Source: an optimization exercise on an open RTL-to-GDS flow (aim: small area, a short achievable clock period and few clock cycles per item). Production flows keep margins and buffers that such runs may drop.
Only simulation tests tie the RTL to the original design; equivalence was not proved.
Some runs may be left out. An edit can pass the tests and still lose a function that they never use.

Fig. 1: run 1, register map, names as in the netlist
Drawn at 1.5 px/um. Other sequential cells in the stronger grey, the rest of the logic in the fainter grey.
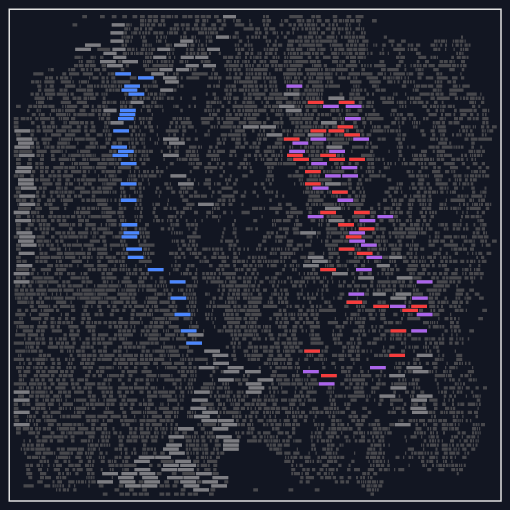
Fig. 2: run 1, wiring by layer
Drawn at 2 px/um.
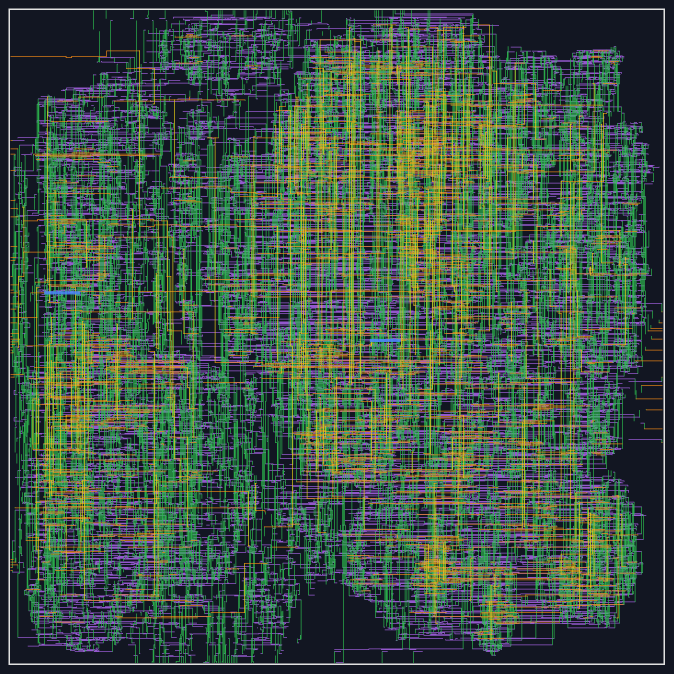
Fig. 3: run 1, gate families picked out
Drawn at 1.5 px/um.
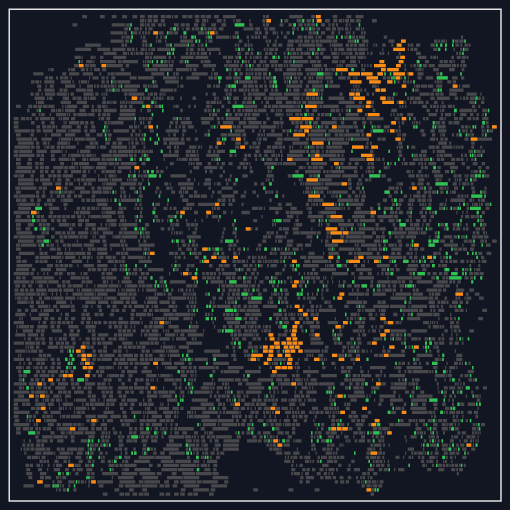
Fig. 4: run 1, port wiring
Drawn at 1 px/um.
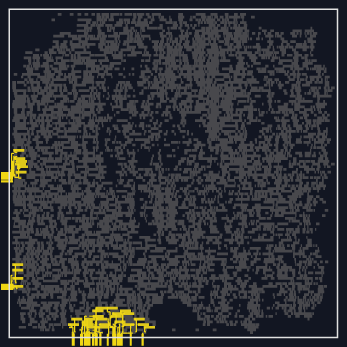
$ cat flow/design.v
module fp_mul_prod (
  input      [31:0]   a,
  input      [31:0]   b,
  output              s,
  output     [9:0]    esum,     
  output     [25:0]   ph,       
  output              pl,       
  output              cn,       
  output              ci,       
  output              cz        
);
  wire [7:0]  ea = a[30:23];
  wire [7:0]  eb = b[30:23];
  wire a_ff = &ea;
  wire b_ff = &eb;
  wire a_fz = ~|a[22:0];
  wire b_fz = ~|b[22:0];
  wire a_zero = ~|ea;
  wire b_zero = ~|eb;
  wire a_nan = a_ff & ~a_fz;
  wire b_nan = b_ff & ~b_fz;
  wire a_inf = a_ff & a_fz;
  wire b_inf = b_ff & b_fz;
  assign s = a[31] ^ b[31];
  assign esum = {2'b00, ea} + {2'b00, eb} - 10'd127;
  wire [47:0] p;
  booth24 u_mul (.a({1'b1, a[22:0]}), .b({1'b1, b[22:0]}), .p(p));
  assign ph = p[47:22];
  assign pl = |p[21:0];
  assign cn = a_nan | b_nan | (a_inf & b_zero) | (b_inf & a_zero);
  assign ci = a_inf | b_inf;
  assign cz = a_zero | b_zero;
endmodule
module fp_mul_round (
  input               s,
  input      [9:0]    esum,
  input      [25:0]   ph,
  input               pl,
  input               cn,
  input               ci,
  input               cz,
  output     [31:0]   res,
  output              rz,
  output              ri,
  output              rn,
  output     [7:0]    en        
);
  wire        hi    = ph[25];
  wire [22:0] m_pre = hi ? ph[24:2] : ph[23:1];
  wire        g     = hi ? ph[1] : ph[0];
  wire        st    = hi ? (ph[0] | pl) : pl;
  wire        inc   = g & (st | m_pre[0]);
  wire [23:0] m_rnd = {1'b0, m_pre} + {23'd0, inc};
  wire signed [9:0] e_res = $signed(esum) + $signed({9'd0, hi}) + $signed({9'd0, m_rnd[23]});
  wire        cy    = inc & (&m_pre);
  wire [7:0]  en_hi = esum[7:0] + 8'd1;
  assign en = (hi ? en_hi : esum[7:0]) + {7'd0, cy};
  wire ovf = ~e_res[9] & (e_res[8] | (&e_res[7:0]));
  wire unf = e_res[9] | ~|e_res[8:0];
  assign rn = cn;
  assign ri = ~cn & (ci | (~cz & ovf));
  assign rz = ~cn & ~ci & (cz | unf);
  assign res = rn ? 32'h7fc00000 :
               ri ? {s, 8'hff, 23'd0} :
               rz ? {s, 31'd0} :
                    {s, e_res[7:0], m_rnd[22:0]};
endmodule
module booth24 (input [23:0] a, input [23:0] b, output [47:0] p);
  wire [26:0] bb = {2'b00, b, 1'b0};
  wire n0 = bb[2] & ~(bb[1] & bb[0]);
  wire o0 = bb[1] ^ bb[0];
  wire t0 = (bb[2] & ~bb[1] & ~bb[0]) | (~bb[2] & bb[1] & bb[0]);
  wire w0 = ((o0 & a[0])) ^ n0;
  wire w1 = ((o0 & a[1]) | (t0 & a[0])) ^ n0;
  wire w2 = ((o0 & a[2]) | (t0 & a[1])) ^ n0;
  wire w3 = ((o0 & a[3]) | (t0 & a[2])) ^ n0;
  wire w4 = ((o0 & a[4]) | (t0 & a[3])) ^ n0;
  wire w5 = ((o0 & a[5]) | (t0 & a[4])) ^ n0;
  wire w6 = ((o0 & a[6]) | (t0 & a[5])) ^ n0;
  wire w7 = ((o0 & a[7]) | (t0 & a[6])) ^ n0;
  wire w8 = ((o0 & a[8]) | (t0 & a[7])) ^ n0;
  wire w9 = ((o0 & a[9]) | (t0 & a[8])) ^ n0;
  wire w10 = ((o0 & a[10]) | (t0 & a[9])) ^ n0;
  wire w11 = ((o0 & a[11]) | (t0 & a[10])) ^ n0;
  wire w12 = ((o0 & a[12]) | (t0 & a[11])) ^ n0;
  wire w13 = ((o0 & a[13]) | (t0 & a[12])) ^ n0;
  wire w14 = ((o0 & a[14]) | (t0 & a[13])) ^ n0;
  wire w15 = ((o0 & a[15]) | (t0 & a[14])) ^ n0;
  wire w16 = ((o0 & a[16]) | (t0 & a[15])) ^ n0;
  wire w17 = ((o0 & a[17]) | (t0 & a[16])) ^ n0;
  wire w18 = ((o0 & a[18]) | (t0 & a[17])) ^ n0;
  wire w19 = ((o0 & a[19]) | (t0 & a[18])) ^ n0;
  wire w20 = ((o0 & a[20]) | (t0 & a[19])) ^ n0;
  wire w21 = ((o0 & a[21]) | (t0 & a[20])) ^ n0;
  wire w22 = ((o0 & a[22]) | (t0 & a[21])) ^ n0;
  wire w23 = ((o0 & a[23]) | (t0 & a[22])) ^ n0;
  wire w24 = ((t0 & a[23])) ^ n0;
  wire n1 = bb[4] & ~(bb[3] & bb[2]);
  wire o1 = bb[3] ^ bb[2];
  wire t1 = (bb[4] & ~bb[3] & ~bb[2]) | (~bb[4] & bb[3] & bb[2]);
  wire w25 = ((o1 & a[0])) ^ n1;
  wire w26 = ((o1 & a[1]) | (t1 & a[0])) ^ n1;
  wire w27 = ((o1 & a[2]) | (t1 & a[1])) ^ n1;
  wire w28 = ((o1 & a[3]) | (t1 & a[2])) ^ n1;
  wire w29 = ((o1 & a[4]) | (t1 & a[3])) ^ n1;
  wire w30 = ((o1 & a[5]) | (t1 & a[4])) ^ n1;
  wire w31 = ((o1 & a[6]) | (t1 & a[5])) ^ n1;
  wire w32 = ((o1 & a[7]) | (t1 & a[6])) ^ n1;
  wire w33 = ((o1 & a[8]) | (t1 & a[7])) ^ n1;
  wire w34 = ((o1 & a[9]) | (t1 & a[8])) ^ n1;
  wire w35 = ((o1 & a[10]) | (t1 & a[9])) ^ n1;
  wire w36 = ((o1 & a[11]) | (t1 & a[10])) ^ n1;
  wire w37 = ((o1 & a[12]) | (t1 & a[11])) ^ n1;
  wire w38 = ((o1 & a[13]) | (t1 & a[12])) ^ n1;
  wire w39 = ((o1 & a[14]) | (t1 & a[13])) ^ n1;
  wire w40 = ((o1 & a[15]) | (t1 & a[14])) ^ n1;
  wire w41 = ((o1 & a[16]) | (t1 & a[15])) ^ n1;
  wire w42 = ((o1 & a[17]) | (t1 & a[16])) ^ n1;
  wire w43 = ((o1 & a[18]) | (t1 & a[17])) ^ n1;
  wire w44 = ((o1 & a[19]) | (t1 & a[18])) ^ n1;
  wire w45 = ((o1 & a[20]) | (t1 & a[19])) ^ n1;
  wire w46 = ((o1 & a[21]) | (t1 & a[20])) ^ n1;
  wire w47 = ((o1 & a[22]) | (t1 & a[21])) ^ n1;
  wire w48 = ((o1 & a[23]) | (t1 & a[22])) ^ n1;
  wire w49 = ((t1 & a[23])) ^ n1;
  wire n2 = bb[6] & ~(bb[5] & bb[4]);
  wire o2 = bb[5] ^ bb[4];
  wire t2 = (bb[6] & ~bb[5] & ~bb[4]) | (~bb[6] & bb[5] & bb[4]);
  wire w50 = ((o2 & a[0])) ^ n2;
  wire w51 = ((o2 & a[1]) | (t2 & a[0])) ^ n2;
  wire w52 = ((o2 & a[2]) | (t2 & a[1])) ^ n2;
  wire w53 = ((o2 & a[3]) | (t2 & a[2])) ^ n2;
  wire w54 = ((o2 & a[4]) | (t2 & a[3])) ^ n2;
  wire w55 = ((o2 & a[5]) | (t2 & a[4])) ^ n2;
  wire w56 = ((o2 & a[6]) | (t2 & a[5])) ^ n2;
  wire w57 = ((o2 & a[7]) | (t2 & a[6])) ^ n2;
  wire w58 = ((o2 & a[8]) | (t2 & a[7])) ^ n2;
  wire w59 = ((o2 & a[9]) | (t2 & a[8])) ^ n2;
  wire w60 = ((o2 & a[10]) | (t2 & a[9])) ^ n2;
  wire w61 = ((o2 & a[11]) | (t2 & a[10])) ^ n2;
  wire w62 = ((o2 & a[12]) | (t2 & a[11])) ^ n2;
  wire w63 = ((o2 & a[13]) | (t2 & a[12])) ^ n2;
  wire w64 = ((o2 & a[14]) | (t2 & a[13])) ^ n2;
  wire w65 = ((o2 & a[15]) | (t2 & a[14])) ^ n2;
  wire w66 = ((o2 & a[16]) | (t2 & a[15])) ^ n2;
  wire w67 = ((o2 & a[17]) | (t2 & a[16])) ^ n2;
  wire w68 = ((o2 & a[18]) | (t2 & a[17])) ^ n2;
  wire w69 = ((o2 & a[19]) | (t2 & a[18])) ^ n2;
  wire w70 = ((o2 & a[20]) | (t2 & a[19])) ^ n2;
  wire w71 = ((o2 & a[21]) | (t2 & a[20])) ^ n2;
  wire w72 = ((o2 & a[22]) | (t2 & a[21])) ^ n2;
  wire w73 = ((o2 & a[23]) | (t2 & a[22])) ^ n2;
  wire w74 = ((t2 & a[23])) ^ n2;
  wire n3 = bb[8] & ~(bb[7] & bb[6]);
  wire o3 = bb[7] ^ bb[6];
  wire t3 = (bb[8] & ~bb[7] & ~bb[6]) | (~bb[8] & bb[7] & bb[6]);
  wire w75 = ((o3 & a[0])) ^ n3;
  wire w76 = ((o3 & a[1]) | (t3 & a[0])) ^ n3;
  wire w77 = ((o3 & a[2]) | (t3 & a[1])) ^ n3;
  wire w78 = ((o3 & a[3]) | (t3 & a[2])) ^ n3;
  wire w79 = ((o3 & a[4]) | (t3 & a[3])) ^ n3;
  wire w80 = ((o3 & a[5]) | (t3 & a[4])) ^ n3;
  wire w81 = ((o3 & a[6]) | (t3 & a[5])) ^ n3;
  wire w82 = ((o3 & a[7]) | (t3 & a[6])) ^ n3;
  wire w83 = ((o3 & a[8]) | (t3 & a[7])) ^ n3;
  wire w84 = ((o3 & a[9]) | (t3 & a[8])) ^ n3;
  wire w85 = ((o3 & a[10]) | (t3 & a[9])) ^ n3;
  wire w86 = ((o3 & a[11]) | (t3 & a[10])) ^ n3;
  wire w87 = ((o3 & a[12]) | (t3 & a[11])) ^ n3;
  wire w88 = ((o3 & a[13]) | (t3 & a[12])) ^ n3;
  wire w89 = ((o3 & a[14]) | (t3 & a[13])) ^ n3;
  wire w90 = ((o3 & a[15]) | (t3 & a[14])) ^ n3;
  wire w91 = ((o3 & a[16]) | (t3 & a[15])) ^ n3;
  wire w92 = ((o3 & a[17]) | (t3 & a[16])) ^ n3;
  wire w93 = ((o3 & a[18]) | (t3 & a[17])) ^ n3;
  wire w94 = ((o3 & a[19]) | (t3 & a[18])) ^ n3;
  wire w95 = ((o3 & a[20]) | (t3 & a[19])) ^ n3;
  wire w96 = ((o3 & a[21]) | (t3 & a[20])) ^ n3;
  wire w97 = ((o3 & a[22]) | (t3 & a[21])) ^ n3;
  wire w98 = ((o3 & a[23]) | (t3 & a[22])) ^ n3;
  wire w99 = ((t3 & a[23])) ^ n3;
  wire n4 = bb[10] & ~(bb[9] & bb[8]);
  wire o4 = bb[9] ^ bb[8];
  wire t4 = (bb[10] & ~bb[9] & ~bb[8]) | (~bb[10] & bb[9] & bb[8]);
  wire w100 = ((o4 & a[0])) ^ n4;
  wire w101 = ((o4 & a[1]) | (t4 & a[0])) ^ n4;
  wire w102 = ((o4 & a[2]) | (t4 & a[1])) ^ n4;
  wire w103 = ((o4 & a[3]) | (t4 & a[2])) ^ n4;
  wire w104 = ((o4 & a[4]) | (t4 & a[3])) ^ n4;
  wire w105 = ((o4 & a[5]) | (t4 & a[4])) ^ n4;
  wire w106 = ((o4 & a[6]) | (t4 & a[5])) ^ n4;
  wire w107 = ((o4 & a[7]) | (t4 & a[6])) ^ n4;
  wire w108 = ((o4 & a[8]) | (t4 & a[7])) ^ n4;
  wire w109 = ((o4 & a[9]) | (t4 & a[8])) ^ n4;
  wire w110 = ((o4 & a[10]) | (t4 & a[9])) ^ n4;
  wire w111 = ((o4 & a[11]) | (t4 & a[10])) ^ n4;
  wire w112 = ((o4 & a[12]) | (t4 & a[11])) ^ n4;
  wire w113 = ((o4 & a[13]) | (t4 & a[12])) ^ n4;
  wire w114 = ((o4 & a[14]) | (t4 & a[13])) ^ n4;
  wire w115 = ((o4 & a[15]) | (t4 & a[14])) ^ n4;
  wire w116 = ((o4 & a[16]) | (t4 & a[15])) ^ n4;
  wire w117 = ((o4 & a[17]) | (t4 & a[16])) ^ n4;
  wire w118 = ((o4 & a[18]) | (t4 & a[17])) ^ n4;
  wire w119 = ((o4 & a[19]) | (t4 & a[18])) ^ n4;
  wire w120 = ((o4 & a[20]) | (t4 & a[19])) ^ n4;
  wire w121 = ((o4 & a[21]) | (t4 & a[20])) ^ n4;
  wire w122 = ((o4 & a[22]) | (t4 & a[21])) ^ n4;
  wire w123 = ((o4 & a[23]) | (t4 & a[22])) ^ n4;
  wire w124 = ((t4 & a[23])) ^ n4;
  wire n5 = bb[12] & ~(bb[11] & bb[10]);
  wire o5 = bb[11] ^ bb[10];
  wire t5 = (bb[12] & ~bb[11] & ~bb[10]) | (~bb[12] & bb[11] & bb[10]);
  wire w125 = ((o5 & a[0])) ^ n5;
  wire w126 = ((o5 & a[1]) | (t5 & a[0])) ^ n5;
  wire w127 = ((o5 & a[2]) | (t5 & a[1])) ^ n5;
  wire w128 = ((o5 & a[3]) | (t5 & a[2])) ^ n5;
  wire w129 = ((o5 & a[4]) | (t5 & a[3])) ^ n5;
  wire w130 = ((o5 & a[5]) | (t5 & a[4])) ^ n5;
  wire w131 = ((o5 & a[6]) | (t5 & a[5])) ^ n5;
  wire w132 = ((o5 & a[7]) | (t5 & a[6])) ^ n5;
  wire w133 = ((o5 & a[8]) | (t5 & a[7])) ^ n5;
  wire w134 = ((o5 & a[9]) | (t5 & a[8])) ^ n5;
  wire w135 = ((o5 & a[10]) | (t5 & a[9])) ^ n5;
  wire w136 = ((o5 & a[11]) | (t5 & a[10])) ^ n5;
  wire w137 = ((o5 & a[12]) | (t5 & a[11])) ^ n5;
  wire w138 = ((o5 & a[13]) | (t5 & a[12])) ^ n5;
  wire w139 = ((o5 & a[14]) | (t5 & a[13])) ^ n5;
  wire w140 = ((o5 & a[15]) | (t5 & a[14])) ^ n5;
  wire w141 = ((o5 & a[16]) | (t5 & a[15])) ^ n5;
  wire w142 = ((o5 & a[17]) | (t5 & a[16])) ^ n5;
  wire w143 = ((o5 & a[18]) | (t5 & a[17])) ^ n5;
  wire w144 = ((o5 & a[19]) | (t5 & a[18])) ^ n5;
  wire w145 = ((o5 & a[20]) | (t5 & a[19])) ^ n5;
  wire w146 = ((o5 & a[21]) | (t5 & a[20])) ^ n5;
  wire w147 = ((o5 & a[22]) | (t5 & a[21])) ^ n5;
  wire w148 = ((o5 & a[23]) | (t5 & a[22])) ^ n5;
  wire w149 = ((t5 & a[23])) ^ n5;
  wire n6 = bb[14] & ~(bb[13] & bb[12]);
  wire o6 = bb[13] ^ bb[12];
  wire t6 = (bb[14] & ~bb[13] & ~bb[12]) | (~bb[14] & bb[13] & bb[12]);
  wire w150 = ((o6 & a[0])) ^ n6;
  wire w151 = ((o6 & a[1]) | (t6 & a[0])) ^ n6;
  wire w152 = ((o6 & a[2]) | (t6 & a[1])) ^ n6;
  wire w153 = ((o6 & a[3]) | (t6 & a[2])) ^ n6;
  wire w154 = ((o6 & a[4]) | (t6 & a[3])) ^ n6;
  wire w155 = ((o6 & a[5]) | (t6 & a[4])) ^ n6;
  wire w156 = ((o6 & a[6]) | (t6 & a[5])) ^ n6;
  wire w157 = ((o6 & a[7]) | (t6 & a[6])) ^ n6;
  wire w158 = ((o6 & a[8]) | (t6 & a[7])) ^ n6;
  wire w159 = ((o6 & a[9]) | (t6 & a[8])) ^ n6;
  wire w160 = ((o6 & a[10]) | (t6 & a[9])) ^ n6;
  wire w161 = ((o6 & a[11]) | (t6 & a[10])) ^ n6;
  wire w162 = ((o6 & a[12]) | (t6 & a[11])) ^ n6;
  wire w163 = ((o6 & a[13]) | (t6 & a[12])) ^ n6;
  wire w164 = ((o6 & a[14]) | (t6 & a[13])) ^ n6;
  wire w165 = ((o6 & a[15]) | (t6 & a[14])) ^ n6;
  wire w166 = ((o6 & a[16]) | (t6 & a[15])) ^ n6;
  wire w167 = ((o6 & a[17]) | (t6 & a[16])) ^ n6;
  wire w168 = ((o6 & a[18]) | (t6 & a[17])) ^ n6;
  wire w169 = ((o6 & a[19]) | (t6 & a[18])) ^ n6;
  wire w170 = ((o6 & a[20]) | (t6 & a[19])) ^ n6;
  wire w171 = ((o6 & a[21]) | (t6 & a[20])) ^ n6;
  wire w172 = ((o6 & a[22]) | (t6 & a[21])) ^ n6;
  wire w173 = ((o6 & a[23]) | (t6 & a[22])) ^ n6;
  wire w174 = ((t6 & a[23])) ^ n6;
  wire n7 = bb[16] & ~(bb[15] & bb[14]);
  wire o7 = bb[15] ^ bb[14];
  wire t7 = (bb[16] & ~bb[15] & ~bb[14]) | (~bb[16] & bb[15] & bb[14]);
  wire w175 = ((o7 & a[0])) ^ n7;
  wire w176 = ((o7 & a[1]) | (t7 & a[0])) ^ n7;
  wire w177 = ((o7 & a[2]) | (t7 & a[1])) ^ n7;
  wire w178 = ((o7 & a[3]) | (t7 & a[2])) ^ n7;
  wire w179 = ((o7 & a[4]) | (t7 & a[3])) ^ n7;
  wire w180 = ((o7 & a[5]) | (t7 & a[4])) ^ n7;
  wire w181 = ((o7 & a[6]) | (t7 & a[5])) ^ n7;
  wire w182 = ((o7 & a[7]) | (t7 & a[6])) ^ n7;
  wire w183 = ((o7 & a[8]) | (t7 & a[7])) ^ n7;
  wire w184 = ((o7 & a[9]) | (t7 & a[8])) ^ n7;
  wire w185 = ((o7 & a[10]) | (t7 & a[9])) ^ n7;
  wire w186 = ((o7 & a[11]) | (t7 & a[10])) ^ n7;
  wire w187 = ((o7 & a[12]) | (t7 & a[11])) ^ n7;
  wire w188 = ((o7 & a[13]) | (t7 & a[12])) ^ n7;
  wire w189 = ((o7 & a[14]) | (t7 & a[13])) ^ n7;
  wire w190 = ((o7 & a[15]) | (t7 & a[14])) ^ n7;
  wire w191 = ((o7 & a[16]) | (t7 & a[15])) ^ n7;
  wire w192 = ((o7 & a[17]) | (t7 & a[16])) ^ n7;
  wire w193 = ((o7 & a[18]) | (t7 & a[17])) ^ n7;
  wire w194 = ((o7 & a[19]) | (t7 & a[18])) ^ n7;
  wire w195 = ((o7 & a[20]) | (t7 & a[19])) ^ n7;
  wire w196 = ((o7 & a[21]) | (t7 & a[20])) ^ n7;
  wire w197 = ((o7 & a[22]) | (t7 & a[21])) ^ n7;
  wire w198 = ((o7 & a[23]) | (t7 & a[22])) ^ n7;
  wire w199 = ((t7 & a[23])) ^ n7;
  wire n8 = bb[18] & ~(bb[17] & bb[16]);
  wire o8 = bb[17] ^ bb[16];
  wire t8 = (bb[18] & ~bb[17] & ~bb[16]) | (~bb[18] & bb[17] & bb[16]);
  wire w200 = ((o8 & a[0])) ^ n8;
  wire w201 = ((o8 & a[1]) | (t8 & a[0])) ^ n8;
  wire w202 = ((o8 & a[2]) | (t8 & a[1])) ^ n8;
  wire w203 = ((o8 & a[3]) | (t8 & a[2])) ^ n8;
  wire w204 = ((o8 & a[4]) | (t8 & a[3])) ^ n8;
  wire w205 = ((o8 & a[5]) | (t8 & a[4])) ^ n8;
  wire w206 = ((o8 & a[6]) | (t8 & a[5])) ^ n8;
  wire w207 = ((o8 & a[7]) | (t8 & a[6])) ^ n8;
  wire w208 = ((o8 & a[8]) | (t8 & a[7])) ^ n8;
  wire w209 = ((o8 & a[9]) | (t8 & a[8])) ^ n8;
  wire w210 = ((o8 & a[10]) | (t8 & a[9])) ^ n8;
  wire w211 = ((o8 & a[11]) | (t8 & a[10])) ^ n8;
  wire w212 = ((o8 & a[12]) | (t8 & a[11])) ^ n8;
  wire w213 = ((o8 & a[13]) | (t8 & a[12])) ^ n8;
  wire w214 = ((o8 & a[14]) | (t8 & a[13])) ^ n8;
  wire w215 = ((o8 & a[15]) | (t8 & a[14])) ^ n8;
  wire w216 = ((o8 & a[16]) | (t8 & a[15])) ^ n8;
  wire w217 = ((o8 & a[17]) | (t8 & a[16])) ^ n8;
  wire w218 = ((o8 & a[18]) | (t8 & a[17])) ^ n8;
  wire w219 = ((o8 & a[19]) | (t8 & a[18])) ^ n8;
  wire w220 = ((o8 & a[20]) | (t8 & a[19])) ^ n8;
  wire w221 = ((o8 & a[21]) | (t8 & a[20])) ^ n8;
  wire w222 = ((o8 & a[22]) | (t8 & a[21])) ^ n8;
  wire w223 = ((o8 & a[23]) | (t8 & a[22])) ^ n8;
  wire w224 = ((t8 & a[23])) ^ n8;
  wire n9 = bb[20] & ~(bb[19] & bb[18]);
  wire o9 = bb[19] ^ bb[18];
  wire t9 = (bb[20] & ~bb[19] & ~bb[18]) | (~bb[20] & bb[19] & bb[18]);
  wire w225 = ((o9 & a[0])) ^ n9;
  wire w226 = ((o9 & a[1]) | (t9 & a[0])) ^ n9;
  wire w227 = ((o9 & a[2]) | (t9 & a[1])) ^ n9;
  wire w228 = ((o9 & a[3]) | (t9 & a[2])) ^ n9;
  wire w229 = ((o9 & a[4]) | (t9 & a[3])) ^ n9;
  wire w230 = ((o9 & a[5]) | (t9 & a[4])) ^ n9;
  wire w231 = ((o9 & a[6]) | (t9 & a[5])) ^ n9;
  wire w232 = ((o9 & a[7]) | (t9 & a[6])) ^ n9;
  wire w233 = ((o9 & a[8]) | (t9 & a[7])) ^ n9;
  wire w234 = ((o9 & a[9]) | (t9 & a[8])) ^ n9;
  wire w235 = ((o9 & a[10]) | (t9 & a[9])) ^ n9;
  wire w236 = ((o9 & a[11]) | (t9 & a[10])) ^ n9;
  wire w237 = ((o9 & a[12]) | (t9 & a[11])) ^ n9;
  wire w238 = ((o9 & a[13]) | (t9 & a[12])) ^ n9;
  wire w239 = ((o9 & a[14]) | (t9 & a[13])) ^ n9;
  wire w240 = ((o9 & a[15]) | (t9 & a[14])) ^ n9;
  wire w241 = ((o9 & a[16]) | (t9 & a[15])) ^ n9;
  wire w242 = ((o9 & a[17]) | (t9 & a[16])) ^ n9;
  wire w243 = ((o9 & a[18]) | (t9 & a[17])) ^ n9;
  wire w244 = ((o9 & a[19]) | (t9 & a[18])) ^ n9;
  wire w245 = ((o9 & a[20]) | (t9 & a[19])) ^ n9;
  wire w246 = ((o9 & a[21]) | (t9 & a[20])) ^ n9;
  wire w247 = ((o9 & a[22]) | (t9 & a[21])) ^ n9;
  wire w248 = ((o9 & a[23]) | (t9 & a[22])) ^ n9;
  wire w249 = ((t9 & a[23])) ^ n9;
  wire n10 = bb[22] & ~(bb[21] & bb[20]);
  wire o10 = bb[21] ^ bb[20];
  wire t10 = (bb[22] & ~bb[21] & ~bb[20]) | (~bb[22] & bb[21] & bb[20]);
  wire w250 = ((o10 & a[0])) ^ n10;
  wire w251 = ((o10 & a[1]) | (t10 & a[0])) ^ n10;
  wire w252 = ((o10 & a[2]) | (t10 & a[1])) ^ n10;
  wire w253 = ((o10 & a[3]) | (t10 & a[2])) ^ n10;
  wire w254 = ((o10 & a[4]) | (t10 & a[3])) ^ n10;
  wire w255 = ((o10 & a[5]) | (t10 & a[4])) ^ n10;
  wire w256 = ((o10 & a[6]) | (t10 & a[5])) ^ n10;
  wire w257 = ((o10 & a[7]) | (t10 & a[6])) ^ n10;
  wire w258 = ((o10 & a[8]) | (t10 & a[7])) ^ n10;
  wire w259 = ((o10 & a[9]) | (t10 & a[8])) ^ n10;
  wire w260 = ((o10 & a[10]) | (t10 & a[9])) ^ n10;
  wire w261 = ((o10 & a[11]) | (t10 & a[10])) ^ n10;
  wire w262 = ((o10 & a[12]) | (t10 & a[11])) ^ n10;
  wire w263 = ((o10 & a[13]) | (t10 & a[12])) ^ n10;
  wire w264 = ((o10 & a[14]) | (t10 & a[13])) ^ n10;
  wire w265 = ((o10 & a[15]) | (t10 & a[14])) ^ n10;
  wire w266 = ((o10 & a[16]) | (t10 & a[15])) ^ n10;
  wire w267 = ((o10 & a[17]) | (t10 & a[16])) ^ n10;
  wire w268 = ((o10 & a[18]) | (t10 & a[17])) ^ n10;
  wire w269 = ((o10 & a[19]) | (t10 & a[18])) ^ n10;
  wire w270 = ((o10 & a[20]) | (t10 & a[19])) ^ n10;
  wire w271 = ((o10 & a[21]) | (t10 & a[20])) ^ n10;
  wire w272 = ((o10 & a[22]) | (t10 & a[21])) ^ n10;
  wire w273 = ((o10 & a[23]) | (t10 & a[22])) ^ n10;
  wire w274 = ((t10 & a[23])) ^ n10;
  wire n11 = bb[24] & ~(bb[23] & bb[22]);
  wire o11 = bb[23] ^ bb[22];
  wire t11 = (bb[24] & ~bb[23] & ~bb[22]) | (~bb[24] & bb[23] & bb[22]);
  wire w275 = ((o11 & a[0])) ^ n11;
  wire w276 = ((o11 & a[1]) | (t11 & a[0])) ^ n11;
  wire w277 = ((o11 & a[2]) | (t11 & a[1])) ^ n11;
  wire w278 = ((o11 & a[3]) | (t11 & a[2])) ^ n11;
  wire w279 = ((o11 & a[4]) | (t11 & a[3])) ^ n11;
  wire w280 = ((o11 & a[5]) | (t11 & a[4])) ^ n11;
  wire w281 = ((o11 & a[6]) | (t11 & a[5])) ^ n11;
  wire w282 = ((o11 & a[7]) | (t11 & a[6])) ^ n11;
  wire w283 = ((o11 & a[8]) | (t11 & a[7])) ^ n11;
  wire w284 = ((o11 & a[9]) | (t11 & a[8])) ^ n11;
  wire w285 = ((o11 & a[10]) | (t11 & a[9])) ^ n11;
  wire w286 = ((o11 & a[11]) | (t11 & a[10])) ^ n11;
  wire w287 = ((o11 & a[12]) | (t11 & a[11])) ^ n11;
  wire w288 = ((o11 & a[13]) | (t11 & a[12])) ^ n11;
  wire w289 = ((o11 & a[14]) | (t11 & a[13])) ^ n11;
  wire w290 = ((o11 & a[15]) | (t11 & a[14])) ^ n11;
  wire w291 = ((o11 & a[16]) | (t11 & a[15])) ^ n11;
  wire w292 = ((o11 & a[17]) | (t11 & a[16])) ^ n11;
  wire w293 = ((o11 & a[18]) | (t11 & a[17])) ^ n11;
  wire w294 = ((o11 & a[19]) | (t11 & a[18])) ^ n11;
  wire w295 = ((o11 & a[20]) | (t11 & a[19])) ^ n11;
  wire w296 = ((o11 & a[21]) | (t11 & a[20])) ^ n11;
  wire w297 = ((o11 & a[22]) | (t11 & a[21])) ^ n11;
  wire w298 = ((o11 & a[23]) | (t11 & a[22])) ^ n11;
  wire w299 = ((t11 & a[23])) ^ n11;
  wire w300 = bb[24] & a[0];
  wire w301 = bb[24] & a[1];
  wire w302 = bb[24] & a[2];
  wire w303 = bb[24] & a[3];
  wire w304 = bb[24] & a[4];
  wire w305 = bb[24] & a[5];
  wire w306 = bb[24] & a[6];
  wire w307 = bb[24] & a[7];
  wire w308 = bb[24] & a[8];
  wire w309 = bb[24] & a[9];
  wire w310 = bb[24] & a[10];
  wire w311 = bb[24] & a[11];
  wire w312 = bb[24] & a[12];
  wire w313 = bb[24] & a[13];
  wire w314 = bb[24] & a[14];
  wire w315 = bb[24] & a[15];
  wire w316 = bb[24] & a[16];
  wire w317 = bb[24] & a[17];
  wire w318 = bb[24] & a[18];
  wire w319 = bb[24] & a[19];
  wire w320 = bb[24] & a[20];
  wire w321 = bb[24] & a[21];
  wire w322 = bb[24] & a[22];
  wire w323 = bb[24] & a[23];
  wire w324 = ~n0 ^ w48;
  wire w325 = ~n0 & w48;
  wire w326 = w49 ^ w72;
  wire w327 = w49 & w72;
  wire w328 = w16 ^ w39;
  wire w329 = w16 & w39;
  wire w330 = w17 ^ w40;
  wire w331 = w17 & w40;
  wire w332 = w18 ^ w41 ^ w64;
  wire w333 = (w18 & w41) | (w18 & w64) | (w41 & w64);
  wire w334 = w87 ^ w110;
  wire w335 = w87 & w110;
  wire w336 = w19 ^ w42 ^ w65;
  wire w337 = (w19 & w42) | (w19 & w65) | (w42 & w65);
  wire w338 = w88 ^ w111;
  wire w339 = w88 & w111;
  wire w340 = w20 ^ w43 ^ w66;
  wire w341 = (w20 & w43) | (w20 & w66) | (w43 & w66);
  wire w342 = w89 ^ w112 ^ w135;
  wire w343 = (w89 & w112) | (w89 & w135) | (w112 & w135);
  wire w344 = w158 ^ w181;
  wire w345 = w158 & w181;
  wire w346 = w21 ^ w44 ^ w67;
  wire w347 = (w21 & w44) | (w21 & w67) | (w44 & w67);
  wire w348 = w90 ^ w113 ^ w136;
  wire w349 = (w90 & w113) | (w90 & w136) | (w113 & w136);
  wire w350 = w159 ^ w182;
  wire w351 = w159 & w182;
  wire w352 = w22 ^ w45 ^ w68;
  wire w353 = (w22 & w45) | (w22 & w68) | (w45 & w68);
  wire w354 = w91 ^ w114 ^ w137;
  wire w355 = (w91 & w114) | (w91 & w137) | (w114 & w137);
  wire w356 = w160 ^ w183 ^ w206;
  wire w357 = (w160 & w183) | (w160 & w206) | (w183 & w206);
  wire w358 = w229 ^ w252;
  wire w359 = w229 & w252;
  wire w360 = w23 ^ w46 ^ w69;
  wire w361 = (w23 & w46) | (w23 & w69) | (w46 & w69);
  wire w362 = w92 ^ w115 ^ w138;
  wire w363 = (w92 & w115) | (w92 & w138) | (w115 & w138);
  wire w364 = w161 ^ w184 ^ w207;
  wire w365 = (w161 & w184) | (w161 & w207) | (w184 & w207);
  wire w366 = w230 ^ w253;
  wire w367 = w230 & w253;
  wire w368 = w24 ^ w47 ^ w70;
  wire w369 = (w24 & w47) | (w24 & w70) | (w47 & w70);
  wire w370 = w93 ^ w116 ^ w139;
  wire w371 = (w93 & w116) | (w93 & w139) | (w116 & w139);
  wire w372 = w162 ^ w185 ^ w208;
  wire w373 = (w162 & w185) | (w162 & w208) | (w185 & w208);
  wire w374 = w231 ^ w254 ^ w277;
  wire w375 = (w231 & w254) | (w231 & w277) | (w254 & w277);
  wire w376 = w324 ^ w71 ^ w94;
  wire w377 = (w324 & w71) | (w324 & w94) | (w71 & w94);
  wire w378 = w117 ^ w140 ^ w163;
  wire w379 = (w117 & w140) | (w117 & w163) | (w140 & w163);
  wire w380 = w186 ^ w209 ^ w232;
  wire w381 = (w186 & w209) | (w186 & w232) | (w209 & w232);
  wire w382 = w255 ^ w278 ^ w301;
  wire w383 = (w255 & w278) | (w255 & w301) | (w278 & w301);
  wire w384 = w325 ^ w326 ^ w95;
  wire w385 = (w325 & w326) | (w325 & w95) | (w326 & w95);
  wire w386 = w118 ^ w141 ^ w164;
  wire w387 = (w118 & w141) | (w118 & w164) | (w141 & w164);
  wire w388 = w187 ^ w210 ^ w233;
  wire w389 = (w187 & w210) | (w187 & w233) | (w210 & w233);
  wire w390 = w256 ^ w279 ^ w302;
  wire w391 = (w256 & w279) | (w256 & w302) | (w279 & w302);
  wire w392 = w327 ^ ~n1 ^ w73;
  wire w393 = (w327 & ~n1) | (w327 & w73) | (~n1 & w73);
  wire w394 = w96 ^ w119 ^ w142;
  wire w395 = (w96 & w119) | (w96 & w142) | (w119 & w142);
  wire w396 = w165 ^ w188 ^ w211;
  wire w397 = (w165 & w188) | (w165 & w211) | (w188 & w211);
  wire w398 = w234 ^ w257 ^ w280;
  wire w399 = (w234 & w257) | (w234 & w280) | (w257 & w280);
  wire w400 = w74 ^ w97 ^ w120;
  wire w401 = (w74 & w97) | (w74 & w120) | (w97 & w120);
  wire w402 = w143 ^ w166 ^ w189;
  wire w403 = (w143 & w166) | (w143 & w189) | (w166 & w189);
  wire w404 = w212 ^ w235 ^ w258;
  wire w405 = (w212 & w235) | (w212 & w258) | (w235 & w258);
  wire w406 = w281 ^ w304;
  wire w407 = w281 & w304;
  wire w408 = ~n2 ^ w98 ^ w121;
  wire w409 = (~n2 & w98) | (~n2 & w121) | (w98 & w121);
  wire w410 = w144 ^ w167 ^ w190;
  wire w411 = (w144 & w167) | (w144 & w190) | (w167 & w190);
  wire w412 = w213 ^ w236 ^ w259;
  wire w413 = (w213 & w236) | (w213 & w259) | (w236 & w259);
  wire w414 = w99 ^ w122 ^ w145;
  wire w415 = (w99 & w122) | (w99 & w145) | (w122 & w145);
  wire w416 = w168 ^ w191 ^ w214;
  wire w417 = (w168 & w191) | (w168 & w214) | (w191 & w214);
  wire w418 = w237 ^ w260;
  wire w419 = w237 & w260;
  wire w420 = ~n3 ^ w123 ^ w146;
  wire w421 = (~n3 & w123) | (~n3 & w146) | (w123 & w146);
  wire w422 = w169 ^ w192 ^ w215;
  wire w423 = (w169 & w192) | (w169 & w215) | (w192 & w215);
  wire w424 = w124 ^ w147 ^ w170;
  wire w425 = (w124 & w147) | (w124 & w170) | (w147 & w170);
  wire w426 = w193 ^ w216;
  wire w427 = w193 & w216;
  wire w428 = ~n4 ^ w148 ^ w171;
  wire w429 = (~n4 & w148) | (~n4 & w171) | (w148 & w171);
  wire w430 = w149 ^ w172;
  wire w431 = w149 & w172;
  wire w432 = w10 ^ w33;
  wire w433 = w10 & w33;
  wire w434 = w11 ^ w34;
  wire w435 = w11 & w34;
  wire w436 = w12 ^ w35 ^ w58;
  wire w437 = (w12 & w35) | (w12 & w58) | (w35 & w58);
  wire w438 = w81 ^ w104;
  wire w439 = w81 & w104;
  wire w440 = w13 ^ w36 ^ w59;
  wire w441 = (w13 & w36) | (w13 & w59) | (w36 & w59);
  wire w442 = w82 ^ w105;
  wire w443 = w82 & w105;
  wire w444 = w14 ^ w37 ^ w60;
  wire w445 = (w14 & w37) | (w14 & w60) | (w37 & w60);
  wire w446 = w83 ^ w106 ^ w129;
  wire w447 = (w83 & w106) | (w83 & w129) | (w106 & w129);
  wire w448 = w152 ^ w175;
  wire w449 = w152 & w175;
  wire w450 = w15 ^ w38 ^ w61;
  wire w451 = (w15 & w38) | (w15 & w61) | (w38 & w61);
  wire w452 = w84 ^ w107 ^ w130;
  wire w453 = (w84 & w107) | (w84 & w130) | (w107 & w130);
  wire w454 = w153 ^ w176;
  wire w455 = w153 & w176;
  wire w456 = w328 ^ w62 ^ w85;
  wire w457 = (w328 & w62) | (w328 & w85) | (w62 & w85);
  wire w458 = w108 ^ w131 ^ w154;
  wire w459 = (w108 & w131) | (w108 & w154) | (w131 & w154);
  wire w460 = w177 ^ w200 ^ n8;
  wire w461 = (w177 & w200) | (w177 & n8) | (w200 & n8);
  wire w462 = w329 ^ w330 ^ w63;
  wire w463 = (w329 & w330) | (w329 & w63) | (w330 & w63);
  wire w464 = w86 ^ w109 ^ w132;
  wire w465 = (w86 & w109) | (w86 & w132) | (w109 & w132);
  wire w466 = w155 ^ w178 ^ w201;
  wire w467 = (w155 & w178) | (w155 & w201) | (w178 & w201);
  wire w468 = w331 ^ w332 ^ w334;
  wire w469 = (w331 & w332) | (w331 & w334) | (w332 & w334);
  wire w470 = w133 ^ w156 ^ w179;
  wire w471 = (w133 & w156) | (w133 & w179) | (w156 & w179);
  wire w472 = w202 ^ w225 ^ n9;
  wire w473 = (w202 & w225) | (w202 & n9) | (w225 & n9);
  wire w474 = w333 ^ w335 ^ w336;
  wire w475 = (w333 & w335) | (w333 & w336) | (w335 & w336);
  wire w476 = w338 ^ w134 ^ w157;
  wire w477 = (w338 & w134) | (w338 & w157) | (w134 & w157);
  wire w478 = w180 ^ w203 ^ w226;
  wire w479 = (w180 & w203) | (w180 & w226) | (w203 & w226);
  wire w480 = w337 ^ w339 ^ w340;
  wire w481 = (w337 & w339) | (w337 & w340) | (w339 & w340);
  wire w482 = w342 ^ w344 ^ w204;
  wire w483 = (w342 & w344) | (w342 & w204) | (w344 & w204);
  wire w484 = w227 ^ w250 ^ n10;
  wire w485 = (w227 & w250) | (w227 & n10) | (w250 & n10);
  wire w486 = w341 ^ w343 ^ w345;
  wire w487 = (w341 & w343) | (w341 & w345) | (w343 & w345);
  wire w488 = w346 ^ w348 ^ w350;
  wire w489 = (w346 & w348) | (w346 & w350) | (w348 & w350);
  wire w490 = w205 ^ w228 ^ w251;
  wire w491 = (w205 & w228) | (w205 & w251) | (w228 & w251);
  wire w492 = w347 ^ w349 ^ w351;
  wire w493 = (w347 & w349) | (w347 & w351) | (w349 & w351);
  wire w494 = w352 ^ w354 ^ w356;
  wire w495 = (w352 & w354) | (w352 & w356) | (w354 & w356);
  wire w496 = w358 ^ w275 ^ n11;
  wire w497 = (w358 & w275) | (w358 & n11) | (w275 & n11);
  wire w498 = w353 ^ w355 ^ w357;
  wire w499 = (w353 & w355) | (w353 & w357) | (w355 & w357);
  wire w500 = w359 ^ w360 ^ w362;
  wire w501 = (w359 & w360) | (w359 & w362) | (w360 & w362);
  wire w502 = w364 ^ w366 ^ w276;
  wire w503 = (w364 & w366) | (w364 & w276) | (w366 & w276);
  wire w504 = w361 ^ w363 ^ w365;
  wire w505 = (w361 & w363) | (w361 & w365) | (w363 & w365);
  wire w506 = w367 ^ w368 ^ w370;
  wire w507 = (w367 & w368) | (w367 & w370) | (w368 & w370);
  wire w508 = w372 ^ w374 ^ w300;
  wire w509 = (w372 & w374) | (w372 & w300) | (w374 & w300);
  wire w510 = w369 ^ w371 ^ w373;
  wire w511 = (w369 & w371) | (w369 & w373) | (w371 & w373);
  wire w512 = w375 ^ w376 ^ w378;
  wire w513 = (w375 & w376) | (w375 & w378) | (w376 & w378);
  wire w514 = w380 ^ w382 ^ 1'b1;
  wire w515 = (w380 & w382) | (w380 & 1'b1) | (w382 & 1'b1);
  wire w516 = w377 ^ w379 ^ w381;
  wire w517 = (w377 & w379) | (w377 & w381) | (w379 & w381);
  wire w518 = w383 ^ w384 ^ w386;
  wire w519 = (w383 & w384) | (w383 & w386) | (w384 & w386);
  wire w520 = w388 ^ w390 ^ 1'b1;
  wire w521 = (w388 & w390) | (w388 & 1'b1) | (w390 & 1'b1);
  wire w522 = w385 ^ w387 ^ w389;
  wire w523 = (w385 & w387) | (w385 & w389) | (w387 & w389);
  wire w524 = w391 ^ w392 ^ w394;
  wire w525 = (w391 & w392) | (w391 & w394) | (w392 & w394);
  wire w526 = w396 ^ w398 ^ w303;
  wire w527 = (w396 & w398) | (w396 & w303) | (w398 & w303);
  wire w528 = w393 ^ w395 ^ w397;
  wire w529 = (w393 & w395) | (w393 & w397) | (w395 & w397);
  wire w530 = w399 ^ w400 ^ w402;
  wire w531 = (w399 & w400) | (w399 & w402) | (w400 & w402);
  wire w532 = w404 ^ w406 ^ 1'b1;
  wire w533 = (w404 & w406) | (w404 & 1'b1) | (w406 & 1'b1);
  wire w534 = w401 ^ w403 ^ w405;
  wire w535 = (w401 & w403) | (w401 & w405) | (w403 & w405);
  wire w536 = w407 ^ w408 ^ w410;
  wire w537 = (w407 & w408) | (w407 & w410) | (w408 & w410);
  wire w538 = w412 ^ w282 ^ w305;
  wire w539 = (w412 & w282) | (w412 & w305) | (w282 & w305);
  wire w540 = w409 ^ w411 ^ w413;
  wire w541 = (w409 & w411) | (w409 & w413) | (w411 & w413);
  wire w542 = w414 ^ w416 ^ w418;
  wire w543 = (w414 & w416) | (w414 & w418) | (w416 & w418);
  wire w544 = w283 ^ w306 ^ 1'b1;
  wire w545 = (w283 & w306) | (w283 & 1'b1) | (w306 & 1'b1);
  wire w546 = w415 ^ w417 ^ w419;
  wire w547 = (w415 & w417) | (w415 & w419) | (w417 & w419);
  wire w548 = w420 ^ w422 ^ w238;
  wire w549 = (w420 & w422) | (w420 & w238) | (w422 & w238);
  wire w550 = w261 ^ w284 ^ w307;
  wire w551 = (w261 & w284) | (w261 & w307) | (w284 & w307);
  wire w552 = w421 ^ w423 ^ w424;
  wire w553 = (w421 & w423) | (w421 & w424) | (w423 & w424);
  wire w554 = w426 ^ w239 ^ w262;
  wire w555 = (w426 & w239) | (w426 & w262) | (w239 & w262);
  wire w556 = w285 ^ w308 ^ 1'b1;
  wire w557 = (w285 & w308) | (w285 & 1'b1) | (w308 & 1'b1);
  wire w558 = w425 ^ w427 ^ w428;
  wire w559 = (w425 & w427) | (w425 & w428) | (w427 & w428);
  wire w560 = w194 ^ w217 ^ w240;
  wire w561 = (w194 & w217) | (w194 & w240) | (w217 & w240);
  wire w562 = w263 ^ w286 ^ w309;
  wire w563 = (w263 & w286) | (w263 & w309) | (w286 & w309);
  wire w564 = w429 ^ w430 ^ w195;
  wire w565 = (w429 & w430) | (w429 & w195) | (w430 & w195);
  wire w566 = w218 ^ w241 ^ w264;
  wire w567 = (w218 & w241) | (w218 & w264) | (w241 & w264);
  wire w568 = w287 ^ w310 ^ 1'b1;
  wire w569 = (w287 & w310) | (w287 & 1'b1) | (w310 & 1'b1);
  wire w570 = w431 ^ ~n5 ^ w173;
  wire w571 = (w431 & ~n5) | (w431 & w173) | (~n5 & w173);
  wire w572 = w196 ^ w219 ^ w242;
  wire w573 = (w196 & w219) | (w196 & w242) | (w219 & w242);
  wire w574 = w265 ^ w288 ^ w311;
  wire w575 = (w265 & w288) | (w265 & w311) | (w288 & w311);
  wire w576 = w174 ^ w197 ^ w220;
  wire w577 = (w174 & w197) | (w174 & w220) | (w197 & w220);
  wire w578 = w243 ^ w266 ^ w289;
  wire w579 = (w243 & w266) | (w243 & w289) | (w266 & w289);
  wire w580 = w312 ^ 1'b1;
  wire w581 = w312 & 1'b1;
  wire w582 = ~n6 ^ w198 ^ w221;
  wire w583 = (~n6 & w198) | (~n6 & w221) | (w198 & w221);
  wire w584 = w244 ^ w267 ^ w290;
  wire w585 = (w244 & w267) | (w244 & w290) | (w267 & w290);
  wire w586 = w199 ^ w222 ^ w245;
  wire w587 = (w199 & w222) | (w199 & w245) | (w222 & w245);
  wire w588 = w268 ^ w291;
  wire w589 = w268 & w291;
  wire w590 = ~n7 ^ w223 ^ w246;
  wire w591 = (~n7 & w223) | (~n7 & w246) | (w223 & w246);
  wire w592 = w224 ^ w247;
  wire w593 = w224 & w247;
  wire w594 = w6 ^ w29;
  wire w595 = w6 & w29;
  wire w596 = w7 ^ w30;
  wire w597 = w7 & w30;
  wire w598 = w8 ^ w31 ^ w54;
  wire w599 = (w8 & w31) | (w8 & w54) | (w31 & w54);
  wire w600 = w77 ^ w100;
  wire w601 = w77 & w100;
  wire w602 = w9 ^ w32 ^ w55;
  wire w603 = (w9 & w32) | (w9 & w55) | (w32 & w55);
  wire w604 = w78 ^ w101;
  wire w605 = w78 & w101;
  wire w606 = w432 ^ w56 ^ w79;
  wire w607 = (w432 & w56) | (w432 & w79) | (w56 & w79);
  wire w608 = w102 ^ w125 ^ n5;
  wire w609 = (w102 & w125) | (w102 & n5) | (w125 & n5);
  wire w610 = w433 ^ w434 ^ w57;
  wire w611 = (w433 & w434) | (w433 & w57) | (w434 & w57);
  wire w612 = w80 ^ w103 ^ w126;
  wire w613 = (w80 & w103) | (w80 & w126) | (w103 & w126);
  wire w614 = w435 ^ w436 ^ w438;
  wire w615 = (w435 & w436) | (w435 & w438) | (w436 & w438);
  wire w616 = w127 ^ w150 ^ n6;
  wire w617 = (w127 & w150) | (w127 & n6) | (w150 & n6);
  wire w618 = w437 ^ w439 ^ w440;
  wire w619 = (w437 & w439) | (w437 & w440) | (w439 & w440);
  wire w620 = w442 ^ w128 ^ w151;
  wire w621 = (w442 & w128) | (w442 & w151) | (w128 & w151);
  wire w622 = w441 ^ w443 ^ w444;
  wire w623 = (w441 & w443) | (w441 & w444) | (w443 & w444);
  wire w624 = w446 ^ w448 ^ n7;
  wire w625 = (w446 & w448) | (w446 & n7) | (w448 & n7);
  wire w626 = w445 ^ w447 ^ w449;
  wire w627 = (w445 & w447) | (w445 & w449) | (w447 & w449);
  wire w628 = w450 ^ w452 ^ w454;
  wire w629 = (w450 & w452) | (w450 & w454) | (w452 & w454);
  wire w630 = w451 ^ w453 ^ w455;
  wire w631 = (w451 & w453) | (w451 & w455) | (w453 & w455);
  wire w632 = w456 ^ w458 ^ w460;
  wire w633 = (w456 & w458) | (w456 & w460) | (w458 & w460);
  wire w634 = w457 ^ w459 ^ w461;
  wire w635 = (w457 & w459) | (w457 & w461) | (w459 & w461);
  wire w636 = w462 ^ w464 ^ w466;
  wire w637 = (w462 & w464) | (w462 & w466) | (w464 & w466);
  wire w638 = w463 ^ w465 ^ w467;
  wire w639 = (w463 & w465) | (w463 & w467) | (w465 & w467);
  wire w640 = w468 ^ w470 ^ w472;
  wire w641 = (w468 & w470) | (w468 & w472) | (w470 & w472);
  wire w642 = w469 ^ w471 ^ w473;
  wire w643 = (w469 & w471) | (w469 & w473) | (w471 & w473);
  wire w644 = w474 ^ w476 ^ w478;
  wire w645 = (w474 & w476) | (w474 & w478) | (w476 & w478);
  wire w646 = w475 ^ w477 ^ w479;
  wire w647 = (w475 & w477) | (w475 & w479) | (w477 & w479);
  wire w648 = w480 ^ w482 ^ w484;
  wire w649 = (w480 & w482) | (w480 & w484) | (w482 & w484);
  wire w650 = w481 ^ w483 ^ w485;
  wire w651 = (w481 & w483) | (w481 & w485) | (w483 & w485);
  wire w652 = w486 ^ w488 ^ w490;
  wire w653 = (w486 & w488) | (w486 & w490) | (w488 & w490);
  wire w654 = w487 ^ w489 ^ w491;
  wire w655 = (w487 & w489) | (w487 & w491) | (w489 & w491);
  wire w656 = w492 ^ w494 ^ w496;
  wire w657 = (w492 & w494) | (w492 & w496) | (w494 & w496);
  wire w658 = w493 ^ w495 ^ w497;
  wire w659 = (w493 & w495) | (w493 & w497) | (w495 & w497);
  wire w660 = w498 ^ w500 ^ w502;
  wire w661 = (w498 & w500) | (w498 & w502) | (w500 & w502);
  wire w662 = w499 ^ w501 ^ w503;
  wire w663 = (w499 & w501) | (w499 & w503) | (w501 & w503);
  wire w664 = w504 ^ w506 ^ w508;
  wire w665 = (w504 & w506) | (w504 & w508) | (w506 & w508);
  wire w666 = w505 ^ w507 ^ w509;
  wire w667 = (w505 & w507) | (w505 & w509) | (w507 & w509);
  wire w668 = w510 ^ w512 ^ w514;
  wire w669 = (w510 & w512) | (w510 & w514) | (w512 & w514);
  wire w670 = w511 ^ w513 ^ w515;
  wire w671 = (w511 & w513) | (w511 & w515) | (w513 & w515);
  wire w672 = w516 ^ w518 ^ w520;
  wire w673 = (w516 & w518) | (w516 & w520) | (w518 & w520);
  wire w674 = w517 ^ w519 ^ w521;
  wire w675 = (w517 & w519) | (w517 & w521) | (w519 & w521);
  wire w676 = w522 ^ w524 ^ w526;
  wire w677 = (w522 & w524) | (w522 & w526) | (w524 & w526);
  wire w678 = w523 ^ w525 ^ w527;
  wire w679 = (w523 & w525) | (w523 & w527) | (w525 & w527);
  wire w680 = w528 ^ w530 ^ w532;
  wire w681 = (w528 & w530) | (w528 & w532) | (w530 & w532);
  wire w682 = w529 ^ w531 ^ w533;
  wire w683 = (w529 & w531) | (w529 & w533) | (w531 & w533);
  wire w684 = w534 ^ w536 ^ w538;
  wire w685 = (w534 & w536) | (w534 & w538) | (w536 & w538);
  wire w686 = w535 ^ w537 ^ w539;
  wire w687 = (w535 & w537) | (w535 & w539) | (w537 & w539);
  wire w688 = w540 ^ w542 ^ w544;
  wire w689 = (w540 & w542) | (w540 & w544) | (w542 & w544);
  wire w690 = w541 ^ w543 ^ w545;
  wire w691 = (w541 & w543) | (w541 & w545) | (w543 & w545);
  wire w692 = w546 ^ w548 ^ w550;
  wire w693 = (w546 & w548) | (w546 & w550) | (w548 & w550);
  wire w694 = w547 ^ w549 ^ w551;
  wire w695 = (w547 & w549) | (w547 & w551) | (w549 & w551);
  wire w696 = w552 ^ w554 ^ w556;
  wire w697 = (w552 & w554) | (w552 & w556) | (w554 & w556);
  wire w698 = w553 ^ w555 ^ w557;
  wire w699 = (w553 & w555) | (w553 & w557) | (w555 & w557);
  wire w700 = w558 ^ w560 ^ w562;
  wire w701 = (w558 & w560) | (w558 & w562) | (w560 & w562);
  wire w702 = w559 ^ w561 ^ w563;
  wire w703 = (w559 & w561) | (w559 & w563) | (w561 & w563);
  wire w704 = w564 ^ w566 ^ w568;
  wire w705 = (w564 & w566) | (w564 & w568) | (w566 & w568);
  wire w706 = w565 ^ w567 ^ w569;
  wire w707 = (w565 & w567) | (w565 & w569) | (w567 & w569);
  wire w708 = w570 ^ w572 ^ w574;
  wire w709 = (w570 & w572) | (w570 & w574) | (w572 & w574);
  wire w710 = w571 ^ w573 ^ w575;
  wire w711 = (w571 & w573) | (w571 & w575) | (w573 & w575);
  wire w712 = w576 ^ w578 ^ w580;
  wire w713 = (w576 & w578) | (w576 & w580) | (w578 & w580);
  wire w714 = w577 ^ w579 ^ w581;
  wire w715 = (w577 & w579) | (w577 & w581) | (w579 & w581);
  wire w716 = w582 ^ w584 ^ w313;
  wire w717 = (w582 & w584) | (w582 & w313) | (w584 & w313);
  wire w718 = w583 ^ w585 ^ w586;
  wire w719 = (w583 & w585) | (w583 & w586) | (w585 & w586);
  wire w720 = w588 ^ w314 ^ 1'b1;
  wire w721 = (w588 & w314) | (w588 & 1'b1) | (w314 & 1'b1);
  wire w722 = w587 ^ w589 ^ w590;
  wire w723 = (w587 & w589) | (w587 & w590) | (w589 & w590);
  wire w724 = w269 ^ w292 ^ w315;
  wire w725 = (w269 & w292) | (w269 & w315) | (w292 & w315);
  wire w726 = w591 ^ w592 ^ w270;
  wire w727 = (w591 & w592) | (w591 & w270) | (w592 & w270);
  wire w728 = w293 ^ w316 ^ 1'b1;
  wire w729 = (w293 & w316) | (w293 & 1'b1) | (w316 & 1'b1);
  wire w730 = w593 ^ ~n8 ^ w248;
  wire w731 = (w593 & ~n8) | (w593 & w248) | (~n8 & w248);
  wire w732 = w271 ^ w294 ^ w317;
  wire w733 = (w271 & w294) | (w271 & w317) | (w294 & w317);
  wire w734 = w249 ^ w272 ^ w295;
  wire w735 = (w249 & w272) | (w249 & w295) | (w272 & w295);
  wire w736 = w318 ^ 1'b1;
  wire w737 = w318 & 1'b1;
  wire w738 = ~n9 ^ w273 ^ w296;
  wire w739 = (~n9 & w273) | (~n9 & w296) | (w273 & w296);
  wire w740 = w274 ^ w297;
  wire w741 = w274 & w297;
  wire w742 = w4 ^ w27;
  wire w743 = w4 & w27;
  wire w744 = w5 ^ w28;
  wire w745 = w5 & w28;
  wire w746 = w594 ^ w52 ^ w75;
  wire w747 = (w594 & w52) | (w594 & w75) | (w52 & w75);
  wire w748 = w595 ^ w596 ^ w53;
  wire w749 = (w595 & w596) | (w595 & w53) | (w596 & w53);
  wire w750 = w597 ^ w598 ^ w600;
  wire w751 = (w597 & w598) | (w597 & w600) | (w598 & w600);
  wire w752 = w599 ^ w601 ^ w602;
  wire w753 = (w599 & w601) | (w599 & w602) | (w601 & w602);
  wire w754 = w603 ^ w605 ^ w606;
  wire w755 = (w603 & w605) | (w603 & w606) | (w605 & w606);
  wire w756 = w607 ^ w609 ^ w610;
  wire w757 = (w607 & w609) | (w607 & w610) | (w609 & w610);
  wire w758 = w611 ^ w613 ^ w614;
  wire w759 = (w611 & w613) | (w611 & w614) | (w613 & w614);
  wire w760 = w615 ^ w617 ^ w618;
  wire w761 = (w615 & w617) | (w615 & w618) | (w617 & w618);
  wire w762 = w619 ^ w621 ^ w622;
  wire w763 = (w619 & w621) | (w619 & w622) | (w621 & w622);
  wire w764 = w623 ^ w625 ^ w626;
  wire w765 = (w623 & w625) | (w623 & w626) | (w625 & w626);
  wire w766 = w627 ^ w629 ^ w630;
  wire w767 = (w627 & w629) | (w627 & w630) | (w629 & w630);
  wire w768 = w631 ^ w633 ^ w634;
  wire w769 = (w631 & w633) | (w631 & w634) | (w633 & w634);
  wire w770 = w635 ^ w637 ^ w638;
  wire w771 = (w635 & w637) | (w635 & w638) | (w637 & w638);
  wire w772 = w639 ^ w641 ^ w642;
  wire w773 = (w639 & w641) | (w639 & w642) | (w641 & w642);
  wire w774 = w643 ^ w645 ^ w646;
  wire w775 = (w643 & w645) | (w643 & w646) | (w645 & w646);
  wire w776 = w647 ^ w649 ^ w650;
  wire w777 = (w647 & w649) | (w647 & w650) | (w649 & w650);
  wire w778 = w651 ^ w653 ^ w654;
  wire w779 = (w651 & w653) | (w651 & w654) | (w653 & w654);
  wire w780 = w655 ^ w657 ^ w658;
  wire w781 = (w655 & w657) | (w655 & w658) | (w657 & w658);
  wire w782 = w659 ^ w661 ^ w662;
  wire w783 = (w659 & w661) | (w659 & w662) | (w661 & w662);
  wire w784 = w663 ^ w665 ^ w666;
  wire w785 = (w663 & w665) | (w663 & w666) | (w665 & w666);
  wire w786 = w667 ^ w669 ^ w670;
  wire w787 = (w667 & w669) | (w667 & w670) | (w669 & w670);
  wire w788 = w671 ^ w673 ^ w674;
  wire w789 = (w671 & w673) | (w671 & w674) | (w673 & w674);
  wire w790 = w675 ^ w677 ^ w678;
  wire w791 = (w675 & w677) | (w675 & w678) | (w677 & w678);
  wire w792 = w679 ^ w681 ^ w682;
  wire w793 = (w679 & w681) | (w679 & w682) | (w681 & w682);
  wire w794 = w683 ^ w685 ^ w686;
  wire w795 = (w683 & w685) | (w683 & w686) | (w685 & w686);
  wire w796 = w687 ^ w689 ^ w690;
  wire w797 = (w687 & w689) | (w687 & w690) | (w689 & w690);
  wire w798 = w691 ^ w693 ^ w694;
  wire w799 = (w691 & w693) | (w691 & w694) | (w693 & w694);
  wire w800 = w695 ^ w697 ^ w698;
  wire w801 = (w695 & w697) | (w695 & w698) | (w697 & w698);
  wire w802 = w699 ^ w701 ^ w702;
  wire w803 = (w699 & w701) | (w699 & w702) | (w701 & w702);
  wire w804 = w703 ^ w705 ^ w706;
  wire w805 = (w703 & w705) | (w703 & w706) | (w705 & w706);
  wire w806 = w707 ^ w709 ^ w710;
  wire w807 = (w707 & w709) | (w707 & w710) | (w709 & w710);
  wire w808 = w711 ^ w713 ^ w714;
  wire w809 = (w711 & w713) | (w711 & w714) | (w713 & w714);
  wire w810 = w715 ^ w717 ^ w718;
  wire w811 = (w715 & w717) | (w715 & w718) | (w717 & w718);
  wire w812 = w719 ^ w721 ^ w722;
  wire w813 = (w719 & w721) | (w719 & w722) | (w721 & w722);
  wire w814 = w723 ^ w725 ^ w726;
  wire w815 = (w723 & w725) | (w723 & w726) | (w725 & w726);
  wire w816 = w727 ^ w729 ^ w730;
  wire w817 = (w727 & w729) | (w727 & w730) | (w729 & w730);
  wire w818 = w731 ^ w733 ^ w734;
  wire w819 = (w731 & w733) | (w731 & w734) | (w733 & w734);
  wire w820 = w735 ^ w737 ^ w738;
  wire w821 = (w735 & w737) | (w735 & w738) | (w737 & w738);
  wire w822 = w739 ^ w740 ^ w320;
  wire w823 = (w739 & w740) | (w739 & w320) | (w740 & w320);
  wire w824 = w741 ^ ~n10 ^ w298;
  wire w825 = (w741 & ~n10) | (w741 & w298) | (~n10 & w298);
  wire w826 = w299 ^ w322;
  wire w827 = w299 & w322;
  wire w828 = w2 ^ w25;
  wire w829 = w2 & w25;
  wire w830 = w3 ^ w26;
  wire w831 = w3 & w26;
  wire w832 = w742 ^ w50 ^ n2;
  wire w833 = (w742 & w50) | (w742 & n2) | (w50 & n2);
  wire w834 = w743 ^ w744 ^ w51;
  wire w835 = (w743 & w744) | (w743 & w51) | (w744 & w51);
  wire w836 = w745 ^ w746 ^ n3;
  wire w837 = (w745 & w746) | (w745 & n3) | (w746 & n3);
  wire w838 = w747 ^ w748 ^ w76;
  wire w839 = (w747 & w748) | (w747 & w76) | (w748 & w76);
  wire w840 = w749 ^ w750 ^ n4;
  wire w841 = (w749 & w750) | (w749 & n4) | (w750 & n4);
  wire w842 = w751 ^ w752 ^ w604;
  wire w843 = (w751 & w752) | (w751 & w604) | (w752 & w604);
  wire w844 = w753 ^ w754 ^ w608;
  wire w845 = (w753 & w754) | (w753 & w608) | (w754 & w608);
  wire w846 = w755 ^ w756 ^ w612;
  wire w847 = (w755 & w756) | (w755 & w612) | (w756 & w612);
  wire w848 = w757 ^ w758 ^ w616;
  wire w849 = (w757 & w758) | (w757 & w616) | (w758 & w616);
  wire w850 = w759 ^ w760 ^ w620;
  wire w851 = (w759 & w760) | (w759 & w620) | (w760 & w620);
  wire w852 = w761 ^ w762 ^ w624;
  wire w853 = (w761 & w762) | (w761 & w624) | (w762 & w624);
  wire w854 = w763 ^ w764 ^ w628;
  wire w855 = (w763 & w764) | (w763 & w628) | (w764 & w628);
  wire w856 = w765 ^ w766 ^ w632;
  wire w857 = (w765 & w766) | (w765 & w632) | (w766 & w632);
  wire w858 = w767 ^ w768 ^ w636;
  wire w859 = (w767 & w768) | (w767 & w636) | (w768 & w636);
  wire w860 = w769 ^ w770 ^ w640;
  wire w861 = (w769 & w770) | (w769 & w640) | (w770 & w640);
  wire w862 = w771 ^ w772 ^ w644;
  wire w863 = (w771 & w772) | (w771 & w644) | (w772 & w644);
  wire w864 = w773 ^ w774 ^ w648;
  wire w865 = (w773 & w774) | (w773 & w648) | (w774 & w648);
  wire w866 = w775 ^ w776 ^ w652;
  wire w867 = (w775 & w776) | (w775 & w652) | (w776 & w652);
  wire w868 = w777 ^ w778 ^ w656;
  wire w869 = (w777 & w778) | (w777 & w656) | (w778 & w656);
  wire w870 = w779 ^ w780 ^ w660;
  wire w871 = (w779 & w780) | (w779 & w660) | (w780 & w660);
  wire w872 = w781 ^ w782 ^ w664;
  wire w873 = (w781 & w782) | (w781 & w664) | (w782 & w664);
  wire w874 = w783 ^ w784 ^ w668;
  wire w875 = (w783 & w784) | (w783 & w668) | (w784 & w668);
  wire w876 = w785 ^ w786 ^ w672;
  wire w877 = (w785 & w786) | (w785 & w672) | (w786 & w672);
  wire w878 = w787 ^ w788 ^ w676;
  wire w879 = (w787 & w788) | (w787 & w676) | (w788 & w676);
  wire w880 = w789 ^ w790 ^ w680;
  wire w881 = (w789 & w790) | (w789 & w680) | (w790 & w680);
  wire w882 = w791 ^ w792 ^ w684;
  wire w883 = (w791 & w792) | (w791 & w684) | (w792 & w684);
  wire w884 = w793 ^ w794 ^ w688;
  wire w885 = (w793 & w794) | (w793 & w688) | (w794 & w688);
  wire w886 = w795 ^ w796 ^ w692;
  wire w887 = (w795 & w796) | (w795 & w692) | (w796 & w692);
  wire w888 = w797 ^ w798 ^ w696;
  wire w889 = (w797 & w798) | (w797 & w696) | (w798 & w696);
  wire w890 = w799 ^ w800 ^ w700;
  wire w891 = (w799 & w800) | (w799 & w700) | (w800 & w700);
  wire w892 = w801 ^ w802 ^ w704;
  wire w893 = (w801 & w802) | (w801 & w704) | (w802 & w704);
  wire w894 = w803 ^ w804 ^ w708;
  wire w895 = (w803 & w804) | (w803 & w708) | (w804 & w708);
  wire w896 = w805 ^ w806 ^ w712;
  wire w897 = (w805 & w806) | (w805 & w712) | (w806 & w712);
  wire w898 = w807 ^ w808 ^ w716;
  wire w899 = (w807 & w808) | (w807 & w716) | (w808 & w716);
  wire w900 = w809 ^ w810 ^ w720;
  wire w901 = (w809 & w810) | (w809 & w720) | (w810 & w720);
  wire w902 = w811 ^ w812 ^ w724;
  wire w903 = (w811 & w812) | (w811 & w724) | (w812 & w724);
  wire w904 = w813 ^ w814 ^ w728;
  wire w905 = (w813 & w814) | (w813 & w728) | (w814 & w728);
  wire w906 = w815 ^ w816 ^ w732;
  wire w907 = (w815 & w816) | (w815 & w732) | (w816 & w732);
  wire w908 = w817 ^ w818 ^ w736;
  wire w909 = (w817 & w818) | (w817 & w736) | (w818 & w736);
  wire w910 = w819 ^ w820 ^ w319;
  wire w911 = (w819 & w820) | (w819 & w319) | (w820 & w319);
  wire w912 = w821 ^ w822 ^ 1'b1;
  wire w913 = (w821 & w822) | (w821 & 1'b1) | (w822 & 1'b1);
  wire w914 = w823 ^ w824 ^ w321;
  wire w915 = (w823 & w824) | (w823 & w321) | (w824 & w321);
  wire w916 = w825 ^ w826 ^ 1'b1;
  wire w917 = (w825 & w826) | (w825 & 1'b1) | (w826 & 1'b1);
  wire w918 = w827 ^ ~n11 ^ w323;
  wire w919 = (w827 & ~n11) | (w827 & w323) | (~n11 & w323);
  wire [47:0] r0 = {w917, w915, w913, w911, w909, w907, w905, w903, w901, w899, w897, w895, w893, w891, w889, w887, w885, w883, w881, w879, w877, w875, w873, w871, w869, w867, w865, w863, w861, w859, w857, w855, w853, w851, w849, w847, w845, w843, w841, w839, w837, w835, w833, w831, w829, w828, w1, w0};
  wire [47:0] r1 = {w918, w916, w914, w912, w910, w908, w906, w904, w902, w900, w898, w896, w894, w892, w890, w888, w886, w884, w882, w880, w878, w876, w874, w872, w870, w868, w866, w864, w862, w860, w858, w856, w854, w852, w850, w848, w846, w844, w842, w840, w838, w836, w834, w832, w830, n1, 1'b0, n0};
  assign p = r0 + r1;
endmodule
module fp_add_core (
  input               sa,
  input      [7:0]    ea,
  input      [23:0]   ma,
  input               za,
  input               ia,
  input               na,
  input               sb,
  input      [7:0]    eb,
  input      [23:0]   mb,
  input               zb,
  input               ib,
  input               nb,
  input      [9:0]    d,        
  input               a_ge,     
  input               b_gt,     
  input               d0,       
  input               d1,       
  input      [7:0]    en,       
  input      [9:0]    dz,       
  input               dz_ge,    
  output reg [31:0]   res,
  output reg          rz,
  output reg          ri,
  output reg          rn,
  output     [9:0]    dn,       
  output              dn_ge,    
  output              dn0,      
  output              dn1       
);
  wire        sub  = sa ^ sb;
  wire        near = sub & (d0 | d1);
  wire [7:0]  emax = b_gt ? eb : ea;
  wire        fsx = b_gt ? sb : sa;
  wire [23:0] fmx = a_ge ? ma : mb;
  wire [23:0] fmy = b_gt ? ma : mb;
  wire [26:0] yf  = {fmy, 3'b000};
  wire        dbig = |d[9:5];
  wire [26:0] ysh = dbig ? 27'd0 : (yf >> d[4:0]);
  wire [26:0] lost_mask = dbig ? 27'h7ffffff : ~(27'h7ffffff << d[4:0]);
  wire        y_st = |(yf & lost_mask);
  wire [26:0] y27 = {ysh[26:1], ysh[0] | y_st};
  wire [26:0] x27 = {fmx, 3'b000};
  wire [28:0] fs2  = {1'b0, x27, 1'b1} + {sub, y27 ^ {27{sub}}, sub};
  wire [27:0] fsum = fs2[28:1];
  wire        selA = fsum[27];
  wire        selB = ~fsum[27] & fsum[26];
  wire        selC = ~fsum[27] & ~fsum[26];
  wire        incA = fsum[3] & ((|fsum[2:0]) | fsum[4]);
  wire        incB = fsum[2] & ((|fsum[1:0]) | fsum[3]);
  wire        incC = fsum[1] & (fsum[0] | fsum[2]);
  wire [23:0] rndA = {1'b0, fsum[26:4]} + {23'd0, incA};
  wire [23:0] rndB = {1'b0, fsum[25:3]} + {23'd0, incB};
  wire [23:0] rndC = {1'b0, fsum[24:2]} + {23'd0, incC};
  wire [22:0] f_man = ({23{selA}} & rndA[22:0]) | ({23{selB}} & rndB[22:0]) | ({23{selC}} & rndC[22:0]);
  wire        fdm1 = selC & ~rndC[23];
  wire        fd0  = (selC & rndC[23]) | (selB & ~rndB[23]);
  wire        fd1  = (selB & rndB[23]) | (selA & ~rndA[23]);
  wire        fd2  = selA & rndA[23];
  wire [9:0]  em1 = {2'b00, emax} - 10'd1;
  wire [9:0]  ep1 = {2'b00, emax} + 10'd1;
  wire [9:0]  ep2 = {2'b00, emax} + 10'd2;
  wire [7:0]  f_exp = ({8{fdm1}} & em1[7:0]) | ({8{fd0}} & emax) | ({8{fd1}} & ep1[7:0]) | ({8{fd2}} & ep2[7:0]);
  wire        f_ovf = (fd1 & (emax == 8'd254)) | (fd2 & (emax >= 8'd253));
  wire        f_unf = (fdm1 & (emax == 8'd1)) | (fd0 & (emax == 8'd0));
  wire [24:0] n_ab0 = {1'b0, ma} - {1'b0, mb};           
  wire [24:0] n_ba0 = {1'b0, mb} - {1'b0, ma};
  wire [25:0] n_ab1 = {1'b0, ma, 1'b0} - {2'b00, mb};    
  wire [25:0] n_ba1 = {1'b0, mb, 1'b0} - {2'b00, ma};    
  wire        n_pick_a = d0 ? ~n_ab0[24] : a_ge;
  wire [24:0] nd  = d0 ? (n_ab0[24] ? {n_ba0[23:0], 1'b0} : {n_ab0[23:0], 1'b0})
                       : (a_ge ? n_ab1[24:0] : n_ba1[24:0]);
  wire        nsx = n_pick_a ? sa : sb;
  wire [31:0] nd32 = {nd, 7'h7f};
  wire        z16 = ~|nd32[31:16];
  wire [15:0] t16 = z16 ? nd32[15:0] : nd32[31:16];
  wire        z8  = ~|t16[15:8];
  wire [7:0]  t8  = z8 ? t16[7:0] : t16[15:8];
  wire        z4  = ~|t8[7:4];
  wire [3:0]  t4  = z4 ? t8[3:0] : t8[7:4];
  wire        z2  = ~|t4[3:2];
  wire [1:0]  t2  = z2 ? t4[1:0] : t4[3:2];
  wire        z1  = ~t2[1];
  wire [4:0]  nlz = {z16, z8, z4, z2, z1};
  wire [24:0] ns1 = z16 ? {nd[8:0], 16'd0} : nd;
  wire [24:0] ns2 = z8  ? {ns1[16:0], 8'd0} : ns1;
  wire [24:0] ns3 = z4  ? {ns2[20:0], 4'd0} : ns2;
  wire [24:0] ns4 = z2  ? {ns3[22:0], 2'd0} : ns3;
  wire [24:0] nsh = z1  ? {ns4[23:0], 1'd0} : ns4;
  wire        n_inc = nd[0] & nd[1];                  
  wire [22:0] n_m  = (nlz == 5'd0) ? (nd[23:1] + {22'd0, n_inc}) : nsh[23:1];
  wire [7:0]  e8  = emax - 8'd8;
  wire [7:0]  e16 = emax - 8'd16;
  wire [7:0]  e24 = emax - 8'd24;
  wire [7:0]  eh  = z16 ? (z8 ? e24 : e16) : (z8 ? e8 : emax);
  wire [4:0]  ehm = z16 ? (z8 ? e24[7:3] - 5'd1 : e16[7:3] - 5'd1) : (z8 ? e8[7:3] - 5'd1 : emax[7:3] - 5'd1);
  wire [3:0]  el  = {1'b0, eh[2:0]} - {1'b0, z4, z2, z1};
  wire [7:0]  n_e = {el[3] ? ehm : eh[7:3], el[2:0]};
  wire        n_zero = ~|nd;
  wire        n_unf = ~|emax[7:5] & (emax[4:0] <= nlz);    
  wire c_nan  = na | nb | (ia & ib & (sa != sb));
  wire c_spec = c_nan | ia | ib | (za & zb);
  wire k_nan  = c_nan;
  wire k_ia   = ~c_nan & ia;
  wire k_ib   = ~c_nan & ~ia & ib;
  wire k_zz   = ~c_nan & ~ia & ~ib & za & zb;
  wire k_cb   = ~c_spec & za;                  
  wire k_ca   = ~c_spec & ~za & zb;            
  wire k_near = ~c_spec & ~za & ~zb & near;
  wire k_far  = ~c_spec & ~za & ~zb & ~near;
  wire        n_ok   = ~n_zero & ~n_unf;
  wire [31:0] n_word = {nsx & ~n_zero, {8{n_ok}} & n_e, {23{n_ok}} & n_m};
  wire        f_ok   = ~f_ovf & ~f_unf;
  wire [31:0] f_word = {fsx, {8{f_ovf}} | ({8{~f_unf}} & f_exp), {23{f_ok}} & f_man};
  always @(*) begin
    res = ({32{k_nan}} & 32'h7fc00000) |
          ({32{k_ia}}  & {sa, 8'hff, 23'd0}) |
          ({32{k_ib}}  & {sb, 8'hff, 23'd0}) |
          ({32{k_zz}}  & {sa & sb, 31'd0}) |
          ({32{k_cb}}  & {sb, eb, mb[22:0]}) |
          ({32{k_ca}}  & {sa, ea, ma[22:0]}) |
          ({32{k_near}} & n_word) |
          ({32{k_far}} & f_word);
    rn = k_nan;
    ri = k_ia | k_ib | (k_far & f_ovf);
    rz = k_zz | (k_near & ~n_ok) | (k_far & f_unf);
  end
  wire [7:0] ebase = zb ? ea : emax;
  wire [9:0] t   = {2'b00, en} - {2'b00, ebase};
  wire [9:0] nt  = {2'b00, ebase} - {2'b00, en};
  wire [9:0] tm1 = t + 10'd1,  ntm1 = nt - 10'd1;      
  wire [9:0] tp1 = t - 10'd1,  ntp1 = nt + 10'd1;      
  wire [9:0] tp2 = t - 10'd2,  ntp2 = nt + 10'd2;      
  wire [9:0] am1 = tm1[9] ? ntm1 : tm1;
  wire [9:0] a0  = t[9]   ? nt   : t;
  wire [9:0] ap1 = tp1[9] ? ntp1 : tp1;
  wire [9:0] ap2 = tp2[9] ? ntp2 : tp2;
  wire [9:0] ut8   = t + 10'd8,   ut16  = t + 10'd16,  ut24  = t + 10'd24;
  wire [9:0] unt8  = nt - 10'd8,  unt16 = nt - 10'd16, unt24 = nt - 10'd24;
  wire [9:0] th   = z16 ? (z8 ? ut24 : ut16) : (z8 ? ut8 : t);
  wire [9:0] nth  = z16 ? (z8 ? unt24 : unt16) : (z8 ? unt8 : nt);
  wire [6:0] thp  = z16 ? (z8 ? ut24[9:3] + 7'd1 : ut16[9:3] + 7'd1) : (z8 ? ut8[9:3] + 7'd1 : t[9:3] + 7'd1);
  wire [6:0] nthm = z16 ? (z8 ? unt24[9:3] - 7'd1 : unt16[9:3] - 7'd1) : (z8 ? unt8[9:3] - 7'd1 : nt[9:3] - 7'd1);
  wire [3:0] tl   = {1'b0, th[2:0]} + {1'b0, z4, z2, z1};
  wire [3:0] ntl  = {1'b0, nth[2:0]} - {1'b0, z4, z2, z1};
  wire [9:0] tn   = {tl[3] ? thp : th[9:3], tl[2:0]};
  wire [9:0] ntn  = {ntl[3] ? nthm : nth[9:3], ntl[2:0]};
  wire [9:0] an   = tn[9] ? ntn : tn;
  wire       s_z  = za;
  wire       s_n  = ~za & near & ~zb;
  wire       s_f  = ~za & ~s_n;
  wire       s_m1 = s_f & ~zb & fdm1;
  wire       s_0  = s_f & (zb | fd0);
  wire       s_p1 = s_f & ~zb & fd1;
  wire       s_p2 = s_f & ~zb & fd2;
  assign dn = ({10{s_z}} & dz) | ({10{s_n}} & an) | ({10{s_m1}} & am1) | ({10{s_0}} & a0) |
              ({10{s_p1}} & ap1) | ({10{s_p2}} & ap2);
  assign dn_ge = (s_z & dz_ge) | (s_n & ~tn[9]) | (s_m1 & ~tm1[9]) | (s_0 & ~t[9]) |
                 (s_p1 & ~tp1[9]) | (s_p2 & ~tp2[9]);
  assign dn0 = (s_z & ~|dz) | (s_n & ~|tn) | (s_m1 & ~|tm1) | (s_0 & ~|t) | (s_p1 & ~|tp1) | (s_p2 & ~|tp2);
  assign dn1 = (s_z & (dz == 10'd1)) | (s_n & (an == 10'd1)) | (s_m1 & (am1 == 10'd1)) | (s_0 & (a0 == 10'd1)) |
               (s_p1 & (ap1 == 10'd1)) | (s_p2 & (ap2 == 10'd1));
endmodule
module mac_acc_unit (
  input               io_ina_valid,
  output              io_ina_ready,
  input      [31:0]   io_ina_payload,
  input               io_inb_valid,
  output              io_inb_ready,
  input      [31:0]   io_inb_payload,
  output              io_out_valid,
  input               io_out_ready,
  output     [31:0]   io_out_payload,
  input               io_acc_enable,
  input      [15:0]   io_par_acc_cnt,
  input               clk,
  input               reset
);
  reg         a_v, b_v;
  reg  [31:0] a_r, b_r;
  reg         m_v;
  reg         m_s;
  reg  [9:0]  m_e;
  reg  [25:0] m_ph;
  reg         m_pl, m_cn, m_ci, m_cz;
  reg         q_v;
  reg  [9:0]  q_d;         
  reg         q_ge, q_lt;  
  reg         q_d0, q_d1;  
  reg  [31:0] q_r;
  reg         q_z, q_i, q_n;
  reg         s_s;
  reg  [30:0] s_r;
  reg         s_z, s_i, s_n;
  reg         emp;         
  reg         js;          
  reg         acc_rdy;     
  reg         lastf;       
  reg         donef;       
  reg  [15:0] cnt;         
  reg         o_v;
  reg  [31:0] o_r;
  wire consume  = q_v & acc_rdy;
  wire q_adv    = m_v & (~q_v | acc_rdy);
  wire ab_adv   = a_v & b_v & (~m_v | ~q_v | acc_rdy);
  assign io_ina_ready = ~a_v | ab_adv;
  assign io_inb_ready = ~b_v | ab_adv;
  wire start    = ~js & io_acc_enable & ~o_v;
  wire complete = js & (donef | (consume & lastf));
  wire js_n     = (js & ~complete) | start;
  wire emp_n    = complete | (emp & ~consume);
  wire [15:0] cnt_n = complete ? 16'd0 : (cnt + {15'd0, consume});
  wire donef_n  = ~emp_n & (cnt_n == io_par_acc_cnt);
  wire lastf_n  = ((cnt_n + 16'd1) == io_par_acc_cnt);
  wire acc_rdy_n = emp_n | (js_n & ~donef_n);
  wire        p_s;
  wire [9:0]  p_e;
  wire [25:0] p_ph;
  wire        p_pl, p_cn, p_ci, p_cz;
  fp_mul_prod u_prod (
    .a(a_r), .b(b_r), .s(p_s), .esum(p_e), .ph(p_ph), .pl(p_pl),
    .cn(p_cn), .ci(p_ci), .cz(p_cz));
  wire [31:0] r_w;
  wire        r_z_w, r_i_w, r_n_w;
  wire [7:0]  r_en;
  fp_mul_round u_round (
    .s(m_s), .esum(m_e), .ph(m_ph), .pl(m_pl), .cn(m_cn), .ci(m_ci), .cz(m_cz),
    .res(r_w), .rz(r_z_w), .ri(r_i_w), .rn(r_n_w), .en(r_en));
  wire [31:0] add_w;
  wire        add_z, add_i, add_n;
  wire [9:0]  add_dn;
  wire        add_dn_ge, add_dn0, add_dn1;
  wire [9:0]  rs_d  = {2'b00, r_en} - {2'b00, s_r[30:23]};
  wire [9:0]  rs_nd = {2'b00, s_r[30:23]} - {2'b00, r_en};
  wire [9:0]  rs_abs = rs_d[9] ? rs_nd : rs_d;
  fp_add_core u_add (
    .sa(q_r[31]), .ea(q_r[30:23]), .ma({~q_z, q_r[22:0]}), .za(q_z), .ia(q_i), .na(q_n),
    .sb(s_s), .eb(s_r[30:23]), .mb({~s_z, s_r[22:0]}), .zb(s_z), .ib(s_i), .nb(s_n),
    .d(q_d), .a_ge(q_ge), .b_gt(q_lt), .d0(q_d0), .d1(q_d1), .en(r_en),
    .dz(rs_abs), .dz_ge(~rs_d[9]),
    .res(add_w), .rz(add_z), .ri(add_i), .rn(add_n), .dn(add_dn), .dn_ge(add_dn_ge), .dn0(add_dn0), .dn1(add_dn1));
  always @(posedge clk or posedge reset) begin
    if (reset) begin
      a_v <= 1'b0;
      b_v <= 1'b0;
      m_v <= 1'b0;
      q_v <= 1'b0;
      emp <= 1'b1;
      js <= 1'b0;
      acc_rdy <= 1'b1;
      lastf <= 1'b0;
      donef <= 1'b0;
      cnt <= 16'd0;
      o_v <= 1'b0;
      s_s <= 1'b0;
      s_z <= 1'b1;
      s_i <= 1'b0;
      s_n <= 1'b0;
    end else begin
      if (io_ina_ready) a_v <= io_ina_valid;
      if (io_inb_ready) b_v <= io_inb_valid;
      if (ab_adv) m_v <= 1'b1; else if (q_adv) m_v <= 1'b0;
      if (q_adv) q_v <= 1'b1; else if (consume) q_v <= 1'b0;
      emp <= emp_n;
      js <= js_n;
      acc_rdy <= acc_rdy_n;
      lastf <= lastf_n;
      donef <= donef_n;
      cnt <= cnt_n;
      if (complete) o_v <= 1'b1; else if (io_out_ready) o_v <= 1'b0;
      if (complete) begin
        s_s <= 1'b0; s_z <= 1'b1; s_i <= 1'b0; s_n <= 1'b0;
      end else if (consume) begin
        s_s <= add_w[31]; s_z <= add_z; s_i <= add_i; s_n <= add_n;
      end
    end
  end
  always @(posedge clk) begin
    if (io_ina_ready) a_r <= io_ina_payload;
    if (io_inb_ready) b_r <= io_inb_payload;
    if (ab_adv) begin
      m_s <= p_s; m_e <= p_e; m_ph <= p_ph; m_pl <= p_pl;
      m_cn <= p_cn; m_ci <= p_ci; m_cz <= p_cz;
    end
    if (q_adv) begin
      q_r <= r_w; q_z <= r_z_w; q_i <= r_i_w; q_n <= r_n_w;
    end
    if (consume) begin
      q_d <= add_dn; q_ge <= add_dn_ge; q_lt <= ~add_dn_ge;
      q_d0 <= add_dn0; q_d1 <= add_dn1;
    end else if (q_adv) begin
      q_d <= rs_abs; q_ge <= ~rs_d[9]; q_lt <= rs_d[9];
      q_d0 <= ~|rs_abs; q_d1 <= (rs_abs == 10'd1);
    end
    if (consume) begin
      s_r <= add_w[30:0];
    end
    if (complete) o_r <= consume ? add_w : {s_s, s_r};
  end
  assign io_out_valid = o_v;
  assign io_out_payload = o_r;
endmodule
$ cat flow/flow/run.sh
#!/bin/bash
set -euo pipefail
bash standard.sh synth > synth.log 2>&1
bash standard.sh SETUP_SLACK_MARGIN=9 finish > layout.log 2>&1
$ cat flow/standard.sh
#!/bin/bash
# synth_recipe.tcl (not shown) runs the flow's synth.tcl, then flattens the netlist and writes it again
# the make line also repeats each setting of config.mk as NAME=value (left out here)
make -C /OpenROAD-flow-scripts/flow DESIGN_CONFIG=/design/flow/config.mk WORK_HOME=/design/flow/orfs CLKGATE_MAP_FILE= SYNTH_SCRIPT=/design/flow/synth_recipe.tcl "${@:-finish}"
$ cat flow/config.mk
export PLATFORM = sky130hd
export DESIGN_NAME = mac_acc_unit
export DESIGN_NICKNAME = mac_acc_unit
export VERILOG_FILES = /design/flow/design.v
export SDC_FILE = /design/flow/constraint.sdc
export NUM_CORES = 4
export LEC_CHECK = 0
export CAP_MARGIN = 20
export CORE_MARGIN = 2
export CORE_UTILIZATION = 45
export PLACE_DENSITY = 0.65
export SETUP_SLACK_MARGIN = 5
export SLEW_MARGIN = 20
export TNS_END_PERCENT = 0
$ cat flow/constraint.sdc
create_clock -name core_clock -period 15.0 [get_ports {clk}]
set_input_delay 3.0000 -clock core_clock [delete_from_list [all_inputs] [get_ports {clk}]]
set_output_delay 3.0000 -clock core_clock [all_outputs]
set_load 0.01 [all_outputs]
==> run summary, run 1 <==
* Run status: no timing/DRC/antenna violations
* Grt ovf at 0
* Well Taps at 1,380
* Die H at 327 um
* Mux cell area share after synthesis at 5.49%
* Initial antenna violation count at 3
* Max clock buf depth at 3
* GRT met3 Usage at 4.98%
* Seq cells at 247
* Vias/cell at 6.45
* Setup WS pre-CTS at 3.98 ns
* Wl on met1 at 77,600 um
* Fin. max-slew vios at 0
* Post-synthesis simple-gate area fraction at 17.0%
* # hold bufs at CTS at 0
* Logic inverters at 444
* Cell family with most CP delay: compound AO/OA/AOI/OAI gates
* GRT Total Usage at 35.2%
* F_max at 132 MHz
* Design Area, Final at 0.0547 mm2
* Period utilisation layout at 50.5%
* Post-CTS Setup Bufs at 148
* Area Overhead vs Synth at 16.7%
* Post-synth top flop: edfxtp_1
* Slew margin rel. at 23.6%
* CP startpoint: q_r[4]$_SDFFCE_PP0P_
* CTS tree: built
* Cells after Synth at 5,757
* Final min period at 7.57 ns
* Final-layout clock buffer total at 38
* Resized cells post-CTS at 219
* Number of global-route vias before repair at 44,900
* Hold depth at 2
* Largest family of logic cells by synthesized area: compound AO/OA/AOI/OAI gates
* Site Rows at 118
* Final nets at 6,617
* HP Start: m_v$_DFFE_PP0P_
* Post-route setup TNS at 0 ns
* Worst-path maximum fanout at 13
* Worst Setup EP: o_r[2]$_DFFE_PP_
* Multi-input gates at 4,709
Testbench counts for the RTL of run 1, summed over its fixed seeds: cycles 21,435, items 20,434.
Back to the opening pictures, Fig. 1:
Red shows s_r, sequential cells 31. Purple shows o_r, sequential cells 32. Blue shows m_ph, sequential cells 26.
final core occ: 52.9%
sequential share of cell area: 13.3%
Seq. cell area: 0.00727 mm2

Back to the opening pictures, Fig. 2:
Orange shows metal 3, wire length 17,100 um. Blue shows metal 5, wire length 30.4 um. Yellow shows metal 4, wire length 11,400 um. Green shows metal 2, wire length 88.5 mm. Purple shows metal 1, wire length 77.6 mm.
drt total wl: 195,000 um
total number of vias: 47,400

Back to the opening pictures, Fig. 3:
Orange shows multiplexers, cells 213, where spread over the die. Green shows NOR gates, cells 679, where spread over the die.
multi-input combinational area share: 70.0%
Layout Cells excl Fill: 7,351
most common cell after layout, fill and taps aside: xnor2_1

Back to the opening pictures, Fig. 4:
Yellow shows io_inb_payload, bits 32, direction input, end cells 32, buffers 32, wire 688 um.
IO buf count: 120
IO Pins: 121

--- run 2 (diff from run 1) ---
==> flow/flow/run.sh (replaced) <==
#!/bin/bash
set -euo pipefail
bash standard.sh synth > synth.log 2>&1
bash standard.sh SETUP_SLACK_MARGIN=8 finish > layout.log 2>&1
--- a/flow/config.mk
+++ b/flow/config.mk
@@ -7,8 +7,8 @@
 export LEC_CHECK = 0
 export CAP_MARGIN = 20
 export CORE_MARGIN = 2
-export CORE_UTILIZATION = 45
-export PLACE_DENSITY = 0.65
+export CORE_UTILIZATION = 60
+export PLACE_DENSITY = 0.75
 export SETUP_SLACK_MARGIN = 5
 export SLEW_MARGIN = 20
 export TNS_END_PERCENT = 0
Fig. 5: run 2, gate families picked out
Drawn at 1.5 px/um.
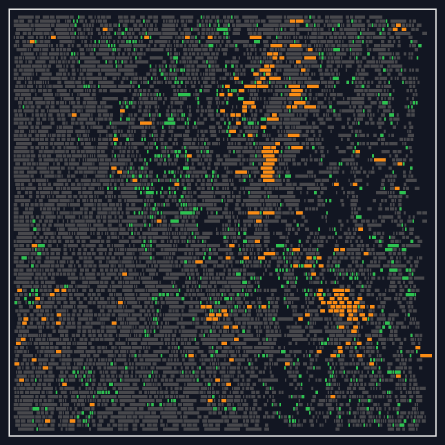
Orange shows multiplexers, cells 213, where spread over the die. Green shows NOR gates, cells 679, where spread over the die.
multi-input combinational area share: 71.1%
Layout Cells excl Fill: 6,965

==> run 2 against run 1 <==
Largest cell class unchanged. Final cell count fell by 5.3%. Synthesized cell count stayed put. Setup slack lost 0.074 ns. First-iteration DRC count grew 23%. Still clean. Critical endpoint is now o_r[23]$_DFFE_PP_. Final area decreased by 2.0%. Sequential cell count did not move. Clock skew shrank 0.0074 ns. Non-clock buffer count is 49 lower.
==> run summary, run 2 <==
* Run status: no timing/DRC/antenna violations
* Die H at 284 um (-13%)
* Post-Synth XOR/XNOR Area at 12.0%
* Post-CTS Setup Bufs at 117 (-21%)
* Vias/cell at 6.97 (+8.0%)
* Resized cells post-CTS at 211 (-3.7%)
* Worst path slowest cell: or4_4
* Number of global-route vias before repair at 45,600 (+1.6%)
* Post-synthesis simple-gate area fraction at 17.0% (unchanged)
* Final-layout clock buffer total at 38 (unchanged)
* Total number of vias at 48,500 (+2.3%)
* Wl on met1 at 67,900 um (-13%)
* Final min period at 7.65 ns (+0.0739 ns)
* Cell family with most CP delay: simple AND/OR/NAND/NOR gates
* Worst-path maximum fanout at 25 (+12)
* IO Pins at 121 (unchanged)
* IO buf count at 120 (unchanged)
* Sequential share of cell area at 13.6% (+0.26 points)
* Logic inverters at 445 (+0.23%)
* Placed Cells at 6,685
* Final core occ at 69.3% (+16 points)
* Syn Nets at 6,429
* Most common cell after layout, fill and taps aside: xnor2_1
* Site Rows at 102 (-14%)
* F_max at 131 MHz (-0.97%)
* Hold depth at 2 (unchanged)
* Design Area, Final at 0.0537 mm2 (-2.0%)
* Seq. cell area at 0.00727 mm2 (about the same)
* Post-synth top flop: edfxtp_1
* Initial antenna violation count at 8 (+5)
* HP Start: m_v$_DFFE_PP0P_
* Area Overhead vs Synth at 14.5%
* Post-route setup TNS at 0 ns (unchanged)
* Flops & latches, synth at 247
* Largest cell class: multi-input combinational cells
* GRT met3 Usage at 11.0% (+6.1 points)
* Grt ovf at 0 (unchanged)
* CP startpoint: q_d[1]$_DFFE_PP_
* DP Area at 0.0491 mm2
* Fin. max-slew vios at 0 (unchanged)
* Mux cell area share after synthesis at 5.49% (unchanged)
* Slew margin rel. at 21.2% (-2.4 points)
* Largest family of logic cells by synthesized area: compound AO/OA/AOI/OAI gates
* # hold bufs at CTS at 0 (unchanged)
* Final nets at 6,568 (-0.74%)
* Period utilisation layout at 51.0% (+0.49 points)
* Max clock buf depth at 3 (unchanged)
* Multi-input gates at 4,709 (unchanged)
* Well Taps at 1,040 (-25%)
Fig. 6: run 2, wiring by layer
Drawn at 2 px/um.
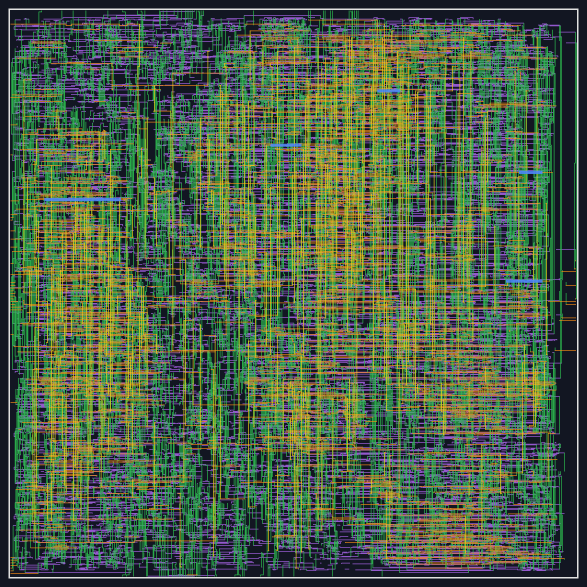
Yellow shows metal 4, wire length 14,200 um. Orange shows metal 3, wire length 23.2 mm. Blue shows metal 5, wire length 87.2 um. Purple shows metal 1, wire length 67.9 mm. Green shows metal 2, wire length 80.5 mm.
drt total wl: 186,000 um
routed length per instance: 26.7 um
GRT Total Usage: 44.0%

--- run 3 (diff from run 2) ---
--- a/flow/design.v
+++ b/flow/design.v
@@ -1174,7 +1174,10 @@
   wire [3:0] ntl  = {1'b0, nth[2:0]} - {1'b0, z4, z2, z1};
   wire [9:0] tn   = {tl[3] ? thp : th[9:3], tl[2:0]};
   wire [9:0] ntn  = {ntl[3] ? nthm : nth[9:3], ntl[2:0]};
-  wire [9:0] an   = tn[9] ? ntn : tn;
+  wire       n_ge = nt[9] | ~|nt | (~|nt[9:5] & (nlz >= nt[4:0]));
+  wire       n_z0 = ~|nt[9:5] & (nlz == nt[4:0]);
+  wire       n_z1 = (~|ntp1[9:5] & (nlz == ntp1[4:0])) | (~|ntm1[9:5] & (nlz == ntm1[4:0]));
+  wire [9:0] an   = n_ge ? tn : ntn;
   wire       s_z  = za;
   wire       s_n  = ~za & near & ~zb;
   wire       s_f  = ~za & ~s_n;
@@ -1184,10 +1187,10 @@
   wire       s_p2 = s_f & ~zb & fd2;
   assign dn = ({10{s_z}} & dz) | ({10{s_n}} & an) | ({10{s_m1}} & am1) | ({10{s_0}} & a0) |
               ({10{s_p1}} & ap1) | ({10{s_p2}} & ap2);
-  assign dn_ge = (s_z & dz_ge) | (s_n & ~tn[9]) | (s_m1 & ~tm1[9]) | (s_0 & ~t[9]) |
+  assign dn_ge = (s_z & dz_ge) | (s_n & n_ge) | (s_m1 & ~tm1[9]) | (s_0 & ~t[9]) |
                  (s_p1 & ~tp1[9]) | (s_p2 & ~tp2[9]);
-  assign dn0 = (s_z & ~|dz) | (s_n & ~|tn) | (s_m1 & ~|tm1) | (s_0 & ~|t) | (s_p1 & ~|tp1) | (s_p2 & ~|tp2);
-  assign dn1 = (s_z & (dz == 10'd1)) | (s_n & (an == 10'd1)) | (s_m1 & (am1 == 10'd1)) | (s_0 & (a0 == 10'd1)) |
+  assign dn0 = (s_z & ~|dz) | (s_n & n_z0) | (s_m1 & ~|tm1) | (s_0 & ~|t) | (s_p1 & ~|tp1) | (s_p2 & ~|tp2);
+  assign dn1 = (s_z & (dz == 10'd1)) | (s_n & n_z1) | (s_m1 & (am1 == 10'd1)) | (s_0 & (a0 == 10'd1)) |
                (s_p1 & (ap1 == 10'd1)) | (s_p2 & (ap2 == 10'd1));
 endmodule
 module mac_acc_unit (
@@ -1263,7 +1266,7 @@
   wire [9:0]  rs_nd = {2'b00, s_r[30:23]} - {2'b00, r_en};
   wire [9:0]  rs_abs = rs_d[9] ? rs_nd : rs_d;
   fp_add_core u_add (
-    .sa(q_r[31]), .ea(q_r[30:23]), .ma({~q_z, q_r[22:0]}), .za(q_z), .ia(q_i), .na(q_n),
+    .sa(q_r[31]), .ea(q_r[30:23]), .ma({~q_z, q_r[22:0]}), .za(q_z | donef), .ia(q_i & ~donef), .na(q_n & ~donef),
     .sb(s_s), .eb(s_r[30:23]), .mb({~s_z, s_r[22:0]}), .zb(s_z), .ib(s_i), .nb(s_n),
     .d(q_d), .a_ge(q_ge), .b_gt(q_lt), .d0(q_d0), .d1(q_d1), .en(r_en),
     .dz(rs_abs), .dz_ge(~rs_d[9]),
@@ -1324,7 +1327,7 @@
     if (consume) begin
       s_r <= add_w[30:0];
     end
-    if (complete) o_r <= consume ? add_w : {s_s, s_r};
+    if (complete) o_r <= add_w;
   end
   assign io_out_valid = o_v;
   assign io_out_payload = o_r;
==> flow/flow/run.sh (replaced) <==
#!/bin/bash
set -euo pipefail
bash standard.sh synth > synth.log 2>&1
bash standard.sh SETUP_SLACK_MARGIN=9 finish > layout.log 2>&1
--- a/flow/config.mk
+++ b/flow/config.mk
@@ -7,8 +7,8 @@
 export LEC_CHECK = 0
 export CAP_MARGIN = 20
 export CORE_MARGIN = 2
-export CORE_UTILIZATION = 60
-export PLACE_DENSITY = 0.75
+export CORE_UTILIZATION = 55
+export PLACE_DENSITY = 0.7
 export SETUP_SLACK_MARGIN = 5
 export SLEW_MARGIN = 20
 export TNS_END_PERCENT = 0
Fig. 7: run 3, gate families picked out
Drawn at 1.5 px/um.
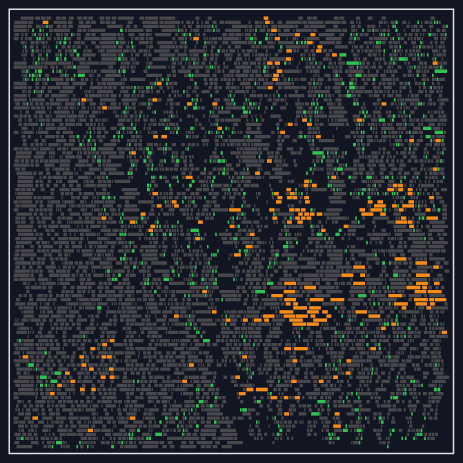
Orange shows multiplexers, cells 214, where spread over the die. Green shows NOR gates, cells 649, where spread over the die.
most common cell after layout, fill and taps aside: nand2_1
Layout Cells excl Fill: 6,950
multi-input combinational area share: 71.0%

==> run 3 against run 2 <==
Still clean on timing, DRC and antenna. Register-to-register slack better by 0.06 ns. Core utilization down 5.9 points. First-iteration DRC count down 19%. Setup slack better by 0.060 ns. Via count down 3.9%. Final area down 1.0%. Non-clock buffer count down 51. Critical endpoint is now q_d1$_DFFE_PP_.
==> run summary, run 3 <==
* Multi-input gates at 4,656 (-1.1%)
* Hold depth at 2 (unchanged)
* Wl on met1 at 70,400 um (+3.6%)
* Mux cell area share after synthesis at 5.94% (+0.45 points)
* Seq. cell area at 0.00727 mm2 (unchanged)
* Post-route setup TNS at 0 ns (unchanged)
* Worst-path maximum fanout at 32 (+28%)
* Initial antenna violation count at 5 (-3)
* Area Overhead vs Synth at 13.9%
* GRT Total Usage at 41.9% (-2.1 points)
* Seq cells at 247
* Largest cell class: multi-input combinational cells
* DP Area at 0.0490 mm2 (-0.24%)
* GRT met3 Usage at 10.0% (-1.0 points)
* Met1 GRT Util at 51.7%
* Number of global-route vias before repair at 44,400 (-2.5%)
* Logic inverters at 441 (-0.90%)
* Layout cells sized above 1 at 12.4%
* Die H at 295 um (+4.1%)
* F_max at 132 MHz (+0.79%)
* Grt ovf at 0 (unchanged)
* Post-synthesis simple-gate area fraction at 16.6% (-0.44 points)
* Final nets at 6,466 (-1.6%)
* Post-Synth XOR/XNOR Area at 12.6% (+0.62 points)
* Design Area, Final at 0.0531 mm2 (-1.0%)
* Well Taps at 1,134 (+9.0%)
* Run status: no timing/DRC/antenna violations
* Vias/cell at 6.71 (-3.7%)
* Worst path slowest cell: a2111oi_0
* Largest family of logic cells by synthesized area: compound AO/OA/AOI/OAI gates
* # hold bufs at CTS at 0 (unchanged)
* Slew margin rel. at 19.7% (-1.5 points)
* IO Pins at 121 (unchanged)
* HP Start: m_v$_DFFE_PP0P_
* Reg-to-Reg End: q_d1$_DFFE_PP_
* Final core occ at 63.4% (-5.9 points)
* Mapped Avg Cell Area at 8.18 um2
* Post-synth top flop: edfxtp_1
* Period utilisation layout at 50.6% (-0.40 points)
* CP startpoint: q_lt$_DFFE_PP_
* Final-layout clock buffer total at 35 (-7.9%)
* Syn Nets at 6,376 (-0.82%)
* Cell family with most CP delay: simple AND/OR/NAND/NOR gates
* Placed Cells at 6,717 (+0.48%)
* Fin. max-slew vios at 0 (unchanged)
* Site Rows at 106 (+3.9%)
* Flops & latches, synth at 247 (unchanged)
Testbench counts for the RTL of run 3, summed over its fixed seeds: cycles 21,435, items 20,434.
Fig. 8: run 3, routing view
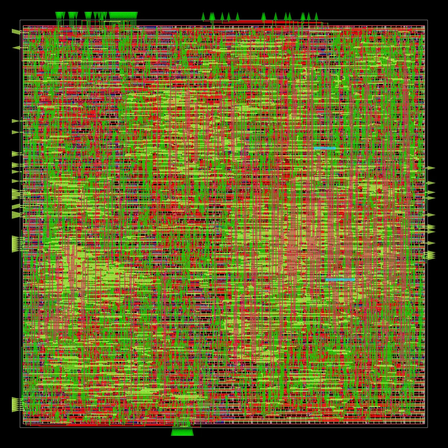
DR top layer: met5
routed length per instance: 26.9 um
total number of vias: 46,700
drt total wl: 187,000 um
met2 wire len: 81,700 um

--- run 4 (diff from run 3) ---
--- a/flow/design.v
+++ b/flow/design.v
@@ -1043,8 +1043,6 @@
   input      [9:0]    d,        
   input               a_ge,     
   input               b_gt,     
-  input               d0,       
-  input               d1,       
   input      [7:0]    en,       
   input      [9:0]    dz,       
   input               dz_ge,    
@@ -1053,11 +1051,11 @@
   output reg          ri,
   output reg          rn,
   output     [9:0]    dn,       
-  output              dn_ge,    
-  output              dn0,      
-  output              dn1       
+  output              dn_ge     
 );
   wire        sub  = sa ^ sb;
+  wire        d0   = ~|d;
+  wire        d1   = (d == 10'd1);
   wire        near = sub & (d0 | d1);
   wire [7:0]  emax = b_gt ? eb : ea;
   wire        fsx = b_gt ? sb : sa;
@@ -1174,10 +1172,7 @@
   wire [3:0] ntl  = {1'b0, nth[2:0]} - {1'b0, z4, z2, z1};
   wire [9:0] tn   = {tl[3] ? thp : th[9:3], tl[2:0]};
   wire [9:0] ntn  = {ntl[3] ? nthm : nth[9:3], ntl[2:0]};
-  wire       n_ge = nt[9] | ~|nt | (~|nt[9:5] & (nlz >= nt[4:0]));
-  wire       n_z0 = ~|nt[9:5] & (nlz == nt[4:0]);
-  wire       n_z1 = (~|ntp1[9:5] & (nlz == ntp1[4:0])) | (~|ntm1[9:5] & (nlz == ntm1[4:0]));
-  wire [9:0] an   = n_ge ? tn : ntn;
+  wire [9:0] an   = tn[9] ? ntn : tn;
   wire       s_z  = za;
   wire       s_n  = ~za & near & ~zb;
   wire       s_f  = ~za & ~s_n;
@@ -1187,11 +1182,8 @@
   wire       s_p2 = s_f & ~zb & fd2;
   assign dn = ({10{s_z}} & dz) | ({10{s_n}} & an) | ({10{s_m1}} & am1) | ({10{s_0}} & a0) |
               ({10{s_p1}} & ap1) | ({10{s_p2}} & ap2);
-  assign dn_ge = (s_z & dz_ge) | (s_n & n_ge) | (s_m1 & ~tm1[9]) | (s_0 & ~t[9]) |
+  assign dn_ge = (s_z & dz_ge) | (s_n & ~tn[9]) | (s_m1 & ~tm1[9]) | (s_0 & ~t[9]) |
                  (s_p1 & ~tp1[9]) | (s_p2 & ~tp2[9]);
-  assign dn0 = (s_z & ~|dz) | (s_n & n_z0) | (s_m1 & ~|tm1) | (s_0 & ~|t) | (s_p1 & ~|tp1) | (s_p2 & ~|tp2);
-  assign dn1 = (s_z & (dz == 10'd1)) | (s_n & n_z1) | (s_m1 & (am1 == 10'd1)) | (s_0 & (a0 == 10'd1)) |
-               (s_p1 & (ap1 == 10'd1)) | (s_p2 & (ap2 == 10'd1));
 endmodule
 module mac_acc_unit (
   input               io_ina_valid,
@@ -1218,7 +1210,6 @@
   reg         q_v;
   reg  [9:0]  q_d;         
   reg         q_ge, q_lt;  
-  reg         q_d0, q_d1;  
   reg  [31:0] q_r;
   reg         q_z, q_i, q_n;
   reg         s_s;
@@ -1261,16 +1252,16 @@
   wire [31:0] add_w;
   wire        add_z, add_i, add_n;
   wire [9:0]  add_dn;
-  wire        add_dn_ge, add_dn0, add_dn1;
+  wire        add_dn_ge;
   wire [9:0]  rs_d  = {2'b00, r_en} - {2'b00, s_r[30:23]};
   wire [9:0]  rs_nd = {2'b00, s_r[30:23]} - {2'b00, r_en};
   wire [9:0]  rs_abs = rs_d[9] ? rs_nd : rs_d;
   fp_add_core u_add (
-    .sa(q_r[31]), .ea(q_r[30:23]), .ma({~q_z, q_r[22:0]}), .za(q_z | donef), .ia(q_i & ~donef), .na(q_n & ~donef),
+    .sa(q_r[31]), .ea(q_r[30:23]), .ma({~q_z, q_r[22:0]}), .za(q_z), .ia(q_i), .na(q_n),
     .sb(s_s), .eb(s_r[30:23]), .mb({~s_z, s_r[22:0]}), .zb(s_z), .ib(s_i), .nb(s_n),
-    .d(q_d), .a_ge(q_ge), .b_gt(q_lt), .d0(q_d0), .d1(q_d1), .en(r_en),
+    .d(q_d), .a_ge(q_ge), .b_gt(q_lt), .en(r_en),
     .dz(rs_abs), .dz_ge(~rs_d[9]),
-    .res(add_w), .rz(add_z), .ri(add_i), .rn(add_n), .dn(add_dn), .dn_ge(add_dn_ge), .dn0(add_dn0), .dn1(add_dn1));
+    .res(add_w), .rz(add_z), .ri(add_i), .rn(add_n), .dn(add_dn), .dn_ge(add_dn_ge));
   always @(posedge clk or posedge reset) begin
     if (reset) begin
       a_v <= 1'b0;
@@ -1319,15 +1310,13 @@
     end
     if (consume) begin
       q_d <= add_dn; q_ge <= add_dn_ge; q_lt <= ~add_dn_ge;
-      q_d0 <= add_dn0; q_d1 <= add_dn1;
     end else if (q_adv) begin
       q_d <= rs_abs; q_ge <= ~rs_d[9]; q_lt <= rs_d[9];
-      q_d0 <= ~|rs_abs; q_d1 <= (rs_abs == 10'd1);
     end
     if (consume) begin
       s_r <= add_w[30:0];
     end
-    if (complete) o_r <= add_w;
+    if (complete) o_r <= consume ? add_w : {s_s, s_r};
   end
   assign io_out_valid = o_v;
   assign io_out_payload = o_r;
Fig. 9: run 4, register map, names as in the netlist
Drawn at 2 px/um. Other sequential cells in the stronger grey, the rest of the logic in the fainter grey.
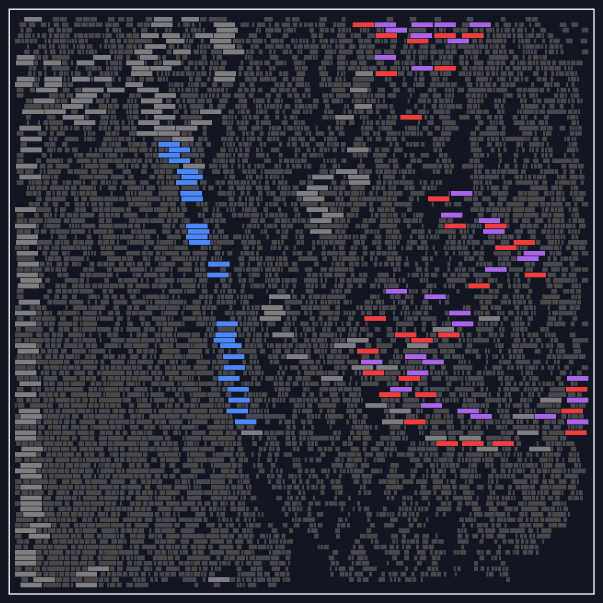
Purple shows o_r, sequential cells 32. Red shows s_r, sequential cells 31. Blue shows m_ph, sequential cells 26.
sequential share of cell area: 13.1%
final core occ: 66.9%

Fig. 10: run 4, port wiring
Drawn at 1 px/um.
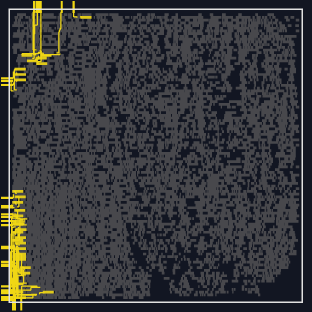
Yellow shows io_inb_payload, bits 32, direction input, end cells 32, buffers 32, wire 1,390 um.

==> run 4 against run 3 <==
The layout now fails its checks (capacitance limit, slew limit). Core utilization increased by 3.6 points. First-iteration DRC count increased by 18%. Setup slack got worse by 0.12 ns. Global-route usage increased by 1.8 points. Critical path depth decreased by 7. Register-to-register slack got worse by 0.12 ns. Count of clock-buffer cells in the layout increased by 9. Wire length increased by 5.1%. Critical path type unchanged. Highest routed layer unchanged.
==> run summary, run 4 <==
* Run status: finished with violations
* Layout check faults: capacitance limit, slew limit
* Design Area, Final at 0.0549 mm2 (+3.3%)
* Logic inverters at 458 (+3.9%)
* Max-cap check violation count at 1
* Final-layout clock buffer total at 44 (+26%)
* Largest family of logic cells by synthesized area: compound AO/OA/AOI/OAI gates
* Routed length per instance at 28.1 um (+4.3%)
* Drt total wl at 197,000 um (+5.1%)
* Total number of vias at 48,200 (+3.4%)
* Vias/cell at 6.88 (+2.5%)
* F_max at 130 MHz (-1.5%)
* Largest cell class: multi-input combinational cells
* DP Area at 0.0479 mm2 (-2.3%)
* Seq cells at 245 (-0.81%)
* Fin. max-slew vios at 2 (+2)
* Post-route setup TNS at 0 ns (unchanged)
* Most common cell after layout, fill and taps aside: nand2_1
* Layout cells sized above 1 at 17.8% (+5.4 points)
* CP startpoint: q_ge$_DFFE_PP_
* Mux cell area share after synthesis at 4.90% (-1.0 points)
* Syn Nets at 6,283 (-1.5%)
* Die H at 292 um (-1.2%)
* Post-Synth XOR/XNOR Area at 12.7% (+0.12 points)
* Slew margin rel. at -77.4% (-97 points)
* Hold depth at 2 (unchanged)
* IO Pins at 121 (unchanged)
* Final nets at 6,572 (+1.6%)
* Initial antenna violation count at 8 (+3)
* Wl on met1 at 68,500 um (-2.6%)
* Flops & latches, synth at 245 (-0.81%)
* GRT met3 Usage at 13.1% (+3.1 points)
* Post-synth top flop: edfxtp_1
* Multi-input gates at 4,571 (-1.8%)
* Period utilisation layout at 51.4% (+0.78 points)
* GRT Total Usage at 43.7% (+1.8 points)
* Met1 GRT Util at 51.3% (-0.42 points)
* Met2 wire len at 83,700 um (+2.5%)
* Area Overhead vs Synth at 20.6%
* DR top layer: met5
Testbench counts for the RTL of run 4, summed over its fixed seeds: cycles 21,435, items 20,434.
Fig. 11: run 4, wiring by layer
Drawn at 2 px/um.
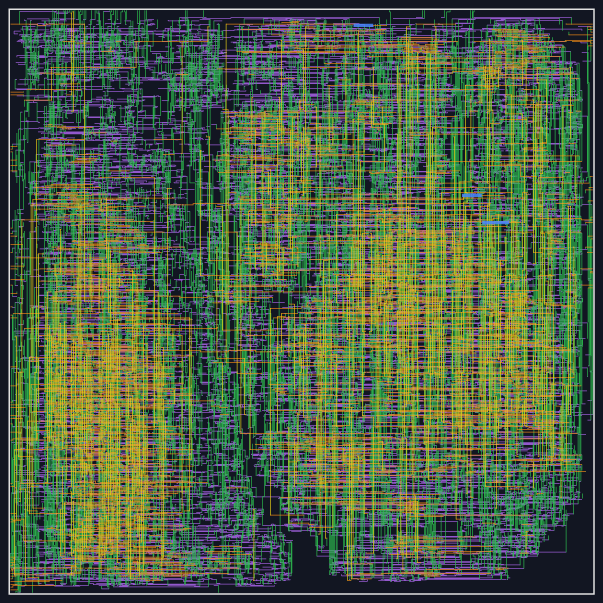

--- run 5 (diff from run 4) ---
--- a/flow/config.mk
+++ b/flow/config.mk
@@ -7,8 +7,8 @@
 export LEC_CHECK = 0
 export CAP_MARGIN = 20
 export CORE_MARGIN = 2
-export CORE_UTILIZATION = 55
-export PLACE_DENSITY = 0.7
+export CORE_UTILIZATION = 50
+export PLACE_DENSITY = 0.65
 export SETUP_SLACK_MARGIN = 5
 export SLEW_MARGIN = 20
 export TNS_END_PERCENT = 0
Fig. 12: run 5, wiring by layer
Drawn at 2 px/um.
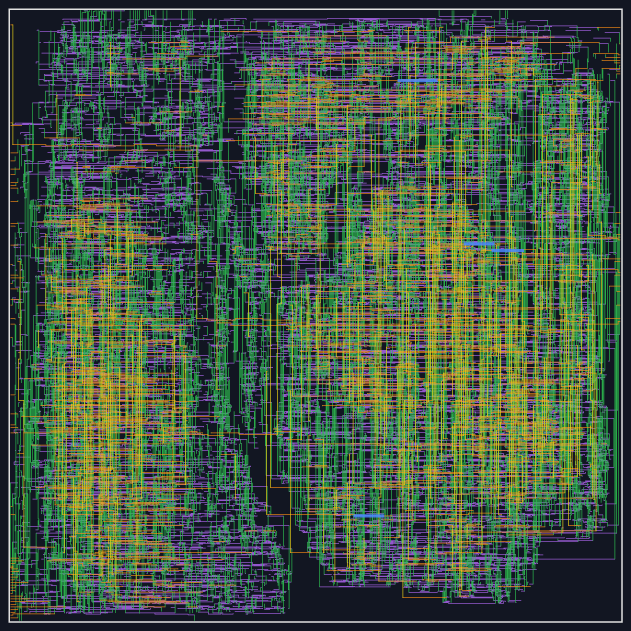
Green shows metal 2, wire length 81.8 mm. Orange shows metal 3, wire length 20.4 mm. Blue shows metal 5, wire length 60.7 um. Yellow shows metal 4, wire length 14,700 um. Purple shows metal 1, wire length 69.1 mm.
drt total wl: 186,000 um
routed length per instance: 26.6 um
GRT Total Usage: 38.9%
total number of vias: 46,400

Fig. 13: run 5, register map, names as in the netlist
Drawn at 2 px/um. Other sequential cells in the stronger grey, the rest of the logic in the fainter grey.
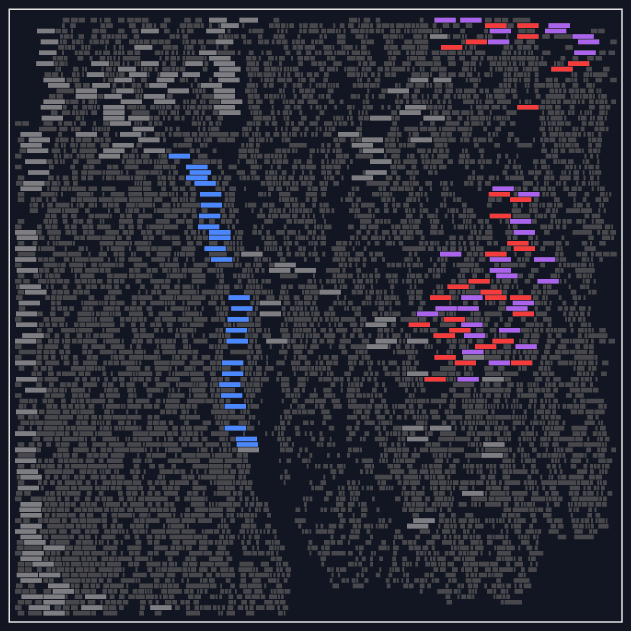
Red shows s_r, sequential cells 31. Blue shows m_ph, sequential cells 26. Purple shows o_r, sequential cells 32.
sequential share of cell area: 13.6%
Seq. cell area: 0.00721 mm2
final core occ: 58.9%

==> run 5 against run 4 <==
Now clean on timing, DRC and antenna. Core utilization down 8.0 points. Count of clock-buffer cells in the layout did not move. Register-to-register slack improved by 0.46 ns. Global-route usage fell by 4.8 points. Sequential cell count unchanged. Wire length down 5.3%. Area after synthesis did not move. Die area is 9.9% higher. Final cell count fell by 0.29%. Synthesized cell count did not move. Highest routed layer unchanged.
==> run summary, run 5 <==
* F_max at 138 MHz (+6.3%)
* DP HPWL at 134,000 um
* Mux cell area share after synthesis at 4.90% (unchanged)
* DR top layer: met5
* Well Taps at 1,176
* Area Overhead vs Synth at 16.8%
* Max-cap check violation count at 0 (-1)
* Layout cells sized above 1 at 14.7% (-3.1 points)
* HP Class: reg2reg
* Flops & latches, synth at 245 (unchanged)
* Post-DRT Antenna Nets at 0
* Die H at 306 um (+4.8%)
* Period utilisation layout at 48.3% (-3.1 points)
* Wl on met1 at 69,100 um (+0.83%)
* Met1 GRT Util at 48.1% (-3.2 points)
* Vias/cell at 6.64 (-3.6%)
* Crit path kind: reg2reg
* Post-Synth XOR/XNOR Area at 12.7% (unchanged)
* GRT met3 Usage at 8.45% (-4.7 points)
* Final-layout clock buffer total at 44 (unchanged)
* Run status: no timing/DRC/antenna violations
* IO Pins at 121 (unchanged)
* Startpoint types: flop
* Initial antenna violation count at 8 (unchanged)
* Most common cell after layout, fill and taps aside: nand2_1
* DRT Pass-1 Iters at 9
* Final nets at 6,450 (-1.9%)
* Hold depth at 2 (unchanged)
* Met2 wire len at 81,800 um (-2.2%)
* Fin. max-slew vios at 0 (-2)
* Logic inverters at 459 (+0.22%)
* Multi-input gates at 4,569 (-0.044%)
* Design Area, Final at 0.0531 mm2 (-3.2%)
* Seq cells at 245 (unchanged)
* Largest family of logic cells by synthesized area: compound AO/OA/AOI/OAI gates
* CP startpoint: q_d[9]$_DFFE_PP_
* Initial core utilization at 50.5%
* ClkCell Share at 1.94%
* Worst Hold Path EP: js$_DFF_PP0_
* Post-route setup TNS at 0 ns (unchanged)
* Slew margin rel. at 24.4% (+100 points)
* Number of flops mapped to enable cells by yosys at 215
* Final setup margin at 7.76 ns
* DP Area at 0.0480 mm2 (+0.28%)
* Largest cell class: multi-input combinational cells
* Post-synth top flop: edfxtp_1
--- run 6 (diff from run 5) ---
--- a/flow/config.mk
+++ b/flow/config.mk
@@ -8,7 +8,7 @@
 export CAP_MARGIN = 20
 export CORE_MARGIN = 2
 export CORE_UTILIZATION = 50
-export PLACE_DENSITY = 0.65
+export PLACE_DENSITY = 0.6
 export SETUP_SLACK_MARGIN = 5
 export SLEW_MARGIN = 20
 export TNS_END_PERCENT = 0
==> run 6 against run 5 <==
Clock skew increased by 0.022 ns. Wire length increased by 1.2%. Non-clock buffer count shrank 23. Maximum frequency grew 1.7%. Sequential cell count is the same. Synthesized cell count is the same. Core utilization is 0.40 points higher. Count of clock-buffer cells in the layout shrank 11. Critical path type unchanged.
==> run summary, run 6 <==
* Post-Synth XOR/XNOR Area at 12.7% (unchanged)
* Vias/cell at 6.54 (-1.5%)
* Seq. cell area at 0.00721 mm2 (unchanged)
* Sequential share of cell area at 13.5% (-0.091 points)
* Worst Hold Path EP: q_v$_DFFE_PP0P_
* Initial antenna violation count at 0 (-8)
* Number of flops mapped to enable cells by yosys at 215 (unchanged)
* Largest family of logic cells by synthesized area: compound AO/OA/AOI/OAI gates
* Initial core utilization at 50.5% (unchanged)
* Logic inverters at 459 (unchanged)
* Final nets at 6,428 (-0.34%)
* CP startpoint: s_r[4]$_DFFE_PP_
* HP Class: reg2reg
* Post-route setup TNS at 0 ns (unchanged)
* Flops & latches, synth at 245 (unchanged)
* Final core occ at 59.3% (+0.40 points)
* DP Area at 0.0479 mm2 (-0.23%)
* Wl on met1 at 71,500 um (+3.5%)
* F_max at 140 MHz (+1.7%)
* Run status: no timing/DRC/antenna violations
* Hold depth at 2 (unchanged)
* Multi-input gates at 4,570 (+0.022%)
* Largest cell class: multi-input combinational cells
* Post-DRT Antenna Nets at 0 (unchanged)
* Most common cell after layout, fill and taps aside: nand2_1
* Met1 GRT Util at 48.1% (about the same)
* GRT met3 Usage at 6.20% (-2.3 points)
* Max-cap check violation count at 0 (unchanged)
* DR top layer: met4
* Seq cells at 245 (unchanged)
* IO Pins at 121 (unchanged)
Fig. 14: run 6, port wiring
Drawn at 1 px/um.
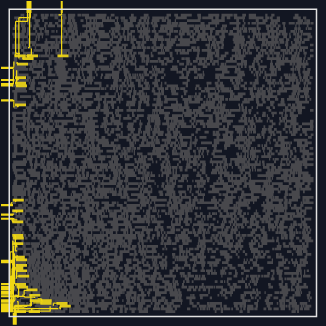
Yellow shows io_inb_payload, bits 32, direction input, end cells 32, buffers 32, wire 987 um.

Fig. 15: run 6, routing view
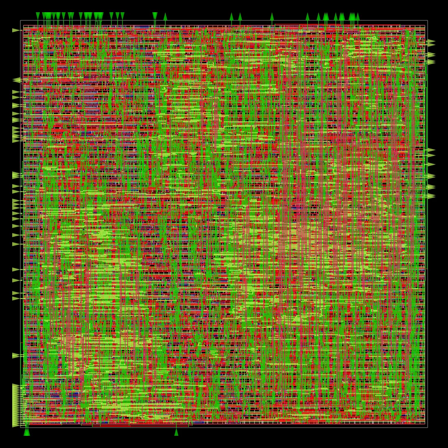
routed length per instance: 27.1 um
drt total wl: 188,000 um

--- run 7 (diff from run 6) ---
--- a/flow/config.mk
+++ b/flow/config.mk
@@ -7,7 +7,7 @@
 export LEC_CHECK = 0
 export CAP_MARGIN = 20
 export CORE_MARGIN = 2
-export CORE_UTILIZATION = 50
+export CORE_UTILIZATION = 45
 export PLACE_DENSITY = 0.6
 export SETUP_SLACK_MARGIN = 5
 export SLEW_MARGIN = 20
==> run 7 against run 6 <==
Maximum frequency decreased by 0.14%. Synthesized cell count unchanged. Count of clock-buffer cells in the layout up 12. Critical path type unchanged. Critical endpoint is now q_d[8]$_DFFE_PP_. Highest routed layer unchanged.
==> run summary, run 7 <==
* Run status: no timing/DRC/antenna violations
* Multi-input gates at 4,571 (+0.022%)
* Post-route setup TNS at 0 ns (unchanged)
* Drt total wl at 194,000 um (+3.2%)
* Initial core utilization at 45.4% (-5.0 points)
* DP Area at 0.0482 mm2 (+0.65%)
* Worst Hold Path EP: q_v$_DFFE_PP0P_
* Max-cap check violation count at 0 (unchanged)
* Hold depth at 2 (unchanged)
* Post-Synth XOR/XNOR Area at 12.7% (unchanged)
* Seq. cell area at 0.00721 mm2 (unchanged)
* Number of flops mapped to enable cells by yosys at 215 (unchanged)
* Hold Vio Cnt, Final at 0
* Largest cell class: multi-input combinational cells
* Seq cells at 245 (unchanged)
* Logic inverters at 459 (unchanged)
* Initial antenna violation count at 2 (+2)
* Stages on worst setup path at 25
* HP Class: reg2reg
* CP startpoint: s_r[12]$_DFFE_PP_
* GRT met3 Usage at 6.72% (+0.52 points)
* Final nets at 6,512 (+1.3%)
* Sequential share of cell area at 13.3% (-0.22 points)
* Met1 GRT Util at 46.4% (-1.7 points)
* Post-DRT Antenna Nets at 0 (unchanged)
* Largest family of logic cells by synthesized area: compound AO/OA/AOI/OAI gates
* Vias/cell at 6.47 (-1.0%)
* Flops & latches, synth at 245 (unchanged)
* Most common cell after layout, fill and taps aside: nand2_1
Fig. 16: run 7, port wiring
Drawn at 1 px/um.
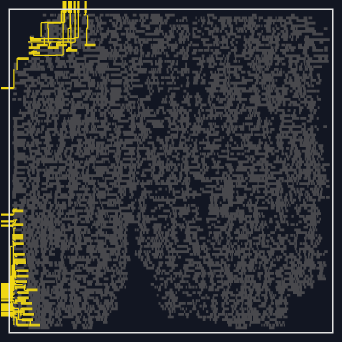
Yellow shows io_inb_payload, bits 32, direction input, end cells 32, buffers 32, wire 1,090 um.

Fig. 17: run 7, routing view
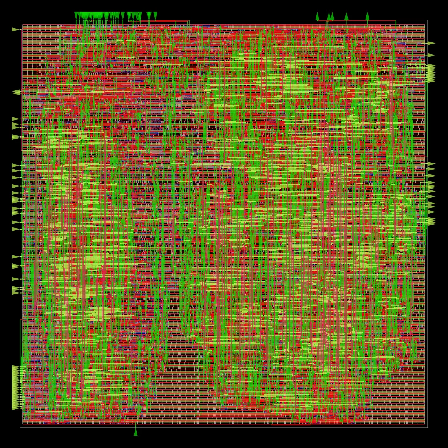
met3 routed wirelength: 19,200 um
DR top layer: met4
wl on met1: 75,500 um
routed length per instance: 27.1 um

--- run 8 (diff from run 7) ---
--- a/flow/design.v
+++ b/flow/design.v
@@ -1222,20 +1222,33 @@
   reg         donef;       
   reg  [15:0] cnt;         
   reg         o_v;
+  reg         overf;       
+  reg         sv;          
+  reg  [31:0] st_r;
+  reg         st_z, st_i, st_n;
   reg  [31:0] o_r;
   wire consume  = q_v & acc_rdy;
-  wire q_adv    = m_v & (~q_v | acc_rdy);
-  wire ab_adv   = a_v & b_v & (~m_v | ~q_v | acc_rdy);
+  wire restore  = js & overf;
+  wire q_free   = ~q_v | acc_rdy;
+  wire q_adv_s  = sv & ~q_v & ~restore;               
+  wire q_adv    = m_v & ~sv & q_free & ~restore;      
+  wire ab_adv   = a_v & b_v & (~m_v | (~sv & q_free & ~restore));
+  wire spec2    = consume & ~js & ~emp;               
   assign io_ina_ready = ~a_v | ab_adv;
   assign io_inb_ready = ~b_v | ab_adv;
   wire start    = ~js & io_acc_enable & ~o_v;
-  wire complete = js & (donef | (consume & lastf));
+  wire done_j   = js & (donef | (consume & lastf));  
+  wire complete = done_j | restore;                  
   wire js_n     = (js & ~complete) | start;
   wire emp_n    = complete | (emp & ~consume);
   wire [15:0] cnt_n = complete ? 16'd0 : (cnt + {15'd0, consume});
   wire donef_n  = ~emp_n & (cnt_n == io_par_acc_cnt);
   wire lastf_n  = ((cnt_n + 16'd1) == io_par_acc_cnt);
-  wire acc_rdy_n = emp_n | (js_n & ~donef_n);
+  wire overf_n  = (cnt_n == 16'd2) & (io_par_acc_cnt == 16'd1);
+  wire o_v_n    = complete | (o_v & ~io_out_ready);
+  wire sv_n     = restore ? q_v : (sv & ~q_adv_s);
+  wire acc_rdy_n = emp_n | (js_n & ~donef_n & ~overf_n) |
+                   (~js_n & (cnt_n == 16'd1) & ~o_v_n & ~sv_n);
   wire        p_s;
   wire [9:0]  p_e;
   wire [25:0] p_ph;
@@ -1253,8 +1266,9 @@
   wire        add_z, add_i, add_n;
   wire [9:0]  add_dn;
   wire        add_dn_ge;
-  wire [9:0]  rs_d  = {2'b00, r_en} - {2'b00, s_r[30:23]};
-  wire [9:0]  rs_nd = {2'b00, s_r[30:23]} - {2'b00, r_en};
+  wire [7:0]  q_en  = sv ? st_r[30:23] : r_en;        
+  wire [9:0]  rs_d  = {2'b00, q_en} - {2'b00, s_r[30:23]};
+  wire [9:0]  rs_nd = {2'b00, s_r[30:23]} - {2'b00, q_en};
   wire [9:0]  rs_abs = rs_d[9] ? rs_nd : rs_d;
   fp_add_core u_add (
     .sa(q_r[31]), .ea(q_r[30:23]), .ma({~q_z, q_r[22:0]}), .za(q_z), .ia(q_i), .na(q_n),
@@ -1274,6 +1288,8 @@
       lastf <= 1'b0;
       donef <= 1'b0;
       cnt <= 16'd0;
+      overf <= 1'b0;
+      sv <= 1'b0;
       o_v <= 1'b0;
       s_s <= 1'b0;
       s_z <= 1'b1;
@@ -1283,14 +1299,16 @@
       if (io_ina_ready) a_v <= io_ina_valid;
       if (io_inb_ready) b_v <= io_inb_valid;
       if (ab_adv) m_v <= 1'b1; else if (q_adv) m_v <= 1'b0;
-      if (q_adv) q_v <= 1'b1; else if (consume) q_v <= 1'b0;
+      if (restore | q_adv | q_adv_s) q_v <= 1'b1; else if (consume) q_v <= 1'b0;
+      sv <= sv_n;
+      overf <= overf_n;
       emp <= emp_n;
       js <= js_n;
       acc_rdy <= acc_rdy_n;
       lastf <= lastf_n;
       donef <= donef_n;
       cnt <= cnt_n;
-      if (complete) o_v <= 1'b1; else if (io_out_ready) o_v <= 1'b0;
+      o_v <= o_v_n;
       if (complete) begin
         s_s <= 1'b0; s_z <= 1'b1; s_i <= 1'b0; s_n <= 1'b0;
       end else if (consume) begin
@@ -1305,18 +1323,23 @@
       m_s <= p_s; m_e <= p_e; m_ph <= p_ph; m_pl <= p_pl;
       m_cn <= p_cn; m_ci <= p_ci; m_cz <= p_cz;
     end
-    if (q_adv) begin
+    if (restore | q_adv_s) begin
+      q_r <= st_r; q_z <= st_z; q_i <= st_i; q_n <= st_n;
+    end else if (q_adv) begin
       q_r <= r_w; q_z <= r_z_w; q_i <= r_i_w; q_n <= r_n_w;
     end
+    if (restore | spec2) begin
+      st_r <= q_r; st_z <= q_z; st_i <= q_i; st_n <= q_n;
+    end
     if (consume) begin
       q_d <= add_dn; q_ge <= add_dn_ge; q_lt <= ~add_dn_ge;
-    end else if (q_adv) begin
+    end else if (q_adv | q_adv_s) begin
       q_d <= rs_abs; q_ge <= ~rs_d[9]; q_lt <= rs_d[9];
     end
     if (consume) begin
       s_r <= add_w[30:0];
     end
-    if (complete) o_r <= consume ? add_w : {s_s, s_r};
+    if (done_j | spec2) o_r <= (done_j & consume) ? add_w : {s_s, s_r};
   end
   assign io_out_valid = o_v;
   assign io_out_payload = o_r;
--- a/flow/config.mk
+++ b/flow/config.mk
@@ -7,8 +7,8 @@
 export LEC_CHECK = 0
 export CAP_MARGIN = 20
 export CORE_MARGIN = 2
-export CORE_UTILIZATION = 45
-export PLACE_DENSITY = 0.6
+export CORE_UTILIZATION = 55
+export PLACE_DENSITY = 0.7
 export SETUP_SLACK_MARGIN = 5
 export SLEW_MARGIN = 20
 export TNS_END_PERCENT = 0
Fig. 18: run 8, wiring by layer
Drawn at 2 px/um.
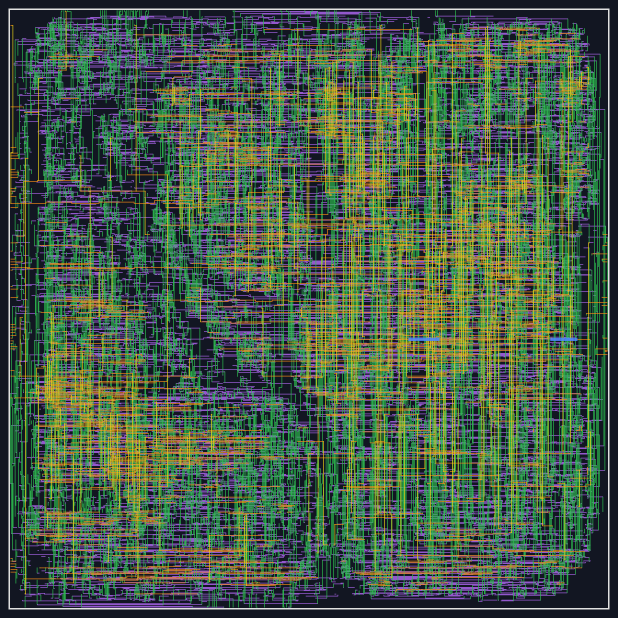
Purple shows metal 1, wire length 72.5 mm. Orange shows metal 3, wire length 19,600 um. Green shows metal 2, wire length 82.6 mm. Blue shows metal 5, wire length 25.8 um. Yellow shows metal 4, wire length 13,400 um.
total number of vias: 47,200
GRT Total Usage: 41.1%
routed length per instance: 26.9 um

==> run 8 against run 7 <==
Critical path depth up 3. Area after synthesis is 5.2% higher. Core utilization up 7.5 points. Worst hold slack improved by 0.052 ns. Critical endpoint is now o_r[8]$_DFFE_PP_.
==> run summary, run 8 <==
* Post-route setup TNS at 0 ns (unchanged)
* Initial core utilization at 55.4% (+9.9 points)
* Post-DRT Antenna Nets at 0 (unchanged)
* Wl on met1 at 72,500 um (-4.1%)
* Number of flops mapped to enable cells by yosys at 250 (+16%)
* Fin. max-slew vios at 0
* Drt total wl at 188,000 um (-3.2%)
* Number of global-route vias before repair at 44,700
* Largest family of logic cells by synthesized area: compound AO/OA/AOI/OAI gates
* Hold depth at 2 (unchanged)
* Post-Synth XOR/XNOR Area at 12.0% (-0.69 points)
* Yosys top cell area share at 15.7%
* DRT Pass-1 Iters at 7
* Seq cells at 282 (+15%)
* Largest cell class: multi-input combinational cells
* Number of diodes at 1
* Starting DRT DRC Count at 6,206
* Stages on worst setup path at 28 (+12%)
* Area of the die at 0.0894 mm2
* Sink Count at 282
* RSZ-0062 raised after global routing: yes
* Vias/cell at 6.74 (+4.2%)
* Final nets at 6,480 (-0.49%)
* Flops & latches, synth at 282 (+15%)
* HP Class: reg2reg
* GRT met3 Usage at 8.01% (+1.3 points)
* Seq. cell area at 0.00831 mm2 (+15%)
* Logic inverters at 453 (-1.3%)
* Sequential share of cell area at 15.5% (+2.3 points)
* Most common cell after layout, fill and taps aside: nand2_1
* Worst Hold Path EP: q_z$_DFFE_PP_
* Hold Vio Cnt, Final at 0 (unchanged)
* DP Area at 0.0504 mm2 (+4.4%)
* Run status: no timing/DRC/antenna violations
* DR top layer: met5
* IO Pins at 121
* Met1 GRT Util at 53.4% (+7.0 points)
* F_max at 130 MHz
* CP startpoint: q_lt$_DFFE_PP_
* Multi-input gates at 4,672 (+2.2%)
* Met3 routed wirelength at 19,600 um (+2.3%)
* Initial antenna violation count at 4 (+2)
Testbench counts for the RTL of run 8, summed over its fixed seeds: cycles 20,541, items 20,434.
Fig. 19: run 8, gate families picked out
Drawn at 1.5 px/um.
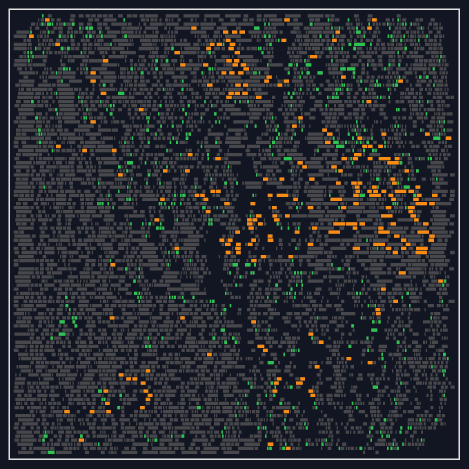
Orange shows multiplexers, cells 228. Green shows NOR gates, cells 554, where spread over the die.
multi-input combinational area share: 70.0%
Layout Cells excl Fill: 6,997

Fig. 20: run 8, port wiring
Drawn at 1 px/um.
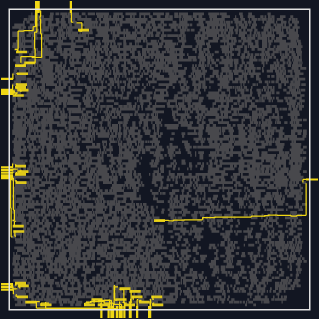

--- run 9 (diff from run 8) ---
--- a/flow/config.mk
+++ b/flow/config.mk
@@ -7,8 +7,8 @@
 export LEC_CHECK = 0
 export CAP_MARGIN = 20
 export CORE_MARGIN = 2
-export CORE_UTILIZATION = 55
-export PLACE_DENSITY = 0.7
+export CORE_UTILIZATION = 50
+export PLACE_DENSITY = 0.65
 export SETUP_SLACK_MARGIN = 5
 export SLEW_MARGIN = 20
 export TNS_END_PERCENT = 0
Fig. 21: run 9, port wiring
Drawn at 1 px/um.
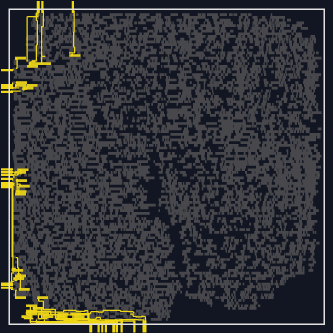
Yellow shows io_inb_payload, bits 32, direction input, end cells 32, buffers 32, wire 1,700 um.

==> run 9 against run 8 <==
Count of clock-buffer cells in the layout shrank 5. Highest routed layer unchanged. Core utilization shrank 4.8 points. Area after synthesis did not move.
==> run summary, run 9 <==
* Run status: no timing/DRC/antenna violations
* IO Pins at 121 (unchanged)
* DP Area at 0.0505 mm2 (+0.32%)
* Stages on worst setup path at 29 (+3.6%)
* Worst-path maximum fanout at 7
* Number of diodes at 0 (-1)
* Wl on met1 at 74,500 um (+2.8%)
* Area Overhead vs Synth at 13.0%
* GRT Total Usage at 37.2% (-3.9 points)
* Post-route setup TNS at 0 ns (unchanged)
* GRT met3 Usage at 7.54% (-0.47 points)
* Layout Cells excl Fill at 7,144 (+2.1%)
* Most common cell after layout, fill and taps aside: nand2_1
* Area of the die at 0.0982 mm2 (+9.9%)
* Fin. max-slew vios at 0 (unchanged)
* Initial core utilization at 50.4% (-5.0 points)
* Worst Skew at 0.0401 ns
* Sequential share of cell area at 15.4% (-0.19 points)
* DR top layer: met5
* Met1 GRT Util at 48.4% (-5.0 points)
* Post-DRT Antenna Nets at 0 (unchanged)
* Number of flops mapped to enable cells by yosys at 250 (unchanged)
* Largest cell class: multi-input combinational cells
* Vias/cell at 6.55 (-2.9%)
* Logic inverters at 453 (unchanged)
* Seq. cell area at 0.00831 mm2 (unchanged)
* Cell taking the most area after synthesis: edfxtp_1
* Seq cells at 282 (unchanged)
* Met2 usage at 57.3%
* Largest family of logic cells by synthesized area: compound AO/OA/AOI/OAI gates
* Mapped Avg Cell Area at 8.28 um2
* Post-Synth XOR/XNOR Area at 12.0% (unchanged)
* CP startpoint: q_d[7]$_DFFE_PP_
* Final nets at 6,525 (+0.69%)
* RSZ-0062 raised after global routing: yes
* Initial antenna violation count at 4 (unchanged)
* DRT Pass-1 Iters at 9 (+2)
* Number of global-route vias before repair at 44,100 (-1.4%)
* Flops & latches, synth at 282 (unchanged)
* Sink Count at 282 (unchanged)
* Hold depth at 1 (-1)
* Multi-input gates at 4,673 (+0.021%)
* Placed Cells at 6,927
* Hold Vio Cnt, Final at 0 (unchanged)
* F_max at 128 MHz (-1.2%)
* Site Rows at 113
* Multi-input combinational area share at 69.8% (-0.15 points)
* H-tree level count at 2
* Slew margin rel. at 10.3%
* HP Class: reg2reg
* Met3 routed wirelength at 18,900 um (-3.7%)
Fig. 22: run 9, routing view
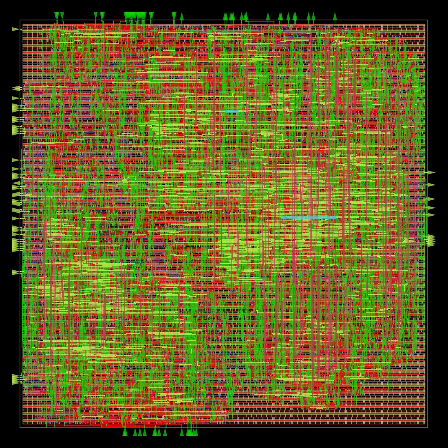
total number of vias: 46,800
routed length per instance: 26.4 um
met2 wire len: 82,500 um
drt total wl: 189,000 um

--- run 10 (diff from run 9) ---
--- a/flow/design.v
+++ b/flow/design.v
@@ -1043,6 +1043,8 @@
   input      [9:0]    d,        
   input               a_ge,     
   input               b_gt,     
+  input               d0,       
+  input               d1,       
   input      [7:0]    en,       
   input      [9:0]    dz,       
   input               dz_ge,    
@@ -1051,11 +1053,11 @@
   output reg          ri,
   output reg          rn,
   output     [9:0]    dn,       
-  output              dn_ge     
+  output              dn_ge,    
+  output              dn0,      
+  output              dn1       
 );
   wire        sub  = sa ^ sb;
-  wire        d0   = ~|d;
-  wire        d1   = (d == 10'd1);
   wire        near = sub & (d0 | d1);
   wire [7:0]  emax = b_gt ? eb : ea;
   wire        fsx = b_gt ? sb : sa;
@@ -1184,6 +1186,9 @@
               ({10{s_p1}} & ap1) | ({10{s_p2}} & ap2);
   assign dn_ge = (s_z & dz_ge) | (s_n & ~tn[9]) | (s_m1 & ~tm1[9]) | (s_0 & ~t[9]) |
                  (s_p1 & ~tp1[9]) | (s_p2 & ~tp2[9]);
+  assign dn0 = (s_z & ~|dz) | (s_n & ~|tn) | (s_m1 & ~|tm1) | (s_0 & ~|t) | (s_p1 & ~|tp1) | (s_p2 & ~|tp2);
+  assign dn1 = (s_z & (dz == 10'd1)) | (s_n & (an == 10'd1)) | (s_m1 & (am1 == 10'd1)) | (s_0 & (a0 == 10'd1)) |
+               (s_p1 & (ap1 == 10'd1)) | (s_p2 & (ap2 == 10'd1));
 endmodule
 module mac_acc_unit (
   input               io_ina_valid,
@@ -1210,6 +1215,7 @@
   reg         q_v;
   reg  [9:0]  q_d;         
   reg         q_ge, q_lt;  
+  reg         q_d0, q_d1;  
   reg  [31:0] q_r;
   reg         q_z, q_i, q_n;
   reg         s_s;
@@ -1221,11 +1227,11 @@
   reg         lastf;       
   reg         donef;       
   reg  [15:0] cnt;         
-  reg         o_v;
   reg         overf;       
   reg         sv;          
   reg  [31:0] st_r;
   reg         st_z, st_i, st_n;
+  reg         o_v;
   reg  [31:0] o_r;
   wire consume  = q_v & acc_rdy;
   wire restore  = js & overf;
@@ -1265,7 +1271,7 @@
   wire [31:0] add_w;
   wire        add_z, add_i, add_n;
   wire [9:0]  add_dn;
-  wire        add_dn_ge;
+  wire        add_dn_ge, add_dn0, add_dn1;
   wire [7:0]  q_en  = sv ? st_r[30:23] : r_en;        
   wire [9:0]  rs_d  = {2'b00, q_en} - {2'b00, s_r[30:23]};
   wire [9:0]  rs_nd = {2'b00, s_r[30:23]} - {2'b00, q_en};
@@ -1273,9 +1279,9 @@
   fp_add_core u_add (
     .sa(q_r[31]), .ea(q_r[30:23]), .ma({~q_z, q_r[22:0]}), .za(q_z), .ia(q_i), .na(q_n),
     .sb(s_s), .eb(s_r[30:23]), .mb({~s_z, s_r[22:0]}), .zb(s_z), .ib(s_i), .nb(s_n),
-    .d(q_d), .a_ge(q_ge), .b_gt(q_lt), .en(r_en),
+    .d(q_d), .a_ge(q_ge), .b_gt(q_lt), .d0(q_d0), .d1(q_d1), .en(r_en),
     .dz(rs_abs), .dz_ge(~rs_d[9]),
-    .res(add_w), .rz(add_z), .ri(add_i), .rn(add_n), .dn(add_dn), .dn_ge(add_dn_ge));
+    .res(add_w), .rz(add_z), .ri(add_i), .rn(add_n), .dn(add_dn), .dn_ge(add_dn_ge), .dn0(add_dn0), .dn1(add_dn1));
   always @(posedge clk or posedge reset) begin
     if (reset) begin
       a_v <= 1'b0;
@@ -1333,8 +1339,10 @@
     end
     if (consume) begin
       q_d <= add_dn; q_ge <= add_dn_ge; q_lt <= ~add_dn_ge;
+      q_d0 <= add_dn0; q_d1 <= add_dn1;
     end else if (q_adv | q_adv_s) begin
       q_d <= rs_abs; q_ge <= ~rs_d[9]; q_lt <= rs_d[9];
+      q_d0 <= ~|rs_abs; q_d1 <= (rs_abs == 10'd1);
     end
     if (consume) begin
       s_r <= add_w[30:0];
--- a/flow/config.mk
+++ b/flow/config.mk
@@ -7,8 +7,8 @@
 export LEC_CHECK = 0
 export CAP_MARGIN = 20
 export CORE_MARGIN = 2
-export CORE_UTILIZATION = 50
-export PLACE_DENSITY = 0.65
+export CORE_UTILIZATION = 55
+export PLACE_DENSITY = 0.7
 export SETUP_SLACK_MARGIN = 5
 export SLEW_MARGIN = 20
 export TNS_END_PERCENT = 0
Fig. 23: run 10, port wiring
Drawn at 1 px/um.
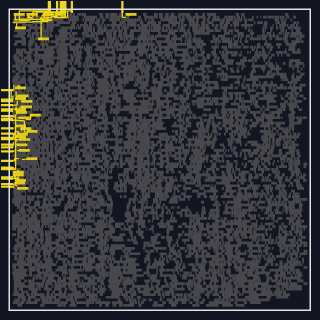
Yellow shows io_inb_payload, bits 32, direction input, end cells 32, buffers 32, wire 718 um.

==> run 10 against run 9 <==
Final cell count is 0.83% lower. Area after synthesis is 0.32% higher. Count of clock-buffer cells in the layout is 11 higher. Highest routed layer unchanged. Largest cell class unchanged. Die area is 8.7% lower. Still clean on timing, DRC and antenna. Via count is 2.1% higher. Non-clock buffer count is 98 higher.
==> run summary, run 10 <==
* Post-Synth XOR/XNOR Area at 12.1% (+0.076 points)
* GRT met3 Usage at 8.15% (+0.61 points)
* H-tree level count at 2 (unchanged)
* GRT Total Usage at 41.6% (+4.4 points)
* Met2 usage at 66.1% (+8.8 points)
* Fin. max-slew vios at 0 (unchanged)
* Worst Skew at 0.0238 ns (-0.0163 ns)
* Layout Cells excl Fill at 7,085 (-0.83%)
* Area Overhead vs Synth at 16.5%
* Area of the die at 0.0897 mm2 (-8.7%)
* Stages on worst setup path at 25 (-14%)
* Wl on met1 at 72,700 um (-2.3%)
* Initial core utilization at 55.4% (+5.1 points)
* Worst-path maximum fanout at 24 (+17)
* Run status: no timing/DRC/antenna violations
* Sink Count at 284 (+0.71%)
* Flops & latches, synth at 284 (+0.71%)
* Post-DRT Antenna Nets at 0 (unchanged)
* Seq cells at 284 (+0.71%)
* DP Area at 0.0504 mm2 (-0.26%)
* Multi-input gates at 4,607 (-1.4%)
* Placed Cells at 6,747 (-2.6%)
* Mapped Avg Cell Area at 8.42 um2 (+1.6%)
* Met3 routed wirelength at 21,100 um (+12%)
Testbench counts for the RTL of run 10, summed over its fixed seeds: cycles 20,541, items 20,434.
Fig. 24: run 10, gate families picked out
Drawn at 1.5 px/um.
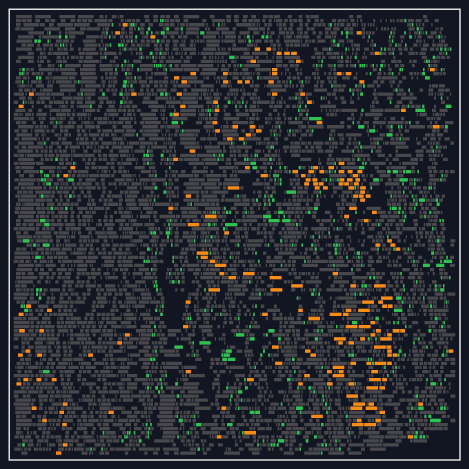
Orange shows multiplexers, cells 208, where spread over the die. Green shows NOR gates, cells 610, where spread over the die.
multi-input combinational area share: 68.7%
most common cell after layout, fill and taps aside: xnor2_1

separate check: timing with driven ports:
How much do the figures lean on ideal ports? The routed layouts below were timed once more, with nothing changed but the port constraints.
Step 1: set_driving_cell puts a clkbuf_16 on clk and a buf_2 on each other input, an assumption about the parent block.
Step 2 adds t to the input delays and takes it off the output delays; t is the mean of the earliest and latest rising clock arrival at the registers after step 1. Input paths then give back, and output paths get back, about the clock's delay inside the block.
Three values: ideal, step 1, step 2; two values: the first two.
| run | t (ns) | slack for setup (ns) | worst hold slack (ns) | worst setup path after step 2 | cell pins on the clock port's net |
|---|---|---|---|---|---|
| run 1 | 0.656 | 7.428 / 7.428 / 7.428 | 0.500 / 0.500 / 0.500 | register to register | 1 |
| run 2 | 0.619 | 7.354 / 7.354 / 7.354 | 0.475 / 0.475 / 0.475 | register to register | 1 |
| run 3 | 0.658 | 7.414 / 7.414 / 7.414 | 0.500 / 0.500 / 0.500 | register to register | 1 |
| run 4 | 0.667 | 7.297 / 7.297 / 7.297 | 0.475 / 0.475 / 0.475 | register to register | 1 |
| run 5 | 0.708 | 7.756 / 7.756 / 7.756 | 0.529 / 0.529 / 0.529 | register to register | 1 |
| run 6 | 0.691 | 7.877 / 7.877 / 7.877 | 0.482 / 0.482 / 0.482 | register to register | 1 |
| run 7 | 0.664 | 7.866 / 7.866 / 7.866 | 0.483 / 0.483 / 0.483 | register to register | 1 |
| run 8 | 0.670 | 7.286 / 7.286 / 7.286 | 0.534 / 0.534 / 0.534 | register to register | 1 |
| run 9 | 0.688 | 7.189 / 7.189 / 7.189 | 0.524 / 0.524 / 0.524 | register to register | 1 |
| run 10 | 0.653 | 7.415 / 7.415 / 7.415 | 0.531 / 0.531 / 0.531 | register to register | 1 |
